Background: an optimization exercise with open tools, aiming at small area, a short achievable clock period and few clock cycles per item. Do not read the settings as production practice.
Function was checked by simulation only, so behaviour that the tests miss may differ from the original.
Not every run is shown, and edits may drop behaviour that the tests do not exercise.
No activity file was given, so power comes from the tool's default toggle rates.

===== config.mk =====
export PLATFORM = sky130hd
export DESIGN_NAME = ecsm_processor
export DESIGN_NICKNAME = ecsm_processor
export VERILOG_FILES = /design/flow/design.v
export SDC_FILE = /design/flow/constraint.sdc
export NUM_CORES = 4
export LEC_CHECK = 0
export ABC_AREA = 1
export CAP_MARGIN = 20
export CORE_MARGIN = 2
export CORE_UTILIZATION = 40
export SLEW_MARGIN = 20

===== constraint.sdc =====
create_clock -name core_clock -period 10.0 [get_ports {clk}]
set_input_delay 2.0000 -clock core_clock [delete_from_list [all_inputs] [get_ports {clk}]]
set_output_delay 2.0000 -clock core_clock [all_outputs]
set_load 0.01 [all_outputs]

===== design.v =====
module binary_adder(a, b, c);
input [15:0] a, b;
output [15:0] c;
assign c = a ^ b;
endmodule
module adder_subtracter(a, b, carry_in, add_sub, s, carry_out);
input [15:0] a, b;
input carry_in;
input add_sub; 			 
output [15:0] s;
output carry_out;
wire [15:0] w1;
assign w1 = (add_sub==0) ? b : ~b;
reg [16:0] G, P;
integer d, i;
always @* begin
  G[0] = carry_in ^ add_sub;
  P[0] = 1'b0;
  for (i = 0; i < 16; i = i + 1) begin
    G[i+1] = a[i] & w1[i];
    P[i+1] = a[i] ^ w1[i];
  end
  for (d = 1; d < 17; d = d * 2)
    for (i = 16; i >= 1; i = i - 1)
      if (i >= d) begin
        G[i] = G[i] | (P[i] & G[i-d]);
        P[i] = P[i] & P[i-d];
      end
end
assign s = a ^ w1 ^ G[15:0];
assign carry_out = G[16] ^ add_sub;
endmodule
module mux2(in1, in2, sel, out);
input [15:0] in1, in2;
input sel;
output [15:0] out;
assign out = (sel) ? in2 : in1;
endmodule
module sb16(a,b,c);
input wire [15:0]a;
input wire [15:0]b;
output wire [30:0]c;
assign c[0]=(a[0] & b[0]);
assign c[1]=(a[0] & b[1])^(a[1] & b[0]);
assign c[2]=(a[0] & b[2])^(a[1] & b[1])^(a[2] & b[0]);
assign c[3]=(a[0] & b[3])^(a[1] & b[2])^(a[2] & b[1])^(a[3] & b[0]);
assign c[4]=(a[0] & b[4])^(a[1] & b[3])^(a[2] & b[2])^(a[3] & b[1])^(a[4] & b[0]);
assign c[5]=(a[0] & b[5])^(a[1] & b[4])^(a[2] & b[3])^(a[3] & b[2])^(a[4] & b[1])^(a[5] & b[0]);
assign c[6]=(a[0] & b[6])^(a[1] & b[5])^(a[2] & b[4])^(a[3] & b[3])^(a[4] & b[2])^(a[5] & b[1])^(a[6] & b[0]);
assign c[7]=(a[0] & b[7])^(a[1] & b[6])^(a[2] & b[5])^(a[3] & b[4])^(a[4] & b[3])^(a[5] & b[2])^(a[6] & b[1])^(a[7] & b[0]);
assign c[8]=(a[0] & b[8])^(a[1] & b[7])^(a[2] & b[6])^(a[3] & b[5])^(a[4] & b[4])^(a[5] & b[3])^(a[6] & b[2])^(a[7] & b[1])^(a[8] & b[0]);
assign c[9]=(a[0] & b[9])^(a[1] & b[8])^(a[2] & b[7])^(a[3] & b[6])^(a[4] & b[5])^(a[5] & b[4])^(a[6] & b[3])^(a[7] & b[2])^(a[8] & b[1])^(a[9] & b[0]);
assign c[10]=(a[0] & b[10])^(a[1] & b[9])^(a[2] & b[8])^(a[3] & b[7])^(a[4] & b[6])^(a[5] & b[5])^(a[6] & b[4])^(a[7] & b[3])^(a[8] & b[2])^(a[9] & b[1])^(a[10] & b[0]);
assign c[11]=(a[0] & b[11])^(a[1] & b[10])^(a[2] & b[9])^(a[3] & b[8])^(a[4] & b[7])^(a[5] & b[6])^(a[6] & b[5])^(a[7] & b[4])^(a[8] & b[3])^(a[9] & b[2])^(a[10] & b[1])^(a[11] & b[0]);
assign c[12]=(a[0] & b[12])^(a[1] & b[11])^(a[2] & b[10])^(a[3] & b[9])^(a[4] & b[8])^(a[5] & b[7])^(a[6] & b[6])^(a[7] & b[5])^(a[8] & b[4])^(a[9] & b[3])^(a[10] & b[2])^(a[11] & b[1])^(a[12] & b[0]);
assign c[13]=(a[0] & b[13])^(a[1] & b[12])^(a[2] & b[11])^(a[3] & b[10])^(a[4] & b[9])^(a[5] & b[8])^(a[6] & b[7])^(a[7] & b[6])^(a[8] & b[5])^(a[9] & b[4])^(a[10] & b[3])^(a[11] & b[2])^(a[12] & b[1])^(a[13] & b[0]);
assign c[14]=(a[0] & b[14])^(a[1] & b[13])^(a[2] & b[12])^(a[3] & b[11])^(a[4] & b[10])^(a[5] & b[9])^(a[6] & b[8])^(a[7] & b[7])^(a[8] & b[6])^(a[9] & b[5])^(a[10] & b[4])^(a[11] & b[3])^(a[12] & b[2])^(a[13] & b[1])^(a[14] & b[0]);
assign c[15]=(a[0] & b[15])^(a[1] & b[14])^(a[2] & b[13])^(a[3] & b[12])^(a[4] & b[11])^(a[5] & b[10])^(a[6] & b[9])^(a[7] & b[8])^(a[8] & b[7])^(a[9] & b[6])^(a[10] & b[5])^(a[11] & b[4])^(a[12] & b[3])^(a[13] & b[2])^(a[14] & b[1])^(a[15] & b[0]);
assign c[16]=(a[1] & b[15])^(a[2] & b[14])^(a[3] & b[13])^(a[4] & b[12])^(a[5] & b[11])^(a[6] & b[10])^(a[7] & b[9])^(a[8] & b[8])^(a[9] & b[7])^(a[10] & b[6])^(a[11] & b[5])^(a[12] & b[4])^(a[13] & b[3])^(a[14] & b[2])^(a[15] & b[1]);
assign c[17]=(a[2] & b[15])^(a[3] & b[14])^(a[4] & b[13])^(a[5] & b[12])^(a[6] & b[11])^(a[7] & b[10])^(a[8] & b[9])^(a[9] & b[8])^(a[10] & b[7])^(a[11] & b[6])^(a[12] & b[5])^(a[13] & b[4])^(a[14] & b[3])^(a[15] & b[2]);
assign c[18]=(a[3] & b[15])^(a[4] & b[14])^(a[5] & b[13])^(a[6] & b[12])^(a[7] & b[11])^(a[8] & b[10])^(a[9] & b[9])^(a[10] & b[8])^(a[11] & b[7])^(a[12] & b[6])^(a[13] & b[5])^(a[14] & b[4])^(a[15] & b[3]);
assign c[19]=(a[4] & b[15])^(a[5] & b[14])^(a[6] & b[13])^(a[7] & b[12])^(a[8] & b[11])^(a[9] & b[10])^(a[10] & b[9])^(a[11] & b[8])^(a[12] & b[7])^(a[13] & b[6])^(a[14] & b[5])^(a[15] & b[4]);
assign c[20]=(a[5] & b[15])^(a[6] & b[14])^(a[7] & b[13])^(a[8] & b[12])^(a[9] & b[11])^(a[10] & b[10])^(a[11] & b[9])^(a[12] & b[8])^(a[13] & b[7])^(a[14] & b[6])^(a[15] & b[5]);
assign c[21]=(a[6] & b[15])^(a[7] & b[14])^(a[8] & b[13])^(a[9] & b[12])^(a[10] & b[11])^(a[11] & b[10])^(a[12] & b[9])^(a[13] & b[8])^(a[14] & b[7])^(a[15] & b[6]);
assign c[22]=(a[7] & b[15])^(a[8] & b[14])^(a[9] & b[13])^(a[10] & b[12])^(a[11] & b[11])^(a[12] & b[10])^(a[13] & b[9])^(a[14] & b[8])^(a[15] & b[7]);
assign c[23]=(a[8] & b[15])^(a[9] & b[14])^(a[10] & b[13])^(a[11] & b[12])^(a[12] & b[11])^(a[13] & b[10])^(a[14] & b[9])^(a[15] & b[8]);
assign c[24]=(a[9] & b[15])^(a[10] & b[14])^(a[11] & b[13])^(a[12] & b[12])^(a[13] & b[11])^(a[14] & b[10])^(a[15] & b[9]);
assign c[25]=(a[10] & b[15])^(a[11] & b[14])^(a[12] & b[13])^(a[13] & b[12])^(a[14] & b[11])^(a[15] & b[10]);
assign c[26]=(a[11] & b[15])^(a[12] & b[14])^(a[13] & b[13])^(a[14] & b[12])^(a[15] & b[11]);
assign c[27]=(a[12] & b[15])^(a[13] & b[14])^(a[14] & b[13])^(a[15] & b[12]);
assign c[28]=(a[13] & b[15])^(a[14] & b[14])^(a[15] & b[13]);
assign c[29]=(a[14] & b[15])^(a[15] & b[14]);
assign c[30]=(a[15] & b[15]);
endmodule
module ROM1(address, dout);
input [2:0] address;
output reg [15:0] dout;
always @*
begin
	case(address)
	3'd0 : dout <= 16'd0;
	3'd1 : dout <= 16'd1;
	3'd2 : dout <= 16'd32;
	3'd3 : dout <= 16'd128;		
	3'd4 : dout <= 16'd4096;
	default : dout <= 16'd0;
	endcase
end	
endmodule
module ROM2(address, dout);
input [3:0] address;
output reg [7:0] dout;
always @*
begin
	case(address)
	4'd0 : dout <= 8'd00;
	4'd1 : dout <= 8'd18;
	4'd2 : dout <= 8'd36;
	4'd3 : dout <= 8'd54;
	4'd4 : dout <= 8'd72;
	4'd5 : dout <= 8'd90;
	4'd6 : dout <= 8'd108;
	4'd7 : dout <= 8'd126;
	4'd8 : dout <= 8'd144;
	4'd9 : dout <= 8'd162;	
	4'd10 : dout <= 8'd180;
	4'd11 : dout <= 8'd198;
	4'd12 : dout <= 8'd216;
	4'd13 : dout <= 8'd234;	
	default : dout <= 8'd0;
	endcase
end	
endmodule
module mask_d(clk, rst, mask_d_en, R2_1, R1_0, dout_lsb, Tbit_sign, terminal_condition,
				  R2_1_masked, R1_0_masked, d_carry, Tbit, Tbit_no_sign, Tbit_no_sign_n);
input clk, rst;
input mask_d_en;
input R2_1, R1_0, dout_lsb, Tbit_sign, terminal_condition;
output R2_1_masked, R1_0_masked;
output reg d_carry;
output reg Tbit, Tbit_no_sign;
output Tbit_no_sign_n;
assign Tbit_no_sign_n = (mask_d_en & mask_d_en_delayed) ? Tbit_wire : Tbit_no_sign;
wire Tbit_wire;
wire d_carry_wire;
reg mask_d_en_delayed;
assign R2_1_masked = (mask_d_en & (!R2_1) & (!(dout_lsb^d_carry))) ? 1'b1 : R2_1;
assign d_carry_wire = (mask_d_en & R2_1 & (dout_lsb^d_carry));
assign R1_0_masked = (d_carry_wire) ? 1'b0 : R1_0;
assign Tbit_wire = (mask_d_en & (R2_1^dout_lsb^d_carry)) ? 1'b1 : 1'b0;
always @(posedge clk)
begin
	if(rst)
		d_carry <= 1'b0;
	else if(mask_d_en & mask_d_en_delayed)	 
		d_carry <= d_carry_wire;
	else 
		d_carry <= d_carry;
end
always @(posedge clk)
begin
	if(rst)
		Tbit<=1'b0;
	else if((mask_d_en & mask_d_en_delayed) | (mask_d_en & terminal_condition))	
		Tbit<=Tbit_wire^Tbit_sign;
	else
		Tbit<=Tbit;
end
always @(posedge clk)
begin
	if(mask_d_en & mask_d_en_delayed)
		Tbit_no_sign <= Tbit_wire;
	else 	
		Tbit_no_sign <= Tbit_no_sign;
end
always @(posedge clk)	
mask_d_en_delayed <= mask_d_en;
endmodule
module ACC(clk, rst, rst_d_carry, en1, en2, clr1, clr2, R1set, lsb_en, lsb_en_mode, carry_en, mode, sel1, sel2, add, 
			  sel3, sel4, sel5, sel6, sel7, Tbit_sign,  mask, mask_d_en, Cen, Cshift, 
			  terminal_condition, ROM_sel, enable_flag_adjustment,
			  LSB_store, Tbit_no_sign, doutb, dina, b0_one, b1_zero, Tbit_pair, M4_out0, flag_adjustment,
			  CL, R2, R1, Tbit_no_sign_n);
input clk, rst, rst_d_carry;
input en1, en2, clr1, clr2, R1set, lsb_en, lsb_en_mode;
input [1:0] sel2, carry_en, mode;
input sel1, sel3, sel4, sel5, sel6, sel7, Tbit_sign, mask, mask_d_en, add, Cen, Cshift, terminal_condition, enable_flag_adjustment;
input [2:0] ROM_sel;
output LSB_store;				 
output Tbit_no_sign; 				 
input [15:0] doutb;
output [15:0] dina;
output b0_one, b1_zero; 	 
output [1:0] Tbit_pair;		 
output M4_out0;				 
output reg [1:0] flag_adjustment;	 
output [15:0] CL, R2, R1;
output Tbit_no_sign_n;
reg [15:0] R1, R2, CL, CU;
reg [4:0] T;
reg LSB_store, LSB_store_delayed, carryout1, carryout2;
reg d0_even;
wire [15:0] M1_out, M2_out, M3_out, M4_out, M5_out, sum_out, badd_out1, badd_out2, ROM_out;
wire [30:0] mult_out;
wire carry_in, carry_out, R1_lsb, R2_1_masked, R1_0_masked, R_carry, Tbit, Tbit_R_carry, Tbit_R_carry_d0_even, M4_out_lsb, en_T;
wire [4:0] masked_CL;
always @(posedge clk)
begin
	if(clr1) R1<=16'd0;
	else if(en1) R1<=doutb;
	else R1<=R1;
end	
always @(posedge clk)
begin
	if(clr2) R2<=16'd0;
	else if(en2) R2<=doutb;
	else R2<=R2;
end
always @(posedge clk)
begin
	if(lsb_en)
		LSB_store <= (lsb_en_mode) ? doutb[15] : doutb[0];
	else
		LSB_store <= LSB_store;
end
always @(posedge clk)
begin
	if(lsb_en)
		LSB_store_delayed <= LSB_store;
	else
		LSB_store_delayed <= LSB_store_delayed;
end
always @(posedge clk)
begin
	if(carry_en[0]==1'b1) carryout1<=carry_out;
	else carryout1<=carryout1;
end
always @(posedge clk)
begin
	if(carry_en==2'd2) carryout2<=carry_out;
	else carryout2<=carryout2;
end
always @(posedge clk)
begin
	if(carry_en==2'd3) d0_even <= ~doutb[0];
	else d0_even<=d0_even;
end
mask_d	mskd(clk, rst_d_carry, mask_d_en, R2[1], R1[0], doutb[0], Tbit_sign, terminal_condition,
				  R2_1_masked, R1_0_masked, R_carry, Tbit, Tbit_no_sign, Tbit_no_sign_n);
mux2 M1({R2[15:2],R2_1_masked,R2[0]}, {LSB_store,R2[15:2],R2_1_masked}, sel1, M1_out);
assign Tbit_R_carry = (sel7) ? Tbit : R_carry;
assign Tbit_R_carry_d0_even = ((sel7==1'b1) && (carry_en==2'd3)) ? d0_even : Tbit_R_carry;
assign carry_in = (sel2==2'd2) ? carryout2 
		 :(sel2==2'd1) ? carryout1
		 :(sel2==2'd0) ? 1'b0
		 :Tbit_R_carry_d0_even;
assign R1_lsb = (R1set) ? 1'b1 : R1_0_masked;
adder_subtracter	AS(M1_out, {R1[15:1],R1_lsb}, carry_in, add, sum_out, carry_out);
ROM1 RM(ROM_sel, ROM_out);
mux2 M2(R1, ROM_out, sel4, M2_out);
sb16 sb(R2, M2_out, mult_out);
mux2 M3(16'd0, CL, sel5, M3_out);
binary_adder badd1(mult_out[15:0], M3_out, badd_out1);
mux2 M4(sum_out, badd_out1, sel3, M4_out);
assign M4_out0 = M4_out[0];
assign M4_out_lsb = M4_out[0]^enable_flag_adjustment;
mux2 M5(16'd0, CU, sel5, M5_out);
binary_adder badd2({1'b0,mult_out[30:16]}, M5_out, badd_out2);
assign b0_one = (R2[7:0]==8'd1 || R2[7:0]==8'd255) ? 1'b1 : 1'b0;
assign b1_zero = ((R1[7:0]==8'd0)&(R_carry==1'b0))||((R1[7:0]==8'd255)&(R_carry==1'b1)) ? 1'b1 : 1'b0;
always @(posedge clk)
begin
	if(Cshift)
		{CU, CL} <= {16'd0, CU};
	else if (Cen)	
		{CU, CL} <= {badd_out2, M4_out[15:1], M4_out_lsb};
	else
		{CU, CL} <= {CU, CL};
end	
assign en_T = ((mode==2'd1) & (Cshift|Cen)) | ((mode==2'd0) & (Cshift));
always @(posedge clk)
begin
	if(en_T)
		T <= CL[15:11];
	else
		T <= T;
end		
always @(posedge clk)
begin
	if(rst)
		flag_adjustment <= 2'd0;
	else if(enable_flag_adjustment)
		flag_adjustment <= {flag_adjustment[0],M4_out_lsb};
	else	
		flag_adjustment <= flag_adjustment;
end
assign masked_CL = (mask) ? 5'd0 : CL[15:11];
assign dina = (sel6) ? {CL[10:0],T} : {masked_CL,CL[10:0]};
assign Tbit_pair = {LSB_store, LSB_store_delayed};
endmodule
module top_ALU(clk, rst, rst_d_carry, control_group1, control_group2, mode, sel4, sel5, ROM_sel, 
	       LSB_store, Tbit_no_sign, doutb, dina, b0_one, b1_zero, Tbit_pair, M4_out0, flag_adjustment,
		CL, R2, R1, Tbit_no_sign_n);
input clk, rst, rst_d_carry;
input [8:0] control_group1;
input [13:0] control_group2;
input sel4, sel5;
input [1:0] mode;
input [2:0] ROM_sel;
output LSB_store;				 
output Tbit_no_sign;
input [15:0] doutb;
output [15:0] dina;
output b0_one, b1_zero; 	 
output [1:0] Tbit_pair;		 
output M4_out0;				 
output [1:0] flag_adjustment;	 
output [15:0] CL, R2, R1;
output Tbit_no_sign_n;
wire en1, en2, clr1, clr2, R1set, lsb_en, lsb_en_mode;
wire [1:0] sel2, carry_en;
wire sel1, sel3, sel4, sel5, sel6, sel7, Tbit_sign, mask, mask_d_en, add_sub, Cen, Cshift, terminal_condition, enable_flag_adjustment;
wire [2:0] ROM_sel;
assign {en1, en2, clr1, clr2, sel3, sel6, mask, Cen, Cshift}= control_group1; 
assign {sel1, sel2, sel7, Tbit_sign, mask_d_en, enable_flag_adjustment, add_sub, 
		  carry_en, lsb_en, lsb_en_mode, R1set, terminal_condition} = control_group2;
ACC		AL(clk, rst, rst_d_carry, en1, en2, clr1, clr2, R1set, lsb_en, lsb_en_mode, carry_en, mode, sel1, sel2, add_sub, 
			  sel3, sel4, sel5, sel6, sel7, Tbit_sign,  mask, mask_d_en, Cen, Cshift, 
			  terminal_condition, ROM_sel, enable_flag_adjustment,
			  LSB_store, Tbit_no_sign, doutb, dina, b0_one, b1_zero, Tbit_pair, M4_out0, flag_adjustment,
			  CL, R2, R1, Tbit_no_sign_n);
endmodule
module addressb(clk, rst, RdOffset, WtOffset, SCOffset, suspend,
					ROMBaseSel, BaseSel, OffsetSel, Baseen, address_carryin, 
					address, RdBase1, RdBase2, BasePointer, RdBase1_n, RdBase2_n);
input clk;
input rst;			 
input [4:0] RdOffset;
input [5:0] WtOffset;
input [4:0] SCOffset;
input suspend;
input [3:0] ROMBaseSel;
input [2:0] BaseSel;
input OffsetSel;
input [1:0] Baseen;
input address_carryin;		 
output [7:0] address;
output reg [7:0] RdBase1, RdBase2;
output [7:0] BasePointer;
output [7:0] RdBase1_n, RdBase2_n;	 
assign RdBase1_n = (Baseen==2'd1) ? BasePointer : RdBase1;
assign RdBase2_n = (Baseen==2'd2) ? BasePointer : RdBase2;
wire [7:0] BaseAddress;
wire [5:0] Offset;
ROM2 BASEPOINTER(ROMBaseSel, BasePointer);
always @(posedge clk)
begin
	if(rst)
		RdBase1 <= 8'd0;
	else if(Baseen==2'd1)
		RdBase1 <= BasePointer;
	else 	
		RdBase1 <= RdBase1;
end
always @(posedge clk)
begin
	if(rst)
		RdBase2 <= 8'd0;
	else if(Baseen==2'd2)
		RdBase2 <= BasePointer;
	else 	
		RdBase2 <= RdBase2;
end
assign BaseAddress = (BaseSel==3'd0) ? RdBase1
                    :(BaseSel==3'd1) ? RdBase2
                    :(BaseSel==3'd2) ? 8'd234
						  :(BaseSel==3'd3) ? BasePointer
                    :(BaseSel==3'd4) ? 8'd243
						  :(BaseSel==3'd5) ? 8'd63
						  :(BaseSel==3'd6) ? 8'd72
						  : 8'd81;						  
assign Offset = (suspend==1'b0) ? {1'b0,SCOffset} 
					:(OffsetSel) ? WtOffset 
					: {1'b0,RdOffset};						  
assign address = BaseAddress + Offset + address_carryin; 
endmodule
module fau(clk, rst, mode, baseA, baseB, baseD, doutb, addr, dina, wea, done);
input clk, rst;
input [1:0] mode;
input [7:0] baseA, baseB, baseD;
input [15:0] doutb;
output [7:0] addr;
output reg [15:0] dina;
output wea;
output done;
localparam [7:0] TEMP = 8'd234;
localparam [3:0] S_IDLE = 4'd0, S_MUL = 4'd1, S_MULEND = 4'd2, S_SQP = 4'd3, S_SQR = 4'd4,
                 S_SQC = 4'd5, S_ADD = 4'd6, S_CPY = 4'd7, S_DONE = 4'd10;
localparam [4:0] T_NONE = 5'd0, T_RD = 5'd1, T_PE = 5'd2, T_PO = 5'd3, T_RDB = 5'd4,
                 T_RDC = 5'd5, T_L0 = 5'd6, T_L1 = 5'd7, T_FX0 = 5'd8, T_FX1 = 5'd9,
                 T_MW0 = 5'd10, T_MW1 = 5'd11, T_WH = 5'd12, T_SG = 5'd13, T_SQH = 5'd14,
                 T_WX = 5'd15, T_SQ8 = 5'd16;
localparam [1:0] B_A = 2'd0, B_B = 2'd1, B_D = 2'd2, B_T = 2'd3;
localparam [1:0] O_IA = 2'd0, O_JB = 2'd1, O_I = 2'd2, O_WC = 2'd3;
reg [3:0] state;
reg [4:0] i, ia, jb, p, wc;
reg whi;
reg [1:0] slot;
reg nxtA, bnd, podd, firstel;
reg [2:0] wq;
reg qhi;                 
reg [3:0] ms;            
reg [7:0] addr_r, bD;
reg s_mw0, s_mw1, s_wh;    
reg we_r;
reg [4:0] tag1, tag2;
reg [1:0] gs1, gs2;      
reg [1:0] n_bs, n_os;
reg n_we;
reg [4:0] n_tag;
reg [1:0] n_gs;
assign addr = addr_r;
assign wea = we_r;
assign done = (state == S_DONE);
wire is_bnd = nxtA ? (ia == 5'd17) : (jb == 5'd0);
wire [4:0] pn = p + 5'd1;
wire [5:0] cn = {pn, 1'b0} - 6'd17;    
wire wbs_hi = whi;
always @* begin
  n_bs = B_D;
  n_os = O_WC;
  n_we = 1'b0;
  n_tag = T_NONE;
  n_gs = 2'd0;
  case (state)
    S_MUL: begin
      if (wq != 3'd0) begin
        if (!qhi) begin
          n_we = 1'b1; n_bs = B_T; n_os = O_WC;
          n_tag = (wq == 3'd2) ? T_MW0 : T_MW1;
        end else if (wq[2]) begin
          n_bs = B_T; n_os = O_I; n_tag = T_L0; n_gs = (i == 5'd0) ? 2'd1 : 2'd0;
        end else if (wq == 3'd3) begin
          n_bs = B_T; n_os = O_I; n_tag = T_L1;
        end else begin
          n_we = 1'b1; n_bs = B_D; n_os = O_WC; n_tag = (wq == 3'd2) ? T_WX : T_WH;
        end
      end else begin
        n_bs = nxtA ? B_A : B_B; n_os = nxtA ? O_IA : O_JB;
        n_tag = firstel ? T_RD : (podd ? T_PO : T_PE);
      end
    end
    S_MULEND: begin
      case (ms)
        4'd1: begin n_bs = B_T; n_os = O_I; n_tag = T_L0; end
        4'd2: begin n_bs = B_T; n_os = O_I; n_tag = T_L1; n_gs = 2'd3; end
        4'd3: begin n_we = 1'b1; n_tag = T_WX; end
        4'd4: begin n_we = 1'b1; n_tag = T_WH; end
        4'd5: begin n_bs = B_D; n_os = O_I; n_tag = T_FX0; end
        4'd6: begin n_bs = B_D; n_os = O_I; n_tag = T_FX1; end
        4'd7: begin n_we = 1'b1; n_tag = T_WX; end
        4'd8: begin n_we = 1'b1; n_tag = T_WH; end
        default: ;
      endcase
    end
    S_SQP: begin
      n_bs = B_A;
      case (slot)
        2'd0: begin n_tag = T_RD;  n_os = O_IA; end    
        2'd1: begin n_tag = T_SG;  n_os = O_IA; end    
        2'd2: begin n_tag = T_SQ8; n_os = O_IA; end    
        default: begin n_tag = T_RD; n_os = O_JB; end  
      endcase
    end
    S_SQR: begin
      case (slot)
        2'd0: begin
          n_tag = T_SQH; n_bs = B_A; n_os = O_IA;
          n_gs = (i == 5'd0) ? 2'd1 : (i == 5'd8) ? 2'd3 : 2'd0;
        end
        2'd1: begin
          n_bs = B_A; n_os = O_JB;
          if (i != 5'd8) n_tag = T_RD;
        end
        2'd2: begin n_we = 1'b1; n_tag = T_WX; n_bs = whi ? B_D : B_T; n_os = O_WC; end
        default: begin n_we = 1'b1; n_tag = T_WH; n_bs = whi ? B_D : B_T; n_os = O_WC; end
      endcase
    end
    S_SQC: begin
      if (slot == 2'd0) begin
        n_bs = B_T; n_os = O_I;
        if (i != 5'd10) n_tag = T_RDC;
      end else begin
        if (i != 5'd0) begin n_we = 1'b1; n_tag = T_WX; end
      end
    end
    S_ADD: begin
      if (slot == 2'd0) begin
        n_bs = B_A; n_os = O_I;
        if (i != 5'd18) n_tag = T_RD;
      end else if (slot == 2'd1) begin
        n_bs = B_B; n_os = O_I;
        if (i != 5'd18) n_tag = T_RDB;
      end else begin
        if (i != 5'd0) begin n_we = 1'b1; n_tag = T_WX; end
      end
    end
    S_CPY: begin
      if (slot == 2'd0) begin
        n_bs = B_A; n_os = O_I;
        if (i != 5'd18) n_tag = T_RDC;
      end else begin
        if (i != 5'd0) begin n_we = 1'b1; n_tag = T_WX; end
      end
    end
    default: ;
  endcase
end
wire [7:0] n_base = (n_bs == B_A) ? baseA : (n_bs == B_B) ? baseB : (n_bs == B_D) ? bD : TEMP;
wire [4:0] n_off = (n_os == O_IA) ? ia : (n_os == O_JB) ? jb : (n_os == O_I) ? i : wc;
always @(posedge clk) begin
  if (rst) begin
    state <= S_IDLE;
    i <= 5'd0; slot <= 2'd0; p <= 5'd0; wc <= 5'd0; whi <= 1'b0;
    ia <= 5'd0; jb <= 5'd1; nxtA <= 1'b0; bnd <= 1'b0; podd <= 1'b1; firstel <= 1'b1;
    wq <= 3'd0; qhi <= 1'b0; ms <= 4'd0;
  end else begin
    if (n_we) wc <= wc + 5'd1;
    case (state)
      S_IDLE: begin
        bD <= baseD;
        case (mode)
          2'd0: begin state <= S_MUL; whi <= 1'b0; end
          2'd1: begin state <= S_SQP; whi <= 1'b0; ia <= 5'd16; jb <= 5'd0; end
          2'd2: begin state <= S_ADD; whi <= 1'b1; end
          default: begin state <= S_CPY; whi <= 1'b1; end
        endcase
      end
      S_MUL: begin
        if (wq != 3'd0) begin
          wq <= wq - 3'd1;
          if (!qhi && wc == 5'd17) wc <= 5'd0;
          if (qhi && wq[2:1] != 2'd1) i <= i + 5'd1;
        end else begin
          if (nxtA) ia <= ia + 5'd1; else jb <= jb - 5'd1;
          nxtA <= ~nxtA;
          if (!firstel) podd <= ~podd;
          firstel <= 1'b0;
          if (is_bnd) bnd <= 1'b1;
          if (bnd) begin
            bnd <= 1'b0;
            firstel <= 1'b1;
            if (p == 5'd17) begin
              state <= S_MULEND; ms <= 4'd0;
            end else begin
              p <= pn;
              if (pn <= 5'd8) begin
                nxtA <= 1'b0; ia <= 5'd0; jb <= {pn[3:0], 1'b1}; podd <= 1'b1;
              end else begin
                nxtA <= 1'b1; ia <= cn[4:0]; jb <= 5'd17; podd <= 1'b0;
              end
            end
          end else if (firstel && p != 5'd0) begin
            wq <= (p >= 5'd10) ? 3'd4 : 3'd2;
            qhi <= (p >= 5'd10);
          end
        end
      end
      S_MULEND: begin
        ms <= ms + 4'd1;
        if (ms == 4'd1) i <= i + 5'd1;
        if (ms == 4'd2) i <= 5'd0;
        if (ms == 4'd4) wc <= 5'd0;
        if (ms == 4'd5) i <= i + 5'd1;
        if (ms == 4'd8) state <= S_DONE;
      end
      S_SQP: begin
        slot <= slot + 2'd1;
        case (slot)
          2'd0: ia <= 5'd17;
          2'd1: ia <= 5'd8;
          2'd2: ia <= 5'd9;
          default: begin jb <= 5'd1; state <= S_SQR; i <= 5'd0; end
        endcase
      end
      S_SQR: begin
        slot <= slot + 2'd1;
        if (slot == 2'd0) ia <= ia + 5'd1;
        if (slot == 2'd1) jb <= jb + 5'd1;
        if (slot == 2'd3 && wc == 5'd9) whi <= 1'b1;
        if (slot == 2'd3) begin
          if (i == 5'd8) begin state <= S_SQC; i <= 5'd0; slot <= 2'd0; wc <= 5'd0; end
          else i <= i + 5'd1;
        end
      end
      S_SQC: begin
        if (slot == 2'd1) begin
          slot <= 2'd0;
          if (i == 5'd10) state <= S_DONE;
          else i <= i + 5'd1;
        end else slot <= slot + 2'd1;
      end
      S_ADD: begin
        if (slot == 2'd2) begin
          slot <= 2'd0;
          if (i == 5'd18) state <= S_DONE;
          else i <= i + 5'd1;
        end else slot <= slot + 2'd1;
      end
      S_CPY: begin
        if (slot == 2'd1) begin
          slot <= 2'd0;
          if (i == 5'd18) state <= S_DONE;
          else i <= i + 5'd1;
        end else slot <= slot + 2'd1;
      end
      default: ;
    endcase
  end
end
always @(posedge clk) begin
  if (rst) begin
    we_r <= 1'b0; tag1 <= T_NONE; tag2 <= T_NONE; gs1 <= 2'd0; gs2 <= 2'd0;
  end else begin
    we_r <= n_we; tag1 <= n_tag; tag2 <= tag1; gs1 <= n_gs; gs2 <= gs1;
  end
  s_mw0 <= (n_tag == T_MW0);
  s_mw1 <= (n_tag == T_MW1);
  s_wh <= (n_tag == T_WH);
  addr_r <= n_base + {3'b000, n_off};
end
reg [15:0] W, X, SQ, Hm, Pm1, Pm2;
reg [30:0] acc_e, acc_o;
reg [10:0] G;
wire [30:0] prod;
sb16 mul(W, doutb, prod);
function [15:0] fold;    
input [15:0] h, hp;
begin
  fold = h ^ {h[10:0], hp[15:11]} ^ {h[8:0], hp[15:9]} ^ {h[3:0], hp[15:4]};
end
endfunction
function [15:0] spread8;
input [7:0] a;
integer k;
begin
  spread8 = 16'd0;
  for (k = 0; k < 8; k = k + 1) spread8[2*k] = a[k];
end
endfunction
wire is_sq = (tag2 == T_SQH) || (tag2 == T_SG);
wire [15:0] lo_in = spread8(doutb[7:0]);
wire [15:0] hi_in = spread8(doutb[15:8]);
wire [15:0] loS = spread8(SQ[7:0]);
wire [15:0] hiS = spread8(SQ[15:8]);
wire [15:0] loW = spread8(W[7:0]);
wire [15:0] hiW = spread8(W[15:8]);
wire [15:0] Pw0 = acc_e[15:0];
wire [15:0] Pw1 = acc_o[15:0] ^ {1'b0, acc_e[30:16]};
wire [15:0] Hsq_m1 = (gs2 == 2'd1) ? 16'd0 : {hiS[10:0], loS[15:11]};    
wire [15:0] Hsq_0  = {lo_in[10:0], hiS[15:11]};                         
wire [15:0] Hsq_1  = {hi_in[10:0], lo_in[15:11]};                       
wire [15:0] Hm_m1 = (gs2 == 2'd1) ? 16'd0 : {Pm1[10:0], Pm2[15:11]};    
wire [15:0] Hm_0  = {Pw0[10:0], Pm1[15:11]};                            
wire [15:0] Hm_1  = {Pw1[10:0], Pw0[15:11]};                            
wire [15:0] fa = is_sq ? fold(Hsq_0, Hsq_m1) : fold(Hm_0, Hm_m1);
wire [15:0] fb = is_sq ? fold(Hsq_1, Hsq_0) : fold(Hm_1, Hm_0);
wire [15:0] H16 = is_sq ? {lo_in[10:0], hiW[15:11]} : Hm_0;
wire [15:0] H17 = is_sq ? {hi_in[10:0], lo_in[15:11]} : Hm_1;
wire [15:0] F17 = fold(H17, H16);
wire [15:0] F18w = (H17 >> 11) ^ (H17 >> 9) ^ (H17 >> 4);
wire [5:0]  F18 = F18w[5:0];
wire [15:0] Gf0 = {5'd0, G} ^ {G, 5'd0} ^ {G[8:0], 7'd0} ^ {G[3:0], 12'd0};
wire [15:0] Gf1 = {14'd0, G[10:9]} ^ {9'd0, G[10:4]};
wire [15:0] Rm1a = doutb ^ fb;
wire [15:0] Rm1 = (gs2 == 2'd3) ? {5'd0, Rm1a[10:0]} : Rm1a;
wire [15:0] Rs0 = loW ^ fa ^ ((gs2 == 2'd1) ? Gf0 : 16'd0);
wire [15:0] Rs1a = hiW ^ fb ^ ((gs2 == 2'd1) ? Gf1 : 16'd0);
wire [15:0] Rs1 = (gs2 == 2'd3) ? {5'd0, Rs1a[10:0]} : Rs1a;
always @(posedge clk) begin
  case (tag2)
    T_RD:  W <= doutb;
    T_PE: begin acc_e <= acc_e ^ prod; W <= doutb; end
    T_PO: begin acc_o <= acc_o ^ prod; W <= doutb; end
    T_RDB: X <= W ^ doutb;
    T_RDC: X <= doutb;
    T_L0: begin X <= doutb ^ fa; G <= {F18, F17[15:11]}; end
    T_L1: Hm <= Rm1;
    T_FX0: X <= doutb ^ Gf0;
    T_FX1: Hm <= doutb ^ Gf1;
    T_SG: G <= {F18, F17[15:11]};
    T_SQ8: SQ <= doutb;
    T_SQH: begin X <= Rs0; Hm <= Rs1; SQ <= doutb; end
    default: ;
  endcase
  if (tag1 == T_MW1 || tag1 == T_WH || rst) begin
    acc_e <= rst ? 31'd0 : {16'd0, acc_o[30:16]};
    acc_o <= 31'd0;
    Pm2 <= Pw0;
    Pm1 <= Pw1;
  end
end
always @* begin
  if (s_mw0) dina = acc_e[15:0];
  else if (s_mw1) dina = acc_o[15:0] ^ {1'b0, acc_e[30:16]};
  else if (s_wh) dina = Hm;
  else dina = X;
end
endmodule
module inversion_rom(address, dout);
input [3:0] address;
output reg [7:0] dout;
always @*
begin
	case(address)
	4'd0 : dout <= 8'd1;
	4'd1 : dout <= 8'd2;
	4'd2 : dout <= 8'd4;
	4'd3 : dout <= 8'd8;
	4'd4 : dout <= 8'd1;
	4'd5 : dout <= 8'd17;
	4'd6 : dout <= 8'd1;
	4'd7 : dout <= 8'd35;
	4'd8 : dout <= 8'd70;
	4'd9 : dout <= 8'd1;
	4'd10 : dout <= 8'd141;	
	default : dout <= 8'd1;
	endcase
end
endmodule
module inversion_new(clk, rst, done_primitive, 
							control_group3, done_inversion, 
							state, inv_rom_dout, count);
input clk, rst;
input done_primitive;	 
output [8:0] control_group3;
output done_inversion;		
output [2:0] state;
output [7:0] inv_rom_dout;
output [7:0] count;
wire [3:0] BasePtSel;
reg [1:0] Base_en, mode;
reg en_primitive;
reg [3:0] inv_rom_address;
wire [7:0] inv_rom_dout;
reg [7:0] count;
wire count_one, chain_end, inv_rom_dout_one;
reg [2:0] BasePtSel1;
reg inc_rom_address, count_init, count_dec;
reg [2:0] state, nextstate;
reg first_run;
inversion_rom	inv_rom(inv_rom_address, inv_rom_dout);
assign BasePtSel = {1'b0, BasePtSel1};
assign control_group3 = {BasePtSel, Base_en, mode, en_primitive};
always @(posedge clk)
begin
	if(rst)
		inv_rom_address <= 4'd0;
	else if(inc_rom_address)
		inv_rom_address <= inv_rom_address + 1'b1;
	else
		inv_rom_address <= inv_rom_address;
end
always @(posedge clk)
begin
	if(count_init)
		count <= inv_rom_dout;
	else if(count_dec)
		count <= count - 1'b1;
	else
		count <= count;
end		
assign count_one = (count==8'd1) ? 1'b1 : 1'b0;
assign chain_end = (inv_rom_address==4'd11) ? 1'b1 : 1'b0;
assign inv_rom_dout_one = (inv_rom_dout==4'd1) ? 1'b1 : 1'b0;
always @(posedge clk)
begin
	if(rst)
		state<=3'd0;
	else
		state<=nextstate;
end		
always @(posedge clk)
begin
	if(rst)
		first_run<=1'b1;
	else if(state==3'd5)
		first_run<=1'b0;
	else
		first_run<=first_run;
end		
always @(state or first_run or inv_rom_dout_one)
begin
	case(state)
	3'd0: begin  
				BasePtSel1<=3'd0; Base_en<=2'd0; mode<=2'd0; en_primitive<=1'b0;
				inc_rom_address<=1'b0; count_init<=1'b0; count_dec<=1'b0;
			end
	3'd1: begin  
				Base_en<=2'd1; mode<=2'd0; en_primitive<=1'b0;
				inc_rom_address<=1'b0; count_init<=1'b1; count_dec<=1'b0;
				if(first_run) BasePtSel1<=3'd6; else BasePtSel1<=3'd7;  
			end
	3'd2: begin  
				BasePtSel1<=3'd1; Base_en<=2'd0; mode<=2'd1; en_primitive<=1'b1;
				inc_rom_address<=1'b0; count_init<=1'b0; count_dec<=1'b0;
			end			
	3'd3: begin  
				BasePtSel1<=3'd1; Base_en<=2'd1; mode<=2'd1; en_primitive<=1'b0;
				inc_rom_address<=1'b0; count_init<=1'b0; count_dec<=1'b1;
			end			
	3'd4: begin  
				Base_en<=2'd2; mode<=2'd0; en_primitive<=1'b0;
				inc_rom_address<=1'b1; count_init<=1'b0; count_dec<=1'b0;
				if(inv_rom_dout_one) BasePtSel1<=3'd6; else BasePtSel1<=3'd7;
			end
	3'd5: begin  
				BasePtSel1<=3'd7; Base_en<=2'd0; mode<=2'd0; en_primitive<=1'b1;
				inc_rom_address<=1'b0; count_init<=1'b0; count_dec<=1'b0;
			end
	3'd6: begin  
				BasePtSel1<=3'd7; Base_en<=2'd0; mode<=2'd1; en_primitive<=1'b1;
				inc_rom_address<=1'b0; count_init<=1'b0; count_dec<=1'b0;
			end			
	3'd7: begin  
				BasePtSel1<=3'd1; Base_en<=2'd0; mode<=2'd0; en_primitive<=1'b0;
				inc_rom_address<=1'b0; count_init<=1'b0; count_dec<=1'b0;
			end
	default: begin  
				BasePtSel1<=3'd1; Base_en<=2'd0; mode<=2'd0; en_primitive<=1'b0;
				inc_rom_address<=1'b0; count_init<=1'b0; count_dec<=1'b0;
			end	
	endcase
end
always @(state or done_primitive or count_one or chain_end)
begin
	case(state)
	3'd0: nextstate<=3'd1;
	3'd1: begin
				if(chain_end & done_primitive)
					nextstate<=3'd6;
				else
					nextstate<=3'd2;
			end
	3'd2: begin
				if(done_primitive)
					nextstate<=3'd3;
				else
					nextstate<=3'd2;
			end		
	3'd3: begin
				if(count_one)
					nextstate<=3'd4;
				else
					nextstate<=3'd2;
			end		
	3'd4: nextstate<=3'd5;
	3'd5: begin
				if(done_primitive)
					nextstate<=3'd1;
				else
					nextstate<=3'd5;
			end
	3'd6: begin
				if(done_primitive)
					nextstate<=3'd7;
				else
					nextstate<=3'd6;			
			end
	3'd7: nextstate<=3'd7;
	default: nextstate<=3'd1;	
	endcase
end	
assign done_inversion = (state==3'd7) ? 1'b1 : 1'b0;
endmodule
module instruction_decoder(clk, rst, instruction_ready, Tbit_ready, 
									instruction, op0, op1, op2, done_primitive, done_inversion,
									control_group3, en_invert, suspend,
									instruction_executed, suspend_n);
input clk, rst;
input instruction_ready, Tbit_ready;
input [2:0] instruction;
input [3:0] op0, op1, op2;
input done_primitive, done_inversion;
output [8:0] control_group3;	 
output en_invert, suspend;
output instruction_executed;
output suspend_n;		 
wire [3:0] BasePtSel;
reg [1:0] base_en;
wire [1:0] mode;
wire en_primitive;
reg [1:0] op_sel;
reg decode_enable;
wire move_to_done_state;
assign control_group3 = {BasePtSel, base_en, mode, en_primitive};
assign BasePtSel = (op_sel==2'd0) ? op0 : (op_sel==2'd1) ? op1 : op2;
assign en_primitive = ((instruction==3'd1||instruction==3'd2||instruction==3'd3||instruction==3'd5)&decode_enable) ? 1'b1 : 1'b0; 
assign en_invert = (instruction==3'd4 && decode_enable==1'b1) ? 1'b1 : 1'b0;
assign move_to_done_state = (en_primitive & done_primitive) | (en_invert & done_inversion) | (Tbit_ready & suspend==1'b0);
assign mode =   (instruction==3'd1) ? 2'd2	 
					:(instruction==3'd2) ? 2'd0    
					:(instruction==3'd3) ? 2'd1    
					: 2'd3;								 
assign suspend = ((instruction==3'd7) & decode_enable) ? 1'b0 : 1'b1;
reg [1:0] state, nextstate;
always @(posedge clk)
begin
	if(rst)
		state<=2'd0;
	else
		state<=nextstate;
end		
always @(state)
begin	
	case(state)
	2'd0: begin	op_sel<=2'd0; base_en<=2'd0; decode_enable<=1'b0; end
	2'd1: begin	op_sel<=2'd1; base_en<=2'd1; decode_enable<=1'b0; end	 
	2'd2: begin	op_sel<=2'd2; base_en<=2'd2; decode_enable<=1'b0; end	 
	2'd3: begin	op_sel<=2'd0; base_en<=2'd0; decode_enable<=1'b1; end	 
	default: begin	op_sel<=2'd0; base_en<=2'd0; decode_enable<=1'b0; end
	endcase
end
always @(state or instruction_ready or move_to_done_state)
begin
	case(state)
	2'd0: begin
				if(instruction_ready)
					nextstate <= 2'd1;
				else
					nextstate <= 2'd0;
			end			
	2'd1: nextstate <= 2'd2;
	2'd2: nextstate <= 2'd3;
	2'd3: begin
				if(move_to_done_state)
					nextstate <= 3'd0;
				else
					nextstate <= 2'd3;
			end	
	default: nextstate <= 2'd0;
	endcase
end
assign suspend_n = ~((instruction==3'd7) & (nextstate==2'd3));
assign instruction_executed = move_to_done_state;
endmodule
module scalarconv_tnaf(clk, rst, suspend, Tbit_no_sign, b0_one, b1_zero, M4_out0, flag_adjustment,
			rst_d_carry, en1, en2, clr1, clr2, sel1, sel2, sel3, sel6, sel7, Tbit_sign, mask, mask_d_en, enable_flag_adjustment,
			add_sub, carry_en, lsb_en, lsb_en_mode, address_carryin, R1set, Cen, Cshift, terminal_condition,
			BaseSel, SCOffset, wea, length_even, Tbit_ready, done, 
			state, length_counter, Tbit_no_sign_n, BaseSel_n, SCOffset_n, address_carryin_n);
input clk, rst;
input suspend;		 
input Tbit_no_sign;	 
input b0_one, b1_zero;  
input M4_out0;				 
input [1:0] flag_adjustment;
input Tbit_no_sign_n;		 
output [2:0] BaseSel_n;		 
output [4:0] SCOffset_n;
output address_carryin_n;
output reg rst_d_carry, en1, en2, clr1, clr2, sel1, sel7, R1set, Cen, Cshift;
output terminal_condition, enable_flag_adjustment;
output reg add_sub, lsb_en, address_carryin, wea, mask_d_en;
output reg [1:0] sel2, carry_en;
output reg [2:0] BaseSel; 
output reg [4:0] SCOffset;
output sel3, sel6, Tbit_sign, mask;
output reg lsb_en_mode;
output reg length_even;	 
output Tbit_ready;
output reg done;
output [5:0] state;
output [8:0] length_counter;
assign {sel3, sel6, mask} = 3'b000;
reg [4:0] word_counter;
reg [8:0] length_counter;
reg [5:0] state, nextstate;
reg clr_wc, inc_wc, dec_length;
wire wc_full, wc_half, wc_zero, lc_full;
wire length_counter_large, terminal_condition_wire;	 
reg terminal_condition;
wire done_wire;
wire rst_or_state_is30;
always @(posedge clk)
begin
	if(clr_wc)
		word_counter<=5'd0;
	else if(inc_wc)
		word_counter<=word_counter+1'b1;
	else
		word_counter<=word_counter;
end
always @(posedge clk)
begin
	if(rst_or_state_is30)
		length_counter <= 9'd0;
	else if(dec_length)
		length_counter <= length_counter - 1'b1;	
	else if((state==6'd22 || state==6'd35) & wc_half)
		length_counter <= length_counter + 1'b1;
	else
		length_counter <= length_counter;
end
assign wc_full = (word_counter==6'd17) ? 1'b1 : 1'b0;
assign wc_half = (word_counter==6'd8) ? 1'b1 : 1'b0;
assign wc_zero = (word_counter==6'd0) ? 1'b1 : 1'b0;
assign lc_full = (length_counter==9'd282) ? 1'b1 : 1'b0;
assign length_counter_large = (length_counter>9'd280) ? 1'b1 : 1'b0;
assign terminal_condition_wire = wc_zero & length_counter_large & b0_one & b1_zero & (state==6'd35);
assign Tbit_sign = length_counter[0];
assign enable_flag_adjustment = (((state==6'd26 && M4_out0==1'b0)|(state==6'd28 && flag_adjustment[0]==1'b1)) & wc_zero)? 1'b1 : 1'b0;
assign rst_or_state_is30 = (rst | (state==6'd30)) ? 1'b1 : 1'b0;
always @(posedge clk)
rst_d_carry <= rst_or_state_is30;
always @(posedge clk)	 
begin
	if(rst_or_state_is30)
		terminal_condition<=1'b0;
	else if(terminal_condition_wire)
		terminal_condition<=1'b1;
	else 
		terminal_condition<=terminal_condition;
end
always @(posedge clk)
begin
	if(clr_wc)	 
		length_even<=length_counter[0];
	else	
		length_even<=length_even;
end
always @(posedge clk)
begin
	if(rst)
		state<=6'd0;
	else if(suspend)
		state<=state;
	else
		state<=nextstate;
end		
wire [5:0] ns_eff = suspend ? state : nextstate;
wire [4:0] wc_n = clr_wc ? 5'd0 : (inc_wc ? word_counter + 1'b1 : word_counter);
wire nwc_full = (wc_n == 5'd17);
wire nwc_half = (wc_n == 5'd8);
wire nwc_zero = (wc_n == 5'd0);
wire [8:0] lc_n = (state==6'd30) ? 9'd0 :
                  dec_length ? length_counter - 1'b1 :
                  ((state==6'd22 || state==6'd35) & wc_half) ? length_counter + 1'b1 : length_counter;
reg n_en1, n_en2, n_clr1, n_clr2, n_clr_wc, n_inc_wc, n_dec_length, n_sel1, n_sel7, n_add_sub, n_lsb_en,
    n_R1set, n_Cen, n_Cshift, n_address_carryin, n_wea, n_mask_d_en;
reg [2:0] n_BaseSel;
reg [1:0] n_sel2, n_carry_en;
wire n_lsb_en_mode = (nwc_full & (ns_eff==6'd13)) | (nwc_half & (ns_eff==6'd32));
assign SCOffset_n = (ns_eff>6'd37) ? lc_n[8:4] : wc_n;
assign BaseSel_n = n_BaseSel;
assign address_carryin_n = n_address_carryin;
always @(posedge clk)
begin
	if(rst) begin	 
	{en1, en2, clr1, clr2, clr_wc, inc_wc, dec_length, sel1, sel7, add_sub, lsb_en,
	 R1set, Cen, Cshift, address_carryin, wea, mask_d_en} <= 17'b00111000000010000;
	BaseSel <= 3'd0;
	sel2 <= 2'd0;
	carry_en <= 2'd0;
	lsb_en_mode <= 1'b0;
	end else begin
	{en1, en2, clr1, clr2, clr_wc, inc_wc, dec_length, sel1, sel7, add_sub, lsb_en,
	 R1set, Cen, Cshift, address_carryin, wea, mask_d_en} <=
	{n_en1, n_en2, n_clr1, n_clr2, n_clr_wc, n_inc_wc, n_dec_length, n_sel1, n_sel7, n_add_sub, n_lsb_en,
	 n_R1set, n_Cen, n_Cshift, n_address_carryin, n_wea, n_mask_d_en};
	BaseSel <= n_BaseSel;
	sel2 <= n_sel2;
	carry_en <= n_carry_en;
	lsb_en_mode <= n_lsb_en_mode;
	end
	SCOffset <= SCOffset_n;
end
always @*
begin
	case(ns_eff)
	6'd0: begin		 
			n_en1<=1'b0; n_en2<=1'b0; n_clr1<=1'b1; n_clr2<=1'b1; n_clr_wc<=1'b1; n_inc_wc<=1'b0; n_dec_length<=1'b0;
			n_BaseSel<=3'd0; n_sel1<=1'b0; n_sel2<=2'd0; n_sel7<=1'b0; n_add_sub<=1'b0; n_carry_en<=2'd0; n_lsb_en<=1'b0;
			n_R1set<=1'b0; n_Cen<=1'b1; n_Cshift<=1'b0; n_address_carryin<=1'b0; n_wea<=1'b0; n_mask_d_en<=1'b0;
			end
	6'd1: begin		 
			n_en1<=1'b0; n_en2<=1'b0; n_clr1<=1'b0; n_clr2<=1'b0; n_inc_wc<=1'b1; n_dec_length<=1'b0;
			n_BaseSel<=3'd1; n_sel1<=1'b0; n_sel2<=2'd0; n_sel7<=1'b0; n_add_sub<=1'b0; n_carry_en<=2'd0; n_lsb_en<=1'b0;
			n_R1set<=1'b0; n_Cen<=1'b0; n_Cshift<=1'b0; n_address_carryin<=1'b0; n_wea<=1'b1; n_mask_d_en<=1'b0;
			if(nwc_full) n_clr_wc<=1'b1; else n_clr_wc<=1'b0;
			end
	6'd2: begin		 
			n_en1<=1'b0; n_en2<=1'b0; n_clr1<=1'b0; n_clr2<=1'b0; n_inc_wc<=1'b1; n_dec_length<=1'b0;
			n_BaseSel<=3'd2; n_sel1<=1'b0; n_sel2<=2'd0; n_sel7<=1'b0; n_add_sub<=1'b0; n_carry_en<=2'd0; n_lsb_en<=1'b0;
			n_R1set<=1'b0; n_Cen<=1'b1; n_Cshift<=1'b0; n_address_carryin<=1'b0; n_wea<=1'b1; n_mask_d_en<=1'b0;
			if(nwc_full) begin n_clr_wc<=1'b1; n_R1set<=1'b1; end
			else begin n_clr_wc<=1'b0; n_R1set<=1'b0; end
			end
	6'd3: begin		 
			n_en1<=1'b0; n_en2<=1'b0; n_clr1<=1'b0; n_clr2<=1'b0; n_inc_wc<=1'b1; n_clr_wc<=1'b0; n_dec_length<=1'b0;
			n_BaseSel<=3'd3; n_sel1<=1'b0; n_sel2<=2'd0; n_sel7<=1'b0; n_add_sub<=1'b0; n_carry_en<=2'd0; n_lsb_en<=1'b0;
			n_R1set<=1'b0; n_Cen<=1'b1; n_Cshift<=1'b0; n_address_carryin<=1'b0; n_wea<=1'b1; n_mask_d_en<=1'b0;
			if(nwc_full) n_clr_wc<=1'b1; else n_clr_wc<=1'b0;
			end
	6'd4: begin		 
			n_en1<=1'b0; n_en2<=1'b0; n_clr1<=1'b0; n_clr2<=1'b0; n_clr_wc<=1'b0; n_inc_wc<=1'b0; n_dec_length<=1'b0;
			n_BaseSel<=3'd0; n_sel1<=1'b0; n_sel2<=2'd0; n_sel7<=1'b0; n_add_sub<=1'b0; n_carry_en<=2'd0; n_lsb_en<=1'b0;
			n_R1set<=1'b0; n_Cen<=1'b0; n_Cshift<=1'b0; n_address_carryin<=1'b0; n_wea<=1'b0; n_mask_d_en<=1'b0;
			end
	6'd62: begin	 
			n_en1<=1'b0; n_en2<=1'b0; n_clr1<=1'b0; n_clr2<=1'b0; n_clr_wc<=1'b0; n_inc_wc<=1'b0; n_dec_length<=1'b0;
			n_BaseSel<=3'd0; n_sel1<=1'b0; n_sel2<=2'd0; n_sel7<=1'b0; n_add_sub<=1'b0; n_carry_en<=2'd3; n_lsb_en<=1'b0;
			n_R1set<=1'b0; n_Cen<=1'b0; n_Cshift<=1'b0; n_address_carryin<=1'b0; n_wea<=1'b0; n_mask_d_en<=1'b0;
			end
	6'd5: begin		 
			n_en1<=1'b0; n_en2<=1'b0; n_clr1<=1'b0; n_clr2<=1'b0; n_clr_wc<=1'b0; n_inc_wc<=1'b0; n_dec_length<=1'b0;
			n_BaseSel<=3'd2; n_sel1<=1'b0; n_sel2<=2'd0; n_sel7<=1'b0; n_add_sub<=1'b0; n_carry_en<=2'd0; n_lsb_en<=1'b0;
			n_R1set<=1'b0; n_Cen<=1'b0; n_Cshift<=1'b0; n_address_carryin<=1'b0; n_wea<=1'b0; n_mask_d_en<=1'b0;
			end
	6'd6: begin		 
			n_en1<=1'b0; n_en2<=1'b1; n_clr1<=1'b0; n_clr2<=1'b0; n_clr_wc<=1'b0; n_inc_wc<=1'b0; n_dec_length<=1'b0;
			n_BaseSel<=3'd3; n_sel1<=1'b0; n_sel2<=2'd0; n_sel7<=1'b0; n_add_sub<=1'b0; n_carry_en<=2'd0; n_lsb_en<=1'b0;
			n_R1set<=1'b0; n_Cen<=1'b0; n_Cshift<=1'b0; n_address_carryin<=1'b0; n_wea<=1'b0; n_mask_d_en<=1'b0;
			end
	6'd7: begin		 
			n_en1<=1'b1; n_en2<=1'b0; n_clr1<=1'b0; n_clr2<=1'b0; n_clr_wc<=1'b0; n_inc_wc<=1'b0; n_dec_length<=1'b0;
			n_BaseSel<=3'd4; n_sel1<=1'b0; n_sel2<=2'd0; n_sel7<=1'b0; n_add_sub<=1'b0; n_carry_en<=2'd0; n_lsb_en<=1'b0;
			n_R1set<=1'b0; n_Cen<=1'b0; n_Cshift<=1'b0; n_address_carryin<=1'b0; n_wea<=1'b0; n_mask_d_en<=1'b0;
			end
	6'd8: begin		 
			n_en1<=1'b0; n_en2<=1'b1; n_clr1<=1'b0; n_clr2<=1'b0; n_clr_wc<=1'b0; n_inc_wc<=1'b0; n_dec_length<=1'b0;
			n_BaseSel<=3'd5; n_sel1<=1'b0; n_sel7<=1'b0; n_carry_en<=2'd1; n_lsb_en<=1'b0;
			n_R1set<=1'b0; n_Cen<=1'b1; n_Cshift<=1'b0; n_address_carryin<=1'b0; n_wea<=1'b0; n_mask_d_en<=1'b0;
			if(nwc_zero) n_sel2<=2'd0; else n_sel2<=2'd1;
			if(Tbit_no_sign_n) n_add_sub<=1'b0; else n_add_sub<=1'b1;
			end
	6'd9: begin		 
			n_en1<=1'b1; n_en2<=1'b0; n_clr1<=1'b0; n_clr2<=1'b0; n_clr_wc<=1'b0; n_inc_wc<=1'b0; n_dec_length<=1'b0;
			n_BaseSel<=3'd2; n_sel1<=1'b0; n_sel2<=2'd0; n_sel7<=1'b0; n_add_sub<=1'b0; n_carry_en<=2'd0; n_lsb_en<=1'b0;
			n_R1set<=1'b0; n_Cen<=1'b0; n_Cshift<=1'b0; n_address_carryin<=1'b0; n_wea<=1'b1; n_mask_d_en<=1'b0;
			end
	6'd10:begin		 
			n_en1<=1'b0; n_en2<=1'b0; n_clr1<=1'b0; n_clr2<=1'b0; n_clr_wc<=1'b0; n_inc_wc<=1'b0; n_dec_length<=1'b0;
			n_BaseSel<=3'd5; n_sel1<=1'b0; n_sel7<=1'b0; n_carry_en<=2'd2; n_lsb_en<=1'b0;
			n_R1set<=1'b0; n_Cen<=1'b1; n_Cshift<=1'b0; n_address_carryin<=1'b0; n_wea<=1'b0; n_mask_d_en<=1'b0;
			if(nwc_zero) n_sel2<=2'd0; else n_sel2<=2'd2;
			if(Tbit_no_sign_n) n_add_sub<=1'b0; else n_add_sub<=1'b1;
			end
	6'd11:begin		 
			n_en1<=1'b0; n_en2<=1'b0; n_clr1<=1'b0; n_clr2<=1'b0; n_inc_wc<=1'b1; n_dec_length<=1'b0;
			n_BaseSel<=3'd4; n_sel1<=1'b0; n_sel2<=2'd0; n_sel7<=1'b0; n_add_sub<=1'b0; n_carry_en<=2'd0; n_lsb_en<=1'b0;
			n_R1set<=1'b0; n_Cen<=1'b0; n_Cshift<=1'b0; n_address_carryin<=1'b0; n_wea<=1'b1; n_mask_d_en<=1'b0;
			if(nwc_half) n_clr_wc<=1'b1; else n_clr_wc<=1'b0; 	
			end
	6'd12: begin		 
			n_en1<=1'b0; n_en2<=1'b0; n_clr1<=1'b0; n_clr2<=1'b0; n_clr_wc<=1'b0; n_inc_wc<=1'b0; n_dec_length<=1'b0;
			n_BaseSel<=3'd0; n_sel1<=1'b0; n_sel2<=2'd0; n_sel7<=1'b0; n_add_sub<=1'b0; n_carry_en<=2'd0; n_lsb_en<=1'b0;
			n_R1set<=1'b0; n_Cen<=1'b0; n_Cshift<=1'b0; n_address_carryin<=1'b0; n_wea<=1'b0; n_mask_d_en<=1'b0;
			end
	6'd13: begin		 
			n_en1<=1'b0; n_en2<=1'b1; n_clr1<=1'b0; n_clr2<=1'b0; n_clr_wc<=1'b0; n_inc_wc<=1'b0; n_dec_length<=1'b0;
			n_BaseSel<=3'd0; n_sel1<=1'b0; n_sel2<=2'd0; n_sel7<=1'b0; n_add_sub<=1'b0; n_carry_en<=2'd0; n_lsb_en<=1'b0^nwc_full;
			n_R1set<=1'b0; n_Cen<=1'b0; n_Cshift<=1'b0; n_address_carryin<=1'b1; n_wea<=1'b0; n_mask_d_en<=1'b0;
			end
	6'd14: begin		 
			n_en1<=1'b0; n_en2<=1'b0; n_clr1<=1'b1; n_clr2<=1'b0; n_clr_wc<=1'b0; n_inc_wc<=1'b0; n_dec_length<=1'b0;
			n_BaseSel<=3'd1; n_sel1<=1'b0; n_sel2<=2'd0; n_sel7<=1'b0; n_add_sub<=1'b0; n_carry_en<=2'd0; n_lsb_en<=1'b1^nwc_full;
			n_R1set<=1'b0; n_Cen<=1'b0; n_Cshift<=1'b0; n_address_carryin<=1'b0; n_wea<=1'b0; n_mask_d_en<=1'b0;
			end
	6'd15: begin		 
			n_en1<=1'b1; n_en2<=1'b0; n_clr1<=1'b0; n_clr2<=1'b0; n_clr_wc<=1'b0; n_inc_wc<=1'b0; n_dec_length<=1'b0;
			n_BaseSel<=3'd1; n_sel1<=1'b1; n_sel2<=2'd0; n_sel7<=1'b0; n_add_sub<=1'b0; n_carry_en<=2'd0; n_lsb_en<=1'b0;
			n_R1set<=1'b0; n_Cen<=1'b1; n_Cshift<=1'b0; n_address_carryin<=1'b0; n_wea<=1'b0;
				if(nwc_zero) n_mask_d_en<=1'b1; else n_mask_d_en<=1'b0;
			end
	6'd16: begin		 
			n_en1<=1'b0; n_en2<=1'b0; n_clr1<=1'b0; n_clr2<=1'b0; n_clr_wc<=1'b0; n_inc_wc<=1'b0; n_dec_length<=1'b0;
			n_BaseSel<=3'd1; n_sel1<=1'b1; n_sel7<=1'b0; n_add_sub<=1'b1; n_carry_en<=2'd1; n_lsb_en<=1'b0;
			n_R1set<=1'b0; n_Cen<=1'b1; n_Cshift<=1'b0; n_address_carryin<=1'b0; n_wea<=1'b1;
			if(nwc_zero) begin n_mask_d_en<=1'b1; n_sel2<=2'd3;	end
			else begin n_mask_d_en<=1'b0; n_sel2<=2'd1;	end
			end
	6'd17: begin		 
			n_en1<=1'b0; n_en2<=1'b0; n_clr1<=1'b0; n_clr2<=1'b0; n_inc_wc<=1'b1; n_dec_length<=1'b0;
			n_BaseSel<=3'd0; n_sel1<=1'b1; n_sel7<=1'b0; n_add_sub<=1'b1; n_carry_en<=2'd0; n_lsb_en<=1'b0;
			n_R1set<=1'b0; n_Cen<=1'b0; n_Cshift<=1'b0; n_address_carryin<=1'b0; n_wea<=1'b1; n_mask_d_en<=1'b0;
			if(nwc_full) n_clr_wc<=1'b1; else n_clr_wc<=1'b0;
			if(nwc_zero) n_sel2<=2'd0;	else n_sel2<=2'd1;
			end
	6'd18:begin		 
			n_en1<=1'b0; n_en2<=1'b0; n_clr1<=1'b0; n_clr2<=1'b0; n_clr_wc<=1'b0; n_inc_wc<=1'b0; n_dec_length<=1'b0;
			n_BaseSel<=3'd5; n_sel1<=1'b0; n_sel2<=2'd0; n_sel7<=1'b0; n_add_sub<=1'b0; n_carry_en<=2'd0; n_lsb_en<=1'b0;
			n_R1set<=1'b0; n_Cen<=1'b0; n_Cshift<=1'b0; n_address_carryin<=1'b0; n_wea<=1'b0; n_mask_d_en<=1'b0;
			end
	6'd19:begin		 
			n_en1<=1'b1; n_en2<=1'b1; n_clr1<=1'b0; n_clr2<=1'b0; n_clr_wc<=1'b0; n_inc_wc<=1'b0; n_dec_length<=1'b0;
			n_BaseSel<=3'd3; n_sel1<=1'b0; n_sel2<=2'd0; n_sel7<=1'b0; n_add_sub<=1'b0; n_carry_en<=2'd0; n_lsb_en<=1'b0;
			n_R1set<=1'b0; n_Cen<=1'b0; n_Cshift<=1'b0; n_address_carryin<=1'b0; n_wea<=1'b0; n_mask_d_en<=1'b0;
			end
	6'd20:begin		 
			n_en1<=1'b1; n_en2<=1'b0; n_clr1<=1'b0; n_clr2<=1'b0; n_clr_wc<=1'b0; n_inc_wc<=1'b0; n_dec_length<=1'b0;
			n_BaseSel<=3'd3; n_sel1<=1'b0; n_sel7<=1'b0; n_add_sub<=1'b0; n_carry_en<=2'd1; n_lsb_en<=1'b0;
			n_R1set<=1'b0; n_Cen<=1'b1; n_Cshift<=1'b0; n_address_carryin<=1'b0; n_wea<=1'b0; n_mask_d_en<=1'b0;
			if(nwc_zero) n_sel2<=2'd0; else n_sel2<=2'd1;
			end
	6'd21:begin		 
			n_en1<=1'b0; n_en2<=1'b0; n_clr1<=1'b0; n_clr2<=1'b0; n_clr_wc<=1'b0; n_inc_wc<=1'b0; n_dec_length<=1'b0;
			n_BaseSel<=3'd3; n_sel1<=1'b0; n_sel7<=1'b0; n_add_sub<=1'b1; n_carry_en<=2'd2; n_lsb_en<=1'b0;
			n_R1set<=1'b0; n_Cen<=1'b1; n_Cshift<=1'b0; n_address_carryin<=1'b0; n_wea<=1'b1; n_mask_d_en<=1'b0;
			if(nwc_zero) n_sel2<=2'd0; else n_sel2<=2'd2;
			end
	6'd22:begin		 
			n_en1<=1'b0; n_en2<=1'b0; n_clr1<=1'b0; n_clr2<=1'b0; n_inc_wc<=1'b1; n_dec_length<=1'b0;
			n_BaseSel<=3'd5; n_sel1<=1'b0; n_sel2<=2'd0; n_sel7<=1'b0; n_add_sub<=1'b1; n_carry_en<=2'd0; n_lsb_en<=1'b0;
			n_R1set<=1'b0; n_Cen<=1'b0; n_Cshift<=1'b0; n_address_carryin<=1'b0; n_wea<=1'b1; n_mask_d_en<=1'b0;
			if(nwc_half) n_clr_wc<=1'b1; else n_clr_wc<=1'b0;
			end			
	6'd23:begin		 
			n_en1<=1'b0; n_en2<=1'b0; n_clr1<=1'b0; n_clr2<=1'b0; n_clr_wc<=1'b0; n_inc_wc<=1'b0; n_dec_length<=1'b0;
			n_BaseSel<=3'd2; n_sel1<=1'b0; n_sel2<=2'd0; n_sel7<=1'b0; n_add_sub<=1'b0; n_carry_en<=2'd0; n_lsb_en<=1'b0;
			n_R1set<=1'b0; n_Cen<=1'b0; n_Cshift<=1'b0; n_address_carryin<=1'b0; n_wea<=1'b0; n_mask_d_en<=1'b0;
			end
	6'd24:begin		 
			n_en1<=1'b0; n_en2<=1'b1; n_clr1<=1'b0; n_clr2<=1'b0; n_clr_wc<=1'b0; n_inc_wc<=1'b0; n_dec_length<=1'b0;
			n_BaseSel<=3'd0; n_sel1<=1'b0; n_sel2<=2'd0; n_sel7<=1'b0; n_add_sub<=1'b0; n_carry_en<=2'd0; n_lsb_en<=1'b0;
			n_R1set<=1'b0; n_Cen<=1'b0; n_Cshift<=1'b0; n_address_carryin<=1'b0; n_wea<=1'b0; n_mask_d_en<=1'b0;
			end
	6'd25:begin		 
			n_en1<=1'b1; n_en2<=1'b0; n_clr1<=1'b0; n_clr2<=1'b0; n_clr_wc<=1'b0; n_inc_wc<=1'b0; n_dec_length<=1'b0;
			n_BaseSel<=3'd4; n_sel1<=1'b0; n_sel2<=2'd0; n_sel7<=1'b0; n_add_sub<=1'b0; n_carry_en<=2'd0; n_lsb_en<=1'b0; 
			n_R1set<=1'b0; n_Cen<=1'b0; n_Cshift<=1'b0; n_address_carryin<=1'b0; n_wea<=1'b0; n_mask_d_en<=1'b0;
			end
	6'd26:begin		 
			n_en1<=1'b0; n_en2<=1'b1; n_clr1<=1'b0; n_clr2<=1'b0; n_clr_wc<=1'b0; n_inc_wc<=1'b0; n_dec_length<=1'b0;
			n_BaseSel<=3'd1; n_sel1<=1'b0; n_sel7<=1'b1; n_add_sub<=1'b1; n_lsb_en<=1'b0;
			n_R1set<=1'b0; n_Cen<=1'b1; n_Cshift<=1'b0; n_address_carryin<=1'b0; n_wea<=1'b0; n_mask_d_en<=1'b0;
			if(nwc_zero) begin n_sel2<=2'd3; n_carry_en<=2'd3; end
			else begin n_sel2<=2'd1; n_carry_en<=2'd1; end
			end
	6'd27:begin		 
			n_en1<=1'b1; n_en2<=1'b0; n_clr1<=1'b0; n_clr2<=1'b0; n_clr_wc<=1'b0; n_inc_wc<=1'b0; n_dec_length<=1'b0;
			n_BaseSel<=3'd2; n_sel1<=1'b0; n_sel2<=2'd0; n_sel7<=1'b0; n_add_sub<=1'b0; n_carry_en<=2'd0; n_lsb_en<=1'b0;
			n_R1set<=1'b0; n_Cen<=1'b0; n_Cshift<=1'b0; n_address_carryin<=1'b0; n_wea<=1'b1; n_mask_d_en<=1'b0;
			end
	6'd28:begin		 
			n_en1<=1'b0; n_en2<=1'b0; n_clr1<=1'b0; n_clr2<=1'b0; n_clr_wc<=1'b0; n_inc_wc<=1'b0; n_dec_length<=1'b0;
			n_BaseSel<=3'd5; n_sel1<=1'b0; n_sel7<=1'b0; n_add_sub<=1'b1; n_carry_en<=2'd2; n_lsb_en<=1'b0;
			n_R1set<=1'b0; n_Cen<=1'b1; n_Cshift<=1'b0; n_address_carryin<=1'b0; n_wea<=1'b0; n_mask_d_en<=1'b0;
			if(nwc_zero) n_sel2<=2'd0; else n_sel2<=2'd2;
			end
	6'd29:begin		 
			n_en1<=1'b0; n_en2<=1'b0; n_clr1<=1'b0; n_clr2<=1'b0; n_inc_wc<=1'b1; n_dec_length<=1'b0;
			n_BaseSel<=3'd4; n_sel1<=1'b0; n_sel2<=2'd0; n_sel7<=1'b0; n_add_sub<=1'b0; n_carry_en<=2'd0; n_lsb_en<=1'b0;
			n_R1set<=1'b0; n_Cen<=1'b0; n_Cshift<=1'b0; n_address_carryin<=1'b0; n_wea<=1'b1; n_mask_d_en<=1'b0;
			if(nwc_half) n_clr_wc<=1'b1; else n_clr_wc<=1'b0; 	
			end
	6'd30:begin		 
			n_en1<=1'b0; n_en2<=1'b0; n_clr1<=1'b1; n_clr2<=1'b1; n_clr_wc<=1'b1; n_inc_wc<=1'b0; n_dec_length<=1'b0;
			n_BaseSel<=3'd2; n_sel1<=1'b0; n_sel2<=2'd0; n_sel7<=1'b0; n_add_sub<=1'b0; n_carry_en<=2'd0; n_lsb_en<=1'b0;
			n_R1set<=1'b0; n_Cen<=1'b0; n_Cshift<=1'b1; n_address_carryin<=1'b0; n_wea<=1'b0; n_mask_d_en<=1'b0;
			end
	6'd31:begin		 
			n_en1<=1'b0; n_en2<=1'b0; n_clr1<=1'b0; n_clr2<=1'b0; n_clr_wc<=1'b0; n_inc_wc<=1'b0; n_dec_length<=1'b0;
			n_BaseSel<=3'd2; n_sel1<=1'b0; n_sel2<=2'd0; n_sel7<=1'b0; n_add_sub<=1'b0; n_carry_en<=2'd0; n_lsb_en<=1'b0;
			n_R1set<=1'b0; n_Cen<=1'b0; n_Cshift<=1'b0; n_address_carryin<=1'b0; n_wea<=1'b0; n_mask_d_en<=1'b0;
			end
	6'd32:begin		 
			n_en1<=1'b0; n_en2<=1'b1; n_clr1<=1'b0; n_clr2<=1'b0; n_clr_wc<=1'b0; n_inc_wc<=1'b0; n_dec_length<=1'b0;
			n_BaseSel<=3'd2; n_sel1<=1'b0; n_sel2<=2'd0; n_sel7<=1'b0; n_add_sub<=1'b0; n_carry_en<=2'd0; n_lsb_en<=1'b0^nwc_half;
			n_R1set<=1'b0; n_Cen<=1'b0; n_Cshift<=1'b0; n_address_carryin<=1'b1; n_wea<=1'b0; n_mask_d_en<=1'b0;
			end
	6'd33:begin		 
			n_en1<=1'b0; n_en2<=1'b0; n_clr1<=1'b1; n_clr2<=1'b0; n_clr_wc<=1'b0; n_inc_wc<=1'b0; n_dec_length<=1'b0;
			n_BaseSel<=3'd4; n_sel1<=1'b0; n_sel2<=2'd0; n_sel7<=1'b0; n_add_sub<=1'b0; n_carry_en<=2'd0; n_lsb_en<=1'b1^nwc_half;
			n_R1set<=1'b0; n_Cen<=1'b0; n_Cshift<=1'b0; n_address_carryin<=1'b0; n_wea<=1'b0; n_mask_d_en<=1'b0;
			end
	6'd34:begin		 
			n_en1<=1'b1; n_en2<=1'b0; n_clr1<=1'b0; n_clr2<=1'b0; n_clr_wc<=1'b0; n_inc_wc<=1'b0; n_dec_length<=1'b0;
			n_BaseSel<=3'd4; n_sel1<=1'b1; n_sel2<=2'd0; n_sel7<=1'b0; n_add_sub<=1'b0; n_carry_en<=2'd0; n_lsb_en<=1'b0;
			n_R1set<=1'b0; n_Cen<=1'b1; n_Cshift<=1'b0; n_address_carryin<=1'b0; n_wea<=1'b0;
				if(nwc_zero) n_mask_d_en<=1'b1; else n_mask_d_en<=1'b0; 
			end
	6'd35:begin		 
			n_en1<=1'b0; n_en2<=1'b0; n_clr1<=1'b0; n_clr2<=1'b0; n_clr_wc<=1'b0; n_inc_wc<=1'b0; n_dec_length<=1'b0;
			n_BaseSel<=3'd4; n_sel1<=1'b1; n_sel7<=1'b0; n_add_sub<=1'b1; n_carry_en<=2'd1; n_lsb_en<=1'b0;
			n_R1set<=1'b0; n_Cen<=1'b1; n_Cshift<=1'b0; n_address_carryin<=1'b0; n_wea<=1'b1;
				if(nwc_zero) begin n_mask_d_en<=1'b1; n_sel2<=2'd3; end
				else begin n_mask_d_en<=1'b0; n_sel2<=2'd1; end
			end
	6'd36:begin		 
			n_en1<=1'b0; n_en2<=1'b0; n_clr1<=1'b0; n_clr2<=1'b0; n_dec_length<=1'b0;
			n_BaseSel<=3'd2; n_sel1<=1'b1; n_sel7<=1'b0; n_add_sub<=1'b1; n_carry_en<=2'd0; n_lsb_en<=1'b0;
			n_R1set<=1'b0; n_Cen<=1'b0; n_Cshift<=1'b0; n_address_carryin<=1'b0; n_wea<=1'b1; n_mask_d_en<=1'b0;
			if(nwc_half) n_clr_wc<=1'b1; else n_clr_wc<=1'b0;
			if(nwc_zero) begin n_sel2<=2'd0; n_inc_wc<=1'b0; end 
			else begin n_sel2<=2'd1; n_inc_wc<=1'b1; end
			end
	6'd37:begin		 
			n_en1<=1'b0; n_en2<=1'b0; n_clr1<=1'b0; n_clr2<=1'b0; n_clr_wc<=1'b1; n_inc_wc<=1'b0; n_dec_length<=1'b0;
			n_BaseSel<=3'd2; n_sel1<=1'b1; n_sel2<=2'd0; n_sel7<=1'b0; n_add_sub<=1'b1; n_carry_en<=2'd0; n_lsb_en<=1'b0;
			n_R1set<=1'b0; n_Cen<=1'b0; n_Cshift<=1'b0; n_address_carryin<=1'b0; n_wea<=1'b0; n_mask_d_en<=1'b1;
			end
	6'd38: begin		 
			n_en1<=1'b0; n_en2<=1'b0; n_clr1<=1'b0; n_clr2<=1'b0; n_clr_wc<=1'b0; n_inc_wc<=1'b0; n_dec_length<=1'b0;
			n_BaseSel<=3'd0; n_sel1<=1'b0; n_sel2<=2'd0; n_sel7<=1'b0; n_add_sub<=1'b0; n_carry_en<=2'd0; n_lsb_en<=1'b0;
			n_R1set<=1'b0; n_Cen<=1'b0; n_Cshift<=1'b0; n_address_carryin<=1'b0; n_wea<=1'b0; n_mask_d_en<=1'b0;
			end
	6'd39: begin		 
			n_en1<=1'b1; n_en2<=1'b1; n_clr1<=1'b0; n_clr2<=1'b0; n_clr_wc<=1'b0; n_inc_wc<=1'b0; n_dec_length<=1'b0;
			n_BaseSel<=3'd0; n_sel1<=1'b0; n_sel2<=2'd0; n_sel7<=1'b0; n_add_sub<=1'b0; n_carry_en<=2'd0; n_lsb_en<=1'b0;
			n_R1set<=1'b0; n_Cen<=1'b0; n_Cshift<=1'b0; n_address_carryin<=1'b0; n_wea<=1'b0; n_mask_d_en<=1'b0;
			end
	6'd40: begin		 
			n_en1<=1'b0; n_en2<=1'b0; n_clr1<=1'b0; n_clr2<=1'b0; n_clr_wc<=1'b0; n_inc_wc<=1'b0; n_dec_length<=1'b0;
			n_BaseSel<=3'd0; n_sel1<=1'b0; n_sel2<=2'd3; n_sel7<=1'b1; n_add_sub<=1'b0; n_carry_en<=2'd0; n_lsb_en<=1'b0;
			n_R1set<=1'b0; n_Cen<=1'b1; n_Cshift<=1'b0; n_address_carryin<=1'b0; n_wea<=1'b0; n_mask_d_en<=1'b0;
			end
	6'd41: begin		 
			n_en1<=1'b0; n_en2<=1'b0; n_clr1<=1'b0; n_clr2<=1'b0; n_clr_wc<=1'b0; n_inc_wc<=1'b1; n_dec_length<=1'b0;
			n_BaseSel<=3'd0; n_sel1<=1'b1; n_sel2<=2'd0; n_sel7<=1'b0; n_add_sub<=1'b0; n_carry_en<=2'd0; n_lsb_en<=1'b0;
			n_R1set<=1'b0; n_Cen<=1'b1; n_Cshift<=1'b0; n_address_carryin<=1'b0; n_wea<=1'b1; n_mask_d_en<=1'b0;
			end
	6'd42: begin		 
			n_en1<=1'b0; n_en2<=1'b0; n_clr1<=1'b0; n_clr2<=1'b0; n_clr_wc<=1'b1; n_inc_wc<=1'b0; n_dec_length<=1'b0;
			n_BaseSel<=3'd0; n_sel1<=1'b0; n_sel2<=2'd0; n_sel7<=1'b0; n_add_sub<=1'b0; n_carry_en<=2'd0; n_lsb_en<=1'b0;
			n_R1set<=1'b0; n_Cen<=1'b0; n_Cshift<=1'b0; n_address_carryin<=1'b0; n_wea<=1'b0; n_mask_d_en<=1'b0;
			end
	6'd47:begin		 
			n_en1<=1'b0; n_en2<=1'b0; n_clr1<=1'b1; n_clr2<=1'b0; n_clr_wc<=1'b0; n_inc_wc<=1'b0; n_dec_length<=1'b0;
			n_BaseSel<=3'd0; n_sel1<=1'b0; n_sel2<=2'd0; n_sel7<=1'b0; n_add_sub<=1'b0; n_carry_en<=2'd0; n_lsb_en<=1'b0;
			n_R1set<=1'b0; n_Cen<=1'b0; n_Cshift<=1'b0; n_address_carryin<=1'b0; n_wea<=1'b0; n_mask_d_en<=1'b0;
			end
	6'd48:begin		 
			n_en1<=1'b0; n_en2<=1'b1; n_clr1<=1'b0; n_clr2<=1'b0; n_clr_wc<=1'b0; n_inc_wc<=1'b0; n_dec_length<=1'b0;
			n_BaseSel<=3'd0; n_sel1<=1'b0; n_sel2<=2'd0; n_sel7<=1'b0; n_add_sub<=1'b0; n_carry_en<=2'd0; n_lsb_en<=1'b1;
			n_R1set<=1'b0; n_Cen<=1'b0; n_Cshift<=1'b0; n_address_carryin<=1'b0; n_wea<=1'b0; n_mask_d_en<=1'b0;
			end
	6'd49:begin		 
			n_en1<=1'b0; n_en2<=1'b0; n_clr1<=1'b0; n_clr2<=1'b0; n_clr_wc<=1'b0; n_inc_wc<=1'b0; n_dec_length<=1'b0;
			n_BaseSel<=3'd0; n_sel1<=1'b1; n_sel2<=2'd0; n_sel7<=1'b1; n_add_sub<=1'b0; n_carry_en<=2'd0; n_lsb_en<=1'b0;
			n_R1set<=1'b0; n_Cen<=1'b1; n_Cshift<=1'b0; n_address_carryin<=1'b0; n_wea<=1'b0; n_mask_d_en<=1'b0;
			end
	6'd50:begin		 
			n_en1<=1'b0; n_en2<=1'b0; n_clr1<=1'b0; n_clr2<=1'b0; n_clr_wc<=1'b0; n_inc_wc<=1'b0; n_dec_length<=1'b1;
			n_BaseSel<=3'd0; n_sel1<=1'b1; n_sel2<=2'd0; n_sel7<=1'b0; n_add_sub<=1'b0; n_carry_en<=2'd0; n_lsb_en<=1'b0;
			n_R1set<=1'b0; n_Cen<=1'b1; n_Cshift<=1'b0; n_address_carryin<=1'b0; n_wea<=1'b1; n_mask_d_en<=1'b0;
			end	
	6'd51:begin		 
			n_en1<=1'b0; n_en2<=1'b0; n_clr1<=1'b0; n_clr2<=1'b0; n_clr_wc<=1'b0; n_inc_wc<=1'b0; n_dec_length<=1'b0;
			n_BaseSel<=3'd0; n_sel1<=1'b0; n_sel2<=2'd0; n_sel7<=1'b0; n_add_sub<=1'b0; n_carry_en<=2'd0; n_lsb_en<=1'b0;
			n_R1set<=1'b0; n_Cen<=1'b0; n_Cshift<=1'b0; n_address_carryin<=1'b0; n_wea<=1'b0; n_mask_d_en<=1'b0;
			end
	6'd52:begin		 
			n_en1<=1'b0; n_en2<=1'b1; n_clr1<=1'b0; n_clr2<=1'b0; n_clr_wc<=1'b0; n_inc_wc<=1'b0; n_dec_length<=1'b0;
			n_BaseSel<=3'd0; n_sel1<=1'b0; n_sel2<=2'd0; n_sel7<=1'b0; n_add_sub<=1'b0; n_carry_en<=2'd0; n_lsb_en<=1'b1;
			n_R1set<=1'b0; n_Cen<=1'b0; n_Cshift<=1'b0; n_address_carryin<=1'b0; n_wea<=1'b0; n_mask_d_en<=1'b0;
			end
	6'd53:begin		 
			n_en1<=1'b0; n_en2<=1'b0; n_clr1<=1'b0; n_clr2<=1'b0; n_clr_wc<=1'b0; n_inc_wc<=1'b0; n_dec_length<=1'b0;
			n_BaseSel<=3'd0; n_sel1<=1'b1; n_sel2<=2'd0; n_sel7<=1'b1; n_add_sub<=1'b0; n_carry_en<=2'd0; n_lsb_en<=1'b0;
			n_R1set<=1'b0; n_Cen<=1'b1; n_Cshift<=1'b0; n_address_carryin<=1'b0; n_wea<=1'b0; n_mask_d_en<=1'b0;
			end
	6'd54:begin		 
			n_en1<=1'b0; n_en2<=1'b0; n_clr1<=1'b0; n_clr2<=1'b0; n_clr_wc<=1'b0; n_inc_wc<=1'b0; n_dec_length<=1'b1;
			n_BaseSel<=3'd0; n_sel1<=1'b1; n_sel2<=2'd0; n_sel7<=1'b0; n_add_sub<=1'b0; n_carry_en<=2'd0; n_lsb_en<=1'b0;
			n_R1set<=1'b0; n_Cen<=1'b1; n_Cshift<=1'b0; n_address_carryin<=1'b0; n_wea<=1'b1; n_mask_d_en<=1'b0;
			end
	6'd55:begin		 
			n_en1<=1'b0; n_en2<=1'b0; n_clr1<=1'b0; n_clr2<=1'b0; n_clr_wc<=1'b0; n_inc_wc<=1'b0; n_dec_length<=1'b0;
			n_BaseSel<=3'd0; n_sel1<=1'b1; n_sel2<=2'd0; n_sel7<=1'b0; n_add_sub<=1'b0; n_carry_en<=2'd0; n_lsb_en<=1'b0;
			n_R1set<=1'b0; n_Cen<=1'b0; n_Cshift<=1'b0; n_address_carryin<=1'b0; n_wea<=1'b0; n_mask_d_en<=1'b0;
			end
	6'd63:begin		 
			n_en1<=1'b0; n_en2<=1'b0; n_clr1<=1'b0; n_clr2<=1'b0; n_clr_wc<=1'b0; n_inc_wc<=1'b0; n_dec_length<=1'b0;
			n_BaseSel<=3'd0; n_sel1<=1'b0; n_sel2<=2'd0; n_sel7<=1'b0; n_add_sub<=1'b0; n_carry_en<=2'd0; n_lsb_en<=1'b0;
			n_R1set<=1'b0; n_Cen<=1'b0; n_Cshift<=1'b0; n_address_carryin<=1'b0; n_wea<=1'b0; n_mask_d_en<=1'b0;
			end
	default: begin		 
			n_en1<=1'b0; n_en2<=1'b0; n_clr1<=1'b0; n_clr2<=1'b0; n_clr_wc<=1'b0; n_inc_wc<=1'b0; n_dec_length<=1'b0;
			n_BaseSel<=3'd0; n_sel1<=1'b0; n_sel2<=2'd0; n_sel7<=1'b0; n_add_sub<=1'b0; n_carry_en<=2'd0; n_lsb_en<=1'b0;
			n_R1set<=1'b0; n_Cen<=1'b0; n_Cshift<=1'b0; n_address_carryin<=1'b0; n_wea<=1'b0; n_mask_d_en<=1'b0;
			end
	endcase
end	
always @(state or wc_zero or wc_full or wc_half or lc_full or terminal_condition
			or length_even or length_counter[0])
begin
	case(state)
	6'd0: nextstate<=6'd1;
	6'd1: begin	 
				if(wc_full)
					nextstate<=6'd2;
				else	
					nextstate<=6'd1;
			end	
	6'd2: begin  
				if(wc_full)
					nextstate<=6'd3;
				else
					nextstate<=6'd2;
			end
	6'd3: begin  
				if(wc_full)
					nextstate<=6'd4;
				else
					nextstate<=6'd3;
			end	
	6'd4: nextstate<=6'd62;
	6'd62: nextstate<=6'd12;
	6'd5: nextstate<=6'd6;
	6'd6: nextstate<=6'd7;
	6'd7: nextstate<=6'd8;
	6'd8: nextstate<=6'd9;
	6'd9: nextstate<=6'd10;
	6'd10: nextstate<=6'd11;
	6'd11: begin
				if(wc_half)
					nextstate<=6'd18;
				else
					nextstate<=6'd5;
			end
	6'd12: nextstate<=6'd13;
	6'd13: nextstate<=6'd14;
	6'd14: nextstate<=6'd15;
	6'd15: nextstate<=6'd16;
	6'd16: nextstate<=6'd17;
	6'd17: begin
				if(wc_full)
					nextstate<=6'd5;
				else	
					nextstate<=6'd12;
			end	
	6'd18: nextstate<=6'd19;
	6'd19: nextstate<=6'd20;
	6'd20: nextstate<=6'd21;
	6'd21: nextstate<=6'd22;	
	6'd22: begin
				if(lc_full & wc_half)
					nextstate<=6'd23;
				else if(wc_half)
					nextstate<=6'd12;
				else	
					nextstate<=6'd18;
			end
	6'd23: nextstate<=6'd24;
	6'd24: nextstate<=6'd25;
	6'd25: nextstate<=6'd26;
	6'd26: nextstate<=6'd27;
	6'd27: nextstate<=6'd28;
	6'd28: nextstate<=6'd29;
	6'd29: begin
				if(wc_half)
					nextstate<=6'd30;
				else
					nextstate<=6'd23;
			end
	6'd30: nextstate<=6'd31;
	6'd31: nextstate<=6'd32;
	6'd32: nextstate<=6'd33;
	6'd33: nextstate<=6'd34;
	6'd34: nextstate<=6'd35;
	6'd35: nextstate<=6'd36;
	6'd36: begin
				if(terminal_condition)
					nextstate<=6'd37;
				else if(wc_zero)
					nextstate<=6'd38;
				else
					nextstate<=6'd31;
			end
	6'd37: nextstate<=6'd38;
	6'd38: nextstate<=6'd39;
	6'd39: nextstate<=6'd40;
	6'd40: nextstate<=6'd41;
	6'd41: begin
				if(terminal_condition)
					nextstate<=6'd42;
				else
					nextstate<=6'd31;
			end
	6'd42: nextstate<=6'd47;			
	6'd47: begin
				if(length_even)
					nextstate<=6'd51;	
				else			
					nextstate<=6'd48;
			end			
	6'd48: nextstate<=6'd49;
	6'd49: nextstate<=6'd50;
	6'd50: nextstate<=6'd63;			 
	6'd51: nextstate<=6'd52;
	6'd52: nextstate<=6'd53;
	6'd53: nextstate<=6'd54;
	6'd54: nextstate<=6'd55;
	6'd55: begin
				if(length_counter[0])
					nextstate<=6'd63;		 
				else			
					nextstate<=6'd51;
			end
	6'd63: nextstate<=6'd51;
	default: nextstate<=6'd63;
	endcase
end
assign Tbit_ready = (state==6'd63) ? 1'b1 : 1'b0;
assign done_wire = (Tbit_ready & (length_counter==9'd511)) ? 1'b1 : 1'b0;
always @(posedge clk)
begin
	if(rst)
		done<=1'b0;
	else
		done<= done_wire | done;
end		
endmodule
module scalarconv_top(clk, rst, suspend, Tbit_no_sign, b0_one, b1_zero, M4_out0, flag_adjustment,
         		rst_d_carry, control_group1, control_group2, wea, address_carryin, BaseSel, SCOffset,
			length_even, Tbit_ready, done,
			state, length_counter, Tbit_no_sign_n, BaseSel_n, SCOffset_n, address_carryin_n);
input clk, rst;
input suspend;		 
input Tbit_no_sign;
input b0_one, b1_zero;  
input M4_out0;				 
input [1:0] flag_adjustment;
output rst_d_carry;
output [8:0] control_group1;
output [13:0] control_group2;
output wea, address_carryin;
output [2:0] BaseSel;
output [4:0] SCOffset;
output length_even;
output Tbit_ready, done;
output [5:0] state;
output [8:0] length_counter;
input Tbit_no_sign_n;
output [2:0] BaseSel_n;
output [4:0] SCOffset_n;
output address_carryin_n;
wire en1, en2, clr1, clr2, sel1, sel7, R1set, Cen, Cshift;
wire terminal_condition, enable_flag_adjustment;
wire add_sub, lsb_en, address_carryin, wea, mask_d_en;
wire [1:0] sel2, carry_en;
wire [2:0] BaseSel; 
wire sel3, sel6, Tbit_sign, mask, lsb_en_mode;
wire length_even;	 
wire Tbit_ready, done;
scalarconv_tnaf	SC(clk, rst, suspend, Tbit_no_sign, b0_one, b1_zero, M4_out0, flag_adjustment,
			rst_d_carry, en1, en2, clr1, clr2, sel1, sel2, sel3, sel6, sel7, Tbit_sign, mask, mask_d_en, enable_flag_adjustment,
			add_sub, carry_en, lsb_en, lsb_en_mode, address_carryin, R1set, Cen, Cshift, terminal_condition,
			BaseSel, SCOffset, wea, length_even, Tbit_ready, done,
			state, length_counter, Tbit_no_sign_n, BaseSel_n, SCOffset_n, address_carryin_n);
assign control_group1 = {en1, en2, clr1, clr2, sel3, sel6, mask, Cen, Cshift}; 
assign control_group2 = {sel1, sel2, sel7, Tbit_sign, mask_d_en, enable_flag_adjustment, add_sub, 
									  carry_en, lsb_en, lsb_en_mode, R1set, terminal_condition};
endmodule
module 	processor(clk, rst, instruction_ready, instruction, op0, op1, op2,
			address, doutb, dina, wea, length_even, done_SC, Tbit_pair, flag_adjustment, instruction_executed,
			state_SC);
input clk, rst;
input instruction_ready;
input [2:0] instruction;
input [3:0] op0, op1, op2;
output [7:0] address;
input [15:0] doutb;
output [15:0] dina;
output wea;
output length_even, done_SC;
output [1:0] Tbit_pair, flag_adjustment;
output instruction_executed;
output [5:0] state_SC;
wire [5:0] state_SC;
wire [8:0] length_counter;
wire [15:0] CL, R2, R1;
wire [2:0] state_inv;
wire [7:0] inv_rom_dout;
wire [7:0] count;
wire done_primitive, done_inversion;
wire [8:0] control_group3, control_group3_ins, control_group3_inv;
wire [3:0] BasePtSel;
wire [1:0] Base_en, mode;
wire en_primitive, en_invert, suspend;
wire [4:0] SCOffset;
wire [2:0] BaseSel_SC;
wire [8:0] control_group1, control_group1_SC;
wire [13:0] control_group2, control_group2_SC;
wire b0_one, b1_zero, M4_out0;
wire [1:0] Tbit_pair, flag_adjustment;
wire wea_SC, address_carryin;
wire Tbit_no_sign, rst_d_carry, LSB_store;
wire [7:0] address_SC, RdBase1, RdBase2, BasePointer, RdBase1_n, RdBase2_n;
wire suspend_n, Tbit_no_sign_n, address_carryin_n;
wire [2:0] BaseSel_n;
wire [4:0] SCOffset_n;
wire [7:0] op0_base;
reg suspend_r;
reg [7:0] address_SC_r;
wire [15:0] dina_ALU;
wire [7:0] address_F;
wire [15:0] dina_F;
wire wea_F;
instruction_decoder  INS_DEC(clk, rst, instruction_ready, Tbit_ready,
				  instruction, op0, op1, op2, done_primitive, done_inversion,
				  control_group3_ins, en_invert, suspend,
				  instruction_executed, suspend_n);
always @(posedge clk)
	suspend_r <= rst | suspend_n;
scalarconv_top	 SC(clk, rst, suspend_r, Tbit_no_sign, b0_one, b1_zero, M4_out0, flag_adjustment,
	  	 rst_d_carry, control_group1_SC, control_group2_SC, wea_SC, address_carryin, BaseSel_SC, SCOffset,
		 length_even, Tbit_ready, done_SC,
		 state_SC, length_counter, Tbit_no_sign_n, BaseSel_n, SCOffset_n, address_carryin_n);
inversion_new	IN(clk, ~en_invert, done_primitive,
				control_group3_inv, done_inversion,
				state_inv, inv_rom_dout, count);
fau		FU(clk, rst | ~en_primitive, mode, RdBase1, RdBase2, BasePointer,
		   doutb, address_F, dina_F, wea_F, done_primitive);
top_ALU			ALU(clk, rst, rst_d_carry, control_group1, control_group2, mode, 1'b1, 1'b0, 3'd0,
			    LSB_store, Tbit_no_sign, doutb, dina_ALU, b0_one, b1_zero, Tbit_pair, M4_out0, flag_adjustment,
       			    CL, R2, R1, Tbit_no_sign_n);
addressb		ADDR(clk, rst, 5'd0, 6'd0, SCOffset, suspend_r,
			     BasePtSel, (suspend_r==1'b0) ? BaseSel_SC : 3'd0, 1'b0, Base_en, address_carryin, address_SC,
			     RdBase1, RdBase2, BasePointer, RdBase1_n, RdBase2_n);
ROM2 OP0BASE(op0, op0_base);
wire [7:0] base_SC_n = (BaseSel_n==3'd0) ? RdBase1_n
                      :(BaseSel_n==3'd1) ? RdBase2_n
                      :(BaseSel_n==3'd2) ? 8'd234
                      :(BaseSel_n==3'd3) ? op0_base
                      :(BaseSel_n==3'd4) ? 8'd243
                      :(BaseSel_n==3'd5) ? 8'd63
                      :(BaseSel_n==3'd6) ? 8'd72
                      : 8'd81;
always @(posedge clk)
	address_SC_r <= base_SC_n + {3'b000, SCOffset_n} + address_carryin_n;
assign control_group1 = (suspend_r==1'b0) ? control_group1_SC : 9'b001110010;
assign control_group2 = control_group2_SC;
assign control_group3 = (en_invert) ? control_group3_inv : control_group3_ins;
assign {BasePtSel, Base_en, mode, en_primitive} = control_group3;
assign address = (suspend_r==1'b0) ? address_SC_r : address_F;
assign dina = (suspend_r==1'b0) ? dina_ALU : dina_F;
assign wea = (suspend_r==1'b0) ? wea_SC : wea_F;
endmodule
module program_rom(prog_addr, inst, addr_opa, addr_opb, addr_res);
input  [6:0] prog_addr;
output [2:0] inst;
output [3:0] addr_opa, addr_opb, addr_res;
reg [14:0] word;
always @*
begin
  case(prog_addr)
    7'd0: word = {3'b111, 4'd3, 4'd0, 4'd1};  
    7'd1: word = {3'b011, 4'd6, 4'd10, 4'd0};  
    7'd2: word = {3'b011, 4'd8, 4'd11, 4'd0};  
    7'd3: word = {3'b001, 4'd6, 4'd10, 4'd6};  
    7'd4: word = {3'b100, 4'd7, 4'd6, 4'd0};  
    7'd5: word = {3'b001, 4'd1, 4'd11, 4'd8};  
    7'd6: word = {3'b010, 4'd9, 4'd1, 4'd7};  
    7'd7: word = {3'b011, 4'd1, 4'd9, 4'd0};  
    7'd8: word = {3'b001, 4'd1, 4'd1, 4'd9};  
    7'd9: word = {3'b001, 4'd6, 4'd6, 4'd1};  
    7'd10: word = {3'b001, 4'd1, 4'd6, 4'd10};  
    7'd11: word = {3'b010, 4'd8, 4'd9, 4'd1};  
    7'd12: word = {3'b001, 4'd8, 4'd8, 4'd6};  
    7'd13: word = {3'b001, 4'd8, 4'd8, 4'd11};  
    7'd14: word = {3'b010, 4'd7, 4'd7, 4'd10};  
    7'd15: word = {3'b001, 4'd9, 4'd9, 4'd7};  
    7'd16: word = {3'b011, 4'd1, 4'd7, 4'd0};  
    7'd17: word = {3'b001, 4'd7, 4'd7, 4'd1};  
    7'd18: word = {3'b001, 4'd7, 4'd7, 4'd6};  
    7'd19: word = {3'b001, 4'd1, 4'd7, 4'd10};  
    7'd20: word = {3'b010, 4'd9, 4'd9, 4'd1};  
    7'd21: word = {3'b001, 4'd9, 4'd9, 4'd7};  
    7'd22: word = {3'b001, 4'd9, 4'd9, 4'd11};  
    7'd23: word = {3'b001, 4'd9, 4'd9, 4'd10};  
    7'd24: word = {3'b001, 4'd11, 4'd10, 4'd11};  
    7'd25: word = {3'b001, 4'd1, 4'd10, 4'd11};  
    7'd26: word = {3'b010, 4'd10, 4'd10, 4'd12};  
    7'd27: word = {3'b011, 4'd1, 4'd12, 4'd0};  
    7'd28: word = {3'b010, 4'd11, 4'd11, 4'd1};  
    7'd29: word = {3'b011, 4'd11, 4'd11, 4'd0};  
    7'd30: word = {3'b011, 4'd11, 4'd11, 4'd0};  
    7'd31: word = {3'b011, 4'd10, 4'd10, 4'd0};  
    7'd32: word = {3'b011, 4'd10, 4'd10, 4'd0};  
    7'd33: word = {3'b011, 4'd12, 4'd12, 4'd0};  
    7'd34: word = {3'b011, 4'd12, 4'd12, 4'd0};  
    7'd35: word = {3'b101, 4'd3, 4'd6, 4'd0};  
    7'd36: word = {3'b101, 4'd4, 4'd8, 4'd0};  
    7'd37: word = {3'b001, 4'd5, 4'd6, 4'd8};  
    7'd38: word = {3'b101, 4'd3, 4'd7, 4'd0};  
    7'd39: word = {3'b101, 4'd4, 4'd9, 4'd0};  
    7'd40: word = {3'b001, 4'd5, 4'd7, 4'd9};  
    7'd41: word = {3'b101, 4'd3, 4'd6, 4'd0};  
    7'd42: word = {3'b101, 4'd5, 4'd8, 4'd0};  
    7'd43: word = {3'b001, 4'd4, 4'd6, 4'd8};  
    7'd44: word = {3'b101, 4'd3, 4'd7, 4'd0};  
    7'd45: word = {3'b101, 4'd5, 4'd9, 4'd0};  
    7'd46: word = {3'b001, 4'd4, 4'd7, 4'd9};  
    7'd47: word = {3'b011, 4'd1, 4'd12, 4'd0};  
    7'd48: word = {3'b010, 4'd1, 4'd1, 4'd4};  
    7'd49: word = {3'b001, 4'd1, 4'd1, 4'd11};  
    7'd50: word = {3'b010, 4'd2, 4'd12, 4'd3};  
    7'd51: word = {3'b001, 4'd2, 4'd2, 4'd10};  
    7'd52: word = {3'b011, 4'd10, 4'd2, 4'd0};  
    7'd53: word = {3'b001, 4'd10, 4'd10, 4'd1};  
    7'd54: word = {3'b010, 4'd2, 4'd2, 4'd12};  
    7'd55: word = {3'b010, 4'd10, 4'd10, 4'd2};  
    7'd56: word = {3'b010, 4'd11, 4'd1, 4'd2};  
    7'd57: word = {3'b011, 4'd1, 4'd1, 4'd0};  
    7'd58: word = {3'b001, 4'd10, 4'd10, 4'd1};  
    7'd59: word = {3'b011, 4'd12, 4'd2, 4'd0};  
    7'd60: word = {3'b010, 4'd2, 4'd3, 4'd12};  
    7'd61: word = {3'b001, 4'd2, 4'd2, 4'd10};  
    7'd62: word = {3'b001, 4'd11, 4'd11, 4'd12};  
    7'd63: word = {3'b010, 4'd11, 4'd11, 4'd2};  
    7'd64: word = {3'b011, 4'd1, 4'd12, 4'd0};  
    7'd65: word = {3'b010, 4'd1, 4'd1, 4'd5};  
    7'd66: word = {3'b001, 4'd11, 4'd11, 4'd1};  
    7'd67: word = {3'b101, 4'd6, 4'd12, 4'd0};  
    7'd68: word = {3'b100, 4'd7, 4'd6, 4'd0};  
    7'd69: word = {3'b010, 4'd10, 4'd10, 4'd7};  
    7'd70: word = {3'b011, 4'd7, 4'd7, 4'd0};  
    7'd71: word = {3'b010, 4'd11, 4'd11, 4'd7};  
    7'd72: word = {3'b101, 4'd10, 4'd6, 4'd0};  
    7'd73: word = {3'b101, 4'd11, 4'd8, 4'd0};  
    7'd74: word = {3'b101, 4'd10, 4'd7, 4'd0};  
    7'd75: word = {3'b101, 4'd11, 4'd9, 4'd0};  
    7'd76: word = {3'b101, 4'd1, 4'd6, 4'd0};  
    7'd77: word = {3'b101, 4'd2, 4'd8, 4'd0};  
    default: word = 15'd0;
  endcase
end
assign inst     = word[14:12];
assign addr_res = word[11:8];
assign addr_opa = word[7:4];
assign addr_opb = word[3:0];
endmodule
module ecsm_fsm(clk, rst, en_ecsm, en_primitive, done_primitive, done_ecsm,
                k_even, done_k, k_bits, k_end, prog_addr);
input clk, rst;
input en_ecsm;
output reg en_primitive;
input done_primitive;
output done_ecsm;
input k_even, done_k;
input [1:0] k_bits, k_end;
output [6:0] prog_addr;
localparam [6:0] PNTR_GET_K         = 7'd0;
localparam [6:0] PNTR_PRECOMP_B     = 7'd1;
localparam [6:0] PNTR_PRECOMP_E     = 7'd23;
localparam [6:0] PNTR_FLIP_R_B      = 7'd24;
localparam [6:0] PNTR_FLIP_D_B      = 7'd25;
localparam [6:0] PNTR_RANDBASE_B    = 7'd26;
localparam [6:0] PNTR_RANDBASE_E    = 7'd28;
localparam [6:0] PNTR_FROBMAP_B     = 7'd29;
localparam [6:0] PNTR_FROBMAP_E     = 7'd34;
localparam [6:0] PNTR_ADDINIT_P_B   = 7'd35;
localparam [6:0] PNTR_ADDINIT_P_E   = 7'd37;
localparam [6:0] PNTR_ADDINIT_M_B   = 7'd38;
localparam [6:0] PNTR_ADDINIT_M_E   = 7'd40;
localparam [6:0] PNTR_SUBINIT_P_B   = 7'd41;
localparam [6:0] PNTR_SUBINIT_P_E   = 7'd43;
localparam [6:0] PNTR_SUBINIT_M_B   = 7'd44;
localparam [6:0] PNTR_SUBINIT_M_E   = 7'd46;
localparam [6:0] PNTR_ADDSUB_B      = 7'd47;
localparam [6:0] PNTR_ADDSUB_E      = 7'd66;
localparam [6:0] PNTR_AFFINE_B      = 7'd67;
localparam [6:0] PNTR_AFFINE_E      = 7'd71;
localparam [6:0] PNTR_CHGBASE_P_R_B = 7'd72;
localparam [6:0] PNTR_CHGBASE_P_R_E = 7'd73;
localparam [6:0] PNTR_CHGBASE_M_R_B = 7'd74;
localparam [6:0] PNTR_CHGBASE_M_R_E = 7'd75;
localparam [6:0] PNTR_CHGBASE_D_B   = 7'd76;
localparam [6:0] PNTR_CHGBASE_D_E   = 7'd77;
localparam [5:0] ST_IDLE = 6'd0, ST_GET_MSB_E = 6'd1,
  ST_PRECOMP_B = 6'd2, ST_PRECOMP_C = 6'd3, ST_PRECOMP_E = 6'd4,
  ST_CHGBASE_P_R_B = 6'd5, ST_CHGBASE_P_R_C = 6'd6, ST_CHGBASE_P_R_E = 6'd7,
  ST_CHGBASE_M_R_B = 6'd8, ST_CHGBASE_M_R_C = 6'd9, ST_CHGBASE_M_R_E = 6'd10,
  ST_CHGBASE_D_B = 6'd11, ST_CHGBASE_D_C = 6'd12, ST_CHGBASE_D_E = 6'd13,
  ST_FLIP_R_B = 6'd14, ST_FLIP_R_E = 6'd15,
  ST_FLIP_D_B = 6'd16, ST_FLIP_D_E = 6'd17,
  ST_RANDBASE_B = 6'd18, ST_RANDBASE_C = 6'd19, ST_RANDBASE_E = 6'd20,
  ST_GET_K_B = 6'd21, ST_GET_K_E = 6'd22,
  ST_FROB_B = 6'd23, ST_FROB_C = 6'd24, ST_FROB_E = 6'd25,
  ST_PADD_P_B = 6'd26, ST_PADD_P_C = 6'd27, ST_PADD_P_E = 6'd28,
  ST_PADD_M_B = 6'd29, ST_PADD_M_C = 6'd30, ST_PADD_M_E = 6'd31,
  ST_PSUB_P_B = 6'd32, ST_PSUB_P_C = 6'd33, ST_PSUB_P_E = 6'd34,
  ST_PSUB_M_B = 6'd35, ST_PSUB_M_C = 6'd36, ST_PSUB_M_E = 6'd37,
  ST_PADDSUB_B = 6'd38, ST_PADDSUB_C = 6'd39, ST_PADDSUB_E = 6'd40,
  ST_END = 6'd41,
  ST_AFFINE_B = 6'd42, ST_AFFINE_C = 6'd43, ST_AFFINE_E = 6'd44;
reg [5:0] state;
reg [6:0] cntr, cntr_value;
reg cntr_set, cntr_up;
reg final_proc;
always @(posedge clk)
begin
  if(cntr_set)
    cntr <= cntr_value;
  else if(cntr_up)
    cntr <= cntr + 1'b1;
end
always @(posedge clk)
begin
  if(rst)
    final_proc <= 1'b1;
  else if(state == ST_IDLE)
    final_proc <= 1'b0;
  else if(state == ST_END)
    final_proc <= 1'b1;
end
always @*
begin
  en_primitive = 1'b0;
  cntr_value = PNTR_GET_K;
  cntr_set = 1'b0;
  cntr_up = 1'b0;
  case(state)
    ST_IDLE:          begin cntr_value = PNTR_GET_K; cntr_set = 1'b1; end
    ST_GET_MSB_E:     en_primitive = 1'b1;
    ST_PRECOMP_B:     begin cntr_value = PNTR_PRECOMP_B; cntr_set = 1'b1; end
    ST_CHGBASE_P_R_B: begin cntr_value = PNTR_CHGBASE_P_R_B; cntr_set = 1'b1; end
    ST_CHGBASE_M_R_B: begin cntr_value = PNTR_CHGBASE_M_R_B; cntr_set = 1'b1; end
    ST_CHGBASE_D_B:   begin cntr_value = PNTR_CHGBASE_D_B; cntr_set = 1'b1; end
    ST_FLIP_R_B:      begin cntr_value = PNTR_FLIP_R_B; cntr_set = 1'b1; end
    ST_FLIP_D_B:      begin cntr_value = PNTR_FLIP_D_B; cntr_set = 1'b1; end
    ST_RANDBASE_B:    begin cntr_value = PNTR_RANDBASE_B; cntr_set = 1'b1; end
    ST_FROB_B:        begin cntr_value = PNTR_FROBMAP_B; cntr_set = 1'b1; end
    ST_GET_K_B:       begin cntr_value = PNTR_GET_K; cntr_set = 1'b1; end
    ST_PADD_P_B:      begin cntr_value = PNTR_ADDINIT_P_B; cntr_set = 1'b1; end
    ST_PADD_M_B:      begin cntr_value = PNTR_ADDINIT_M_B; cntr_set = 1'b1; end
    ST_PSUB_P_B:      begin cntr_value = PNTR_SUBINIT_P_B; cntr_set = 1'b1; end
    ST_PSUB_M_B:      begin cntr_value = PNTR_SUBINIT_M_B; cntr_set = 1'b1; end
    ST_PADDSUB_B:     begin cntr_value = PNTR_ADDSUB_B; cntr_set = 1'b1; end
    ST_AFFINE_B:      begin cntr_value = PNTR_AFFINE_B; cntr_set = 1'b1; end
    ST_PRECOMP_C, ST_CHGBASE_P_R_C, ST_CHGBASE_M_R_C, ST_CHGBASE_D_C, ST_RANDBASE_C,
    ST_FROB_C, ST_PADD_P_C, ST_PADD_M_C, ST_PSUB_P_C, ST_PSUB_M_C, ST_PADDSUB_C,
    ST_AFFINE_C:      cntr_up = 1'b1;
    ST_PRECOMP_E, ST_CHGBASE_P_R_E, ST_CHGBASE_M_R_E, ST_CHGBASE_D_E, ST_FLIP_R_E,
    ST_FLIP_D_E, ST_RANDBASE_E, ST_GET_K_E, ST_FROB_E, ST_PADD_P_E, ST_PADD_M_E,
    ST_PSUB_P_E, ST_PSUB_M_E, ST_PADDSUB_E,
    ST_AFFINE_E:      en_primitive = 1'b1;
    default: ;
  endcase
end
always @(posedge clk)
begin
  if(rst)
    state <= ST_IDLE;
  else
    case(state)
      ST_IDLE:      if(en_ecsm) state <= ST_GET_MSB_E;
      ST_GET_MSB_E: if(done_primitive) state <= ST_PRECOMP_B;
      ST_PRECOMP_B, ST_PRECOMP_C: state <= ST_PRECOMP_E;
      ST_PRECOMP_E:
        if(done_primitive) begin
          if(cntr == PNTR_PRECOMP_E) begin
            if(k_even) begin
              if(k_bits[0] ^ k_bits[1]) state <= ST_CHGBASE_M_R_B;
              else state <= ST_CHGBASE_P_R_B;
            end else
              state <= ST_CHGBASE_D_B;
          end else
            state <= ST_PRECOMP_C;
        end
      ST_CHGBASE_P_R_B, ST_CHGBASE_P_R_C: state <= ST_CHGBASE_P_R_E;
      ST_CHGBASE_P_R_E:
        if(done_primitive) begin
          if(cntr == PNTR_CHGBASE_P_R_E) state <= k_bits[0] ? ST_FLIP_D_B : ST_FLIP_R_B;
          else state <= ST_CHGBASE_P_R_C;
        end
      ST_CHGBASE_M_R_B, ST_CHGBASE_M_R_C: state <= ST_CHGBASE_M_R_E;
      ST_CHGBASE_M_R_E:
        if(done_primitive) begin
          if(cntr == PNTR_CHGBASE_M_R_E) state <= k_bits[0] ? ST_FLIP_D_B : ST_FLIP_R_B;
          else state <= ST_CHGBASE_M_R_C;
        end
      ST_CHGBASE_D_B, ST_CHGBASE_D_C: state <= ST_CHGBASE_D_E;
      ST_CHGBASE_D_E:
        if(done_primitive) begin
          if(cntr == PNTR_CHGBASE_D_E) state <= k_bits[1] ? ST_FLIP_D_B : ST_FLIP_R_B;
          else state <= ST_CHGBASE_D_C;
        end
      ST_FLIP_R_B: state <= ST_FLIP_R_E;
      ST_FLIP_R_E: if(done_primitive) state <= ST_RANDBASE_B;
      ST_FLIP_D_B: state <= ST_FLIP_D_E;
      ST_FLIP_D_E: if(done_primitive) state <= ST_RANDBASE_B;
      ST_RANDBASE_B, ST_RANDBASE_C: state <= ST_RANDBASE_E;
      ST_RANDBASE_E:
        if(done_primitive) begin
          if(cntr == PNTR_RANDBASE_E) state <= ST_FROB_B;
          else state <= ST_RANDBASE_C;
        end
      ST_GET_K_B: state <= ST_GET_K_E;
      ST_GET_K_E:
        if(done_primitive) begin
          if(k_bits[0]) state <= k_bits[1] ? ST_PADD_P_B : ST_PADD_M_B;
          else          state <= k_bits[1] ? ST_PSUB_M_B : ST_PSUB_P_B;
        end
      ST_FROB_B, ST_FROB_C: state <= ST_FROB_E;
      ST_FROB_E:
        if(done_primitive) begin
          if(cntr == PNTR_FROBMAP_E) state <= ST_GET_K_B;
          else state <= ST_FROB_C;
        end
      ST_PADD_P_B, ST_PADD_P_C: state <= ST_PADD_P_E;
      ST_PADD_P_E:
        if(done_primitive) begin
          if(cntr == PNTR_ADDINIT_P_E) state <= ST_PADDSUB_B;
          else state <= ST_PADD_P_C;
        end
      ST_PADD_M_B, ST_PADD_M_C: state <= ST_PADD_M_E;
      ST_PADD_M_E:
        if(done_primitive) begin
          if(cntr == PNTR_ADDINIT_M_E) state <= ST_PADDSUB_B;
          else state <= ST_PADD_M_C;
        end
      ST_PSUB_P_B, ST_PSUB_P_C: state <= ST_PSUB_P_E;
      ST_PSUB_P_E:
        if(done_primitive) begin
          if(cntr == PNTR_SUBINIT_P_E) state <= ST_PADDSUB_B;
          else state <= ST_PSUB_P_C;
        end
      ST_PSUB_M_B, ST_PSUB_M_C: state <= ST_PSUB_M_E;
      ST_PSUB_M_E:
        if(done_primitive) begin
          if(cntr == PNTR_SUBINIT_M_E) state <= ST_PADDSUB_B;
          else state <= ST_PSUB_M_C;
        end
      ST_PADDSUB_B, ST_PADDSUB_C: state <= ST_PADDSUB_E;
      ST_PADDSUB_E:
        if(done_primitive) begin
          if(cntr == PNTR_ADDSUB_E) state <= done_k ? ST_END : ST_FROB_B;
          else state <= ST_PADDSUB_C;
        end
      ST_END:
        if(!final_proc && k_end[1]) state <= k_end[0] ? ST_PSUB_P_B : ST_PADD_M_B;
        else state <= ST_AFFINE_B;
      ST_AFFINE_B, ST_AFFINE_C: state <= ST_AFFINE_E;
      ST_AFFINE_E:
        if(done_primitive) begin
          if(cntr == PNTR_AFFINE_E) state <= ST_IDLE;
          else state <= ST_AFFINE_C;
        end
      default: state <= ST_IDLE;
    endcase
end
assign done_ecsm = (state == ST_IDLE);
assign prog_addr = cntr;
endmodule
module ecsm_processor(clk, rst, en_ecsm, done_ecsm, addr, doutb, dina, wea);
input clk, rst;
input en_ecsm;
output done_ecsm;
output [7:0] addr;
input [15:0] doutb;
output [15:0] dina;
output wea;
wire [6:0] prog_addr;
wire [2:0] inst;
wire [3:0] addr_opa, addr_opb, addr_res;
wire en_primitive, done_primitive;
wire done_k, k_even;
wire [1:0] k_bits, k_end;
wire [5:0] state_SC;
wire proc_rst = done_ecsm;	 
ecsm_fsm i_ecsm_fsm(.clk(clk), .rst(rst), .en_ecsm(en_ecsm), .en_primitive(en_primitive),
                    .done_primitive(done_primitive), .done_ecsm(done_ecsm), .k_even(k_even),
                    .done_k(done_k), .k_bits(k_bits), .k_end(k_end), .prog_addr(prog_addr));
program_rom i_program_rom(.prog_addr(prog_addr), .inst(inst), .addr_opa(addr_opa),
                          .addr_opb(addr_opb), .addr_res(addr_res));
processor i_processor(clk, proc_rst, en_primitive, inst, addr_res, addr_opa, addr_opb, addr, doutb, dina, wea,
                      k_even, done_k, k_bits, k_end, done_primitive, state_SC);
endmodule

===== run.sh =====
#!/bin/bash
# synth_recipe.tcl (not shown) runs the flow's synth.tcl, then flattens the netlist and writes it again
# the make line also repeats each setting of config.mk as NAME=value (left out here)
make -C /OpenROAD-flow-scripts/flow DESIGN_CONFIG=/design/flow/config.mk WORK_HOME=/design/flow/orfs CLKGATE_MAP_FILE= SYNTH_SCRIPT=/design/flow/synth_recipe.tcl finish

Figure 1. Gate families picked out (run 1).
The bar under the picture is 100 um long.
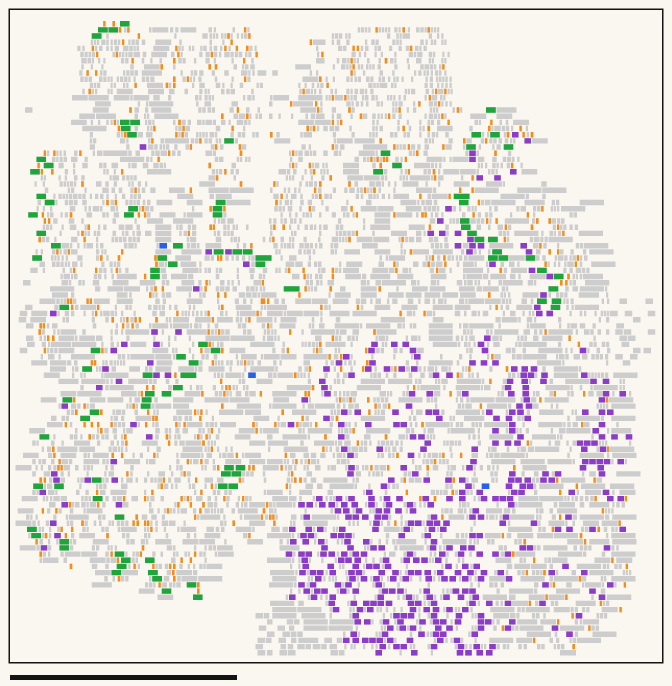
- adder and majority cells: green (cells 102; most used ha_1; where widely spread)
- XOR/XNOR gates: purple (cells 458; most used xor2_1)
- multiplexers: blue (cells 3; most used mux2i_1)
- inverters: orange (cells 530; most used inv_1; where widely spread)

Figure 2. Met4 routing (run 1).
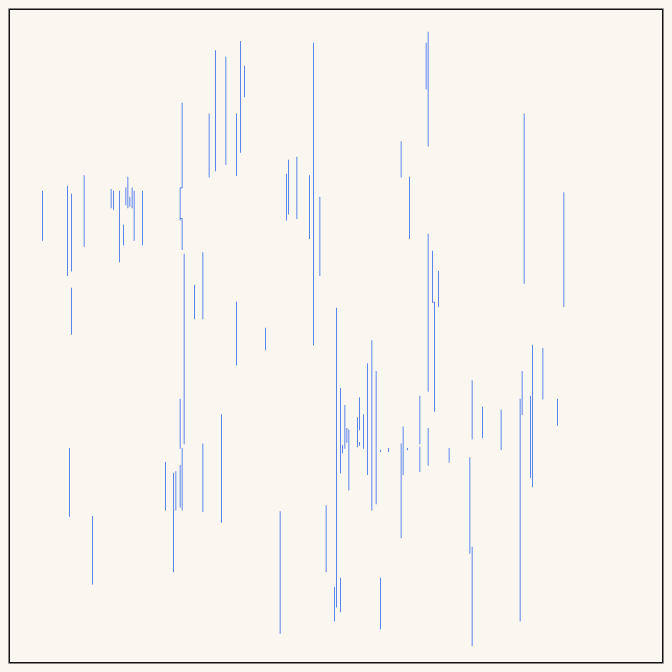
- wire length on this layer: 2780 um
- longest straight run: 133 um
via count: 31628
final wirelength: 108.4 mm

==> summary.txt, run 1 <==
status -> no timing/DRC/antenna violations
commonest non-fill, non-tap cell in the layout -> nand2_1
Resize count post-CTS -> 0
Die Wd -> 287.6 um
Hold Crit Class -> flop to flop
Reg2Reg Setup Slack -> 4.77 ns
Net count, final -> 4785
Final ANT Viol Nets -> 0
die area -> 82690 um2
Post-Synth Adder-Cell Area -> 4.061%
mux cell area share after synthesis -> 0.09337%
Seq cells post-synth -> 425
met2 WL -> 46.65 mm
gr usage total -> 25.76%
most frequent cells in the layout -> nand2_1, nor2_1, inv_1, o21ai_0, dfxtp_1
antenna violations before repair -> 1
DR top layer -> met5
cts hold-fix bufs -> 0
first-pass GRT wire length -> 169.6 mm
Final Max Slew Viols -> 0
PortBufs -> 44
met1 WL -> 49.49 mm
met3 Track Usage GR -> 4.770%
first-pass iteration count of the detailed router -> 9
DR iter-0 viols -> 3481
Setup CP Type -> input pin to flop
Synth Area in Simple Gates -> 27.68%
worst rel slew slack -> 28.80%
crit path from -> doutb[0]
clock insertion delay at the later pin of the skew report -> 0.63 ns
Most Used Layer, Global Route -> met2
Area Overhead vs Synth -> 10.11%
final period utilization -> 55.84%
Chip Height -> 287.6 um
largest family of logic cells by synthesized area -> simple AND/OR/NAND/NOR gates
RSZ-0062 raised after global routing -> no
top cell type's share of synthesized area -> 16.56%
final setup fails -> 0
post-DR vias/cell -> 5.495
Synth Area in Compound Gates -> 15.77%
clk slew on worst S/H paths -> 0.06 ns
Testbench counts for the RTL of run 1, summed over its fixed seeds: cycles 9,358,612, items 12.
Figure 3. The clock tree on the layout (run 1).
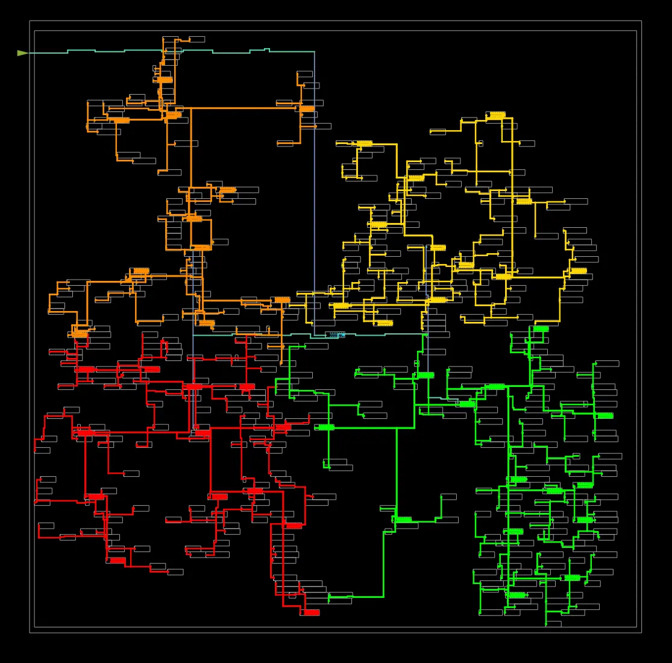
seq_cells: 425
clk sinks: 425
CTS buffer count: 51
H-tree depth: 2

-- run 1: power by group --
group | total [uW] | switching, uW | internal (uW) | leakage (uW)
registers | 2000 | 76.7 | 1920 | 0.00381
logic | 2380 | 1670 | 710 | 0.0104
clock network | 1980 | 782 | 1190 | 0.000887
-- run 1: through the flow --
step                      util, %  hold slack (ns)  std cells  setup WS, ns  area, um2
final                       44.68           0.3687       5756         4.416      35410
after floorplan                 -           0.3508       4702         4.931      32160
after global placement      42.39           0.3702       5660         3.869      33600
after global routing        44.68           0.3777       5756         3.981      35410
after detailed placement    42.40           0.3648       5661         3.872      33610
after CTS                   44.68           0.3707       5756         4.472      35410
-- run 1: how the worst min path moves through the flow --
stage	startpoint	endpoint	slack, ns	cells after the start
after global placement	i_processor.SC.SC.mask_d_en	i_processor.ALU.AL.mskd.mask_d_en_delayed	0.37	0
after global routing	i_processor.SC.SC.mask_d_en	i_processor.ALU.AL.mskd.mask_d_en_delayed	0.38	0
final	i_processor.SC.SC.mask_d_en	i_processor.ALU.AL.mskd.mask_d_en_delayed	0.37	0
after CTS	i_processor.SC.SC.mask_d_en	i_processor.ALU.AL.mskd.mask_d_en_delayed	0.37	0
after floorplan	i_processor.SC.SC.mask_d_en	i_processor.ALU.AL.mskd.mask_d_en_delayed	0.35	0
after detailed placement	i_processor.SC.SC.mask_d_en	i_processor.ALU.AL.mskd.mask_d_en_delayed	0.36	0
-- run 1: critical path, cell delays in order --
cell and delay, ns:
clkdlybuf4s50_1 0.46, buf_4 0.40, xor2_1 0.25, nand2_1 0.13
o21ai_0 0.16, nand2_1 0.08, xor2_1 0.17, fa_1 0.47
nand2_1 0.07, inv_1 0.05, a21oi_1 0.22, nor2_1 0.06
nor2_1 0.09, o21bai_1 0.10, nand2_1 0.07, nand2_1 0.05
a21oi_1 0.30, nor2_1 0.07, nor2_1 0.09, o21bai_1 0.09
nand2_1 0.07, nand2_1 0.04, nand2_1 0.05, nand2_1 0.08
nand3_1 0.09, nand2_1 0.05, nand2_1 0.06, a21oi_1 0.06
-- run 1: final cells by class --
class / count / area (um2)
repair buffers: 97 / 838.3
fillers: 8237 / 43840
well taps: 1050 / 1314
inverters: 530 / 1992
flip-flops and latches: 425 / 10100
clock buffers: 70 / 1515
multi-input cells: 3559 / 19370
clock inverters: 25 / 287.8
==> inputs of run 2 (changes only) <==
--- a/design.v
+++ b/design.v
@@ -176,7 +176,8 @@
 output reg [1:0] flag_adjustment;	 
 output [15:0] CL, R2, R1;
 output Tbit_no_sign_n;
-reg [15:0] R1, R2, CL, CU;
+reg [15:0] R1, R2, CL;
+wire [15:0] CU = 16'd0;	 
 reg [4:0] T;
 reg LSB_store, LSB_store_delayed, carryout1, carryout2;
 reg d0_even;
@@ -251,11 +252,11 @@
 always @(posedge clk)
 begin
 	if(Cshift)
-		{CU, CL} <= {16'd0, CU};
+		CL <= CU;
 	else if (Cen)	
-		{CU, CL} <= {badd_out2, M4_out[15:1], M4_out_lsb};
+		CL <= {M4_out[15:1], M4_out_lsb};
 	else
-		{CU, CL} <= {CU, CL};
+		CL <= CL;
 end	
 assign en_T = ((mode==2'd1) & (Cshift|Cen)) | ((mode==2'd0) & (Cshift));
 always @(posedge clk)
@@ -384,12 +385,14 @@
 localparam [1:0] O_IA = 2'd0, O_JB = 2'd1, O_I = 2'd2, O_WC = 2'd3;
 reg [3:0] state;
 reg [4:0] i, ia, jb, p, wc;
-reg whi;
+reg whi;                 
+reg sqd;                 
 reg [1:0] slot;
 reg nxtA, bnd, podd, firstel;
 reg [2:0] wq;
 reg qhi;                 
 reg [3:0] ms;            
+wire is_mul = (state == S_MUL) || (state == S_MULEND);
 reg [7:0] addr_r, bD;
 reg s_mw0, s_mw1, s_wh;    
 reg we_r;
@@ -511,7 +514,7 @@
         bD <= baseD;
         case (mode)
           2'd0: begin state <= S_MUL; whi <= 1'b0; end
-          2'd1: begin state <= S_SQP; whi <= 1'b0; ia <= 5'd16; jb <= 5'd0; end
+          2'd1: begin state <= S_SQP; whi <= (baseA != baseD); sqd <= (baseA != baseD); ia <= 5'd16; jb <= 5'd0; end
           2'd2: begin state <= S_ADD; whi <= 1'b1; end
           default: begin state <= S_CPY; whi <= 1'b1; end
         endcase
@@ -569,7 +572,7 @@
         if (slot == 2'd1) jb <= jb + 5'd1;
         if (slot == 2'd3 && wc == 5'd9) whi <= 1'b1;
         if (slot == 2'd3) begin
-          if (i == 5'd8) begin state <= S_SQC; i <= 5'd0; slot <= 2'd0; wc <= 5'd0; end
+          if (i == 5'd8) begin state <= sqd ? S_DONE : S_SQC; i <= 5'd0; slot <= 2'd0; wc <= 5'd0; end
           else i <= i + 5'd1;
         end
       end
@@ -609,7 +612,9 @@
   s_wh <= (n_tag == T_WH);
   addr_r <= n_base + {3'b000, n_off};
 end
-reg [15:0] W, X, SQ, Hm, Pm1, Pm2;
+reg [15:0] W, X, SQ, Hm;
+reg [4:0] Pm2;          
+wire [15:0] Pm1 = SQ;
 reg [30:0] acc_e, acc_o;
 reg [10:0] G;
 wire [30:0] prod;
@@ -640,7 +645,7 @@
 wire [15:0] Hsq_m1 = (gs2 == 2'd1) ? 16'd0 : {hiS[10:0], loS[15:11]};    
 wire [15:0] Hsq_0  = {lo_in[10:0], hiS[15:11]};                         
 wire [15:0] Hsq_1  = {hi_in[10:0], lo_in[15:11]};                       
-wire [15:0] Hm_m1 = (gs2 == 2'd1) ? 16'd0 : {Pm1[10:0], Pm2[15:11]};    
+wire [15:0] Hm_m1 = (gs2 == 2'd1) ? 16'd0 : {Pm1[10:0], Pm2};           
 wire [15:0] Hm_0  = {Pw0[10:0], Pm1[15:11]};                            
 wire [15:0] Hm_1  = {Pw1[10:0], Pw0[15:11]};                            
 wire [15:0] fa = is_sq ? fold(Hsq_0, Hsq_m1) : fold(Hm_0, Hm_m1);
@@ -673,11 +678,11 @@
     T_SQH: begin X <= Rs0; Hm <= Rs1; SQ <= doutb; end
     default: ;
   endcase
-  if (tag1 == T_MW1 || tag1 == T_WH || rst) begin
+  if (tag1 == T_MW1 || (tag1 == T_WH && is_mul) || rst) begin
     acc_e <= rst ? 31'd0 : {16'd0, acc_o[30:16]};
     acc_o <= 31'd0;
-    Pm2 <= Pw0;
-    Pm1 <= Pw1;
+    Pm2 <= Pw0[15:11];
+    SQ <= Pw1;
   end
 end
 always @* begin
@@ -1655,12 +1660,12 @@
     7'd26: word = {3'b010, 4'd10, 4'd10, 4'd12};  
     7'd27: word = {3'b011, 4'd1, 4'd12, 4'd0};  
     7'd28: word = {3'b010, 4'd11, 4'd11, 4'd1};  
-    7'd29: word = {3'b011, 4'd11, 4'd11, 4'd0};  
-    7'd30: word = {3'b011, 4'd11, 4'd11, 4'd0};  
-    7'd31: word = {3'b011, 4'd10, 4'd10, 4'd0};  
-    7'd32: word = {3'b011, 4'd10, 4'd10, 4'd0};  
-    7'd33: word = {3'b011, 4'd12, 4'd12, 4'd0};  
-    7'd34: word = {3'b011, 4'd12, 4'd12, 4'd0};  
+    7'd29: word = {3'b011, 4'd1, 4'd11, 4'd0};  
+    7'd30: word = {3'b011, 4'd11, 4'd1, 4'd0};  
+    7'd31: word = {3'b011, 4'd1, 4'd10, 4'd0};  
+    7'd32: word = {3'b011, 4'd10, 4'd1, 4'd0};  
+    7'd33: word = {3'b011, 4'd1, 4'd12, 4'd0};  
+    7'd34: word = {3'b011, 4'd12, 4'd1, 4'd0};  
     7'd35: word = {3'b101, 4'd3, 4'd6, 4'd0};  
     7'd36: word = {3'b101, 4'd4, 4'd8, 4'd0};  
     7'd37: word = {3'b001, 4'd5, 4'd6, 4'd8};  
==> run 2 against run 1 <==
  * Still clean on timing, DRC and antenna
  * Sequential power fell by 2%
  * Cell count rose by 0.97%
  * Power fell by 2.5%
  * Synthesized cell count rose by 1.3%
  * Sequential cell count fell by 7
  * Combinational power barely moved
  * Highest routed layer is now met4
==> summary.txt, run 2 <==
status -> no timing/DRC/antenna violations (unchanged)
Most common cell on crit path -> nand2_1 (unchanged)
DR iter-0 viols -> 3555 (was 3481)
clock share of power -> 30.3% (was 31.1%)
first-pass GRT wire length -> 171.4 mm (was 169.6 mm)
Net Sw Power -> 2548 uW (was 2533 uW)
area of the multi-input gates -> 19740 um2 (was 19370 um2)
antenna violations before repair -> 0 (was 1)
type of origin of the critical path -> input pin (unchanged)
clock insertion delay at the later pin of the skew report -> 0.63 ns (about the same)
Setup WS post-layout -> 4.583 ns (was 4.416 ns)
CTS buffer count -> 51 (unchanged)
Area Overhead vs Synth -> 9.770% (was 10.11%)
family with the most delay on the worst path -> compound AO/OA/AOI/OAI gates (was simple AND/OR/NAND/NOR gates)
H-tree depth -> 2 (unchanged)
Buffers & Inverters on Critical Path -> 4 (was 3)
worst slack, placed -> 3.976 ns (was 3.872 ns)
register area -> 9731 um2 (was 10100 um2)
fillers -> 8306 (was 8237)
gr usage total -> 26.15% (was 25.76%)
Setup CP Type -> input pin to flop (unchanged)
top cell type's share of synthesized area -> 17.55% (was 16.56%)
clk sinks -> 418 (was 425)
worst hold margin -> 0.3672 ns (was 0.3687 ns)
commonest non-fill, non-tap cell in the layout -> nand2_1 (unchanged)
Net count, final -> 4843 (was 4785)
Int Power -> 3651 uW (was 3828 uW)
clk slew on worst S/H paths -> 0.06 ns (about the same)
final setup fails -> 0 (unchanged)
Flop pwr share -> 31.6% (was 31.4%)
worst rel slew slack -> 29.24% (was 28.80%)
sw frac -> 41.11% (was 39.82%)
diodes inserted -> 0 (unchanged)
Hold Crit Class -> flop to flop (unchanged)
first-pass iteration count of the detailed router -> 6 (was 9)
Final ANT Viol Nets -> 0 (unchanged)
post-DR vias/cell -> 5.492 (was 5.495)
cts hold-fix bufs -> 0 (unchanged)
CP peak stage delay -> 0.46 ns (was 0.47 ns)
Power Total -> 6199 uW (was 6361 uW)
Most Used Layer, Global Route -> met2 (unchanged)
power share of the combinational group -> 38.1% (was 37.5%)
CP max stage cell -> clkdlybuf4s50_1 (was fa_1)
most frequent cells in the layout -> nand2_1, nor2_1, inv_1, o21ai_0, dfxtp_1 (unchanged)
Resize count post-CTS -> 0 (unchanged)
Final Max Slew Viols -> 0 (unchanged)
Testbench counts for the RTL of run 2, summed over its fixed seeds: cycles 8,978,804, items 12.
## run 2: cell types whose count changed in the layout (fill, tap and decap cells not counted), sizes merged, moves of 10 or more
| cell | previous run | this run |
|---|---|---|
| nand3 | 229 | 213 |
| clkinv | 20 | 31 |
| dfxtp | 266 | 282 |
| nor2 | 557 | 590 |
| clkbuf | 70 | 60 |
| edfxtp | 159 | 136 |
| nand2 | 1141 | 1161 |
| a21oi | 235 | 246 |
## run 2: logic make-up (layout without fill, tap and decap cells)
group	after synthesis	in the layout	share of synthesized area, %
DFF	418	418	30.24
muxes	5	5	0.1595
and+or+nand+nor	2162	2162	27.89
AOI/OAI and AO/OA	886	886	16.44
xor gates and xnor gates	461	461	12.55
buffers and inverters	729	726	8.576
adders and majority gates	104	104	4.138
## run 2: area by class of cell
cell class	count	area share, %
inverter	535	5.687
clock inverter	35	0.7866
timing repair buffer	96	2.388
clock buffer	60	3.979
sequential	418	27.55
tap	1050	3.720
multi-input combinational	3618	55.89
## run 2: worst paths after layout
| check | startpoint | end | slack [ns] | cells past startpoint |
|---|---|---|---|---|
| max | doutb[0] | i_processor.ALU.AL.carryout2 | 4.58 | 19 |
| min | i_processor.SC.SC.mask_d_en | i_processor.ALU.AL.mskd.mask_d_en_delayed | 0.37 | 0 |
| max reg2reg | i_processor.SC.SC.state[4] | i_processor.address_SC_r[6] | 4.59 | 31 |
| min reg2reg | i_processor.SC.SC.mask_d_en | i_processor.ALU.AL.mskd.mask_d_en_delayed | 0.37 | 0 |
## run 2: stage by stage
step                std cells  instance area (um2)  util (%)
CTS                      5811                35290     44.53
finish                   5812                35310     44.56
floorplan                4765                32170         -
global route             5812                35310     44.56
detailed placement       5716                33610     42.41
global placement         5715                33600     42.39
## run 2: metal layers
metal	share of wire (%)	wire [um]
met5	0	0
met4	2.3	2577
met3	8.4	9260
met2	43	47440
met1	46	51150
## run 2: power groups by stage
stage | clock [uW] | combinational [uW] | sequential (uW)
2_1_floorplan | 0 | 1600 | 1960
3_3_place_gp | 0 | 2300 | 2000
3_5_place_dp | 0 | 2260 | 2000
4_1_cts | 1910 | 2270 | 1960
5_1_grt | 1980 | 2610 | 1980
6_report | 1880 | 2360 | 1960
Figure 4. Pin placement (run 2).
The bar under the picture is 100 um long. Pins as bars across the die edge, other pins in grey.
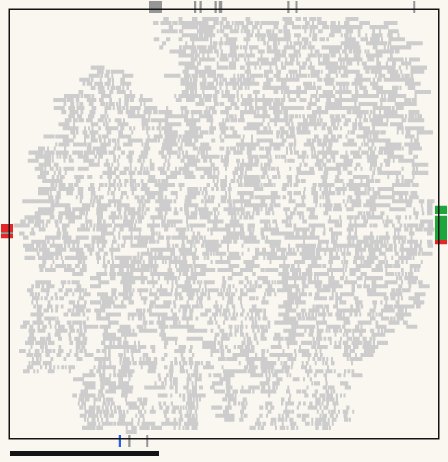
- `dina`: green (pins 16; direction output; edge east)
- `en_ecsm`: blue (pins 1; direction input; edge south)
- `addr`: red (pins 8; direction output; edge 6 west, 2 east)
- all pins by edge: 18 east, 17 north, 7 west, 3 south
Chip Height: 287.6 um
Die Wd: 287.6 um
PortBufs: 44

Figure 5. Met4 routing (run 2).
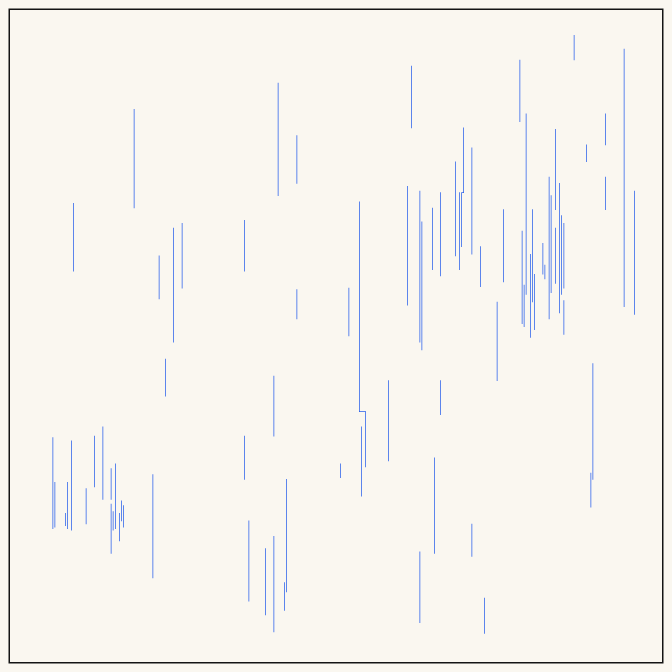
- main direction: vertical
- longest straight run: 114 um
- wire length on this layer: 2580 um
- nets with wire on the layer: 62
- share of all routed wire: 2.3%
via count: 31917
final wirelength: 110.4 mm

Figure 6. Sequential cells coloured by instance or generate block (run 2).
Other sequential cells in the stronger grey, the rest of the logic in the fainter grey.
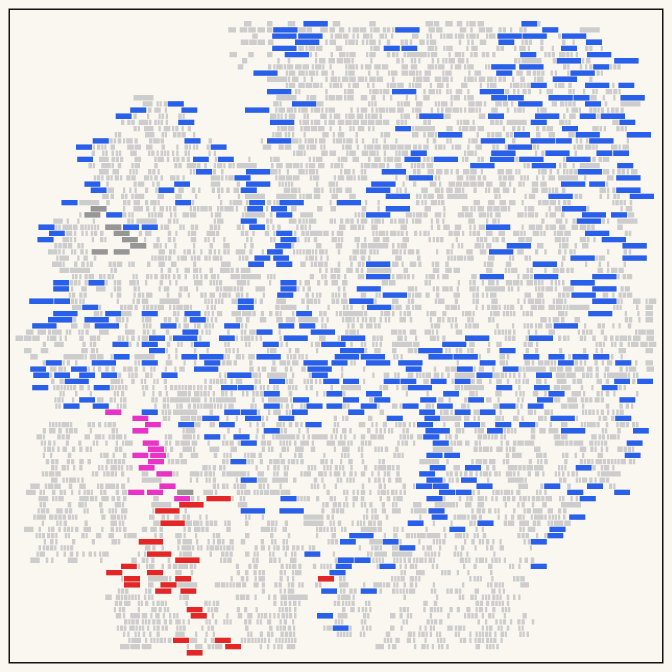
- `i_processor`: blue (sequential cells 371)
- `i_ecsm_fsm`: red (sequential cells 23; where south-west)
- `i_program_rom`: magenta (sequential cells 15)
Post-Layout Cell Count: 5812
Final Core Density: 44.56%
die area: 82710 um2

==> inputs of run 3 (changes only) <==
--- a/design.v
+++ b/design.v
@@ -228,15 +228,25 @@
 end
 mask_d	mskd(clk, rst_d_carry, mask_d_en, R2[1], R1[0], doutb[0], Tbit_sign, terminal_condition,
 				  R2_1_masked, R1_0_masked, R_carry, Tbit, Tbit_no_sign, Tbit_no_sign_n);
-mux2 M1({R2[15:2],R2_1_masked,R2[0]}, {LSB_store,R2[15:2],R2_1_masked}, sel1, M1_out);
+wire x_in = doutb[0] ^ R_carry;
+wire R2_1_m0 = (mask_d_en & !R2[1]) ? 1'b1 : R2[1];
+wire R2_1_m1 = R2[1];
+wire R1_0_m0 = R1[0];
+wire R1_0_m1 = (mask_d_en & R2[1]) ? 1'b0 : R1[0];
+wire [15:0] M1_out0, M1_out1, sum_out0, sum_out1;
+wire carry_out0, carry_out1;
+mux2 M1a({R2[15:2],R2_1_m0,R2[0]}, {LSB_store,R2[15:2],R2_1_m0}, sel1, M1_out0);
+mux2 M1b({R2[15:2],R2_1_m1,R2[0]}, {LSB_store,R2[15:2],R2_1_m1}, sel1, M1_out1);
 assign Tbit_R_carry = (sel7) ? Tbit : R_carry;
 assign Tbit_R_carry_d0_even = ((sel7==1'b1) && (carry_en==2'd3)) ? d0_even : Tbit_R_carry;
 assign carry_in = (sel2==2'd2) ? carryout2 
 		 :(sel2==2'd1) ? carryout1
 		 :(sel2==2'd0) ? 1'b0
 		 :Tbit_R_carry_d0_even;
-assign R1_lsb = (R1set) ? 1'b1 : R1_0_masked;
-adder_subtracter	AS(M1_out, {R1[15:1],R1_lsb}, carry_in, add, sum_out, carry_out);
+adder_subtracter	AS0(M1_out0, {R1[15:1], R1set | R1_0_m0}, carry_in, add, sum_out0, carry_out0);
+adder_subtracter	AS1(M1_out1, {R1[15:1], R1set | R1_0_m1}, carry_in, add, sum_out1, carry_out1);
+assign sum_out = x_in ? sum_out1 : sum_out0;
+assign carry_out = x_in ? carry_out1 : carry_out0;
 ROM1 RM(ROM_sel, ROM_out);
 mux2 M2(R1, ROM_out, sel4, M2_out);
 sb16 sb(R2, M2_out, mult_out);
@@ -365,13 +375,15 @@
 					: {1'b0,RdOffset};						  
 assign address = BaseAddress + Offset + address_carryin; 
 endmodule
-module fau(clk, rst, mode, baseA, baseB, baseD, doutb, addr, dina, wea, done);
+module fau(clk, rst, mode, baseA, baseB, baseD, doutb, addr, dina, wea, done, addr_n, wea_n);
 input clk, rst;
 input [1:0] mode;
 input [7:0] baseA, baseB, baseD;
 input [15:0] doutb;
 output [7:0] addr;
 output reg [15:0] dina;
+output [7:0] addr_n;     
+output wea_n;
 output wea;
 output done;
 localparam [7:0] TEMP = 8'd234;
@@ -394,7 +406,6 @@
 reg [3:0] ms;            
 wire is_mul = (state == S_MUL) || (state == S_MULEND);
 reg [7:0] addr_r, bD;
-reg s_mw0, s_mw1, s_wh;    
 reg we_r;
 reg [4:0] tag1, tag2;
 reg [1:0] gs1, gs2;      
@@ -499,6 +510,8 @@
     default: ;
   endcase
 end
+assign addr_n = n_base + {3'b000, n_off};
+assign wea_n = n_we & ~rst;
 wire [7:0] n_base = (n_bs == B_A) ? baseA : (n_bs == B_B) ? baseB : (n_bs == B_D) ? bD : TEMP;
 wire [4:0] n_off = (n_os == O_IA) ? ia : (n_os == O_JB) ? jb : (n_os == O_I) ? i : wc;
 always @(posedge clk) begin
@@ -607,10 +620,7 @@
   end else begin
     we_r <= n_we; tag1 <= n_tag; tag2 <= tag1; gs1 <= n_gs; gs2 <= gs1;
   end
-  s_mw0 <= (n_tag == T_MW0);
-  s_mw1 <= (n_tag == T_MW1);
-  s_wh <= (n_tag == T_WH);
-  addr_r <= n_base + {3'b000, n_off};
+  addr_r <= addr_n;
 end
 reg [15:0] W, X, SQ, Hm;
 reg [4:0] Pm2;          
@@ -662,35 +672,44 @@
 wire [15:0] Rs0 = loW ^ fa ^ ((gs2 == 2'd1) ? Gf0 : 16'd0);
 wire [15:0] Rs1a = hiW ^ fb ^ ((gs2 == 2'd1) ? Gf1 : 16'd0);
 wire [15:0] Rs1 = (gs2 == 2'd3) ? {5'd0, Rs1a[10:0]} : Rs1a;
+reg [30:0] acc_e_n, acc_o_n;
+reg [15:0] X_n, Hm_n;
+always @* begin
+  acc_e_n = acc_e; acc_o_n = acc_o; X_n = X; Hm_n = Hm;
+  case (tag2)
+    T_PE: acc_e_n = acc_e ^ prod;
+    T_PO: acc_o_n = acc_o ^ prod;
+    T_RDB: X_n = W ^ doutb;
+    T_RDC: X_n = doutb;
+    T_L0: X_n = doutb ^ fa;
+    T_L1: Hm_n = Rm1;
+    T_FX0: X_n = doutb ^ Gf0;
+    T_FX1: Hm_n = doutb ^ Gf1;
+    T_SQH: begin X_n = Rs0; Hm_n = Rs1; end
+    default: ;
+  endcase
+  if (tag1 == T_MW1 || (tag1 == T_WH && is_mul) || rst) begin
+    acc_e_n = rst ? 31'd0 : {16'd0, acc_o[30:16]};
+    acc_o_n = 31'd0;
+  end
+end
 always @(posedge clk) begin
+  acc_e <= acc_e_n; acc_o <= acc_o_n; X <= X_n; Hm <= Hm_n;
   case (tag2)
-    T_RD:  W <= doutb;
-    T_PE: begin acc_e <= acc_e ^ prod; W <= doutb; end
-    T_PO: begin acc_o <= acc_o ^ prod; W <= doutb; end
-    T_RDB: X <= W ^ doutb;
-    T_RDC: X <= doutb;
-    T_L0: begin X <= doutb ^ fa; G <= {F18, F17[15:11]}; end
-    T_L1: Hm <= Rm1;
-    T_FX0: X <= doutb ^ Gf0;
-    T_FX1: Hm <= doutb ^ Gf1;
-    T_SG: G <= {F18, F17[15:11]};
-    T_SQ8: SQ <= doutb;
-    T_SQH: begin X <= Rs0; Hm <= Rs1; SQ <= doutb; end
+    T_RD, T_PE, T_PO: W <= doutb;
+    T_L0, T_SG: G <= {F18, F17[15:11]};
+    T_SQ8, T_SQH: SQ <= doutb;
     default: ;
   endcase
   if (tag1 == T_MW1 || (tag1 == T_WH && is_mul) || rst) begin
-    acc_e <= rst ? 31'd0 : {16'd0, acc_o[30:16]};
-    acc_o <= 31'd0;
     Pm2 <= Pw0[15:11];
     SQ <= Pw1;
   end
 end
-always @* begin
-  if (s_mw0) dina = acc_e[15:0];
-  else if (s_mw1) dina = acc_o[15:0] ^ {1'b0, acc_e[30:16]};
-  else if (s_wh) dina = Hm;
-  else dina = X;
-end
+always @(posedge clk)
+  dina <= (n_tag == T_MW0) ? acc_e_n[15:0] :
+          (n_tag == T_MW1) ? (acc_o_n[15:0] ^ {1'b0, acc_e_n[30:16]}) :
+          (n_tag == T_WH) ? Hm_n : X_n;
 endmodule
 module inversion_rom(address, dout);
 input [3:0] address;
@@ -933,7 +952,7 @@
 			rst_d_carry, en1, en2, clr1, clr2, sel1, sel2, sel3, sel6, sel7, Tbit_sign, mask, mask_d_en, enable_flag_adjustment,
 			add_sub, carry_en, lsb_en, lsb_en_mode, address_carryin, R1set, Cen, Cshift, terminal_condition,
 			BaseSel, SCOffset, wea, length_even, Tbit_ready, done, 
-			state, length_counter, Tbit_no_sign_n, BaseSel_n, SCOffset_n, address_carryin_n);
+			state, length_counter, Tbit_no_sign_n, BaseSel_n, SCOffset_n, address_carryin_n, wea_n);
 input clk, rst;
 input suspend;		 
 input Tbit_no_sign;	 
@@ -944,6 +963,7 @@
 output [2:0] BaseSel_n;		 
 output [4:0] SCOffset_n;
 output address_carryin_n;
+output wea_n;			 
 output reg rst_d_carry, en1, en2, clr1, clr2, sel1, sel7, R1set, Cen, Cshift;
 output terminal_condition, enable_flag_adjustment;
 output reg add_sub, lsb_en, address_carryin, wea, mask_d_en;
@@ -1039,6 +1059,7 @@
 assign SCOffset_n = (ns_eff>6'd37) ? lc_n[8:4] : wc_n;
 assign BaseSel_n = n_BaseSel;
 assign address_carryin_n = n_address_carryin;
+assign wea_n = n_wea & ~rst;
 always @(posedge clk)
 begin
 	if(rst) begin	 
@@ -1500,7 +1521,7 @@
 module scalarconv_top(clk, rst, suspend, Tbit_no_sign, b0_one, b1_zero, M4_out0, flag_adjustment,
          		rst_d_carry, control_group1, control_group2, wea, address_carryin, BaseSel, SCOffset,
 			length_even, Tbit_ready, done,
-			state, length_counter, Tbit_no_sign_n, BaseSel_n, SCOffset_n, address_carryin_n);
+			state, length_counter, Tbit_no_sign_n, BaseSel_n, SCOffset_n, address_carryin_n, wea_n);
 input clk, rst;
 input suspend;		 
 input Tbit_no_sign;
@@ -1521,6 +1542,7 @@
 output [2:0] BaseSel_n;
 output [4:0] SCOffset_n;
 output address_carryin_n;
+output wea_n;
 wire en1, en2, clr1, clr2, sel1, sel7, R1set, Cen, Cshift;
 wire terminal_condition, enable_flag_adjustment;
 wire add_sub, lsb_en, address_carryin, wea, mask_d_en;
@@ -1533,7 +1555,7 @@
 			rst_d_carry, en1, en2, clr1, clr2, sel1, sel2, sel3, sel6, sel7, Tbit_sign, mask, mask_d_en, enable_flag_adjustment,
 			add_sub, carry_en, lsb_en, lsb_en_mode, address_carryin, R1set, Cen, Cshift, terminal_condition,
 			BaseSel, SCOffset, wea, length_even, Tbit_ready, done,
-			state, length_counter, Tbit_no_sign_n, BaseSel_n, SCOffset_n, address_carryin_n);
+			state, length_counter, Tbit_no_sign_n, BaseSel_n, SCOffset_n, address_carryin_n, wea_n);
 assign control_group1 = {en1, en2, clr1, clr2, sel3, sel6, mask, Cen, Cshift}; 
 assign control_group2 = {sel1, sel2, sel7, Tbit_sign, mask_d_en, enable_flag_adjustment, add_sub, 
 									  carry_en, lsb_en, lsb_en_mode, R1set, terminal_condition};
@@ -1580,9 +1602,11 @@
 reg suspend_r;
 reg [7:0] address_SC_r;
 wire [15:0] dina_ALU;
-wire [7:0] address_F;
+wire [7:0] address_F, address_F_n;
 wire [15:0] dina_F;
-wire wea_F;
+wire wea_F, wea_F_n, wea_SC_n;
+reg [7:0] address_r;
+reg wea_r;
 instruction_decoder  INS_DEC(clk, rst, instruction_ready, Tbit_ready,
 				  instruction, op0, op1, op2, done_primitive, done_inversion,
 				  control_group3_ins, en_invert, suspend,
@@ -1592,12 +1616,12 @@
 scalarconv_top	 SC(clk, rst, suspend_r, Tbit_no_sign, b0_one, b1_zero, M4_out0, flag_adjustment,
 	  	 rst_d_carry, control_group1_SC, control_group2_SC, wea_SC, address_carryin, BaseSel_SC, SCOffset,
 		 length_even, Tbit_ready, done_SC,
-		 state_SC, length_counter, Tbit_no_sign_n, BaseSel_n, SCOffset_n, address_carryin_n);
+		 state_SC, length_counter, Tbit_no_sign_n, BaseSel_n, SCOffset_n, address_carryin_n, wea_SC_n);
 inversion_new	IN(clk, ~en_invert, done_primitive,
 				control_group3_inv, done_inversion,
 				state_inv, inv_rom_dout, count);
 fau		FU(clk, rst | ~en_primitive, mode, RdBase1, RdBase2, BasePointer,
-		   doutb, address_F, dina_F, wea_F, done_primitive);
+		   doutb, address_F, dina_F, wea_F, done_primitive, address_F_n, wea_F_n);
 top_ALU			ALU(clk, rst, rst_d_carry, control_group1, control_group2, mode, 1'b1, 1'b0, 3'd0,
 			    LSB_store, Tbit_no_sign, doutb, dina_ALU, b0_one, b1_zero, Tbit_pair, M4_out0, flag_adjustment,
        			    CL, R2, R1, Tbit_no_sign_n);
@@ -1613,15 +1637,21 @@
                       :(BaseSel_n==3'd5) ? 8'd63
                       :(BaseSel_n==3'd6) ? 8'd72
                       : 8'd81;
+wire [7:0] address_SC_n = base_SC_n + {3'b000, SCOffset_n} + address_carryin_n;
 always @(posedge clk)
-	address_SC_r <= base_SC_n + {3'b000, SCOffset_n} + address_carryin_n;
+	address_SC_r <= address_SC_n;
+wire suspend_nx = rst | suspend_n;
+always @(posedge clk) begin
+	address_r <= suspend_nx ? address_F_n : address_SC_n;
+	wea_r <= suspend_nx ? wea_F_n : wea_SC_n;
+end
 assign control_group1 = (suspend_r==1'b0) ? control_group1_SC : 9'b001110010;
 assign control_group2 = control_group2_SC;
 assign control_group3 = (en_invert) ? control_group3_inv : control_group3_ins;
 assign {BasePtSel, Base_en, mode, en_primitive} = control_group3;
-assign address = (suspend_r==1'b0) ? address_SC_r : address_F;
+assign address = address_r;
 assign dina = (suspend_r==1'b0) ? dina_ALU : dina_F;
-assign wea = (suspend_r==1'b0) ? wea_SC : wea_F;
+assign wea = wea_r;
 endmodule
 module program_rom(prog_addr, inst, addr_opa, addr_opb, addr_res);
 input  [6:0] prog_addr;
@@ -1927,7 +1957,16 @@
       default: state <= ST_IDLE;
     endcase
 end
-assign done_ecsm = (state == ST_IDLE);
+reg idle_r;
+always @(posedge clk)
+begin
+  if(rst)
+    idle_r <= 1'b1;
+  else
+    idle_r <= (state == ST_IDLE && !en_ecsm) ||
+              (state == ST_AFFINE_E && done_primitive && cntr == PNTR_AFFINE_E);
+end
+assign done_ecsm = idle_r;
 assign prog_addr = cntr;
 endmodule
 module ecsm_processor(clk, rst, en_ecsm, done_ecsm, addr, doutb, dina, wea);
==> run 3 against run 2 <==
  * Register-to-register slack better by 0.08 ns
  * Area after synthesis is 0.31% higher
  * Worst hold slack improved by 0.040 ns
  * Sequential cell count grew 5
  * Die area increased by 0.30%
==> summary.txt, run 3 <==
Net count, final -> 5072 (was 4843)
type of origin of the critical path -> flop (was input pin)
met3 routed WL -> 9.915 mm (was 9.260 mm)
DR iter-0 viols -> 3424 (was 3555)
gr usage total -> 27.12% (was 26.15%)
met1 WL -> 52.56 mm (was 51.15 mm)
PortBufs -> 44 (unchanged)
placed cell area -> 33660 um2 (was 33610 um2)
clk slew on worst S/H paths -> 0.06 ns (about the same)
Seq cells post-synth -> 423 (was 418)
met2 WL -> 49.78 mm (was 47.44 mm)
family with the most delay on the worst path -> simple AND/OR/NAND/NOR gates (was compound AO/OA/AOI/OAI gates)
Most common cell on crit path -> nor2_1 (was nand2_1)
DR top layer -> met5 (was met4)
commonest non-fill, non-tap cell in the layout -> nand2_1 (unchanged)
worst hold margin -> 0.4070 ns (was 0.3672 ns)
top cell type's share of synthesized area -> 21.71% (was 17.55%)
first-pass GRT wire length -> 177.6 mm (was 171.4 mm)
Resize count post-CTS -> 0 (unchanged)
CTS buffer count -> 52 (was 51)
Area Overhead vs Synth -> 9.752% (was 9.770%)
cts hold-fix bufs -> 0 (unchanged)
status -> no timing/DRC/antenna violations (unchanged)
first-pass iteration count of the detailed router -> 6 (unchanged)
clock insertion delay at the later pin of the skew report -> 0.66 ns (was 0.63 ns)
antenna violations before repair -> 3 (was 0)
Hold Crit Class -> flop to flop (unchanged)
clk sinks -> 423 (was 418)
post-DR vias/cell -> 5.506 (was 5.492)
worst rel slew slack -> 20.34% (was 29.24%)
RSZ-0062 raised after global routing -> no (unchanged)
Testbench counts for the RTL of run 3, summed over its fixed seeds: cycles 8,978,804, items 12.
## run 3: changes by cell type after synthesis, moves of 15 or more
cell,change
inv_1,+59
o21ai_0,+40
nand2_1,+119
nand4_1,+15
dfxtp_1,+68
o221ai_1,-24
o2111ai_1,+29
edfxtp_1,-63
o211ai_1,-16
xnor2_1,-25
nand3_1,+47
## run 3: logic make-up after synthesis
logic type / share of synthesized area (%)
compound gates: 16.47
flops: 28.51
simple gates: 29.76
buf+inv: 9.151
fa+ha+maj: 4.188
xor+xnor: 11.86
mux: 0.06204
## run 3: tightest hold or removal path, delay by kind of cell, from the launching register on
family	cells	cell delay, ns
flops	1	0.29
buf+inv	1	0.04
simple gates	1	0.03
## run 3: area by class of cell
| cell class | count | area, um2 | share of cell area (%) |
|---|---|---|---|
| sequential | 423 | 9200 | 25.98 |
| antenna | 1 | 2.502 | 0.007066 |
| inverter | 590 | 2215 | 6.253 |
| clock inverter | 28 | 290.3 | 0.8196 |
| clock buffer | 69 | 1446 | 4.084 |
| tap | 1060 | 1326 | 3.745 |
| timing repair buffer | 89 | 778.2 | 2.197 |
| multi-input combinational | 3792 | 20160 | 56.92 |
## run 3: stage by stage
step                utilization, %  worst slack, ns  power, uW  cells
floorplan                        -            5.829       3406   4995
global placement             42.00            4.520       4098   5954
detailed placement           42.00            4.542       4063   5954
CTS                          44.17            4.782       5997   6051
global route                 44.18            3.937       6368   6051
finish                       44.18            4.669       6027   6052
## run 3: power breakdown
group          total, uW  internal, uW  switching, uW
registers           1910          1840           69.8
logic               2190           637           1550
clock network       1930          1110            822
## run 3: final timing paths
kind / startpoint / endpoint / slack [ns] / depth (start not counted)
min: i_processor.FU.gs1[0] / i_processor.FU.gs2[0] / 0.41 / 2
max: i_processor.SC.SC.state[4] / i_processor.address_r[7] / 4.67 / 31
max reg2reg: i_processor.SC.SC.state[4] / i_processor.address_r[7] / 4.67 / 31
min reg2reg: i_processor.FU.gs1[0] / i_processor.FU.gs2[0] / 0.41 / 2
## run 3: layer usage
metal	up-vias	GRT usage [%]
li1	16181	-
met1	15483	38.76
met2	1415	41.83
met3	240	4.168
met4	2	8.225
met5	-	0
Figure 7. Pin placement (run 3).
The bar under the picture is 100 um long. Pins as bars across the die edge, other pins in grey.
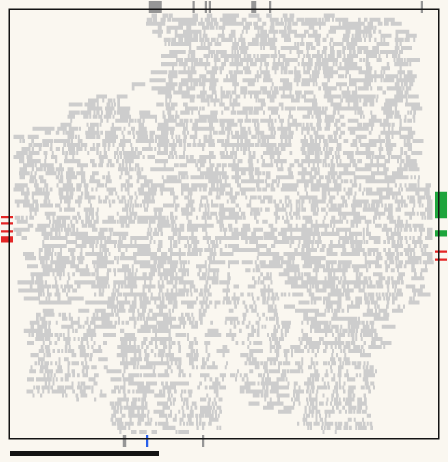
- `addr`: red (pins 8; direction output; edge 6 west, 2 east)
- `dina`: green (pins 16; direction output; edge east)
- `en_ecsm`: blue (pins 1; direction input; edge south)
Die Wd: 288.0 um
Chip Height: 288.0 um

Figure 8. Met4 routing (run 3).
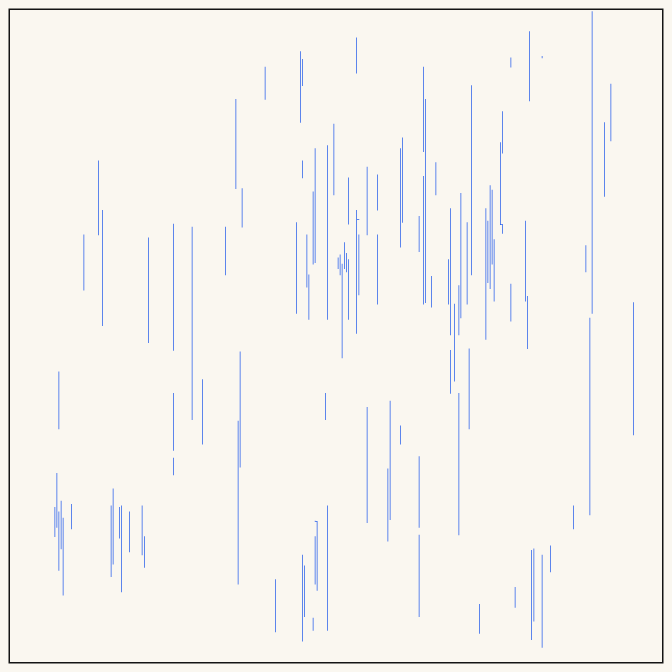
- main direction: vertical
- nets with wire on the layer: 83
- share of all routed wire: 3.1%
- longest straight run: 133 um
- wire length on this layer: 3530 um
final wirelength: 115.8 mm
via count: 33321

Figure 9. Gate families picked out (run 3).
The bar under the picture is 100 um long.
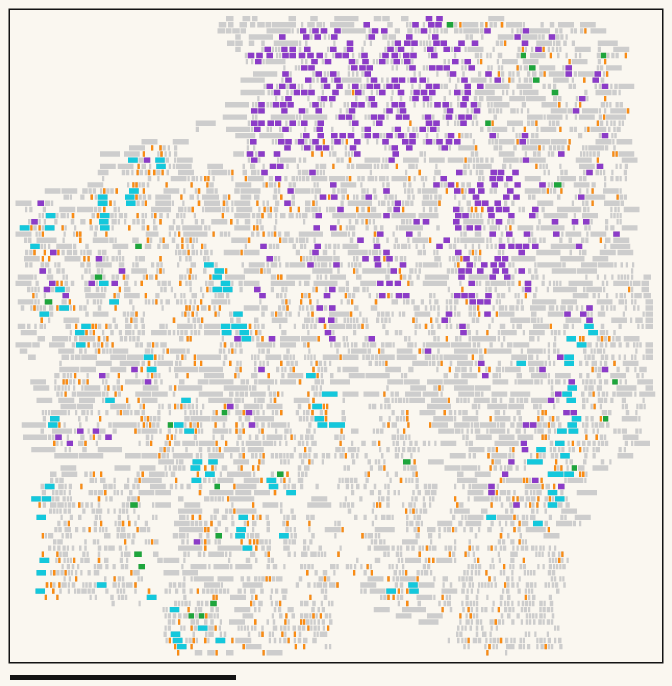
- adder and majority cells: cyan (cells 105; most used ha_1)
- AND-OR and OR-AND gates: green (cells 26; most used a21o_1; where widely spread)
- XOR/XNOR gates: purple (cells 437; most used xor2_1)
- inverters: orange (cells 590; most used inv_1; where widely spread)

==> inputs of run 4 (changes only) <==
--- a/config.mk
+++ b/config.mk
@@ -9,4 +9,5 @@
 export CAP_MARGIN = 20
 export CORE_MARGIN = 2
 export CORE_UTILIZATION = 40
+export SETUP_SLACK_MARGIN = 5
 export SLEW_MARGIN = 20
==> run 4 against run 3 <==
  * Sequential cell count stayed put
  * Via count is 0.74% higher
  * Sequential share of layout area is 0.33 points lower
  * Largest cell class unchanged
  * Power is 0.16% higher
==> summary.txt, run 4 <==
final period utilization -> 46.77% (was 53.31%)
CP max stage cell -> clkdlybuf4s50_1 (was nor2_1)
met1 usage -> 38.74% (was 38.76%)
Final Max Slew Viols -> 0 (unchanged)
status -> no timing/DRC/antenna violations (unchanged)
Net Sw Power -> 2449 uW (was 2442 uW)
Net count, final -> 5093 (was 5072)
final setup fails -> 0 (unchanged)
clk sinks -> 423 (unchanged)
fillers -> 8512 (was 8576)
Hold Crit Class -> flop to flop (unchanged)
Setup CP Type -> input pin to flop (was flop to flop)
first-pass GRT wire length -> 177.6 mm (about the same)
clock insertion delay at the later pin of the skew report -> 0.66 ns (about the same)
RSZ-0062 raised after global routing -> yes (was no)
Seq cells post-synth -> 423 (unchanged)
Int Power -> 3587 uW (was 3585 uW)
gr usage total -> 27.12% (unchanged)
type of origin of the critical path -> input pin (was flop)
sw frac -> 40.57% (was 40.52%)
antenna violations before repair -> 3 (unchanged)
Die Wd -> 288.0 um (unchanged)
worst rel slew slack -> 24.90% (was 20.34%)
commonest non-fill, non-tap cell in the layout -> nand2_1 (unchanged)
met3 Track Usage GR -> 4.168% (unchanged)
die area -> 82960 um2 (unchanged)
placed cell area -> 33660 um2 (unchanged)
Post-Layout Cell Count -> 6074 (was 6052)
CP peak stage delay -> 0.45 ns (was 0.70 ns)
DR iter-0 viols -> 3396 (was 3424)
first-pass iteration count of the detailed router -> 6 (unchanged)
Most Used Layer, Global Route -> met2 (unchanged)
CP Depth -> 12 (was 31)
H-tree depth -> 2 (unchanged)
Setup WS post-layout -> 5.323 ns (was 4.669 ns)
crit-path cells -> clkdlybuf4s50_1 > buf_4 > clkinv_1 > nand2_1 > a31oi_1 > xnor2_1 > xor2_1 > o2111ai_1 > nor2_1 > nor2_1 > o21ai_0 > a31oi_1
GRT met2 Usage -> 41.86% (was 41.83%)
-- run 4: final cells by class --
type                            instances  area (um2)  area share [%]
Multi-Input combinational cell       3793       20460           56.95
Sequential cell                       423        9215           25.65
Inverter                              590        2233           6.216
Clock buffer                           69        1446           4.026
Tap cell                             1060        1326           3.691
Timing Repair Buffer                  108       942.2           2.622
Clock inverter                         28       290.3          0.8079
Timing Repair inverter                  1       7.507         0.02090
Antenna cell                            2       5.005         0.01393
-- run 4: logic make-up after synthesis --
kind of cell	Yosys count	share of synthesized area (%)
DFF	423	28.51
buffers and inverters	780	9.151
adders and majority gates	105	4.188
muxes	2	0.06204
and+or+nand+nor	2329	29.76
xor gates and xnor gates	437	11.86
AOI/OAI and AO/OA	919	16.47
-- run 4: what timing repair did --
item | in CTS | in global routing
resized for setup | 8 | 92
endpoints found under the setup margin | 8 | 32
gates cloned | 0 | 2
pin swaps | 0 | 10
hold buffers | 0 | 0
setup buffers | 0 | 19
-- run 4: final timing paths --
check                              from                        to  slack (ns)
min               i_processor.FU.gs1[0]     i_processor.FU.gs2[0]        0.41
min reg2reg       i_processor.FU.gs1[0]     i_processor.FU.gs2[0]        0.41
max                            doutb[2]    i_processor.FU.dina[0]        5.32
max reg2reg  i_processor.SC.SC.state[5]  i_processor.address_r[6]        5.37
-- run 4: tightest hold or removal path: cells and delay by family (launching register included) --
kind / cells / cell delay (ns)
buffers and inverters: 1 / 0.04
and+or+nand+nor: 1 / 0.03
DFF: 1 / 0.29
-- run 4: through the flow --
step / total power [uW] / hold slack (ns) / utilization [%]
floorplan: 3406 / 0.3759 / -
global placement: 4098 / 0.3999 / 42.00
detailed placement: 4063 / 0.4026 / 42.00
CTS: 5997 / 0.4105 / 44.20
global route: 6373 / 0.4339 / 44.82
finish: 6036 / 0.4070 / 44.82
-- run 4: metal layers --
metal | routed length (um) | part of all wire [%]
met1 | 52460 | 45
met5 | 13 | 0.011
met2 | 50340 | 43
met4 | 3569 | 3.1
met3 | 10180 | 8.7
-- run 4: power by group through the flow --
stage / clock, uW / sequential [uW] / combinational (uW)
3_5_place_dp: 0 / 1950 / 2110
5_1_grt: 2030 / 1920 / 2420
2_1_floorplan: 0 / 1920 / 1490
3_3_place_gp: 0 / 1950 / 2150
6_report: 1930 / 1910 / 2200
4_1_cts: 1960 / 1910 / 2130
Figure 10. Pin placement (run 4).
The bar under the picture is 100 um long. Pins as bars across the die edge, other pins in grey.
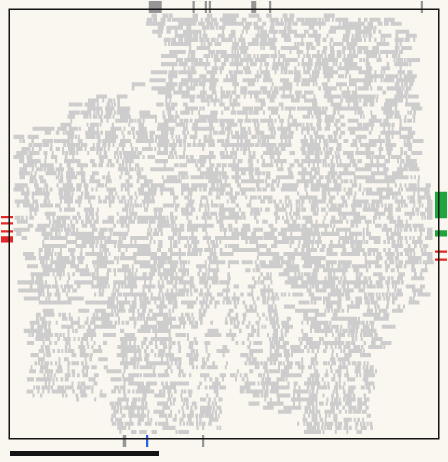
- `dina`: green (pins 16; direction output; edge east)
- `addr`: red (pins 8; direction output; edge 6 west, 2 east)
- `en_ecsm`: blue (pins 1; direction input; edge south)
- all pins by edge: 18 east, 17 north, 6 west, 4 south

Figure 11. Met4 routing (run 4).
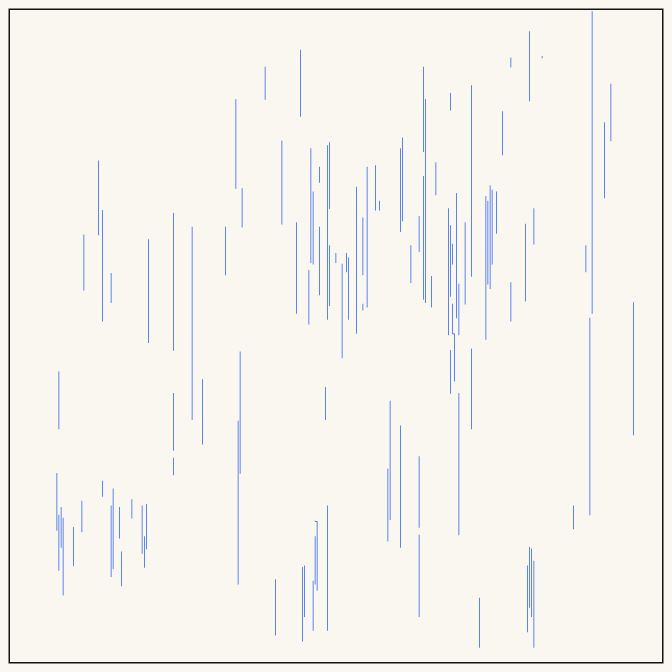
via count: 33566
final wirelength: 116.6 mm

Figure 12. Sequential cells coloured by instance or generate block (run 4).
Other sequential cells in the stronger grey, the rest of the logic in the fainter grey.
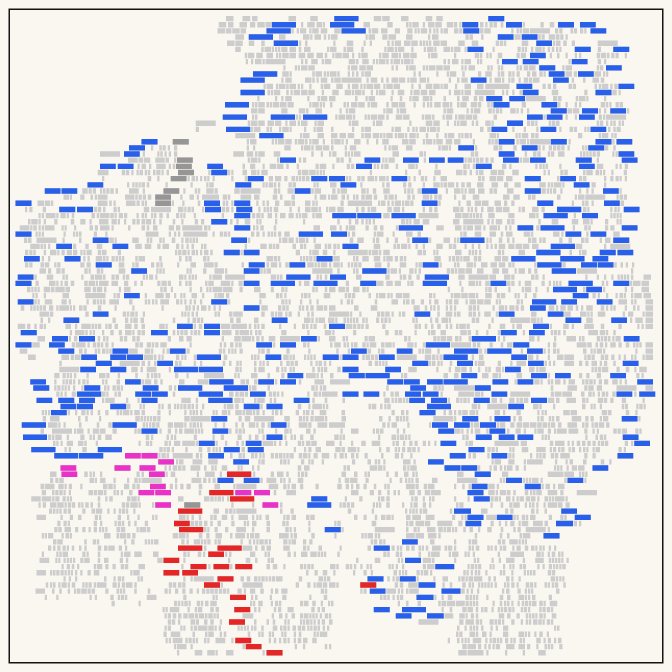
- `i_program_rom`: magenta (sequential cells 15)
- `i_ecsm_fsm`: red (sequential cells 24)
- `i_processor`: blue (sequential cells 375)

==> inputs of run 5 (changes only) <==
--- a/config.mk
+++ b/config.mk
@@ -8,6 +8,6 @@
 export ABC_AREA = 1
 export CAP_MARGIN = 20
 export CORE_MARGIN = 2
-export CORE_UTILIZATION = 40
+export CORE_UTILIZATION = 60
 export SETUP_SLACK_MARGIN = 5
 export SLEW_MARGIN = 20
==> run 5 against run 4 <==
  * Still clean on timing, DRC and antenna
  * Utilization up 22 points
  * Sequential power barely moved
  * Fmax fell by 2.9%
  * Synthesized cell count did not move
==> summary.txt, run 5 <==
status -> no timing/DRC/antenna violations (unchanged)
Final Max Slew Viols -> 0 (unchanged)
first-pass GRT wire length -> 172.0 mm (was 177.6 mm)
type of origin of the critical path -> input pin (unchanged)
Worst Path Required -> 10.47 ns (was 10.56 ns)
DR iter-0 viols -> 4221 (was 3396)
Seq cells post-synth -> 423 (unchanged)
ys async rst share -> 0% (unchanged)
Max Fclk -> 0.2077 GHz (was 0.2138 GHz)
Mapped Area -> 32270 um2 (unchanged)
clock insertion delay at the later pin of the skew report -> 0.62 ns (was 0.66 ns)
gr usage total -> 38.51% (was 27.12%)
worst ir drop on vdd -> 0.3495 mV (was 0.2091 mV)
Chip Height -> 235.9 um (was 288.0 um)
worst rel slew slack -> 24.56% (was 24.90%)
Net count, final -> 5088 (was 5093)
minimum clock period -> 4.814 ns (was 4.677 ns)
first-pass iteration count of the detailed router -> 7 (was 6)
RSZ-0062 raised after global routing -> yes (unchanged)
met1 WL -> 44.96 mm (was 52.46 mm)
Clock Path Buffers -> 3 (unchanged)
DR top layer -> met5 (unchanged)
Die Wd -> 235.9 um (was 288.0 um)
top cell type's share of synthesized area -> 21.71% (unchanged)
diodes inserted -> 0 (was 2)
final setup fails -> 0 (unchanged)
top area cells in the synthesized netlist -> dfxtp_1, nand2_1, edfxtp_1 (unchanged)
H-tree depth -> 2 (unchanged)
met2 WL -> 47.56 mm (was 50.34 mm)
hpwl dp -> 80.61 mm (was 84.60 mm)
Power Total -> 5911 uW (was 6036 uW)
PortBufs -> 44 (unchanged)
Yosys warnings -> 15 (unchanged)
Core Area -> 52870 um2 (was 80160 um2)
crit path DAT -> 5.29 ns (was 5.24 ns)
Setup CP Type -> input pin to flop (unchanged)
Area Overhead vs Synth -> 9.216% (was 11.34%)
clk slew on worst S/H paths -> 0.06 ns (about the same)
commonest non-fill, non-tap cell in the layout -> nand2_1 (unchanged)
vias in the first global route -> 31088 (was 30482)
Setup TNS Final -> 0 ns (unchanged)
drc violations -> 0 (unchanged)
met3 routed WL -> 12.99 mm (was 10.18 mm)
antenna violations before repair -> 2 (was 3)
final period utilization -> 48.14% (was 46.77%)
cts hold-fix bufs -> 0 (unchanged)
most frequent cells in the layout -> nand2_1, inv_1, nor2_1, o21ai_0, dfxtp_1 (unchanged)
Hold Crit Class -> flop to flop (unchanged)
fillers -> 4889 (was 8512)
Final ANT Viol Nets -> 0 (unchanged)
Worst Tran Pin Value -> 1.127 ns (was 1.115 ns)
Netlist cell types -> 59 (unchanged)
Synth area leader -> dfxtp_1 (unchanged)
post-DR vias/cell -> 5.971 (was 5.526)
==> run 5: worst paths after layout <==
check                               start                      to  slack (ns)  cells after the start
setup / recovery                doutb[14]  i_processor.FU.dina[5]        5.19                     13
hold / removal      i_processor.FU.gs1[0]   i_processor.FU.gs2[0]        0.41                      2
setup reg to reg  i_processor.IN.state[0]  i_processor.FU.dina[5]        5.28                     16
hold reg to reg     i_processor.FU.gs1[0]   i_processor.FU.gs2[0]        0.41                      2
==> run 5: layout make-up <==
type	instances	area, um2	area share [%]
clock buffers	65	1369	3.884
clock inverters	25	264.0	0.7491
inverters	590	2232	6.333
multi-input cells	3794	20350	57.74
flip-flops and latches	423	9216	26.15
well taps	688	860.8	2.442
repair buffers	107	953.4	2.705
==> run 5: metrics by stage <==
stage,setup WS (ns),std cells,area (um2),hold WS (ns)
final,5.186,5692,35240,0.4089
after global routing,4.858,5692,35240,0.4361
after CTS,5.022,5669,34830,0.4092
after detailed placement,4.591,5579,33170,0.3998
after global placement,4.701,5579,33170,0.3997
after floorplan,5.829,4995,32270,0.3759
==> run 5: routing by layer <==
layer | vias to the layer above | track usage, %
met3 | 392 | 8.566
met4 | 4 | 16.70
met5 | - | 0
li1 | 16225 | -
met1 | 15390 | 51.85
met2 | 1975 | 59.25
==> run 5: repair_timing <==
action | in CTS | in global routing
gates resized for setup | 8 | 69
setup endpoints to repair | 4 | 28
pin swaps | 0 | 12
buffers inserted | 0 | 20
cloned | 0 | 2
==> run 5: logic make-up (layout without fill, tap and decap cells) <==
logic type               after synthesis  after routing  synth area share, %
AO/OA/AOI/OAI                        919            919                16.47
flip-flops                           423            423                28.51
XOR/XNOR                             437            437                11.86
buffers and inverters                780            787                9.151
multiplexers                           2              2              0.06204
AND/OR/NAND/NOR                     2329           2331                29.76
adder cells (fa/ha/maj)              105            105                4.188
==> run 5: critical path, cell delays in order <==
cell and delay, ns:
clkdlybuf4s50_1 1.12, nand2_1 0.15, xnor2_1 0.23, xnor2_1 0.15, xor2_1 0.18, xor2_1 0.24
inv_1 0.09, nor2_1 0.13, nand2_1 0.07, nand2_1 0.06, inv_1 0.06, o21ai_0 0.63
a31oi_1 0.17
==> run 5: report_power, final <==
| part | internal (uW) | switching [uW] | total [uW] |
|---|---|---|---|
| Sequential | 1840 | 67.5 | 1910 |
| Combinational | 640 | 1500 | 2140 |
| Clock | 1090 | 768 | 1860 |
| Total | 3570 | 2340 | 5910 |
Figure 13. Met4 routing (run 5).
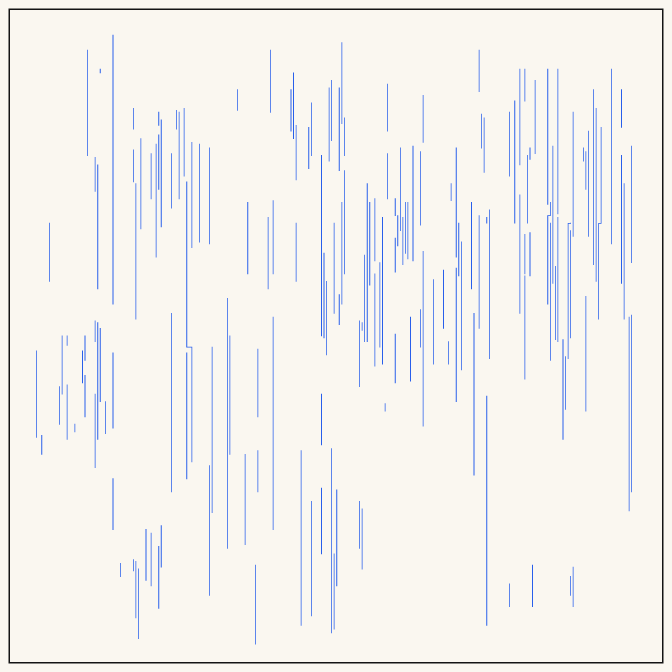
- nets with wire on the layer: 135
- longest straight run: 97.2 um
- share of all routed wire: 4.7%
- wire length on this layer: 5210 um
- main direction: vertical
final wirelength: 110.7 mm
via count: 33986

Figure 14. Sequential cells coloured by instance or generate block (run 5).
Other sequential cells in the stronger grey, the rest of the logic in the fainter grey.
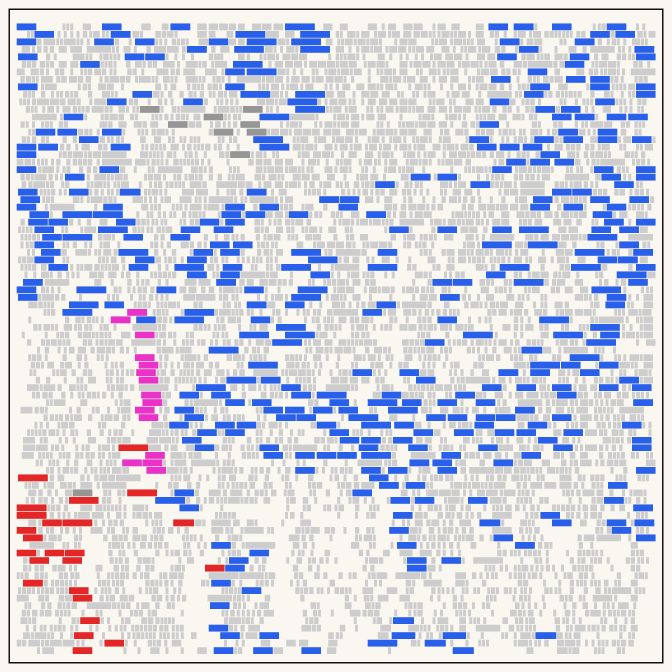
- `i_processor`: blue (sequential cells 375; where widely spread)
- `i_ecsm_fsm`: red (sequential cells 24; where south-west)
- `i_program_rom`: magenta (sequential cells 15; where west)
- not coloured: 9
Post-Layout Cell Count: 5692
Final Core Density: 66.67%
die area: 55650 um2

Figure 15. The clock tree on the layout (run 5).
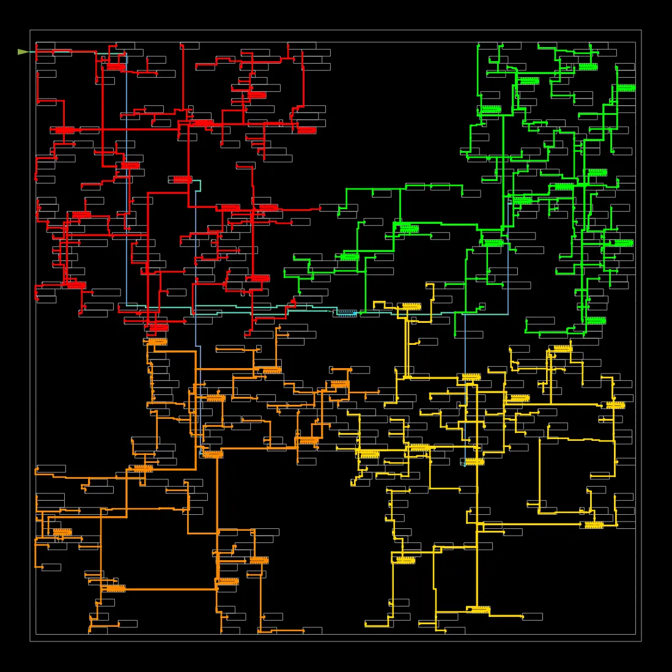
clk sinks: 423
CTS buffer count: 48
Root Buffer: clkbuf_16
seq_cells: 423

==> inputs of run 6 (changes only) <==
--- a/config.mk
+++ b/config.mk
@@ -5,9 +5,9 @@
 export SDC_FILE = /design/flow/constraint.sdc
 export NUM_CORES = 4
 export LEC_CHECK = 0
-export ABC_AREA = 1
+export ABC_AREA = 0
+export ABC_CLOCK_PERIOD_IN_PS = 3500
 export CAP_MARGIN = 20
 export CORE_MARGIN = 2
-export CORE_UTILIZATION = 60
-export SETUP_SLACK_MARGIN = 5
+export CORE_UTILIZATION = 40
 export SLEW_MARGIN = 20
==> run 6 against run 5 <==
  * Critical path type is now flop to flop
  * Power is 4.3% higher
  * Register-to-register slack worse by 1.2 ns
  * Cell count decreased by 8.5%
  * Area after synthesis increased by 1.4%
  * Fmax fell by 19%
  * Wire length fell by 3.9%
  * Die area up 51%
==> summary.txt, run 6 <==
status -> no timing/DRC/antenna violations (unchanged)
HP Start -> i_processor.SC.SC.rst_d_carry (was i_processor.FU.gs1[0])
reg2reg start -> i_processor.SC.SC.state[2] (was i_processor.IN.state[0])
CP peak stage delay -> 0.92 ns (was 1.12 ns)
Net count, final -> 4227 (was 5088)
Setup CP Type -> flop to flop (was input pin to flop)
first-pass iteration count of the detailed router -> 6 (was 7)
clock insertion delay at the later pin of the skew report -> 0.62 ns (about the same)
Synth area leader -> dfxtp_1 (unchanged)
Setup TNS Final -> 0 ns (unchanged)
Clock Path Buffers -> 3 (unchanged)
minimum clock period -> 5.929 ns (was 4.814 ns)
Final ANT Viol Nets -> 0 (unchanged)
worst rel slew slack -> 26.73% (was 24.56%)
Die Wd -> 290.0 um (was 235.9 um)
die area -> 84090 um2 (was 55650 um2)
Post-CTS Setup Bufs -> 0 (unchanged)
cts hold-fix bufs -> 0 (unchanged)
drc violations -> 0 (unchanged)
clk slew on worst S/H paths -> 0.06 ns (about the same)
CP max stage cell -> dfxtp_1 (was clkdlybuf4s50_1)
final setup fails -> 0 (unchanged)
Root Buffer -> clkbuf_16 (unchanged)
commonest non-fill, non-tap cell in the layout -> nand2_1 (unchanged)
most frequent cells in the layout -> nand2_1, nor2_1, xnor2_1, dfxtp_1, a21oi_1 (was nand2_1, inv_1, nor2_1, o21ai_0, dfxtp_1)
Final Max Slew Viols -> 0 (unchanged)
Worst Tran Pin Value -> 1.098 ns (was 1.127 ns)
placed cell area -> 33720 um2 (was 33170 um2)
Yosys warnings -> 15 (unchanged)
Mapped Area -> 32710 um2 (was 32270 um2)
first-pass GRT wire length -> 166.6 mm (was 172.0 mm)
Chip Height -> 290.0 um (was 235.9 um)
R2R Path End -> i_processor.address_r[7] (was i_processor.FU.dina[5])
type of origin of the critical path -> flop (was input pin)
[run 6: cell type report]
type	instances	area, um2
Antenna cell	1	2.502
Clock buffer	69	1531
Clock inverter	25	259.0
Fill cell	8106	45290
Inverter	104	390.4
Multi-Input combinational cell	3416	21890
Sequential cell	423	9201
Tap cell	1060	1326
Timing Repair Buffer	108	920.9
[run 6: logic make-up after synthesis]
family,Yosys count,share of synthesized area (%)
and+or+nand+nor,1642,22.62
AOI/OAI and AO/OA,900,18.24
xor gates and xnor gates,593,15.92
buffers and inverters,424,5.118
DFF,423,28.12
muxes,176,5.848
adders and majority gates,105,4.131
[run 6: power by group]
part           switching (uW)  leakage, uW  internal [uW]
Clock                     801     0.000868           1160
Combinational            1440      0.00867            785
Sequential                144      0.00356           1840
[run 6: routing by layer]
metal | up-vias | global-route usage [%] | part of all wire (%) | routed length, um
li1 | 14463 | - | - | -
met1 | 14182 | 34.85 | 46 | 48850
met2 | 1118 | 38.10 | 44 | 46510
met3 | 184 | 2.987 | 6.7 | 7128
met4 | 0 | 9.045 | 3.7 | 3988
met5 | - | 0 | 0 | 0
[run 6: metrics by stage]
step | setup WS (ns) | hold slack (ns) | util (%) | std cells | total power [uW]
final | 4.071 | 0.4243 | 43.96 | 5206 | 6164
after detailed placement | 4.077 | 0.4178 | 41.73 | 5111 | 4182
after floorplan | 5.360 | 0.3841 | - | 4263 | 3584
after CTS | 4.139 | 0.4317 | 43.94 | 5205 | 6159
after global routing | 3.497 | 0.4352 | 43.96 | 5205 | 6507
after global placement | 4.138 | 0.4114 | 41.73 | 5111 | 4187
[run 6: worst max path at each step]
stage | startpoint | endpoint | cells after the start
floorplan | i_processor.SC.SC.word_counter[0] | i_processor.address_r[6] | 24
global placement | doutb[0] | i_processor.ALU.AL.carryout1 | 13
detailed placement | doutb[0] | i_processor.ALU.AL.carryout1 | 13
CTS | i_processor.SC.SC.state[2] | i_processor.address_r[7] | 19
global route | i_processor.SC.SC.state[2] | i_processor.address_r[7] | 19
finish | i_processor.SC.SC.state[2] | i_processor.address_r[7] | 19
[run 6: critical path: cells and delay by family, from the launching register on]
kind	cells	cell delay [ns]
compound gates	9	2.38
flops	1	0.92
simple gates	7	1.66
buf+inv	1	0.10
mux	1	0.22
fa+ha+maj	1	0.47
Figure 16. The clock tree on the layout (run 6).
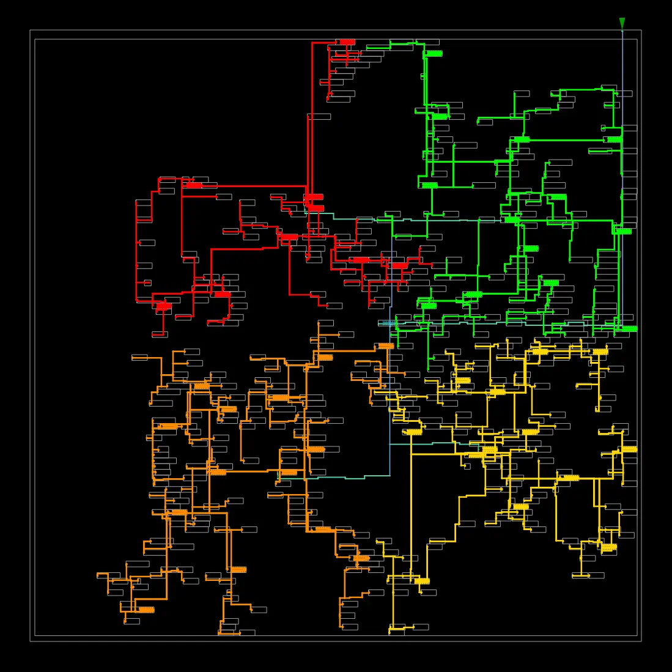
CTS buffer count: 50

Figure 17. Gate families picked out (run 6).
The bar under the picture is 100 um long.
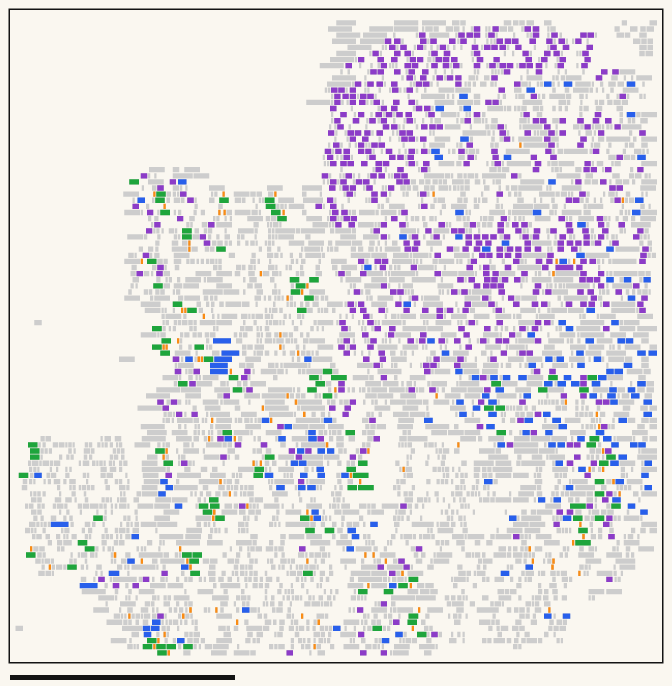
- adder and majority cells: green (cells 105; most used ha_1)
- inverters: orange (cells 104; most used inv_1)
- multiplexers: blue (cells 176; most used mux2i_1)
- XOR/XNOR gates: purple (cells 593; most used xnor2_1)

Figure 18. Met4 routing (run 6).
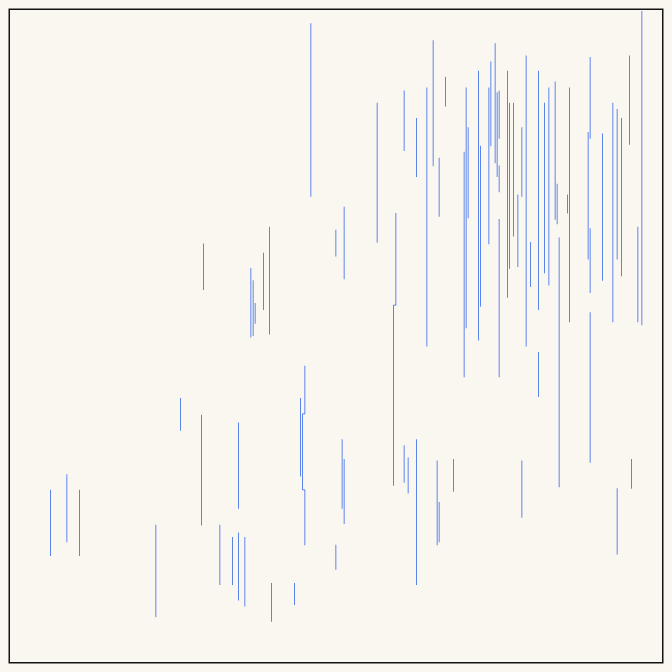
- nets with wire on the layer: 62
- wire length on this layer: 3990 um
- main direction: vertical
- longest straight run: 139 um
via count: 29947
final wirelength: 106.5 mm

==> inputs of run 7 (changes only) <==
--- a/design.v
+++ b/design.v
@@ -753,6 +753,7 @@
 reg inc_rom_address, count_init, count_dec;
 reg [2:0] state, nextstate;
 reg first_run;
+reg pp;		 
 inversion_rom	inv_rom(inv_rom_address, inv_rom_dout);
 assign BasePtSel = {1'b0, BasePtSel1};
 assign control_group3 = {BasePtSel, Base_en, mode, en_primitive};
@@ -787,13 +788,20 @@
 always @(posedge clk)
 begin
 	if(rst)
+		pp<=1'b0;
+	else if(state==3'd3)
+		pp<=~pp;
+end
+always @(posedge clk)
+begin
+	if(rst)
 		first_run<=1'b1;
 	else if(state==3'd5)
 		first_run<=1'b0;
 	else
 		first_run<=first_run;
 end		
-always @(state or first_run or inv_rom_dout_one)
+always @*
 begin
 	case(state)
 	3'd0: begin  
@@ -806,11 +814,11 @@
 				if(first_run) BasePtSel1<=3'd6; else BasePtSel1<=3'd7;  
 			end
 	3'd2: begin  
-				BasePtSel1<=3'd1; Base_en<=2'd0; mode<=2'd1; en_primitive<=1'b1;
+				BasePtSel1<=pp ? 3'd2 : 3'd1; Base_en<=2'd0; mode<=2'd1; en_primitive<=1'b1;
 				inc_rom_address<=1'b0; count_init<=1'b0; count_dec<=1'b0;
 			end			
 	3'd3: begin  
-				BasePtSel1<=3'd1; Base_en<=2'd1; mode<=2'd1; en_primitive<=1'b0;
+				BasePtSel1<=pp ? 3'd2 : 3'd1; Base_en<=2'd1; mode<=2'd1; en_primitive<=1'b0;
 				inc_rom_address<=1'b0; count_init<=1'b0; count_dec<=1'b1;
 			end			
 	3'd4: begin  
--- a/config.mk
+++ b/config.mk
@@ -5,9 +5,9 @@
 export SDC_FILE = /design/flow/constraint.sdc
 export NUM_CORES = 4
 export LEC_CHECK = 0
-export ABC_AREA = 0
-export ABC_CLOCK_PERIOD_IN_PS = 3500
+export ABC_AREA = 1
 export CAP_MARGIN = 20
 export CORE_MARGIN = 2
 export CORE_UTILIZATION = 40
+export SETUP_SLACK_MARGIN = 5
 export SLEW_MARGIN = 20
==> run 7 against run 6 <==
  * Still clean on timing, DRC and antenna
  * Area after synthesis is 0.67% lower
  * Combinational power about the same
  * Non-clock buffer count rose by 21
  * Worst hold slack got worse by 0.018 ns
  * Sequential share of layout area is 0.45 points lower
  * Cell area rose by 2.2%
  * First-iteration DRC count increased by 24%
  * Clock-buffer cell count down 4
  * Sequential cell count increased by 1
  * Largest power group unchanged
  * Highest routed layer is now met5
==> summary.txt, run 7 <==
Int Power -> 3778 uW (was 3782 uW)
top cell type's share of synthesized area -> 21.62% (was 21.42%)
largest power group -> combinational logic (unchanged)
drc violations -> 0 (unchanged)
Final Core Density -> 45.13% (was 43.96%)
Netlist cell types -> 74 (was 107)
post-DR vias/cell -> 5.483 (was 5.752)
R2R Path End -> i_processor.address_r[6] (was i_processor.address_r[7])
first-pass iteration count of the detailed router -> 10 (was 6)
CP peak stage delay -> 0.46 ns (was 0.92 ns)
final setup fails -> 0 (unchanged)
Setup TNS Final -> 0 ns (unchanged)
Net count, final -> 5104 (was 4227)
PortBufs -> 44 (unchanged)
mux cell area share after synthesis -> 0% (was 5.848%)
DR iter-0 viols -> 3501 (was 2817)
clock share of power -> 33.3% (was 31.8%)
crit path DAT -> 5.25 ns (was 6.39 ns)
first-pass GRT wire length -> 178.2 mm (was 166.6 mm)
Final Max Slew Viols -> 0 (unchanged)
area of the multi-input gates -> 20510 um2 (was 21890 um2)
die area -> 83530 um2 (was 84090 um2)
xor/xnor share of the synthesized area -> 12.13% (was 15.92%)
CP max stage cell -> dfxtp_2 (was dfxtp_1)
Worst Path Required -> 10.54 ns (was 10.46 ns)
largest family of logic cells by synthesized area -> simple AND/OR/NAND/NOR gates (unchanged)
top area cells in the synthesized netlist -> dfxtp_1, nand2_1, edfxtp_1 (was dfxtp_1, xnor2_1, nand2_1)
diodes inserted -> 0 (was 1)
status -> no timing/DRC/antenna violations (unchanged)
worst rel slew slack -> 21.53% (was 26.73%)
hpwl dp -> 83.97 mm (was 74.02 mm)
most frequent cells in the layout -> nand2_1, inv_1, nor2_1, o21ai_0, dfxtp_1 (was nand2_1, nor2_1, xnor2_1, dfxtp_1, a21oi_1)
Most common cell on crit path -> nand3_1
final period utilization -> 47.12% (was 59.29%)
Testbench counts for the RTL of run 7, summed over its fixed seeds: cycles 8,836,244, items 12.
-- run 7: cell types whose count changed after synthesis, moves of 35 or more --
cell      previous run  this run
a21oi_1            229       264
clkbuf_1           249       164
inv_1              100       576
mux2_2              61         0
mux2i_1            109         0
nand2_1            619      1219
nand2b_1            52         0
nand3_1             83       228
nor2_1             523       565
nor2b_1             47         0
o21ai_0            211       385
xnor2_1            374       213
-- run 7: worst max path at each step --
stage,from,to,slack (ns),cells after the start
2_1_floorplan,i_processor.SC.SC.state[0],i_processor.address_r[6],5.76,34
3_3_place_gp,doutb[0],i_processor.ALU.AL.CL[15],4.56,20
3_5_place_dp,doutb[0],i_processor.ALU.AL.CL[15],4.55,20
4_1_cts,i_processor.FU.state[3],i_processor.address_r[7],5.00,26
5_1_grt,i_processor.SC.SC.state[4],i_processor.address_r[6],4.97,32
6_report,i_processor.SC.SC.state[4],i_processor.address_r[6],5.29,32
-- run 7: metal layers --
layer,part of all wire [%],GRT usage (%)
met1,45,37.95
met2,43,42.22
met3,8.6,4.173
met4,3.3,8.260
met5,0.011,0
-- run 7: final cells by class --
cell class                 instances  share of cell area, %
sequential                       424                  25.46
tap                             1060                  3.654
clock inverter                    32                  1.165
timing repair buffer             129                  3.020
inverter                         599                  6.239
clock buffer                      65                  3.947
multi-input combinational       3772                  56.52
-- run 7: cells by family (layout without fill, tap and decap cells) --
family,count (synthesis),after routing
xor+xnor,450,450
flops,424,424
simple gates,2268,2271
compound gates,944,944
buf+inv,801,825
fa+ha+maj,107,107
-- run 7: per-stage QoR --
| step | area (um2) | hold WS [ns] | worst slack, ns | power (uW) | cells |
|---|---|---|---|---|---|
| floorplan | 32490 | 0.3759 | 5.756 | 3460 | 4994 |
| global placement | 33880 | 0.4024 | 4.557 | 4159 | 5947 |
| detailed placement | 33880 | 0.4006 | 4.554 | 4114 | 5947 |
| CTS | 35810 | 0.4085 | 5.002 | 6197 | 6046 |
| global route | 36300 | 0.4236 | 4.967 | 6584 | 6081 |
| finish | 36300 | 0.4067 | 5.288 | 6248 | 6081 |
-- run 7: what timing repair did --
| action | 4_1_cts | 5_1_grt |
|---|---|---|
| resized for setup | 10 | 72 |
| endpoints found under the hold margin | 0 | 0 |
| setup endpoints to repair | 4 | 11 |
| buffers inserted | 2 | 31 |
| cloned | 0 | 3 |
| pin swaps | 1 | 13 |
Figure 19. The clock tree on the layout (run 7).
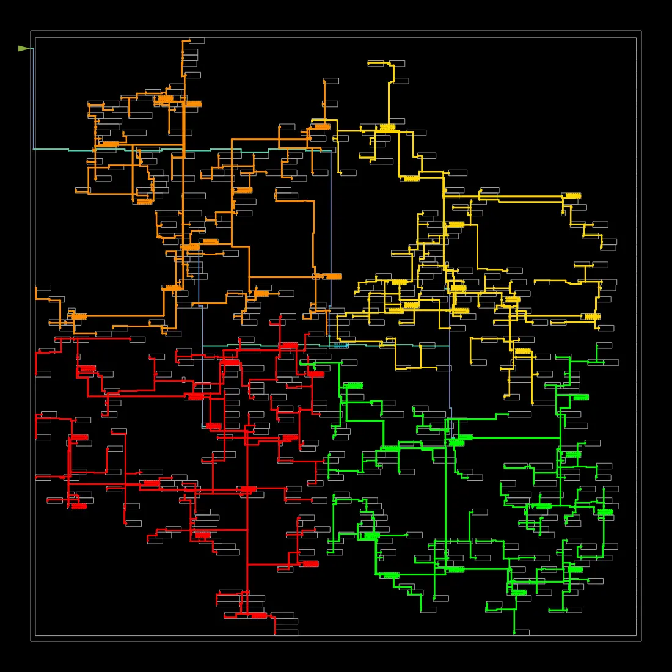
clk sinks: 424
seq_cells: 424
CTS buffer count: 52

Figure 20. Met4 routing (run 7).
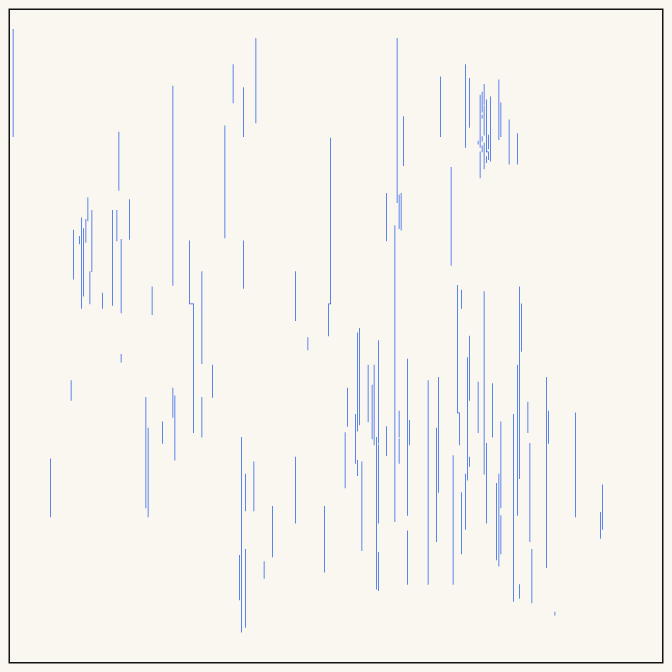
- longest straight run: 131 um
- wire length on this layer: 3810 um
- main direction: vertical
- share of all routed wire: 3.3%
via count: 33343
final wirelength: 115.2 mm

Figure 21. Pin placement (run 7).
The bar under the picture is 100 um long. Pins as bars across the die edge, other pins in grey.
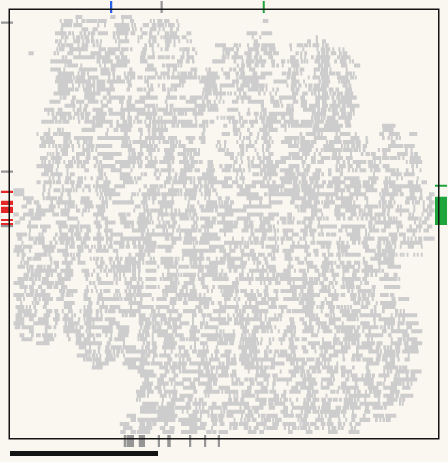
Chip Height: 289.0 um
Die Wd: 289.0 um

==> inputs of run 8 (changes only) <==
==> flow/run.sh (new file) <==
#!/bin/bash
set -euo pipefail
sed 's/SETUP_SLACK_MARGIN=5/SETUP_SLACK_MARGIN=6/' standard.sh > standard_m6.sh
grep -q 'SETUP_SLACK_MARGIN=6' standard_m6.sh
bash standard_m6.sh > standard.log 2>&1
==> standard.sh (new file) <==
#!/bin/bash
# synth_recipe.tcl (not shown) runs the flow's synth.tcl, then flattens the netlist and writes it again
# the make line also repeats each setting of config.mk as NAME=value (left out here)
make -C /OpenROAD-flow-scripts/flow DESIGN_CONFIG=/design/flow/config.mk WORK_HOME=/design/flow/orfs CLKGATE_MAP_FILE= SYNTH_SCRIPT=/design/flow/synth_recipe.tcl "${@:-finish}"
removed: run.sh
==> run 8 against run 7 <==
  * First-iteration DRC count up 7.1%
  * Via count up 2.3%
  * Global-route usage up 1.6 points
  * Utilization up 2.7 points
  * Combinational power up 6%
  * Cell count up 1.4%
  * Worst hold slack worse by 0.0016 ns
  * Worst setup slack better by 0.25 ns
  * Area after synthesis unchanged
  * Clock skew up 0.026 ns
  * Power up 0.44%
  * Critical endpoint unchanged
  * Largest cell class unchanged
==> summary.txt, run 8 <==
first-pass iteration count of the detailed router -> 9 (was 10)
worst ir drop on vdd -> 0.1993 mV (was 0.1327 mV)
CP peak stage delay -> 0.41 ns (was 0.46 ns)
Netlist cell types -> 74 (unchanged)
Post-CTS Setup Bufs -> 77 (was 2)
CP max stage cell -> dfxtp_4 (was dfxtp_2)
DR iter-0 viols -> 3751 (was 3501)
first-pass GRT wire length -> 186.8 mm (was 178.2 mm)
via count -> 34113 (was 33343)
Final ANT Viol Nets -> 0 (unchanged)
sw frac -> 40.29% (was 39.54%)
post-DR vias/cell -> 5.531 (was 5.483)
fillers -> 8182 (was 8321)
antenna violations before repair -> 2 (was 1)
Hold Crit Class -> flop to flop (unchanged)
gr usage total -> 28.57% (was 26.94%)
Setup TNS Final -> 0 ns (unchanged)
clk pwr -> 1980 uW (was 2080 uW)
Seq cells post-synth -> 424 (unchanged)
Worst Path Required -> 10.51 ns (was 10.54 ns)
family with the most delay on the worst path -> simple AND/OR/NAND/NOR gates (unchanged)
type of origin of the critical path -> flop (unchanged)
Synth Area in Simple Gates -> 29.06% (unchanged)
Area Overhead vs Synth -> 18.42% (was 11.70%)
Setup WS post-layout -> 5.536 ns (was 5.288 ns)
Setup CP Type -> flop to flop (unchanged)
combinational cell power -> 2370 uW (was 2240 uW)
mux cell area share after synthesis -> 0% (unchanged)
diodes inserted -> 0 (unchanged)
Max Fclk -> 0.2240 GHz (was 0.2122 GHz)
minimum clock period -> 4.464 ns (was 4.712 ns)
cts hold-fix bufs -> 0 (unchanged)
drc violations -> 0 (unchanged)
clk slew on worst S/H paths -> 0.06 ns (about the same)
clock insertion delay at the later pin of the skew report -> 0.66 ns (was 0.62 ns)
clock share of power -> 31.6% (was 33.3%)
status -> no timing/DRC/antenna violations (unchanged)
register area -> 9249 um2 (was 9240 um2)
Clock Path Buffers -> 3 (unchanged)
area of the multi-input gates -> 21460 um2 (was 20510 um2)
H-tree depth -> 2 (unchanged)
-- run 8: cell types whose count changed in the layout (fill, tap and decap cells not counted), sizes merged, moves of 2 or more --
cell / before / now
inv: 595 / 589
clkbuf: 65 / 84
dlymetal6s2s: 0 / 6
buf: 85 / 159
dlygate4sd2: 0 / 16
clkinvlp: 6 / 11
nor2: 591 / 589
clkdlybuf4s50: 44 / 12
clkinv: 21 / 25
bufinv: 9 / 4
bufbuf: 0 / 7
-- run 8: layout make-up --
| cell class | count | area share [%] |
|---|---|---|
| clock buffers | 70 | 3.820 |
| clock inverters | 28 | 0.8226 |
| inverters | 599 | 5.983 |
| multi-input cells | 3770 | 55.76 |
| flip-flops and latches | 424 | 24.03 |
| well taps | 1060 | 3.446 |
| repair buffers | 215 | 6.106 |
| repair inverters | 2 | 0.03251 |
-- run 8: cell families (layout without fill, tap and decap cells) --
| kind of cell | Yosys count | count (layout) |
|---|---|---|
| simple gates | 2268 | 2269 |
| fa+ha+maj | 107 | 107 |
| buf+inv | 801 | 914 |
| compound gates | 944 | 944 |
| xor+xnor | 450 | 450 |
| flops | 424 | 424 |
-- run 8: final timing paths --
| path | startpoint | to | slack (ns) | cells past startpoint |
|---|---|---|---|---|
| setup / recovery | i_processor.SC.SC.state[2] | i_processor.address_r[6] | 5.54 | 29 |
| hold / removal | i_processor.FU.gs1[1] | i_processor.FU.gs2[1] | 0.41 | 2 |
| setup reg to reg | i_processor.SC.SC.state[2] | i_processor.address_r[6] | 5.54 | 29 |
| hold reg to reg | i_processor.FU.gs1[1] | i_processor.FU.gs2[1] | 0.41 | 2 |
-- run 8: per-layer routing --
metal / vias up / global-route usage [%] / share of wire [%]
li1: 16431 / - / -
met1: 15705 / 40.32 / 44
met2: 1656 / 44.07 / 43
met3: 319 / 4.984 / 9.3
met4: 2 / 9.214 / 3.9
met5: - / 0 / 0.010
-- run 8: per-stage QoR --
step / hold slack [ns] / instances / total power (uW) / util (%) / cell area [um2]
finish: 0.4052 / 6168 / 6276 / 47.85 / 38480
global route: 0.4262 / 6168 / 6598 / 47.85 / 38480
CTS: 0.4125 / 6133 / 6152 / 46.73 / 37580
detailed placement: 0.4089 / 5949 / 4117 / 42.19 / 33930
global placement: 0.4020 / 5949 / 4177 / 42.19 / 33930
floorplan: 0.3759 / 4994 / 3461 / - / 32540
Figure 22. Sequential cells coloured by instance or generate block (run 8).
Other sequential cells in the stronger grey, the rest of the logic in the fainter grey.
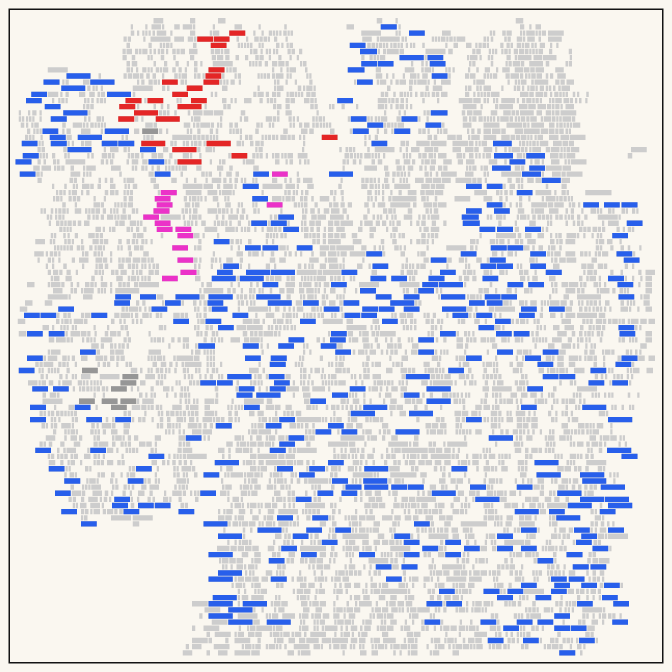
Final Core Density: 47.85%
die area: 83530 um2
Post-Layout Cell Count: 6168

Figure 23. Pin placement (run 8).
The bar under the picture is 100 um long. Pins as bars across the die edge, other pins in grey.
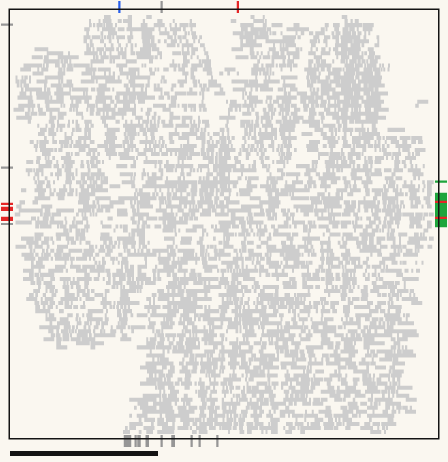

Figure 24. Gate families picked out (run 8).
The bar under the picture is 100 um long.
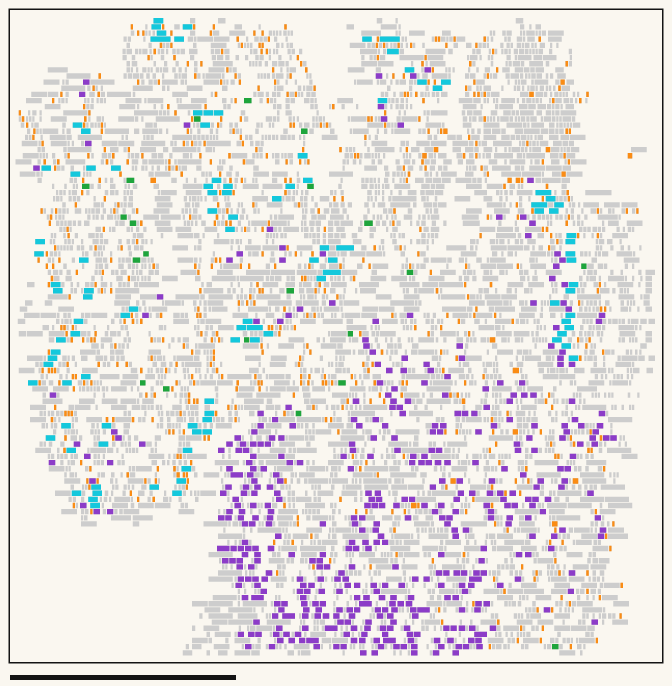
- AND-OR and OR-AND gates: green (cells 21; most used a31o_2)
- inverters: orange (cells 601; most used inv_1; where widely spread)
- adder and majority cells: cyan (cells 107; most used ha_1)
- XOR/XNOR gates: purple (cells 450; most used xor2_1)

==> run 9: too many edits to list; what changed since run 8 <==
design.v: 2003 -> 2023 lines; modules unchanged: 15
  fau: edited, 336 -> 354 lines
  processor: edited, 93 -> 96 lines
  program_rom: edited, 94 -> 92 lines
  ecsm_fsm: edited, 222 -> 222 lines
  ecsm_processor: edited, 24 -> 25 lines
==> module ecsm_processor as of run 9 <==
module ecsm_processor(clk, rst, en_ecsm, done_ecsm, addr, doutb, dina, wea);
input clk, rst;
input en_ecsm;
output done_ecsm;
output [7:0] addr;
input [15:0] doutb;
output [15:0] dina;
output wea;
wire [6:0] prog_addr;
wire [2:0] inst;
wire [3:0] addr_opa, addr_opb, addr_res, addr_opc;
wire fuse;
wire en_primitive, done_primitive;
wire done_k, k_even;
wire [1:0] k_bits, k_end;
wire [5:0] state_SC;
wire proc_rst = done_ecsm;	 
ecsm_fsm i_ecsm_fsm(.clk(clk), .rst(rst), .en_ecsm(en_ecsm), .en_primitive(en_primitive),
                    .done_primitive(done_primitive), .done_ecsm(done_ecsm), .k_even(k_even),
                    .done_k(done_k), .k_bits(k_bits), .k_end(k_end), .prog_addr(prog_addr));
program_rom i_program_rom(.prog_addr(prog_addr), .inst(inst), .addr_opa(addr_opa),
                          .addr_opb(addr_opb), .addr_res(addr_res), .fuse(fuse), .addr_opc(addr_opc));
processor i_processor(clk, proc_rst, en_primitive, inst, addr_res, addr_opa, addr_opb, addr, doutb, dina, wea,
                      k_even, done_k, k_bits, k_end, done_primitive, state_SC, fuse, addr_opc);
endmodule
==> module processor as of run 9 <==
module 	processor(clk, rst, instruction_ready, instruction, op0, op1, op2,
			address, doutb, dina, wea, length_even, done_SC, Tbit_pair, flag_adjustment, instruction_executed,
			state_SC, fuse, op3);
input clk, rst;
input instruction_ready;
input [2:0] instruction;
input [3:0] op0, op1, op2;
output [7:0] address;
input [15:0] doutb;
output [15:0] dina;
output wea;
output length_even, done_SC;
output [1:0] Tbit_pair, flag_adjustment;
output instruction_executed;
output [5:0] state_SC;
input fuse;		 
input [3:0] op3;
wire [5:0] state_SC;
wire [8:0] length_counter;
wire [15:0] CL, R2, R1;
wire [2:0] state_inv;
wire [7:0] inv_rom_dout;
wire [7:0] count;
wire done_primitive, done_inversion;
wire [8:0] control_group3, control_group3_ins, control_group3_inv;
wire [3:0] BasePtSel;
wire [1:0] Base_en, mode;
wire en_primitive, en_invert, suspend;
wire [4:0] SCOffset;
wire [2:0] BaseSel_SC;
wire [8:0] control_group1, control_group1_SC;
wire [13:0] control_group2, control_group2_SC;
wire b0_one, b1_zero, M4_out0;
wire [1:0] Tbit_pair, flag_adjustment;
wire wea_SC, address_carryin;
wire Tbit_no_sign, rst_d_carry, LSB_store;
wire [7:0] address_SC, RdBase1, RdBase2, BasePointer, RdBase1_n, RdBase2_n;
wire suspend_n, Tbit_no_sign_n, address_carryin_n;
wire [2:0] BaseSel_n;
wire [4:0] SCOffset_n;
wire [7:0] op0_base, op3_base;
reg suspend_r;
reg [7:0] address_SC_r;
wire [15:0] dina_ALU;
wire [7:0] address_F, address_F_n;
wire [15:0] dina_F;
wire wea_F, wea_F_n, wea_SC_n;
reg [7:0] address_r;
reg wea_r;
instruction_decoder  INS_DEC(clk, rst, instruction_ready, Tbit_ready,
				  instruction, op0, op1, op2, done_primitive, done_inversion,
				  control_group3_ins, en_invert, suspend,
				  instruction_executed, suspend_n);
always @(posedge clk)
	suspend_r <= rst | suspend_n;
scalarconv_top	 SC(clk, rst, suspend_r, Tbit_no_sign, b0_one, b1_zero, M4_out0, flag_adjustment,
	  	 rst_d_carry, control_group1_SC, control_group2_SC, wea_SC, address_carryin, BaseSel_SC, SCOffset,
		 length_even, Tbit_ready, done_SC,
		 state_SC, length_counter, Tbit_no_sign_n, BaseSel_n, SCOffset_n, address_carryin_n, wea_SC_n);
inversion_new	IN(clk, ~en_invert, done_primitive,
				control_group3_inv, done_inversion,
				state_inv, inv_rom_dout, count);
fau		FU(clk, rst | ~en_primitive, mode, RdBase1, RdBase2, BasePointer,
		   doutb, address_F, dina_F, wea_F, done_primitive, address_F_n, wea_F_n, op3_base, fuse);
top_ALU			ALU(clk, rst, rst_d_carry, control_group1, control_group2, mode, 1'b1, 1'b0, 3'd0,
			    LSB_store, Tbit_no_sign, doutb, dina_ALU, b0_one, b1_zero, Tbit_pair, M4_out0, flag_adjustment,
       			    CL, R2, R1, Tbit_no_sign_n);
addressb		ADDR(clk, rst, 5'd0, 6'd0, SCOffset, suspend_r,
			     BasePtSel, (suspend_r==1'b0) ? BaseSel_SC : 3'd0, 1'b0, Base_en, address_carryin, address_SC,
			     RdBase1, RdBase2, BasePointer, RdBase1_n, RdBase2_n);
ROM2 OP0BASE(op0, op0_base);
ROM2 OP3BASE(op3, op3_base);
wire [7:0] base_SC_n = (BaseSel_n==3'd0) ? RdBase1_n
                      :(BaseSel_n==3'd1) ? RdBase2_n
                      :(BaseSel_n==3'd2) ? 8'd234
                      :(BaseSel_n==3'd3) ? op0_base
                      :(BaseSel_n==3'd4) ? 8'd243
                      :(BaseSel_n==3'd5) ? 8'd63
                      :(BaseSel_n==3'd6) ? 8'd72
                      : 8'd81;
wire [7:0] address_SC_n = base_SC_n + {3'b000, SCOffset_n} + address_carryin_n;
always @(posedge clk)
	address_SC_r <= address_SC_n;
wire suspend_nx = rst | suspend_n;
always @(posedge clk) begin
	address_r <= suspend_nx ? address_F_n : address_SC_n;
	wea_r <= suspend_nx ? wea_F_n : wea_SC_n;
end
assign control_group1 = (suspend_r==1'b0) ? control_group1_SC : 9'b001110010;
assign control_group2 = control_group2_SC;
assign control_group3 = (en_invert) ? control_group3_inv : control_group3_ins;
assign {BasePtSel, Base_en, mode, en_primitive} = control_group3;
assign address = address_r;
assign dina = (suspend_r==1'b0) ? dina_ALU : dina_F;
assign wea = wea_r;
endmodule
==> module program_rom as of run 9 <==
module program_rom(prog_addr, inst, addr_opa, addr_opb, addr_res, fuse, addr_opc);
input  [6:0] prog_addr;
output [2:0] inst;
output [3:0] addr_opa, addr_opb, addr_res;
output fuse;
output [3:0] addr_opc;
reg [19:0] word;
always @*
begin
  case(prog_addr)
    7'd0: word = {1'b0, 4'd0, 3'b111, 4'd3, 4'd0, 4'd1};  
    7'd1: word = {1'b0, 4'd0, 3'b011, 4'd6, 4'd10, 4'd0};  
    7'd2: word = {1'b0, 4'd0, 3'b011, 4'd8, 4'd11, 4'd0};  
    7'd3: word = {1'b0, 4'd0, 3'b001, 4'd6, 4'd10, 4'd6};  
    7'd4: word = {1'b0, 4'd0, 3'b100, 4'd7, 4'd6, 4'd0};  
    7'd5: word = {1'b0, 4'd0, 3'b001, 4'd1, 4'd11, 4'd8};  
    7'd6: word = {1'b0, 4'd0, 3'b010, 4'd9, 4'd1, 4'd7};  
    7'd7: word = {1'b0, 4'd0, 3'b011, 4'd1, 4'd9, 4'd0};  
    7'd8: word = {1'b0, 4'd0, 3'b001, 4'd1, 4'd1, 4'd9};  
    7'd9: word = {1'b0, 4'd0, 3'b001, 4'd6, 4'd6, 4'd1};  
    7'd10: word = {1'b0, 4'd0, 3'b001, 4'd1, 4'd6, 4'd10};  
    7'd11: word = {1'b0, 4'd0, 3'b010, 4'd8, 4'd9, 4'd1};  
    7'd12: word = {1'b0, 4'd0, 3'b001, 4'd8, 4'd8, 4'd6};  
    7'd13: word = {1'b0, 4'd0, 3'b001, 4'd8, 4'd8, 4'd11};  
    7'd14: word = {1'b0, 4'd0, 3'b010, 4'd7, 4'd7, 4'd10};  
    7'd15: word = {1'b0, 4'd0, 3'b001, 4'd9, 4'd9, 4'd7};  
    7'd16: word = {1'b0, 4'd0, 3'b011, 4'd1, 4'd7, 4'd0};  
    7'd17: word = {1'b0, 4'd0, 3'b001, 4'd7, 4'd7, 4'd1};  
    7'd18: word = {1'b0, 4'd0, 3'b001, 4'd7, 4'd7, 4'd6};  
    7'd19: word = {1'b0, 4'd0, 3'b001, 4'd1, 4'd7, 4'd10};  
    7'd20: word = {1'b0, 4'd0, 3'b010, 4'd9, 4'd9, 4'd1};  
    7'd21: word = {1'b0, 4'd0, 3'b001, 4'd9, 4'd9, 4'd7};  
    7'd22: word = {1'b0, 4'd0, 3'b001, 4'd9, 4'd9, 4'd11};  
    7'd23: word = {1'b0, 4'd0, 3'b001, 4'd9, 4'd9, 4'd10};  
    7'd24: word = {1'b0, 4'd0, 3'b001, 4'd11, 4'd10, 4'd11};  
    7'd25: word = {1'b0, 4'd0, 3'b001, 4'd1, 4'd10, 4'd11};  
    7'd26: word = {1'b0, 4'd0, 3'b010, 4'd10, 4'd10, 4'd12};  
    7'd27: word = {1'b0, 4'd0, 3'b011, 4'd1, 4'd12, 4'd0};  
    7'd28: word = {1'b0, 4'd0, 3'b010, 4'd11, 4'd11, 4'd1};  
    7'd29: word = {1'b0, 4'd0, 3'b011, 4'd1, 4'd11, 4'd0};  
    7'd30: word = {1'b0, 4'd0, 3'b011, 4'd11, 4'd1, 4'd0};  
    7'd31: word = {1'b0, 4'd0, 3'b011, 4'd1, 4'd10, 4'd0};  
    7'd32: word = {1'b0, 4'd0, 3'b011, 4'd10, 4'd1, 4'd0};  
    7'd33: word = {1'b0, 4'd0, 3'b011, 4'd1, 4'd12, 4'd0};  
    7'd34: word = {1'b0, 4'd0, 3'b011, 4'd12, 4'd1, 4'd0};  
    7'd35: word = {1'b0, 4'd0, 3'b101, 4'd3, 4'd6, 4'd0};  
    7'd36: word = {1'b0, 4'd0, 3'b101, 4'd4, 4'd8, 4'd0};  
    7'd37: word = {1'b0, 4'd0, 3'b001, 4'd5, 4'd6, 4'd8};  
    7'd38: word = {1'b0, 4'd0, 3'b101, 4'd3, 4'd7, 4'd0};  
    7'd39: word = {1'b0, 4'd0, 3'b101, 4'd4, 4'd9, 4'd0};  
    7'd40: word = {1'b0, 4'd0, 3'b001, 4'd5, 4'd7, 4'd9};  
    7'd41: word = {1'b0, 4'd0, 3'b101, 4'd3, 4'd6, 4'd0};  
    7'd42: word = {1'b0, 4'd0, 3'b101, 4'd5, 4'd8, 4'd0};  
    7'd43: word = {1'b0, 4'd0, 3'b001, 4'd4, 4'd6, 4'd8};  
    7'd44: word = {1'b0, 4'd0, 3'b101, 4'd3, 4'd7, 4'd0};  
    7'd45: word = {1'b0, 4'd0, 3'b101, 4'd5, 4'd9, 4'd0};  
    7'd46: word = {1'b0, 4'd0, 3'b001, 4'd4, 4'd7, 4'd9};  
    7'd47: word = {1'b0, 4'd0, 3'b011, 4'd1, 4'd12, 4'd0};  
    7'd48: word = {1'b1, 4'd11, 3'b010, 4'd1, 4'd1, 4'd4};  
    7'd49: word = {1'b1, 4'd10, 3'b010, 4'd2, 4'd12, 4'd3};  
    7'd50: word = {1'b1, 4'd1, 3'b011, 4'd10, 4'd2, 4'd0};  
    7'd51: word = {1'b0, 4'd0, 3'b010, 4'd2, 4'd2, 4'd12};  
    7'd52: word = {1'b0, 4'd0, 3'b010, 4'd10, 4'd10, 4'd2};  
    7'd53: word = {1'b0, 4'd0, 3'b010, 4'd11, 4'd1, 4'd2};  
    7'd54: word = {1'b1, 4'd10, 3'b011, 4'd10, 4'd1, 4'd0};  
    7'd55: word = {1'b0, 4'd0, 3'b011, 4'd12, 4'd2, 4'd0};  
    7'd56: word = {1'b1, 4'd10, 3'b010, 4'd2, 4'd3, 4'd12};  
    7'd57: word = {1'b0, 4'd0, 3'b001, 4'd11, 4'd11, 4'd12};  
    7'd58: word = {1'b0, 4'd0, 3'b010, 4'd11, 4'd11, 4'd2};  
    7'd59: word = {1'b0, 4'd0, 3'b011, 4'd1, 4'd12, 4'd0};  
    7'd60: word = {1'b1, 4'd11, 3'b010, 4'd11, 4'd1, 4'd5};  
    7'd61: word = {1'b0, 4'd0, 3'b101, 4'd6, 4'd12, 4'd0};  
    7'd62: word = {1'b0, 4'd0, 3'b100, 4'd7, 4'd6, 4'd0};  
    7'd63: word = {1'b0, 4'd0, 3'b010, 4'd10, 4'd10, 4'd7};  
    7'd64: word = {1'b0, 4'd0, 3'b011, 4'd7, 4'd7, 4'd0};  
    7'd65: word = {1'b0, 4'd0, 3'b010, 4'd11, 4'd11, 4'd7};  
    7'd66: word = {1'b0, 4'd0, 3'b101, 4'd10, 4'd6, 4'd0};  
    7'd67: word = {1'b0, 4'd0, 3'b101, 4'd11, 4'd8, 4'd0};  
    7'd68: word = {1'b0, 4'd0, 3'b101, 4'd10, 4'd7, 4'd0};  
    7'd69: word = {1'b0, 4'd0, 3'b101, 4'd11, 4'd9, 4'd0};  
    7'd70: word = {1'b0, 4'd0, 3'b101, 4'd1, 4'd6, 4'd0};  
    7'd71: word = {1'b0, 4'd0, 3'b101, 4'd2, 4'd8, 4'd0};  
    default: word = 20'd0;
  endcase
end
assign fuse     = word[19];
assign addr_opc = word[18:15];
assign inst     = word[14:12];
assign addr_res = word[11:8];
assign addr_opa = word[7:4];
assign addr_opb = word[3:0];
endmodule
==> run.sh (new file) <==
#!/bin/bash
# synth_recipe.tcl (not shown) runs the flow's synth.tcl, then flattens the netlist and writes it again
# the make line also repeats each setting of config.mk as NAME=value (left out here)
make -C /OpenROAD-flow-scripts/flow DESIGN_CONFIG=/design/flow/config.mk WORK_HOME=/design/flow/orfs CLKGATE_MAP_FILE= SYNTH_SCRIPT=/design/flow/synth_recipe.tcl finish
removed: flow/run.sh
removed: standard.sh
==> run 9 against run 8 <==
  * Sequential share of layout area up 0.55 points
  * Wire length about the same
  * Clock power up 2%
  * Utilization down 3.1 points
  * Sequential cell count down 4
  * Combinational power down 32%
  * Sequential power down 3%
  * Largest cell class unchanged
  * Largest power group is now clock
==> summary.txt, run 9 <==
worst ir drop on vdd -> 0.1271 mV (was 0.1993 mV)
cts hold-fix bufs -> 0 (unchanged)
antenna violations before repair -> 2 (unchanged)
Buffers & Inverters on Critical Path -> 7 (was 5)
final setup fails -> 0 (unchanged)
RSZ-0062 raised after global routing -> yes (unchanged)
Worst Path Required -> 10.54 ns (was 10.51 ns)
gr usage total -> 28.00% (was 28.57%)
Worst Tran Pin Value -> 1.089 ns (was 1.108 ns)
H-tree depth -> 2 (unchanged)
post-DR vias/cell -> 5.587 (was 5.531)
family with the most delay on the worst path -> buffers and inverters (was simple AND/OR/NAND/NOR gates)
Chip Height -> 293.5 um (was 289.0 um)
Yosys warnings -> 15 (unchanged)
drc violations -> 0 (unchanged)
area of the multi-input gates -> 21320 um2 (was 21460 um2)
ys async rst share -> 0% (unchanged)
vias in the first global route -> 32609 (was 31339)
Final ANT Viol Nets -> 0 (unchanged)
PortBufs -> 44 (unchanged)
Die Wd -> 293.5 um (was 289.0 um)
CP peak stage delay -> 0.84 ns (was 0.41 ns)
CP max stage cell -> nor2_1 (was dfxtp_4)
Setup TNS Final -> 0 ns (unchanged)
most frequent cells in the layout -> nand2_1, inv_1, nor2_1, o21ai_0, dfxtp_1 (unchanged)
Seq cells post-synth -> 420 (was 424)
Setup CP Type -> flop to flop (unchanged)
register area -> 9164 um2 (was 9249 um2)
hpwl dp -> 91.71 mm (was 85.62 mm)
status -> no timing/DRC/antenna violations (unchanged)
Root Buffer -> clkbuf_16 (unchanged)
crit path DAT -> 5.37 ns (was 4.97 ns)
Netlist cell types -> 71 (was 74)
final period utilization -> 48.30% (was 44.64%)
worst rel slew slack -> 27.14% (was 26.14%)
Mapped Area -> 33520 um2 (was 32490 um2)
top cell type's share of synthesized area -> 20.72% (was 21.62%)
Most common cell on crit path -> inv_1
Final Max Slew Viols -> 0 (unchanged)
minimum clock period -> 4.830 ns (was 4.464 ns)
worst hold margin -> 0.4182 ns (was 0.4052 ns)
Synth area leader -> dfxtp_1 (unchanged)
first-pass GRT wire length -> 191.2 mm (was 186.8 mm)
Testbench counts for the RTL of run 9, summed over its fixed seeds: cycles 8,340,720, items 12.
==> run 9: cell count changes after synthesis, sizes merged, moves of 14 or more <==
cell	before	now
inv	590	644
nand3	235	297
nand4	42	56
nor2	588	606
o211ai	29	43
o21ai	402	385
==> run 9: logic make-up after synthesis <==
family                     after synthesis  share of synthesized area (%)
AOI/OAI and AO/OA                      973                          17.07
xor gates and xnor gates               457                          11.96
adders and majority gates              105                          4.031
buffers and inverters                  857                          9.772
DFF                                    420                          27.26
muxes                                    2                        0.05973
and+or+nand+nor                       2374                          29.84
==> run 9: path summary, 6_finish.rpt <==
kind	from	slack (ns)	end	depth (start not counted)
min	i_processor.FU.gs1[0]	0.42	i_processor.FU.gs2[0]	2
max reg2reg	i_processor.FU.tag2[2]	5.17	i_processor.FU.dina[7]	16
min reg2reg	i_processor.FU.gs1[0]	0.42	i_processor.FU.gs2[0]	2
max	i_processor.FU.tag2[2]	5.17	i_processor.FU.dina[7]	16
==> run 9: layout make-up <==
cell class              instances  area share (%)
clock inverters                27          0.9231
repair inverters                1         0.01343
repair buffers                131           3.048
clock buffers                  71           3.985
flip-flops and latches        420           24.59
inverters                     654           6.616
well taps                    1080           3.625
multi-input cells            3914           57.20
==> run 9: worst min-delay path, delay by kind of cell (launching register included) <==
kind | cells | cell delay [ns]
buffers and inverters | 1 | 0.04
DFF | 1 | 0.30
and+or+nand+nor | 1 | 0.03
==> run 9: per-layer routing <==
layer / up-vias / GRT usage, % / share of wire (%)
li1: 16919 / - / -
met1: 16253 / 39.89 / 45
met2: 1714 / 43.26 / 43
met3: 297 / 4.039 / 8.7
met4: 2 / 9.121 / 3.6
met5: - / 0 / 0.014
==> run 9: through the flow <==
step                power, uW  cells  setup WS [ns]  area, um2  utilization, %
global route             5807   6298          4.928      37270           44.75
CTS                      5511   6267          5.017      36820           44.21
detailed placement       3483   6169          4.468      34960           41.98
floorplan                2981   5188          5.847      33520               -
finish                   5524   6298          5.170      37270           44.75
global placement         3498   6168          4.551      34960           41.97
==> run 9: where the power goes <==
group / switching, uW / internal, uW / leakage, uW / total [uW]
clock network: 815 / 1210 / 0.000900 / 2020
logic: 1140 / 482 / 0.0115 / 1620
registers: 76.1 / 1810 / 0.00355 / 1880
total: 2030 / 3490 / 0.0159 / 5520
==> run 9: repair_timing <==
action,CTS,global route
pin swaps,0,13
gates resized for setup,8,65
buffers inserted,0,27
gates cloned,0,4
setup endpoints to repair,5,14
Figure 25. Met4 routing (run 9).
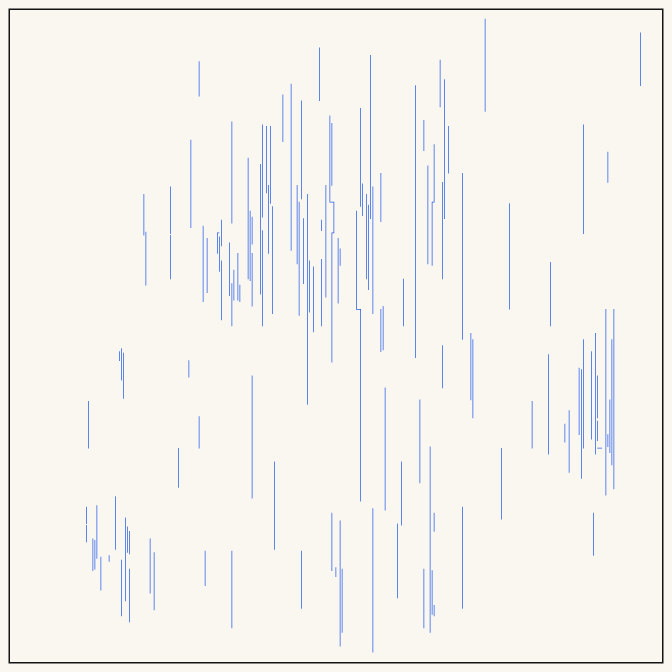
- nets with wire on the layer: 106
- share of all routed wire: 3.6%
final wirelength: 124.4 mm
via count: 35185

Figure 26. The clock tree on the layout (run 9).
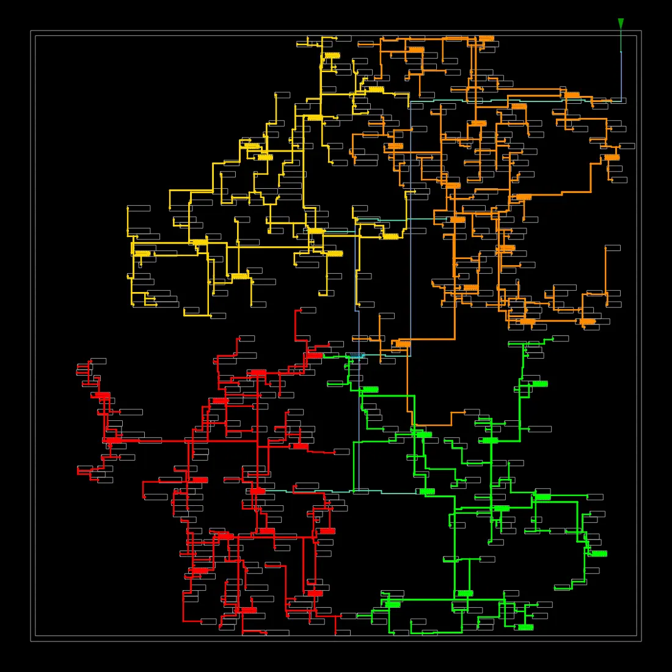
seq_cells: 420
clk sinks: 420

Figure 27. Gate families picked out (run 9).
The bar under the picture is 100 um long.
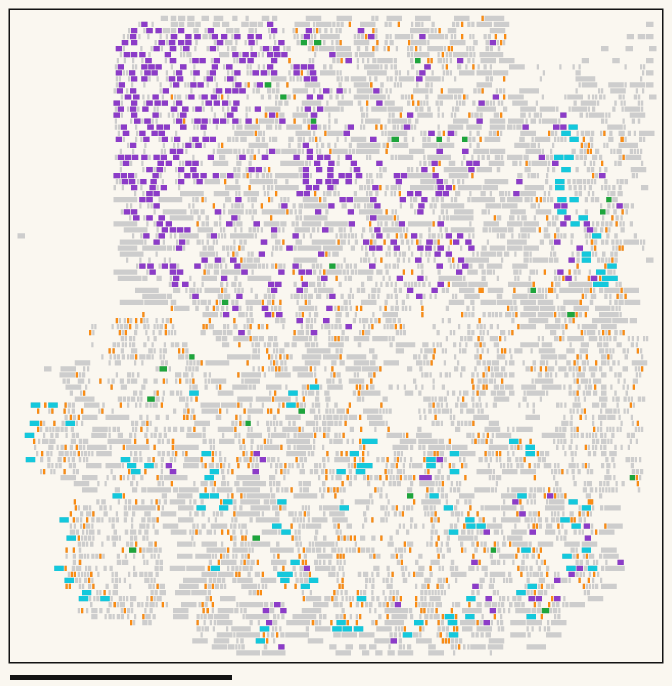
Post-Layout Cell Count: 6298
commonest non-fill, non-tap cell in the layout: nand2_1
fraction of area in multi-input gates: 57.20%

==> inputs of run 10 (changes only) <==
==> flow/run.sh (new file) <==
#!/bin/bash
set -euo pipefail
sed -e 's/SETUP_SLACK_MARGIN=5/SETUP_SLACK_MARGIN=6 BUFFER_PORTS_ARGS="-buffer_cell sky130_fd_sc_hd__buf_4"/' standard.sh > standard_mod.sh
grep -q 'SETUP_SLACK_MARGIN=6' standard_mod.sh
bash standard_mod.sh > standard.log 2>&1
==> standard.sh (new file) <==
#!/bin/bash
# synth_recipe.tcl (not shown) runs the flow's synth.tcl, then flattens the netlist and writes it again
# the make line also repeats each setting of config.mk as NAME=value (left out here)
make -C /OpenROAD-flow-scripts/flow DESIGN_CONFIG=/design/flow/config.mk WORK_HOME=/design/flow/orfs CLKGATE_MAP_FILE= SYNTH_SCRIPT=/design/flow/synth_recipe.tcl "${@:-finish}"
removed: run.sh
==> run 10 against run 9 <==
  * Die area is the same
  * Still clean on timing, DRC and antenna
  * Clock skew increased by 0.0026 ns
  * Combinational power up 2%
  * Largest cell class unchanged
  * Worst setup slack better by 0.58 ns
  * Sequential cell count is the same
  * Clock power barely moved
  * Wire length grew 1.2%
  * Non-clock buffer count rose by 100
  * Cell area is 5.7% higher
  * Critical endpoint is now i_processor.address_r[7]
  * Synthesized cell count unchanged
==> summary.txt, run 10 <==
Final Max Slew Viols -> 0 (unchanged)
status -> no timing/DRC/antenna violations (unchanged)
vias in the first global route -> 32499 (was 32609)
Final Core Density -> 47.29% (was 44.75%)
Net count, final -> 5395 (was 5298)
Design Area, Final -> 39390 um2 (was 37270 um2)
Worst Tran Pin Value -> 1.049 ns (was 1.089 ns)
final setup fails -> 0 (unchanged)
gr usage total -> 28.23% (was 28.00%)
Synth area leader -> dfxtp_1 (unchanged)
area of the multi-input gates -> 22420 um2 (was 21320 um2)
die area -> 86130 um2 (unchanged)
placed cell area -> 34690 um2 (was 34960 um2)
clk slew on worst S/H paths -> 0.07 ns (about the same)
clock insertion delay at the later pin of the skew report -> 0.63 ns (about the same)
clk sinks -> 420 (unchanged)
Mapped Area -> 33520 um2 (unchanged)
hpwl dp -> 89.77 mm (was 91.71 mm)
Hold Crit Class -> flop to flop (unchanged)
minimum clock period -> 4.248 ns (was 4.830 ns)
most frequent cells in the layout -> nand2_1, inv_1, nor2_1, o21ai_0, dfxtp_1 (unchanged)
fillers -> 8518 (was 8815)
commonest non-fill, non-tap cell in the layout -> nand2_1 (unchanged)
Root Buffer -> clkbuf_16 (unchanged)
cts hold-fix bufs -> 0 (unchanged)
==> run 10: logic make-up (layout without fill, tap and decap cells) <==
family | after synthesis | in the layout | synth area share (%)
AND/OR/NAND/NOR | 2374 | 2375 | 29.84
XOR/XNOR | 457 | 457 | 11.96
flip-flops | 420 | 420 | 27.26
buffers and inverters | 857 | 983 | 9.772
adder cells (fa/ha/maj) | 105 | 105 | 4.031
AO/OA/AOI/OAI | 973 | 973 | 17.07
multiplexers | 2 | 2 | 0.05973
==> run 10: per-layer routing <==
metal	wire (um)	share of wire, %	track usage [%]
met3	10550	8.4	3.669
met1	56130	45	40.42
met4	4994	4.0	9.644
met2	54140	43	43.47
met5	0	0	0
==> run 10: timing repair <==
action                                  CTS  global route
endpoints found under the setup margin  108            62
pin swaps                                90            85
gates cloned                              4             3
buffers inserted                        102            42
resized for setup                       274           171
==> run 10: cell type report <==
cell class | count | share of cell area [%]
multi-input cells | 3912 | 56.93
flip-flops and latches | 420 | 23.32
inverters | 654 | 6.424
repair buffers | 231 | 5.270
clock buffers | 70 | 3.869
well taps | 1080 | 3.431
clock inverters | 28 | 0.7466
==> run 10: worst max-delay path, delay by kind of cell (launching register included) <==
family | cells | cell delay, ns
adders and majority gates | 1 | 0.32
DFF | 1 | 0.37
and+or+nand+nor | 18 | 1.87
AOI/OAI and AO/OA | 5 | 0.50
buffers and inverters | 9 | 1.04
==> run 10: where the power goes <==
part | leakage [uW] | internal, uW | switching (uW) | total, uW
Clock | 0.000879 | 1160 | 833 | 1990
Sequential | 0.00355 | 1800 | 79.9 | 1880
Combinational | 0.0124 | 501 | 1160 | 1660
Total | 0.0168 | 3460 | 2070 | 5540
==> run 10: final timing paths <==
path                                    start                                   endpoint  cells past startpoint
setup reg to reg   i_processor.SC.SC.state[5]                   i_processor.address_r[7]                     33
hold / removal    i_processor.SC.SC.mask_d_en  i_processor.ALU.AL.mskd.mask_d_en_delayed                      0
setup / recovery   i_processor.SC.SC.state[5]                   i_processor.address_r[7]                     33
hold reg to reg   i_processor.SC.SC.mask_d_en  i_processor.ALU.AL.mskd.mask_d_en_delayed                      0
Figure 28. Met4 routing (run 10).
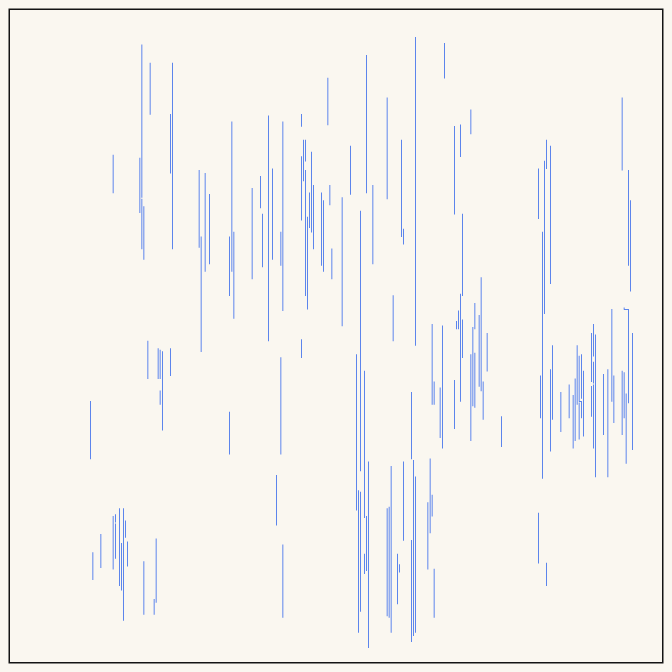
- wire length on this layer: 4990 um
- nets with wire on the layer: 126
- main direction: vertical
- longest straight run: 139 um
final wirelength: 125.8 mm
via count: 35602

Figure 29. Pin placement (run 10).
The bar under the picture is 100 um long. Pins as bars across the die edge, other pins in grey.
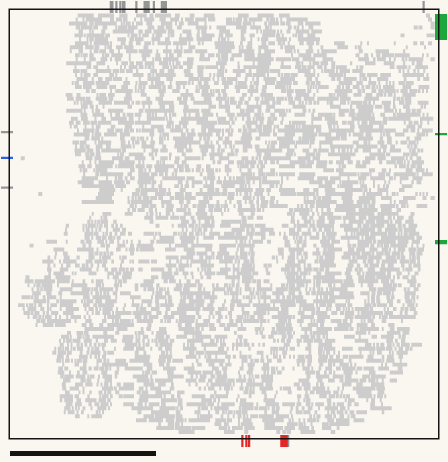
- `addr`: red (pins 8; direction output; edge south)
- `en_ecsm`: blue (pins 1; direction input; edge west)
- `dina`: green (pins 16; direction output; edge east)
Chip Height: 293.5 um
Die Wd: 293.5 um

Figure 30. The clock tree on the layout (run 10).
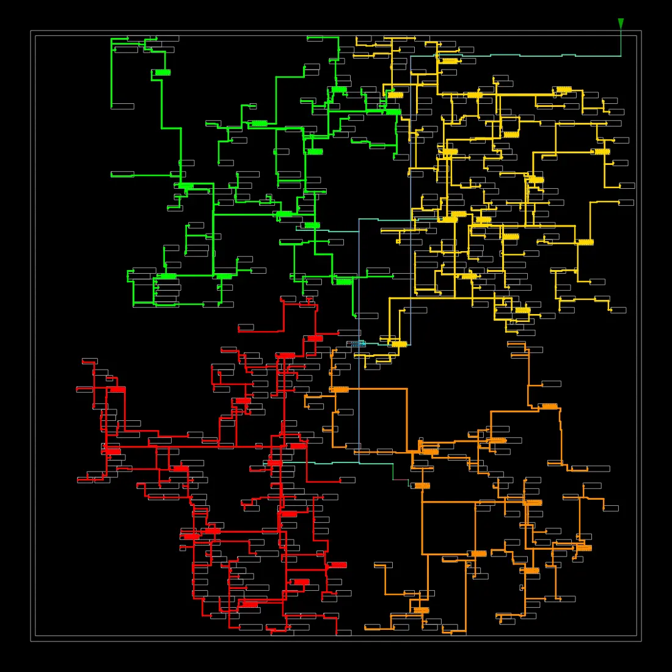

==> inputs of run 11 (changes only) <==
--- a/design.v
+++ b/design.v
@@ -323,7 +323,7 @@
 endmodule
 module addressb(clk, rst, RdOffset, WtOffset, SCOffset, suspend,
 					ROMBaseSel, BaseSel, OffsetSel, Baseen, address_carryin, 
-					address, RdBase1, RdBase2, BasePointer, RdBase1_n, RdBase2_n);
+					address, RdBase1, RdBase2, BasePointer, RdBase1_n, RdBase2_n, pvar);
 input clk;
 input rst;			 
 input [4:0] RdOffset;
@@ -331,6 +331,7 @@
 input [4:0] SCOffset;
 input suspend;
 input [3:0] ROMBaseSel;
+input [1:0] pvar;		 
 input [2:0] BaseSel;
 input OffsetSel;
 input [1:0] Baseen;
@@ -343,7 +344,11 @@
 assign RdBase2_n = (Baseen==2'd2) ? BasePointer : RdBase2;
 wire [7:0] BaseAddress;
 wire [5:0] Offset;
-ROM2 BASEPOINTER(ROMBaseSel, BasePointer);
+wire [3:0] RegSel = (ROMBaseSel==4'd14) ? (pvar[0] ? 4'd7 : 4'd6)
+                   :(ROMBaseSel==4'd15) ? (pvar[1] ? (pvar[0] ? 4'd4 : 4'd3) : (pvar[0] ? 4'd9 : 4'd8))
+                   :(ROMBaseSel==4'd13) ? (pvar[1] ? (pvar[0] ? 4'd9 : 4'd8) : (pvar[0] ? 4'd4 : 4'd3))
+                   : ROMBaseSel;
+ROM2 BASEPOINTER(RegSel, BasePointer);
 always @(posedge clk)
 begin
 	if(rst)
@@ -1588,7 +1593,7 @@
 endmodule
 module 	processor(clk, rst, instruction_ready, instruction, op0, op1, op2,
 			address, doutb, dina, wea, length_even, done_SC, Tbit_pair, flag_adjustment, instruction_executed,
-			state_SC, fuse, op3);
+			state_SC, fuse, op3, pvar);
 input clk, rst;
 input instruction_ready;
 input [2:0] instruction;
@@ -1603,6 +1608,7 @@
 output [5:0] state_SC;
 input fuse;		 
 input [3:0] op3;
+input [1:0] pvar;	 
 wire [5:0] state_SC;
 wire [8:0] length_counter;
 wire [15:0] CL, R2, R1;
@@ -1655,7 +1661,7 @@
        			    CL, R2, R1, Tbit_no_sign_n);
 addressb		ADDR(clk, rst, 5'd0, 6'd0, SCOffset, suspend_r,
 			     BasePtSel, (suspend_r==1'b0) ? BaseSel_SC : 3'd0, 1'b0, Base_en, address_carryin, address_SC,
-			     RdBase1, RdBase2, BasePointer, RdBase1_n, RdBase2_n);
+			     RdBase1, RdBase2, BasePointer, RdBase1_n, RdBase2_n, pvar);
 ROM2 OP0BASE(op0, op0_base);
 ROM2 OP3BASE(op3, op3_base);
 wire [7:0] base_SC_n = (BaseSel_n==3'd0) ? RdBase1_n
@@ -1716,54 +1722,44 @@
     7'd21: word = {1'b0, 4'd0, 3'b001, 4'd9, 4'd9, 4'd7};  
     7'd22: word = {1'b0, 4'd0, 3'b001, 4'd9, 4'd9, 4'd11};  
     7'd23: word = {1'b0, 4'd0, 3'b001, 4'd9, 4'd9, 4'd10};  
-    7'd24: word = {1'b0, 4'd0, 3'b001, 4'd11, 4'd10, 4'd11};  
-    7'd25: word = {1'b0, 4'd0, 3'b001, 4'd1, 4'd10, 4'd11};  
-    7'd26: word = {1'b0, 4'd0, 3'b010, 4'd10, 4'd10, 4'd12};  
-    7'd27: word = {1'b0, 4'd0, 3'b011, 4'd1, 4'd12, 4'd0};  
-    7'd28: word = {1'b0, 4'd0, 3'b010, 4'd11, 4'd11, 4'd1};  
-    7'd29: word = {1'b0, 4'd0, 3'b011, 4'd1, 4'd11, 4'd0};  
-    7'd30: word = {1'b0, 4'd0, 3'b011, 4'd11, 4'd1, 4'd0};  
-    7'd31: word = {1'b0, 4'd0, 3'b011, 4'd1, 4'd10, 4'd0};  
-    7'd32: word = {1'b0, 4'd0, 3'b011, 4'd10, 4'd1, 4'd0};  
-    7'd33: word = {1'b0, 4'd0, 3'b011, 4'd1, 4'd12, 4'd0};  
-    7'd34: word = {1'b0, 4'd0, 3'b011, 4'd12, 4'd1, 4'd0};  
-    7'd35: word = {1'b0, 4'd0, 3'b101, 4'd3, 4'd6, 4'd0};  
-    7'd36: word = {1'b0, 4'd0, 3'b101, 4'd4, 4'd8, 4'd0};  
-    7'd37: word = {1'b0, 4'd0, 3'b001, 4'd5, 4'd6, 4'd8};  
-    7'd38: word = {1'b0, 4'd0, 3'b101, 4'd3, 4'd7, 4'd0};  
-    7'd39: word = {1'b0, 4'd0, 3'b101, 4'd4, 4'd9, 4'd0};  
-    7'd40: word = {1'b0, 4'd0, 3'b001, 4'd5, 4'd7, 4'd9};  
-    7'd41: word = {1'b0, 4'd0, 3'b101, 4'd3, 4'd6, 4'd0};  
-    7'd42: word = {1'b0, 4'd0, 3'b101, 4'd5, 4'd8, 4'd0};  
-    7'd43: word = {1'b0, 4'd0, 3'b001, 4'd4, 4'd6, 4'd8};  
-    7'd44: word = {1'b0, 4'd0, 3'b101, 4'd3, 4'd7, 4'd0};  
-    7'd45: word = {1'b0, 4'd0, 3'b101, 4'd5, 4'd9, 4'd0};  
-    7'd46: word = {1'b0, 4'd0, 3'b001, 4'd4, 4'd7, 4'd9};  
-    7'd47: word = {1'b0, 4'd0, 3'b011, 4'd1, 4'd12, 4'd0};  
-    7'd48: word = {1'b1, 4'd11, 3'b010, 4'd1, 4'd1, 4'd4};  
-    7'd49: word = {1'b1, 4'd10, 3'b010, 4'd2, 4'd12, 4'd3};  
-    7'd50: word = {1'b1, 4'd1, 3'b011, 4'd10, 4'd2, 4'd0};  
-    7'd51: word = {1'b0, 4'd0, 3'b010, 4'd2, 4'd2, 4'd12};  
-    7'd52: word = {1'b0, 4'd0, 3'b010, 4'd10, 4'd10, 4'd2};  
-    7'd53: word = {1'b0, 4'd0, 3'b010, 4'd11, 4'd1, 4'd2};  
-    7'd54: word = {1'b1, 4'd10, 3'b011, 4'd10, 4'd1, 4'd0};  
-    7'd55: word = {1'b0, 4'd0, 3'b011, 4'd12, 4'd2, 4'd0};  
-    7'd56: word = {1'b1, 4'd10, 3'b010, 4'd2, 4'd3, 4'd12};  
-    7'd57: word = {1'b0, 4'd0, 3'b001, 4'd11, 4'd11, 4'd12};  
-    7'd58: word = {1'b0, 4'd0, 3'b010, 4'd11, 4'd11, 4'd2};  
-    7'd59: word = {1'b0, 4'd0, 3'b011, 4'd1, 4'd12, 4'd0};  
-    7'd60: word = {1'b1, 4'd11, 3'b010, 4'd11, 4'd1, 4'd5};  
-    7'd61: word = {1'b0, 4'd0, 3'b101, 4'd6, 4'd12, 4'd0};  
-    7'd62: word = {1'b0, 4'd0, 3'b100, 4'd7, 4'd6, 4'd0};  
-    7'd63: word = {1'b0, 4'd0, 3'b010, 4'd10, 4'd10, 4'd7};  
-    7'd64: word = {1'b0, 4'd0, 3'b011, 4'd7, 4'd7, 4'd0};  
-    7'd65: word = {1'b0, 4'd0, 3'b010, 4'd11, 4'd11, 4'd7};  
-    7'd66: word = {1'b0, 4'd0, 3'b101, 4'd10, 4'd6, 4'd0};  
-    7'd67: word = {1'b0, 4'd0, 3'b101, 4'd11, 4'd8, 4'd0};  
-    7'd68: word = {1'b0, 4'd0, 3'b101, 4'd10, 4'd7, 4'd0};  
-    7'd69: word = {1'b0, 4'd0, 3'b101, 4'd11, 4'd9, 4'd0};  
-    7'd70: word = {1'b0, 4'd0, 3'b101, 4'd1, 4'd6, 4'd0};  
-    7'd71: word = {1'b0, 4'd0, 3'b101, 4'd2, 4'd8, 4'd0};  
+    7'd24: word = {1'b0, 4'd0, 3'b001, 4'd3, 4'd6, 4'd8};  
+    7'd25: word = {1'b0, 4'd0, 3'b001, 4'd4, 4'd7, 4'd9};  
+    7'd26: word = {1'b0, 4'd0, 3'b001, 4'd11, 4'd10, 4'd11};  
+    7'd27: word = {1'b0, 4'd0, 3'b001, 4'd1, 4'd10, 4'd11};  
+    7'd28: word = {1'b0, 4'd0, 3'b010, 4'd10, 4'd10, 4'd12};  
+    7'd29: word = {1'b0, 4'd0, 3'b011, 4'd1, 4'd12, 4'd0};  
+    7'd30: word = {1'b0, 4'd0, 3'b010, 4'd11, 4'd11, 4'd1};  
+    7'd31: word = {1'b0, 4'd0, 3'b011, 4'd1, 4'd11, 4'd0};  
+    7'd32: word = {1'b0, 4'd0, 3'b011, 4'd11, 4'd1, 4'd0};  
+    7'd33: word = {1'b0, 4'd0, 3'b011, 4'd1, 4'd10, 4'd0};  
+    7'd34: word = {1'b0, 4'd0, 3'b011, 4'd10, 4'd1, 4'd0};  
+    7'd35: word = {1'b0, 4'd0, 3'b011, 4'd1, 4'd12, 4'd0};  
+    7'd36: word = {1'b0, 4'd0, 3'b011, 4'd12, 4'd1, 4'd0};  
+    7'd37: word = {1'b0, 4'd0, 3'b011, 4'd1, 4'd12, 4'd0};  
+    7'd38: word = {1'b1, 4'd11, 3'b010, 4'd1, 4'd1, 4'd15};  
+    7'd39: word = {1'b1, 4'd10, 3'b010, 4'd2, 4'd12, 4'd14};  
+    7'd40: word = {1'b1, 4'd1, 3'b011, 4'd10, 4'd2, 4'd0};  
+    7'd41: word = {1'b0, 4'd0, 3'b010, 4'd2, 4'd2, 4'd12};  
+    7'd42: word = {1'b0, 4'd0, 3'b010, 4'd10, 4'd10, 4'd2};  
+    7'd43: word = {1'b0, 4'd0, 3'b010, 4'd11, 4'd1, 4'd2};  
+    7'd44: word = {1'b1, 4'd10, 3'b011, 4'd10, 4'd1, 4'd0};  
+    7'd45: word = {1'b0, 4'd0, 3'b011, 4'd12, 4'd2, 4'd0};  
+    7'd46: word = {1'b1, 4'd10, 3'b010, 4'd2, 4'd14, 4'd12};  
+    7'd47: word = {1'b0, 4'd0, 3'b001, 4'd11, 4'd11, 4'd12};  
+    7'd48: word = {1'b0, 4'd0, 3'b010, 4'd11, 4'd11, 4'd2};  
+    7'd49: word = {1'b0, 4'd0, 3'b011, 4'd1, 4'd12, 4'd0};  
+    7'd50: word = {1'b1, 4'd11, 3'b010, 4'd11, 4'd1, 4'd13};  
+    7'd51: word = {1'b0, 4'd0, 3'b101, 4'd6, 4'd12, 4'd0};  
+    7'd52: word = {1'b0, 4'd0, 3'b100, 4'd7, 4'd6, 4'd0};  
+    7'd53: word = {1'b0, 4'd0, 3'b010, 4'd10, 4'd10, 4'd7};  
+    7'd54: word = {1'b0, 4'd0, 3'b011, 4'd7, 4'd7, 4'd0};  
+    7'd55: word = {1'b0, 4'd0, 3'b010, 4'd11, 4'd11, 4'd7};  
+    7'd56: word = {1'b0, 4'd0, 3'b101, 4'd10, 4'd6, 4'd0};  
+    7'd57: word = {1'b0, 4'd0, 3'b101, 4'd11, 4'd8, 4'd0};  
+    7'd58: word = {1'b0, 4'd0, 3'b101, 4'd10, 4'd7, 4'd0};  
+    7'd59: word = {1'b0, 4'd0, 3'b101, 4'd11, 4'd9, 4'd0};  
+    7'd60: word = {1'b0, 4'd0, 3'b101, 4'd1, 4'd6, 4'd0};  
+    7'd61: word = {1'b0, 4'd0, 3'b101, 4'd2, 4'd8, 4'd0};  
     default: word = 20'd0;
   endcase
 end
@@ -1775,7 +1771,7 @@
 assign addr_opb = word[3:0];
 endmodule
 module ecsm_fsm(clk, rst, en_ecsm, en_primitive, done_primitive, done_ecsm,
-                k_even, done_k, k_bits, k_end, prog_addr);
+                k_even, done_k, k_bits, k_end, prog_addr, pvar);
 input clk, rst;
 input en_ecsm;
 output reg en_primitive;
@@ -1784,15 +1780,16 @@
 input k_even, done_k;
 input [1:0] k_bits, k_end;
 output [6:0] prog_addr;
+output reg [1:0] pvar;
 localparam [6:0] PNTR_GET_K         = 7'd0;
 localparam [6:0] PNTR_PRECOMP_B     = 7'd1;
-localparam [6:0] PNTR_PRECOMP_E     = 7'd23;
-localparam [6:0] PNTR_FLIP_R_B      = 7'd24;
-localparam [6:0] PNTR_FLIP_D_B      = 7'd25;
-localparam [6:0] PNTR_RANDBASE_B    = 7'd26;
-localparam [6:0] PNTR_RANDBASE_E    = 7'd28;
-localparam [6:0] PNTR_FROBMAP_B     = 7'd29;
-localparam [6:0] PNTR_FROBMAP_E     = 7'd34;
+localparam [6:0] PNTR_PRECOMP_E     = 7'd25;
+localparam [6:0] PNTR_FLIP_R_B      = 7'd26;
+localparam [6:0] PNTR_FLIP_D_B      = 7'd27;
+localparam [6:0] PNTR_RANDBASE_B    = 7'd28;
+localparam [6:0] PNTR_RANDBASE_E    = 7'd30;
+localparam [6:0] PNTR_FROBMAP_B     = 7'd31;
+localparam [6:0] PNTR_FROBMAP_E     = 7'd36;
 localparam [6:0] PNTR_ADDINIT_P_B   = 7'd35;
 localparam [6:0] PNTR_ADDINIT_P_E   = 7'd37;
 localparam [6:0] PNTR_ADDINIT_M_B   = 7'd38;
@@ -1801,16 +1798,16 @@
 localparam [6:0] PNTR_SUBINIT_P_E   = 7'd43;
 localparam [6:0] PNTR_SUBINIT_M_B   = 7'd44;
 localparam [6:0] PNTR_SUBINIT_M_E   = 7'd46;
-localparam [6:0] PNTR_ADDSUB_B      = 7'd47;
-localparam [6:0] PNTR_ADDSUB_E      = 7'd60;
-localparam [6:0] PNTR_AFFINE_B      = 7'd61;
-localparam [6:0] PNTR_AFFINE_E      = 7'd65;
-localparam [6:0] PNTR_CHGBASE_P_R_B = 7'd66;
-localparam [6:0] PNTR_CHGBASE_P_R_E = 7'd67;
-localparam [6:0] PNTR_CHGBASE_M_R_B = 7'd68;
-localparam [6:0] PNTR_CHGBASE_M_R_E = 7'd69;
-localparam [6:0] PNTR_CHGBASE_D_B   = 7'd70;
-localparam [6:0] PNTR_CHGBASE_D_E   = 7'd71;
+localparam [6:0] PNTR_ADDSUB_B      = 7'd37;
+localparam [6:0] PNTR_ADDSUB_E      = 7'd50;
+localparam [6:0] PNTR_AFFINE_B      = 7'd51;
+localparam [6:0] PNTR_AFFINE_E      = 7'd55;
+localparam [6:0] PNTR_CHGBASE_P_R_B = 7'd56;
+localparam [6:0] PNTR_CHGBASE_P_R_E = 7'd57;
+localparam [6:0] PNTR_CHGBASE_M_R_B = 7'd58;
+localparam [6:0] PNTR_CHGBASE_M_R_E = 7'd59;
+localparam [6:0] PNTR_CHGBASE_D_B   = 7'd60;
+localparam [6:0] PNTR_CHGBASE_D_E   = 7'd61;
 localparam [5:0] ST_IDLE = 6'd0, ST_GET_MSB_E = 6'd1,
   ST_PRECOMP_B = 6'd2, ST_PRECOMP_C = 6'd3, ST_PRECOMP_E = 6'd4,
   ST_CHGBASE_P_R_B = 6'd5, ST_CHGBASE_P_R_C = 6'd6, ST_CHGBASE_P_R_E = 6'd7,
@@ -1884,9 +1881,10 @@
 end
 always @(posedge clk)
 begin
-  if(rst)
+  if(rst) begin
     state <= ST_IDLE;
-  else
+    pvar <= 2'd0;
+  end else
     case(state)
       ST_IDLE:      if(en_ecsm) state <= ST_GET_MSB_E;
       ST_GET_MSB_E: if(done_primitive) state <= ST_PRECOMP_B;
@@ -1933,8 +1931,8 @@
       ST_GET_K_B: state <= ST_GET_K_E;
       ST_GET_K_E:
         if(done_primitive) begin
-          if(k_bits[0]) state <= k_bits[1] ? ST_PADD_P_B : ST_PADD_M_B;
-          else          state <= k_bits[1] ? ST_PSUB_M_B : ST_PSUB_P_B;
+          state <= ST_PADDSUB_B;
+          pvar <= {~k_bits[0], k_bits[0] ^ k_bits[1]};
         end
       ST_FROB_B, ST_FROB_C: state <= ST_FROB_E;
       ST_FROB_E:
@@ -1973,7 +1971,10 @@
           else state <= ST_PADDSUB_C;
         end
       ST_END:
-        if(!final_proc && k_end[1]) state <= k_end[0] ? ST_PSUB_P_B : ST_PADD_M_B;
+        if(!final_proc && k_end[1]) begin
+          state <= ST_PADDSUB_B;
+          pvar <= k_end[0] ? 2'd2 : 2'd1;
+        end
         else state <= ST_AFFINE_B;
       ST_AFFINE_B, ST_AFFINE_C: state <= ST_AFFINE_E;
       ST_AFFINE_E:
@@ -2008,6 +2009,7 @@
 wire [2:0] inst;
 wire [3:0] addr_opa, addr_opb, addr_res, addr_opc;
 wire fuse;
+wire [1:0] pvar;
 wire en_primitive, done_primitive;
 wire done_k, k_even;
 wire [1:0] k_bits, k_end;
@@ -2015,9 +2017,9 @@
 wire proc_rst = done_ecsm;	 
 ecsm_fsm i_ecsm_fsm(.clk(clk), .rst(rst), .en_ecsm(en_ecsm), .en_primitive(en_primitive),
                     .done_primitive(done_primitive), .done_ecsm(done_ecsm), .k_even(k_even),
-                    .done_k(done_k), .k_bits(k_bits), .k_end(k_end), .prog_addr(prog_addr));
+                    .done_k(done_k), .k_bits(k_bits), .k_end(k_end), .prog_addr(prog_addr), .pvar(pvar));
 program_rom i_program_rom(.prog_addr(prog_addr), .inst(inst), .addr_opa(addr_opa),
                           .addr_opb(addr_opb), .addr_res(addr_res), .fuse(fuse), .addr_opc(addr_opc));
 processor i_processor(clk, proc_rst, en_primitive, inst, addr_res, addr_opa, addr_opb, addr, doutb, dina, wea,
-                      k_even, done_k, k_bits, k_end, done_primitive, state_SC, fuse, addr_opc);
+                      k_even, done_k, k_bits, k_end, done_primitive, state_SC, fuse, addr_opc, pvar);
 endmodule
==> run.sh (new file) <==
#!/bin/bash
# synth_recipe.tcl (not shown) runs the flow's synth.tcl, then flattens the netlist and writes it again
# the make line also repeats each setting of config.mk as NAME=value (left out here)
make -C /OpenROAD-flow-scripts/flow DESIGN_CONFIG=/design/flow/config.mk WORK_HOME=/design/flow/orfs CLKGATE_MAP_FILE= SYNTH_SCRIPT=/design/flow/synth_recipe.tcl finish
removed: flow/run.sh
removed: standard.sh
==> run 11 against run 10 <==
  * Sequential power increased by 3%
  * Clock skew up 0.0038 ns
  * Die area shrank 0.23%
  * Register-to-register slack worse by 0.56 ns
  * Cell count is 1.9% lower
  * Combinational power rose by 49%
  * Area after synthesis is 0.23% lower
  * Cell area decreased by 5.4%
  * Worst hold slack worse by 0.0065 ns
  * Non-clock buffer count down 99
  * Clock-buffer cell count increased by 9
  * Critical path type unchanged
  * Largest power group is now combinational logic
==> summary.txt, run 11 <==
status -> no timing/DRC/antenna violations (unchanged)
drc violations -> 0 (unchanged)
first-pass iteration count of the detailed router -> 6 (unchanged)
first-pass GRT wire length -> 189.5 mm (was 192.2 mm)
RSZ-0062 raised after global routing -> yes (unchanged)
Worst Path Required -> 10.56 ns (was 10.50 ns)
Seq cells post-synth -> 421 (was 420)
placed insts -> 6149 (was 6146)
gr usage total -> 28.01% (was 28.23%)
hold path cells -> 2 (was 0)
Synth Area in Simple Gates -> 30.12% (was 29.84%)
Buffers & Inverters on Critical Path -> 5 (was 9)
register area -> 9180 um2 (was 9186 um2)
clock insertion delay at the later pin of the skew report -> 0.63 ns (about the same)
crit path DAT -> 5.37 ns (was 4.75 ns)
top cell type's share of synthesized area -> 20.83% (was 20.72%)
Max Fclk -> 0.2078 GHz (was 0.2354 GHz)
Core Area -> 83160 um2 (was 83290 um2)
Post-Synth Adder-Cell Area -> 4.190% (was 4.031%)
Clock Path Buffers -> 3 (unchanged)
worst-case reg-to-reg path depth -> 15 (was 33)
Die Wd -> 293.1 um (was 293.5 um)
Int Power -> 3760 uW (was 3464 uW)
CP peak stage delay -> 0.75 ns (was 0.37 ns)
final wirelength -> 123.6 mm (was 125.8 mm)
Setup TNS Final -> 0 ns (unchanged)
Post-Layout Cell Count -> 6276 (was 6395)
largest family of logic cells by synthesized area -> simple AND/OR/NAND/NOR gates (unchanged)
H-tree depth -> 2 (unchanged)
post-DR vias/cell -> 5.535 (was 5.567)
final period utilization -> 48.12% (was 42.48%)
reg2reg start -> i_processor.FU.tag2[0] (was i_processor.SC.SC.state[5])
Area Overhead vs Synth -> 11.40% (was 17.50%)
Worst Tran Pin Value -> 1.106 ns (was 1.049 ns)
Design Area, Final -> 37250 um2 (was 39390 um2)
antenna violations before repair -> 0 (was 2)
sw frac -> 41.11% (was 37.45%)
Power Total -> 6384 uW (was 5538 uW)
Mapped Area -> 33440 um2 (was 33520 um2)
PortBufs -> 44 (unchanged)
Net Sw Power -> 2625 uW (was 2074 uW)
die area -> 85930 um2 (was 86130 um2)
family with the most delay on the worst path -> compound AO/OA/AOI/OAI gates (was simple AND/OR/NAND/NOR gates)
Synth Area in Compound Gates -> 16.15% (was 17.07%)
diodes inserted -> 0 (unchanged)
placed cell area -> 34940 um2 (was 34690 um2)
DR iter-0 viols -> 3648 (was 4048)
vias in the first global route -> 32206 (was 32499)
Testbench counts for the RTL of run 11, summed over its fixed seeds: cycles 8,085,985, items 12.
run 11: changes by cell type after synthesis, moves of 11 or more:
cell / change
nand2_1: +20
o22ai_1: -15
xor2_1: +14
nand4_1: -12
o21ai_0: -27
xnor2_1: +14
inv_1: -39
a31oi_1: -11
run 11: routing by layer:
| layer | GRT usage [%] | wire, um | vias to the layer above |
|---|---|---|---|
| met3 | 4.576 | 10730 | 268 |
| met1 | 38.09 | 53770 | 16081 |
| met5 | 0 | 0 | - |
| met4 | 11.22 | 5132 | 0 |
| li1 | - | - | 16804 |
| met2 | 44.15 | 54020 | 1585 |
run 11: power by group through the flow:
stage	clock (uW)	sequential (uW)	combinational [uW]
after floorplan	0	1940	1710
after global placement	0	1980	2390
after detailed placement	0	1980	2370
after CTS	2010	1940	2380
after global routing	2080	1950	2750
final	1970	1940	2470
run 11: path summary, 6_finish.rpt:
check	endpoint	slack, ns
max	i_processor.FU.dina[6]	5.19
max reg2reg	i_processor.FU.dina[6]	5.19
min reg2reg	i_processor.FU.gs2[0]	0.41
min	i_processor.FU.gs2[0]	0.41
run 11: per-stage QoR:
stage | hold WS (ns) | setup WS [ns]
CTS | 0.4106 | 5.001
global placement | 0.4142 | 4.664
global route | 0.4370 | 4.902
floorplan | 0.3759 | 5.746
detailed placement | 0.4136 | 4.565
finish | 0.4084 | 5.188
run 11: logic make-up (layout without fill, tap and decap cells):
kind of cell             after synthesis  in the layout
buffers and inverters                820            853
AO/OA/AOI/OAI                        917            917
XOR/XNOR                             484            484
flip-flops                           421            421
adder cells (fa/ha/maj)              109            109
multiplexers                           4              4
AND/OR/NAND/NOR                     2407           2408
run 11: worst min-delay path: cells and delay by family (launching register included):
kind                   cells  cell delay (ns)
flip-flops                 1             0.29
buffers and inverters      1             0.04
AND/OR/NAND/NOR            1             0.04
run 11: cell type report:
type,count,share of cell area [%]
clock buffers,79,4.343
clock inverters,19,0.4568
inverters,622,6.331
multi-input cells,3922,57.62
flip-flops and latches,421,24.64
well taps,1080,3.627
repair buffers,132,2.969
repair inverters,1,0.01343
run 11: what timing repair did:
action | CTS | global route
resized for setup | 10 | 82
buffers inserted | 0 | 27
setup endpoints to repair | 4 | 9
gates cloned | 0 | 2
endpoints found under the hold margin | 0 | 0
pin swaps | 0 | 7
Figure 31. The clock tree on the layout (run 11).
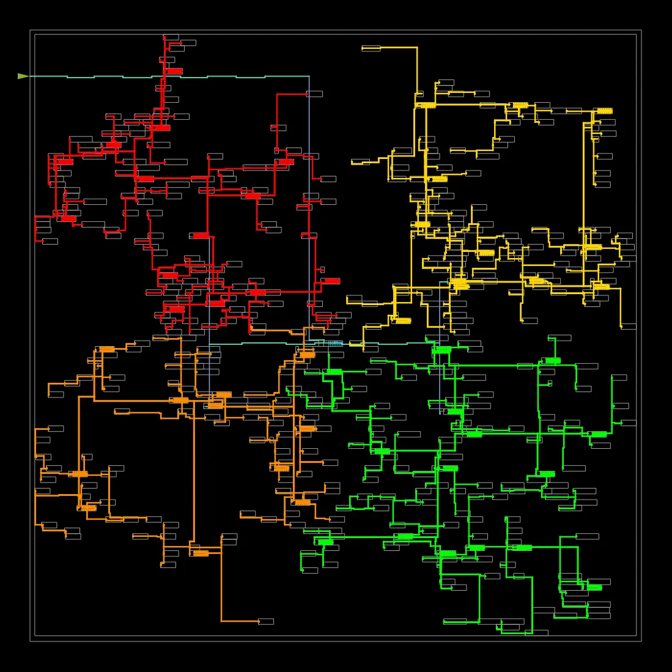
clk sinks: 421
CTS buffer count: 53
seq_cells: 421

Figure 32. Met4 routing (run 11).
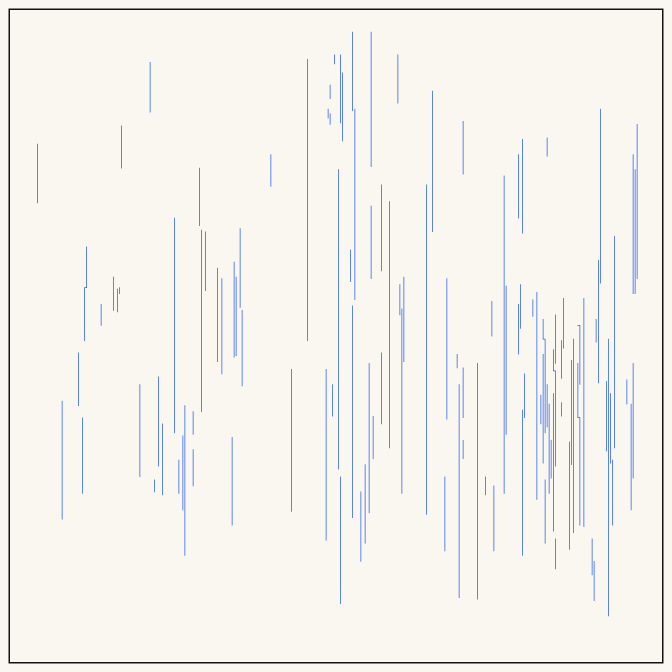
- main direction: vertical
- share of all routed wire: 4.2%
- longest straight run: 148 um
- nets with wire on the layer: 94
- wire length on this layer: 5130 um

Figure 33. Pin placement (run 11).
The bar under the picture is 100 um long. Pins as bars across the die edge, other pins in grey.
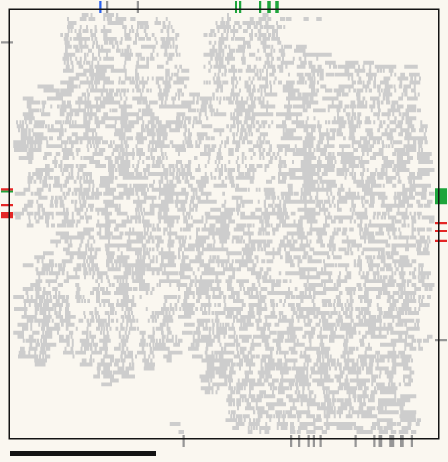
- `addr`: red (pins 8; direction output; edge 5 west, 3 east)
- `en_ecsm`: blue (pins 1; direction input; edge north)
- `dina`: green (pins 16; direction output; edge 8 east, 7 north, 1 west)
- all pins by edge: 16 south, 12 east, 10 north, 7 west


==> screenshots <==
Sequential cells coloured by instance or generate block.
Other sequential cells in the stronger grey, the rest of the logic in the fainter grey.
Plate I
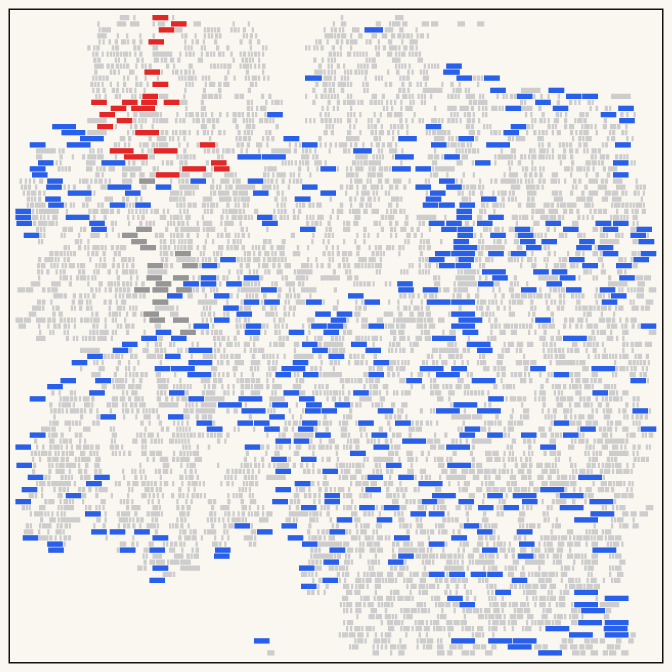
Plate II
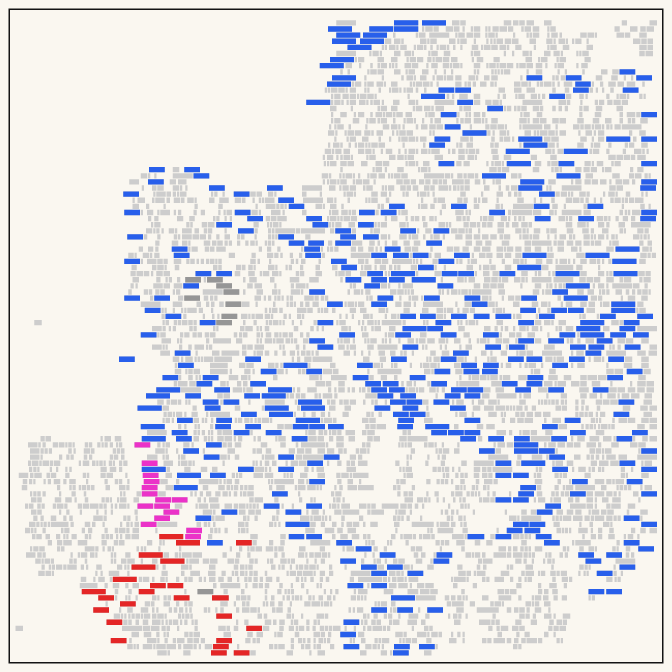
Plate III
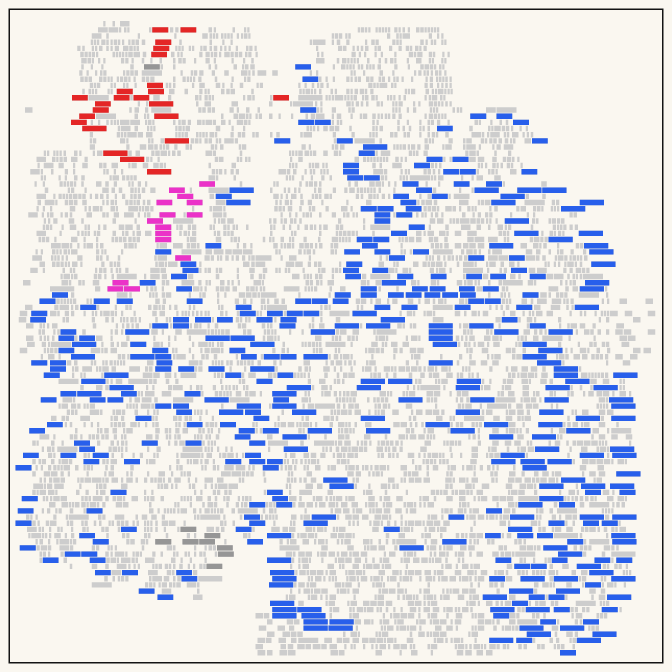
Plate IV
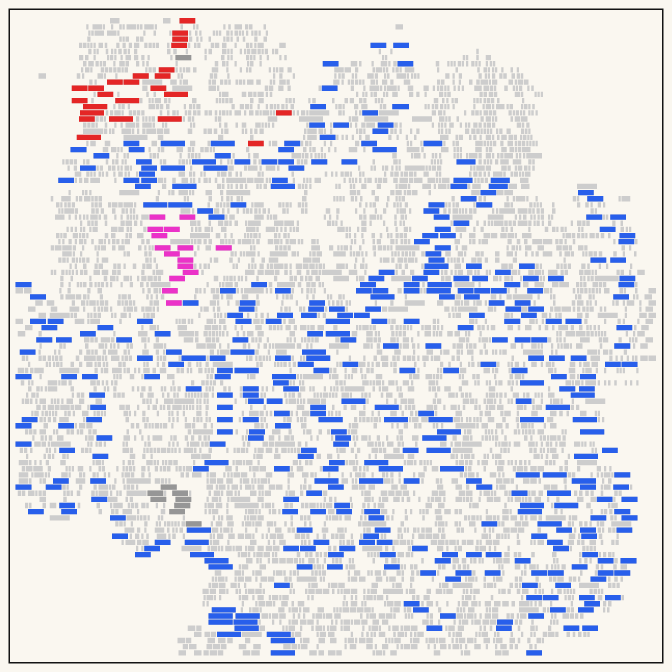
Plate V
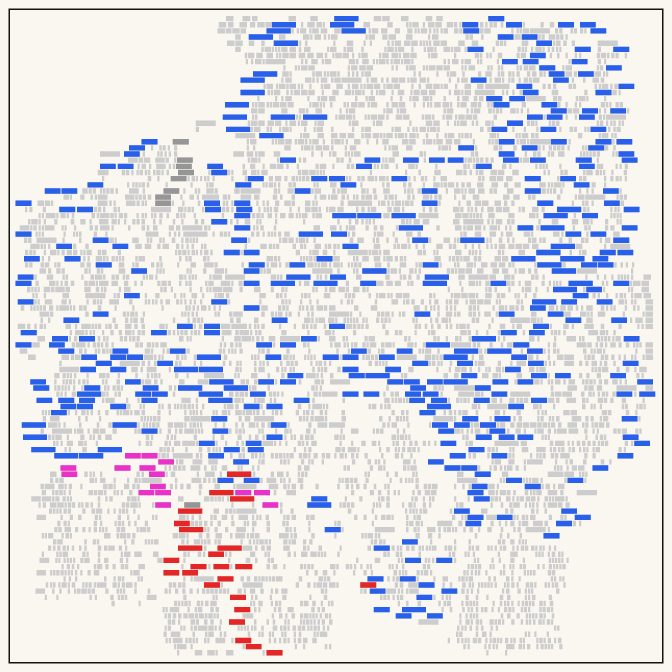
Plate VI
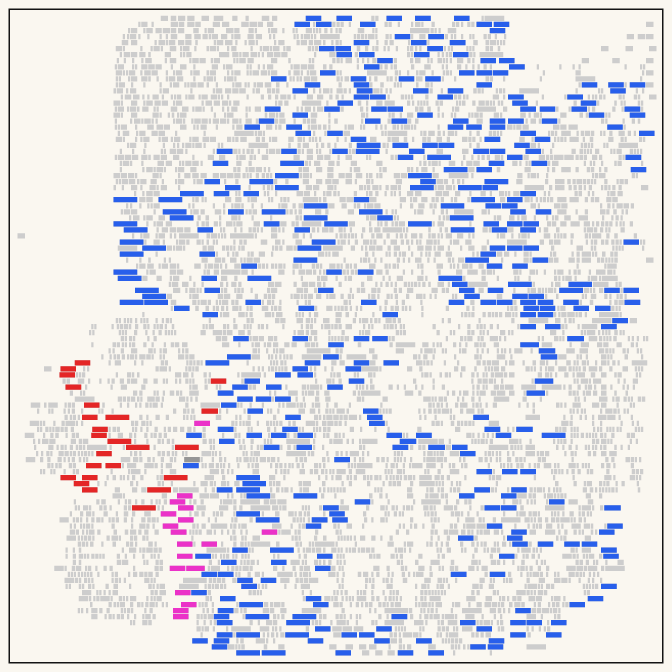
- run 9 = Plate VI
- run 1 = Plate III
- run 3 = Plate V
- run 6 = Plate II
- run 7 = Plate IV
- run 11 = Plate I

re-timing with driven ports:
Ports are ideal in the flow. The routed layouts listed here were re-timed in OpenROAD. Step 1 (the two cells are an assumption about what drives the block):
set clk [get_ports {clk}]
set_driving_cell -lib_cell sky130_fd_sc_hd__clkbuf_16 $clk
set_driving_cell -lib_cell sky130_fd_sc_hd__buf_2 [delete_from_list [all_inputs] $clk]
Step 2 times the ports against the registers' clock, not the clock port: input delays grow and output delays shrink by t, the midpoint of the rising clock arrivals with the driver on. Three values: ideal ports, drivers, drivers and shift; two values: the first two.
run	shift t [ns]	setup slack, ns	worst register clock-pin slew, ns
run 1	0.673	4.416 / 4.458 / 3.784	0.07 / 0.07
run 2	0.676	4.583 / 4.589 / 3.949	0.07 / 0.07
run 3	0.692	4.669 / 4.669 / 4.455	0.07 / 0.07
run 4	0.693	5.323 / 5.360 / 4.667	0.07 / 0.07
run 5	0.675	5.186 / 5.212 / 4.537	0.07 / 0.07
run 6	0.675	4.071 / 4.071 / 4.071	0.07 / 0.07
run 7	0.665	5.288 / 5.288 / 4.805	0.07 / 0.07
run 8	0.703	5.536 / 5.536 / 5.469	0.07 / 0.07
run 9	0.694	5.170 / 5.170 / 4.686	0.07 / 0.07
run 10	0.686	5.752 / 5.752 / 5.439	0.07 / 0.07
run 11	0.683	5.188 / 5.188 / 4.757	0.07 / 0.07
After both steps setup and hold are still met in every run listed. For run 4, which loses most, drivers alone change the setup slack by +0.037 ns; drivers and shift together by -0.656 ns.
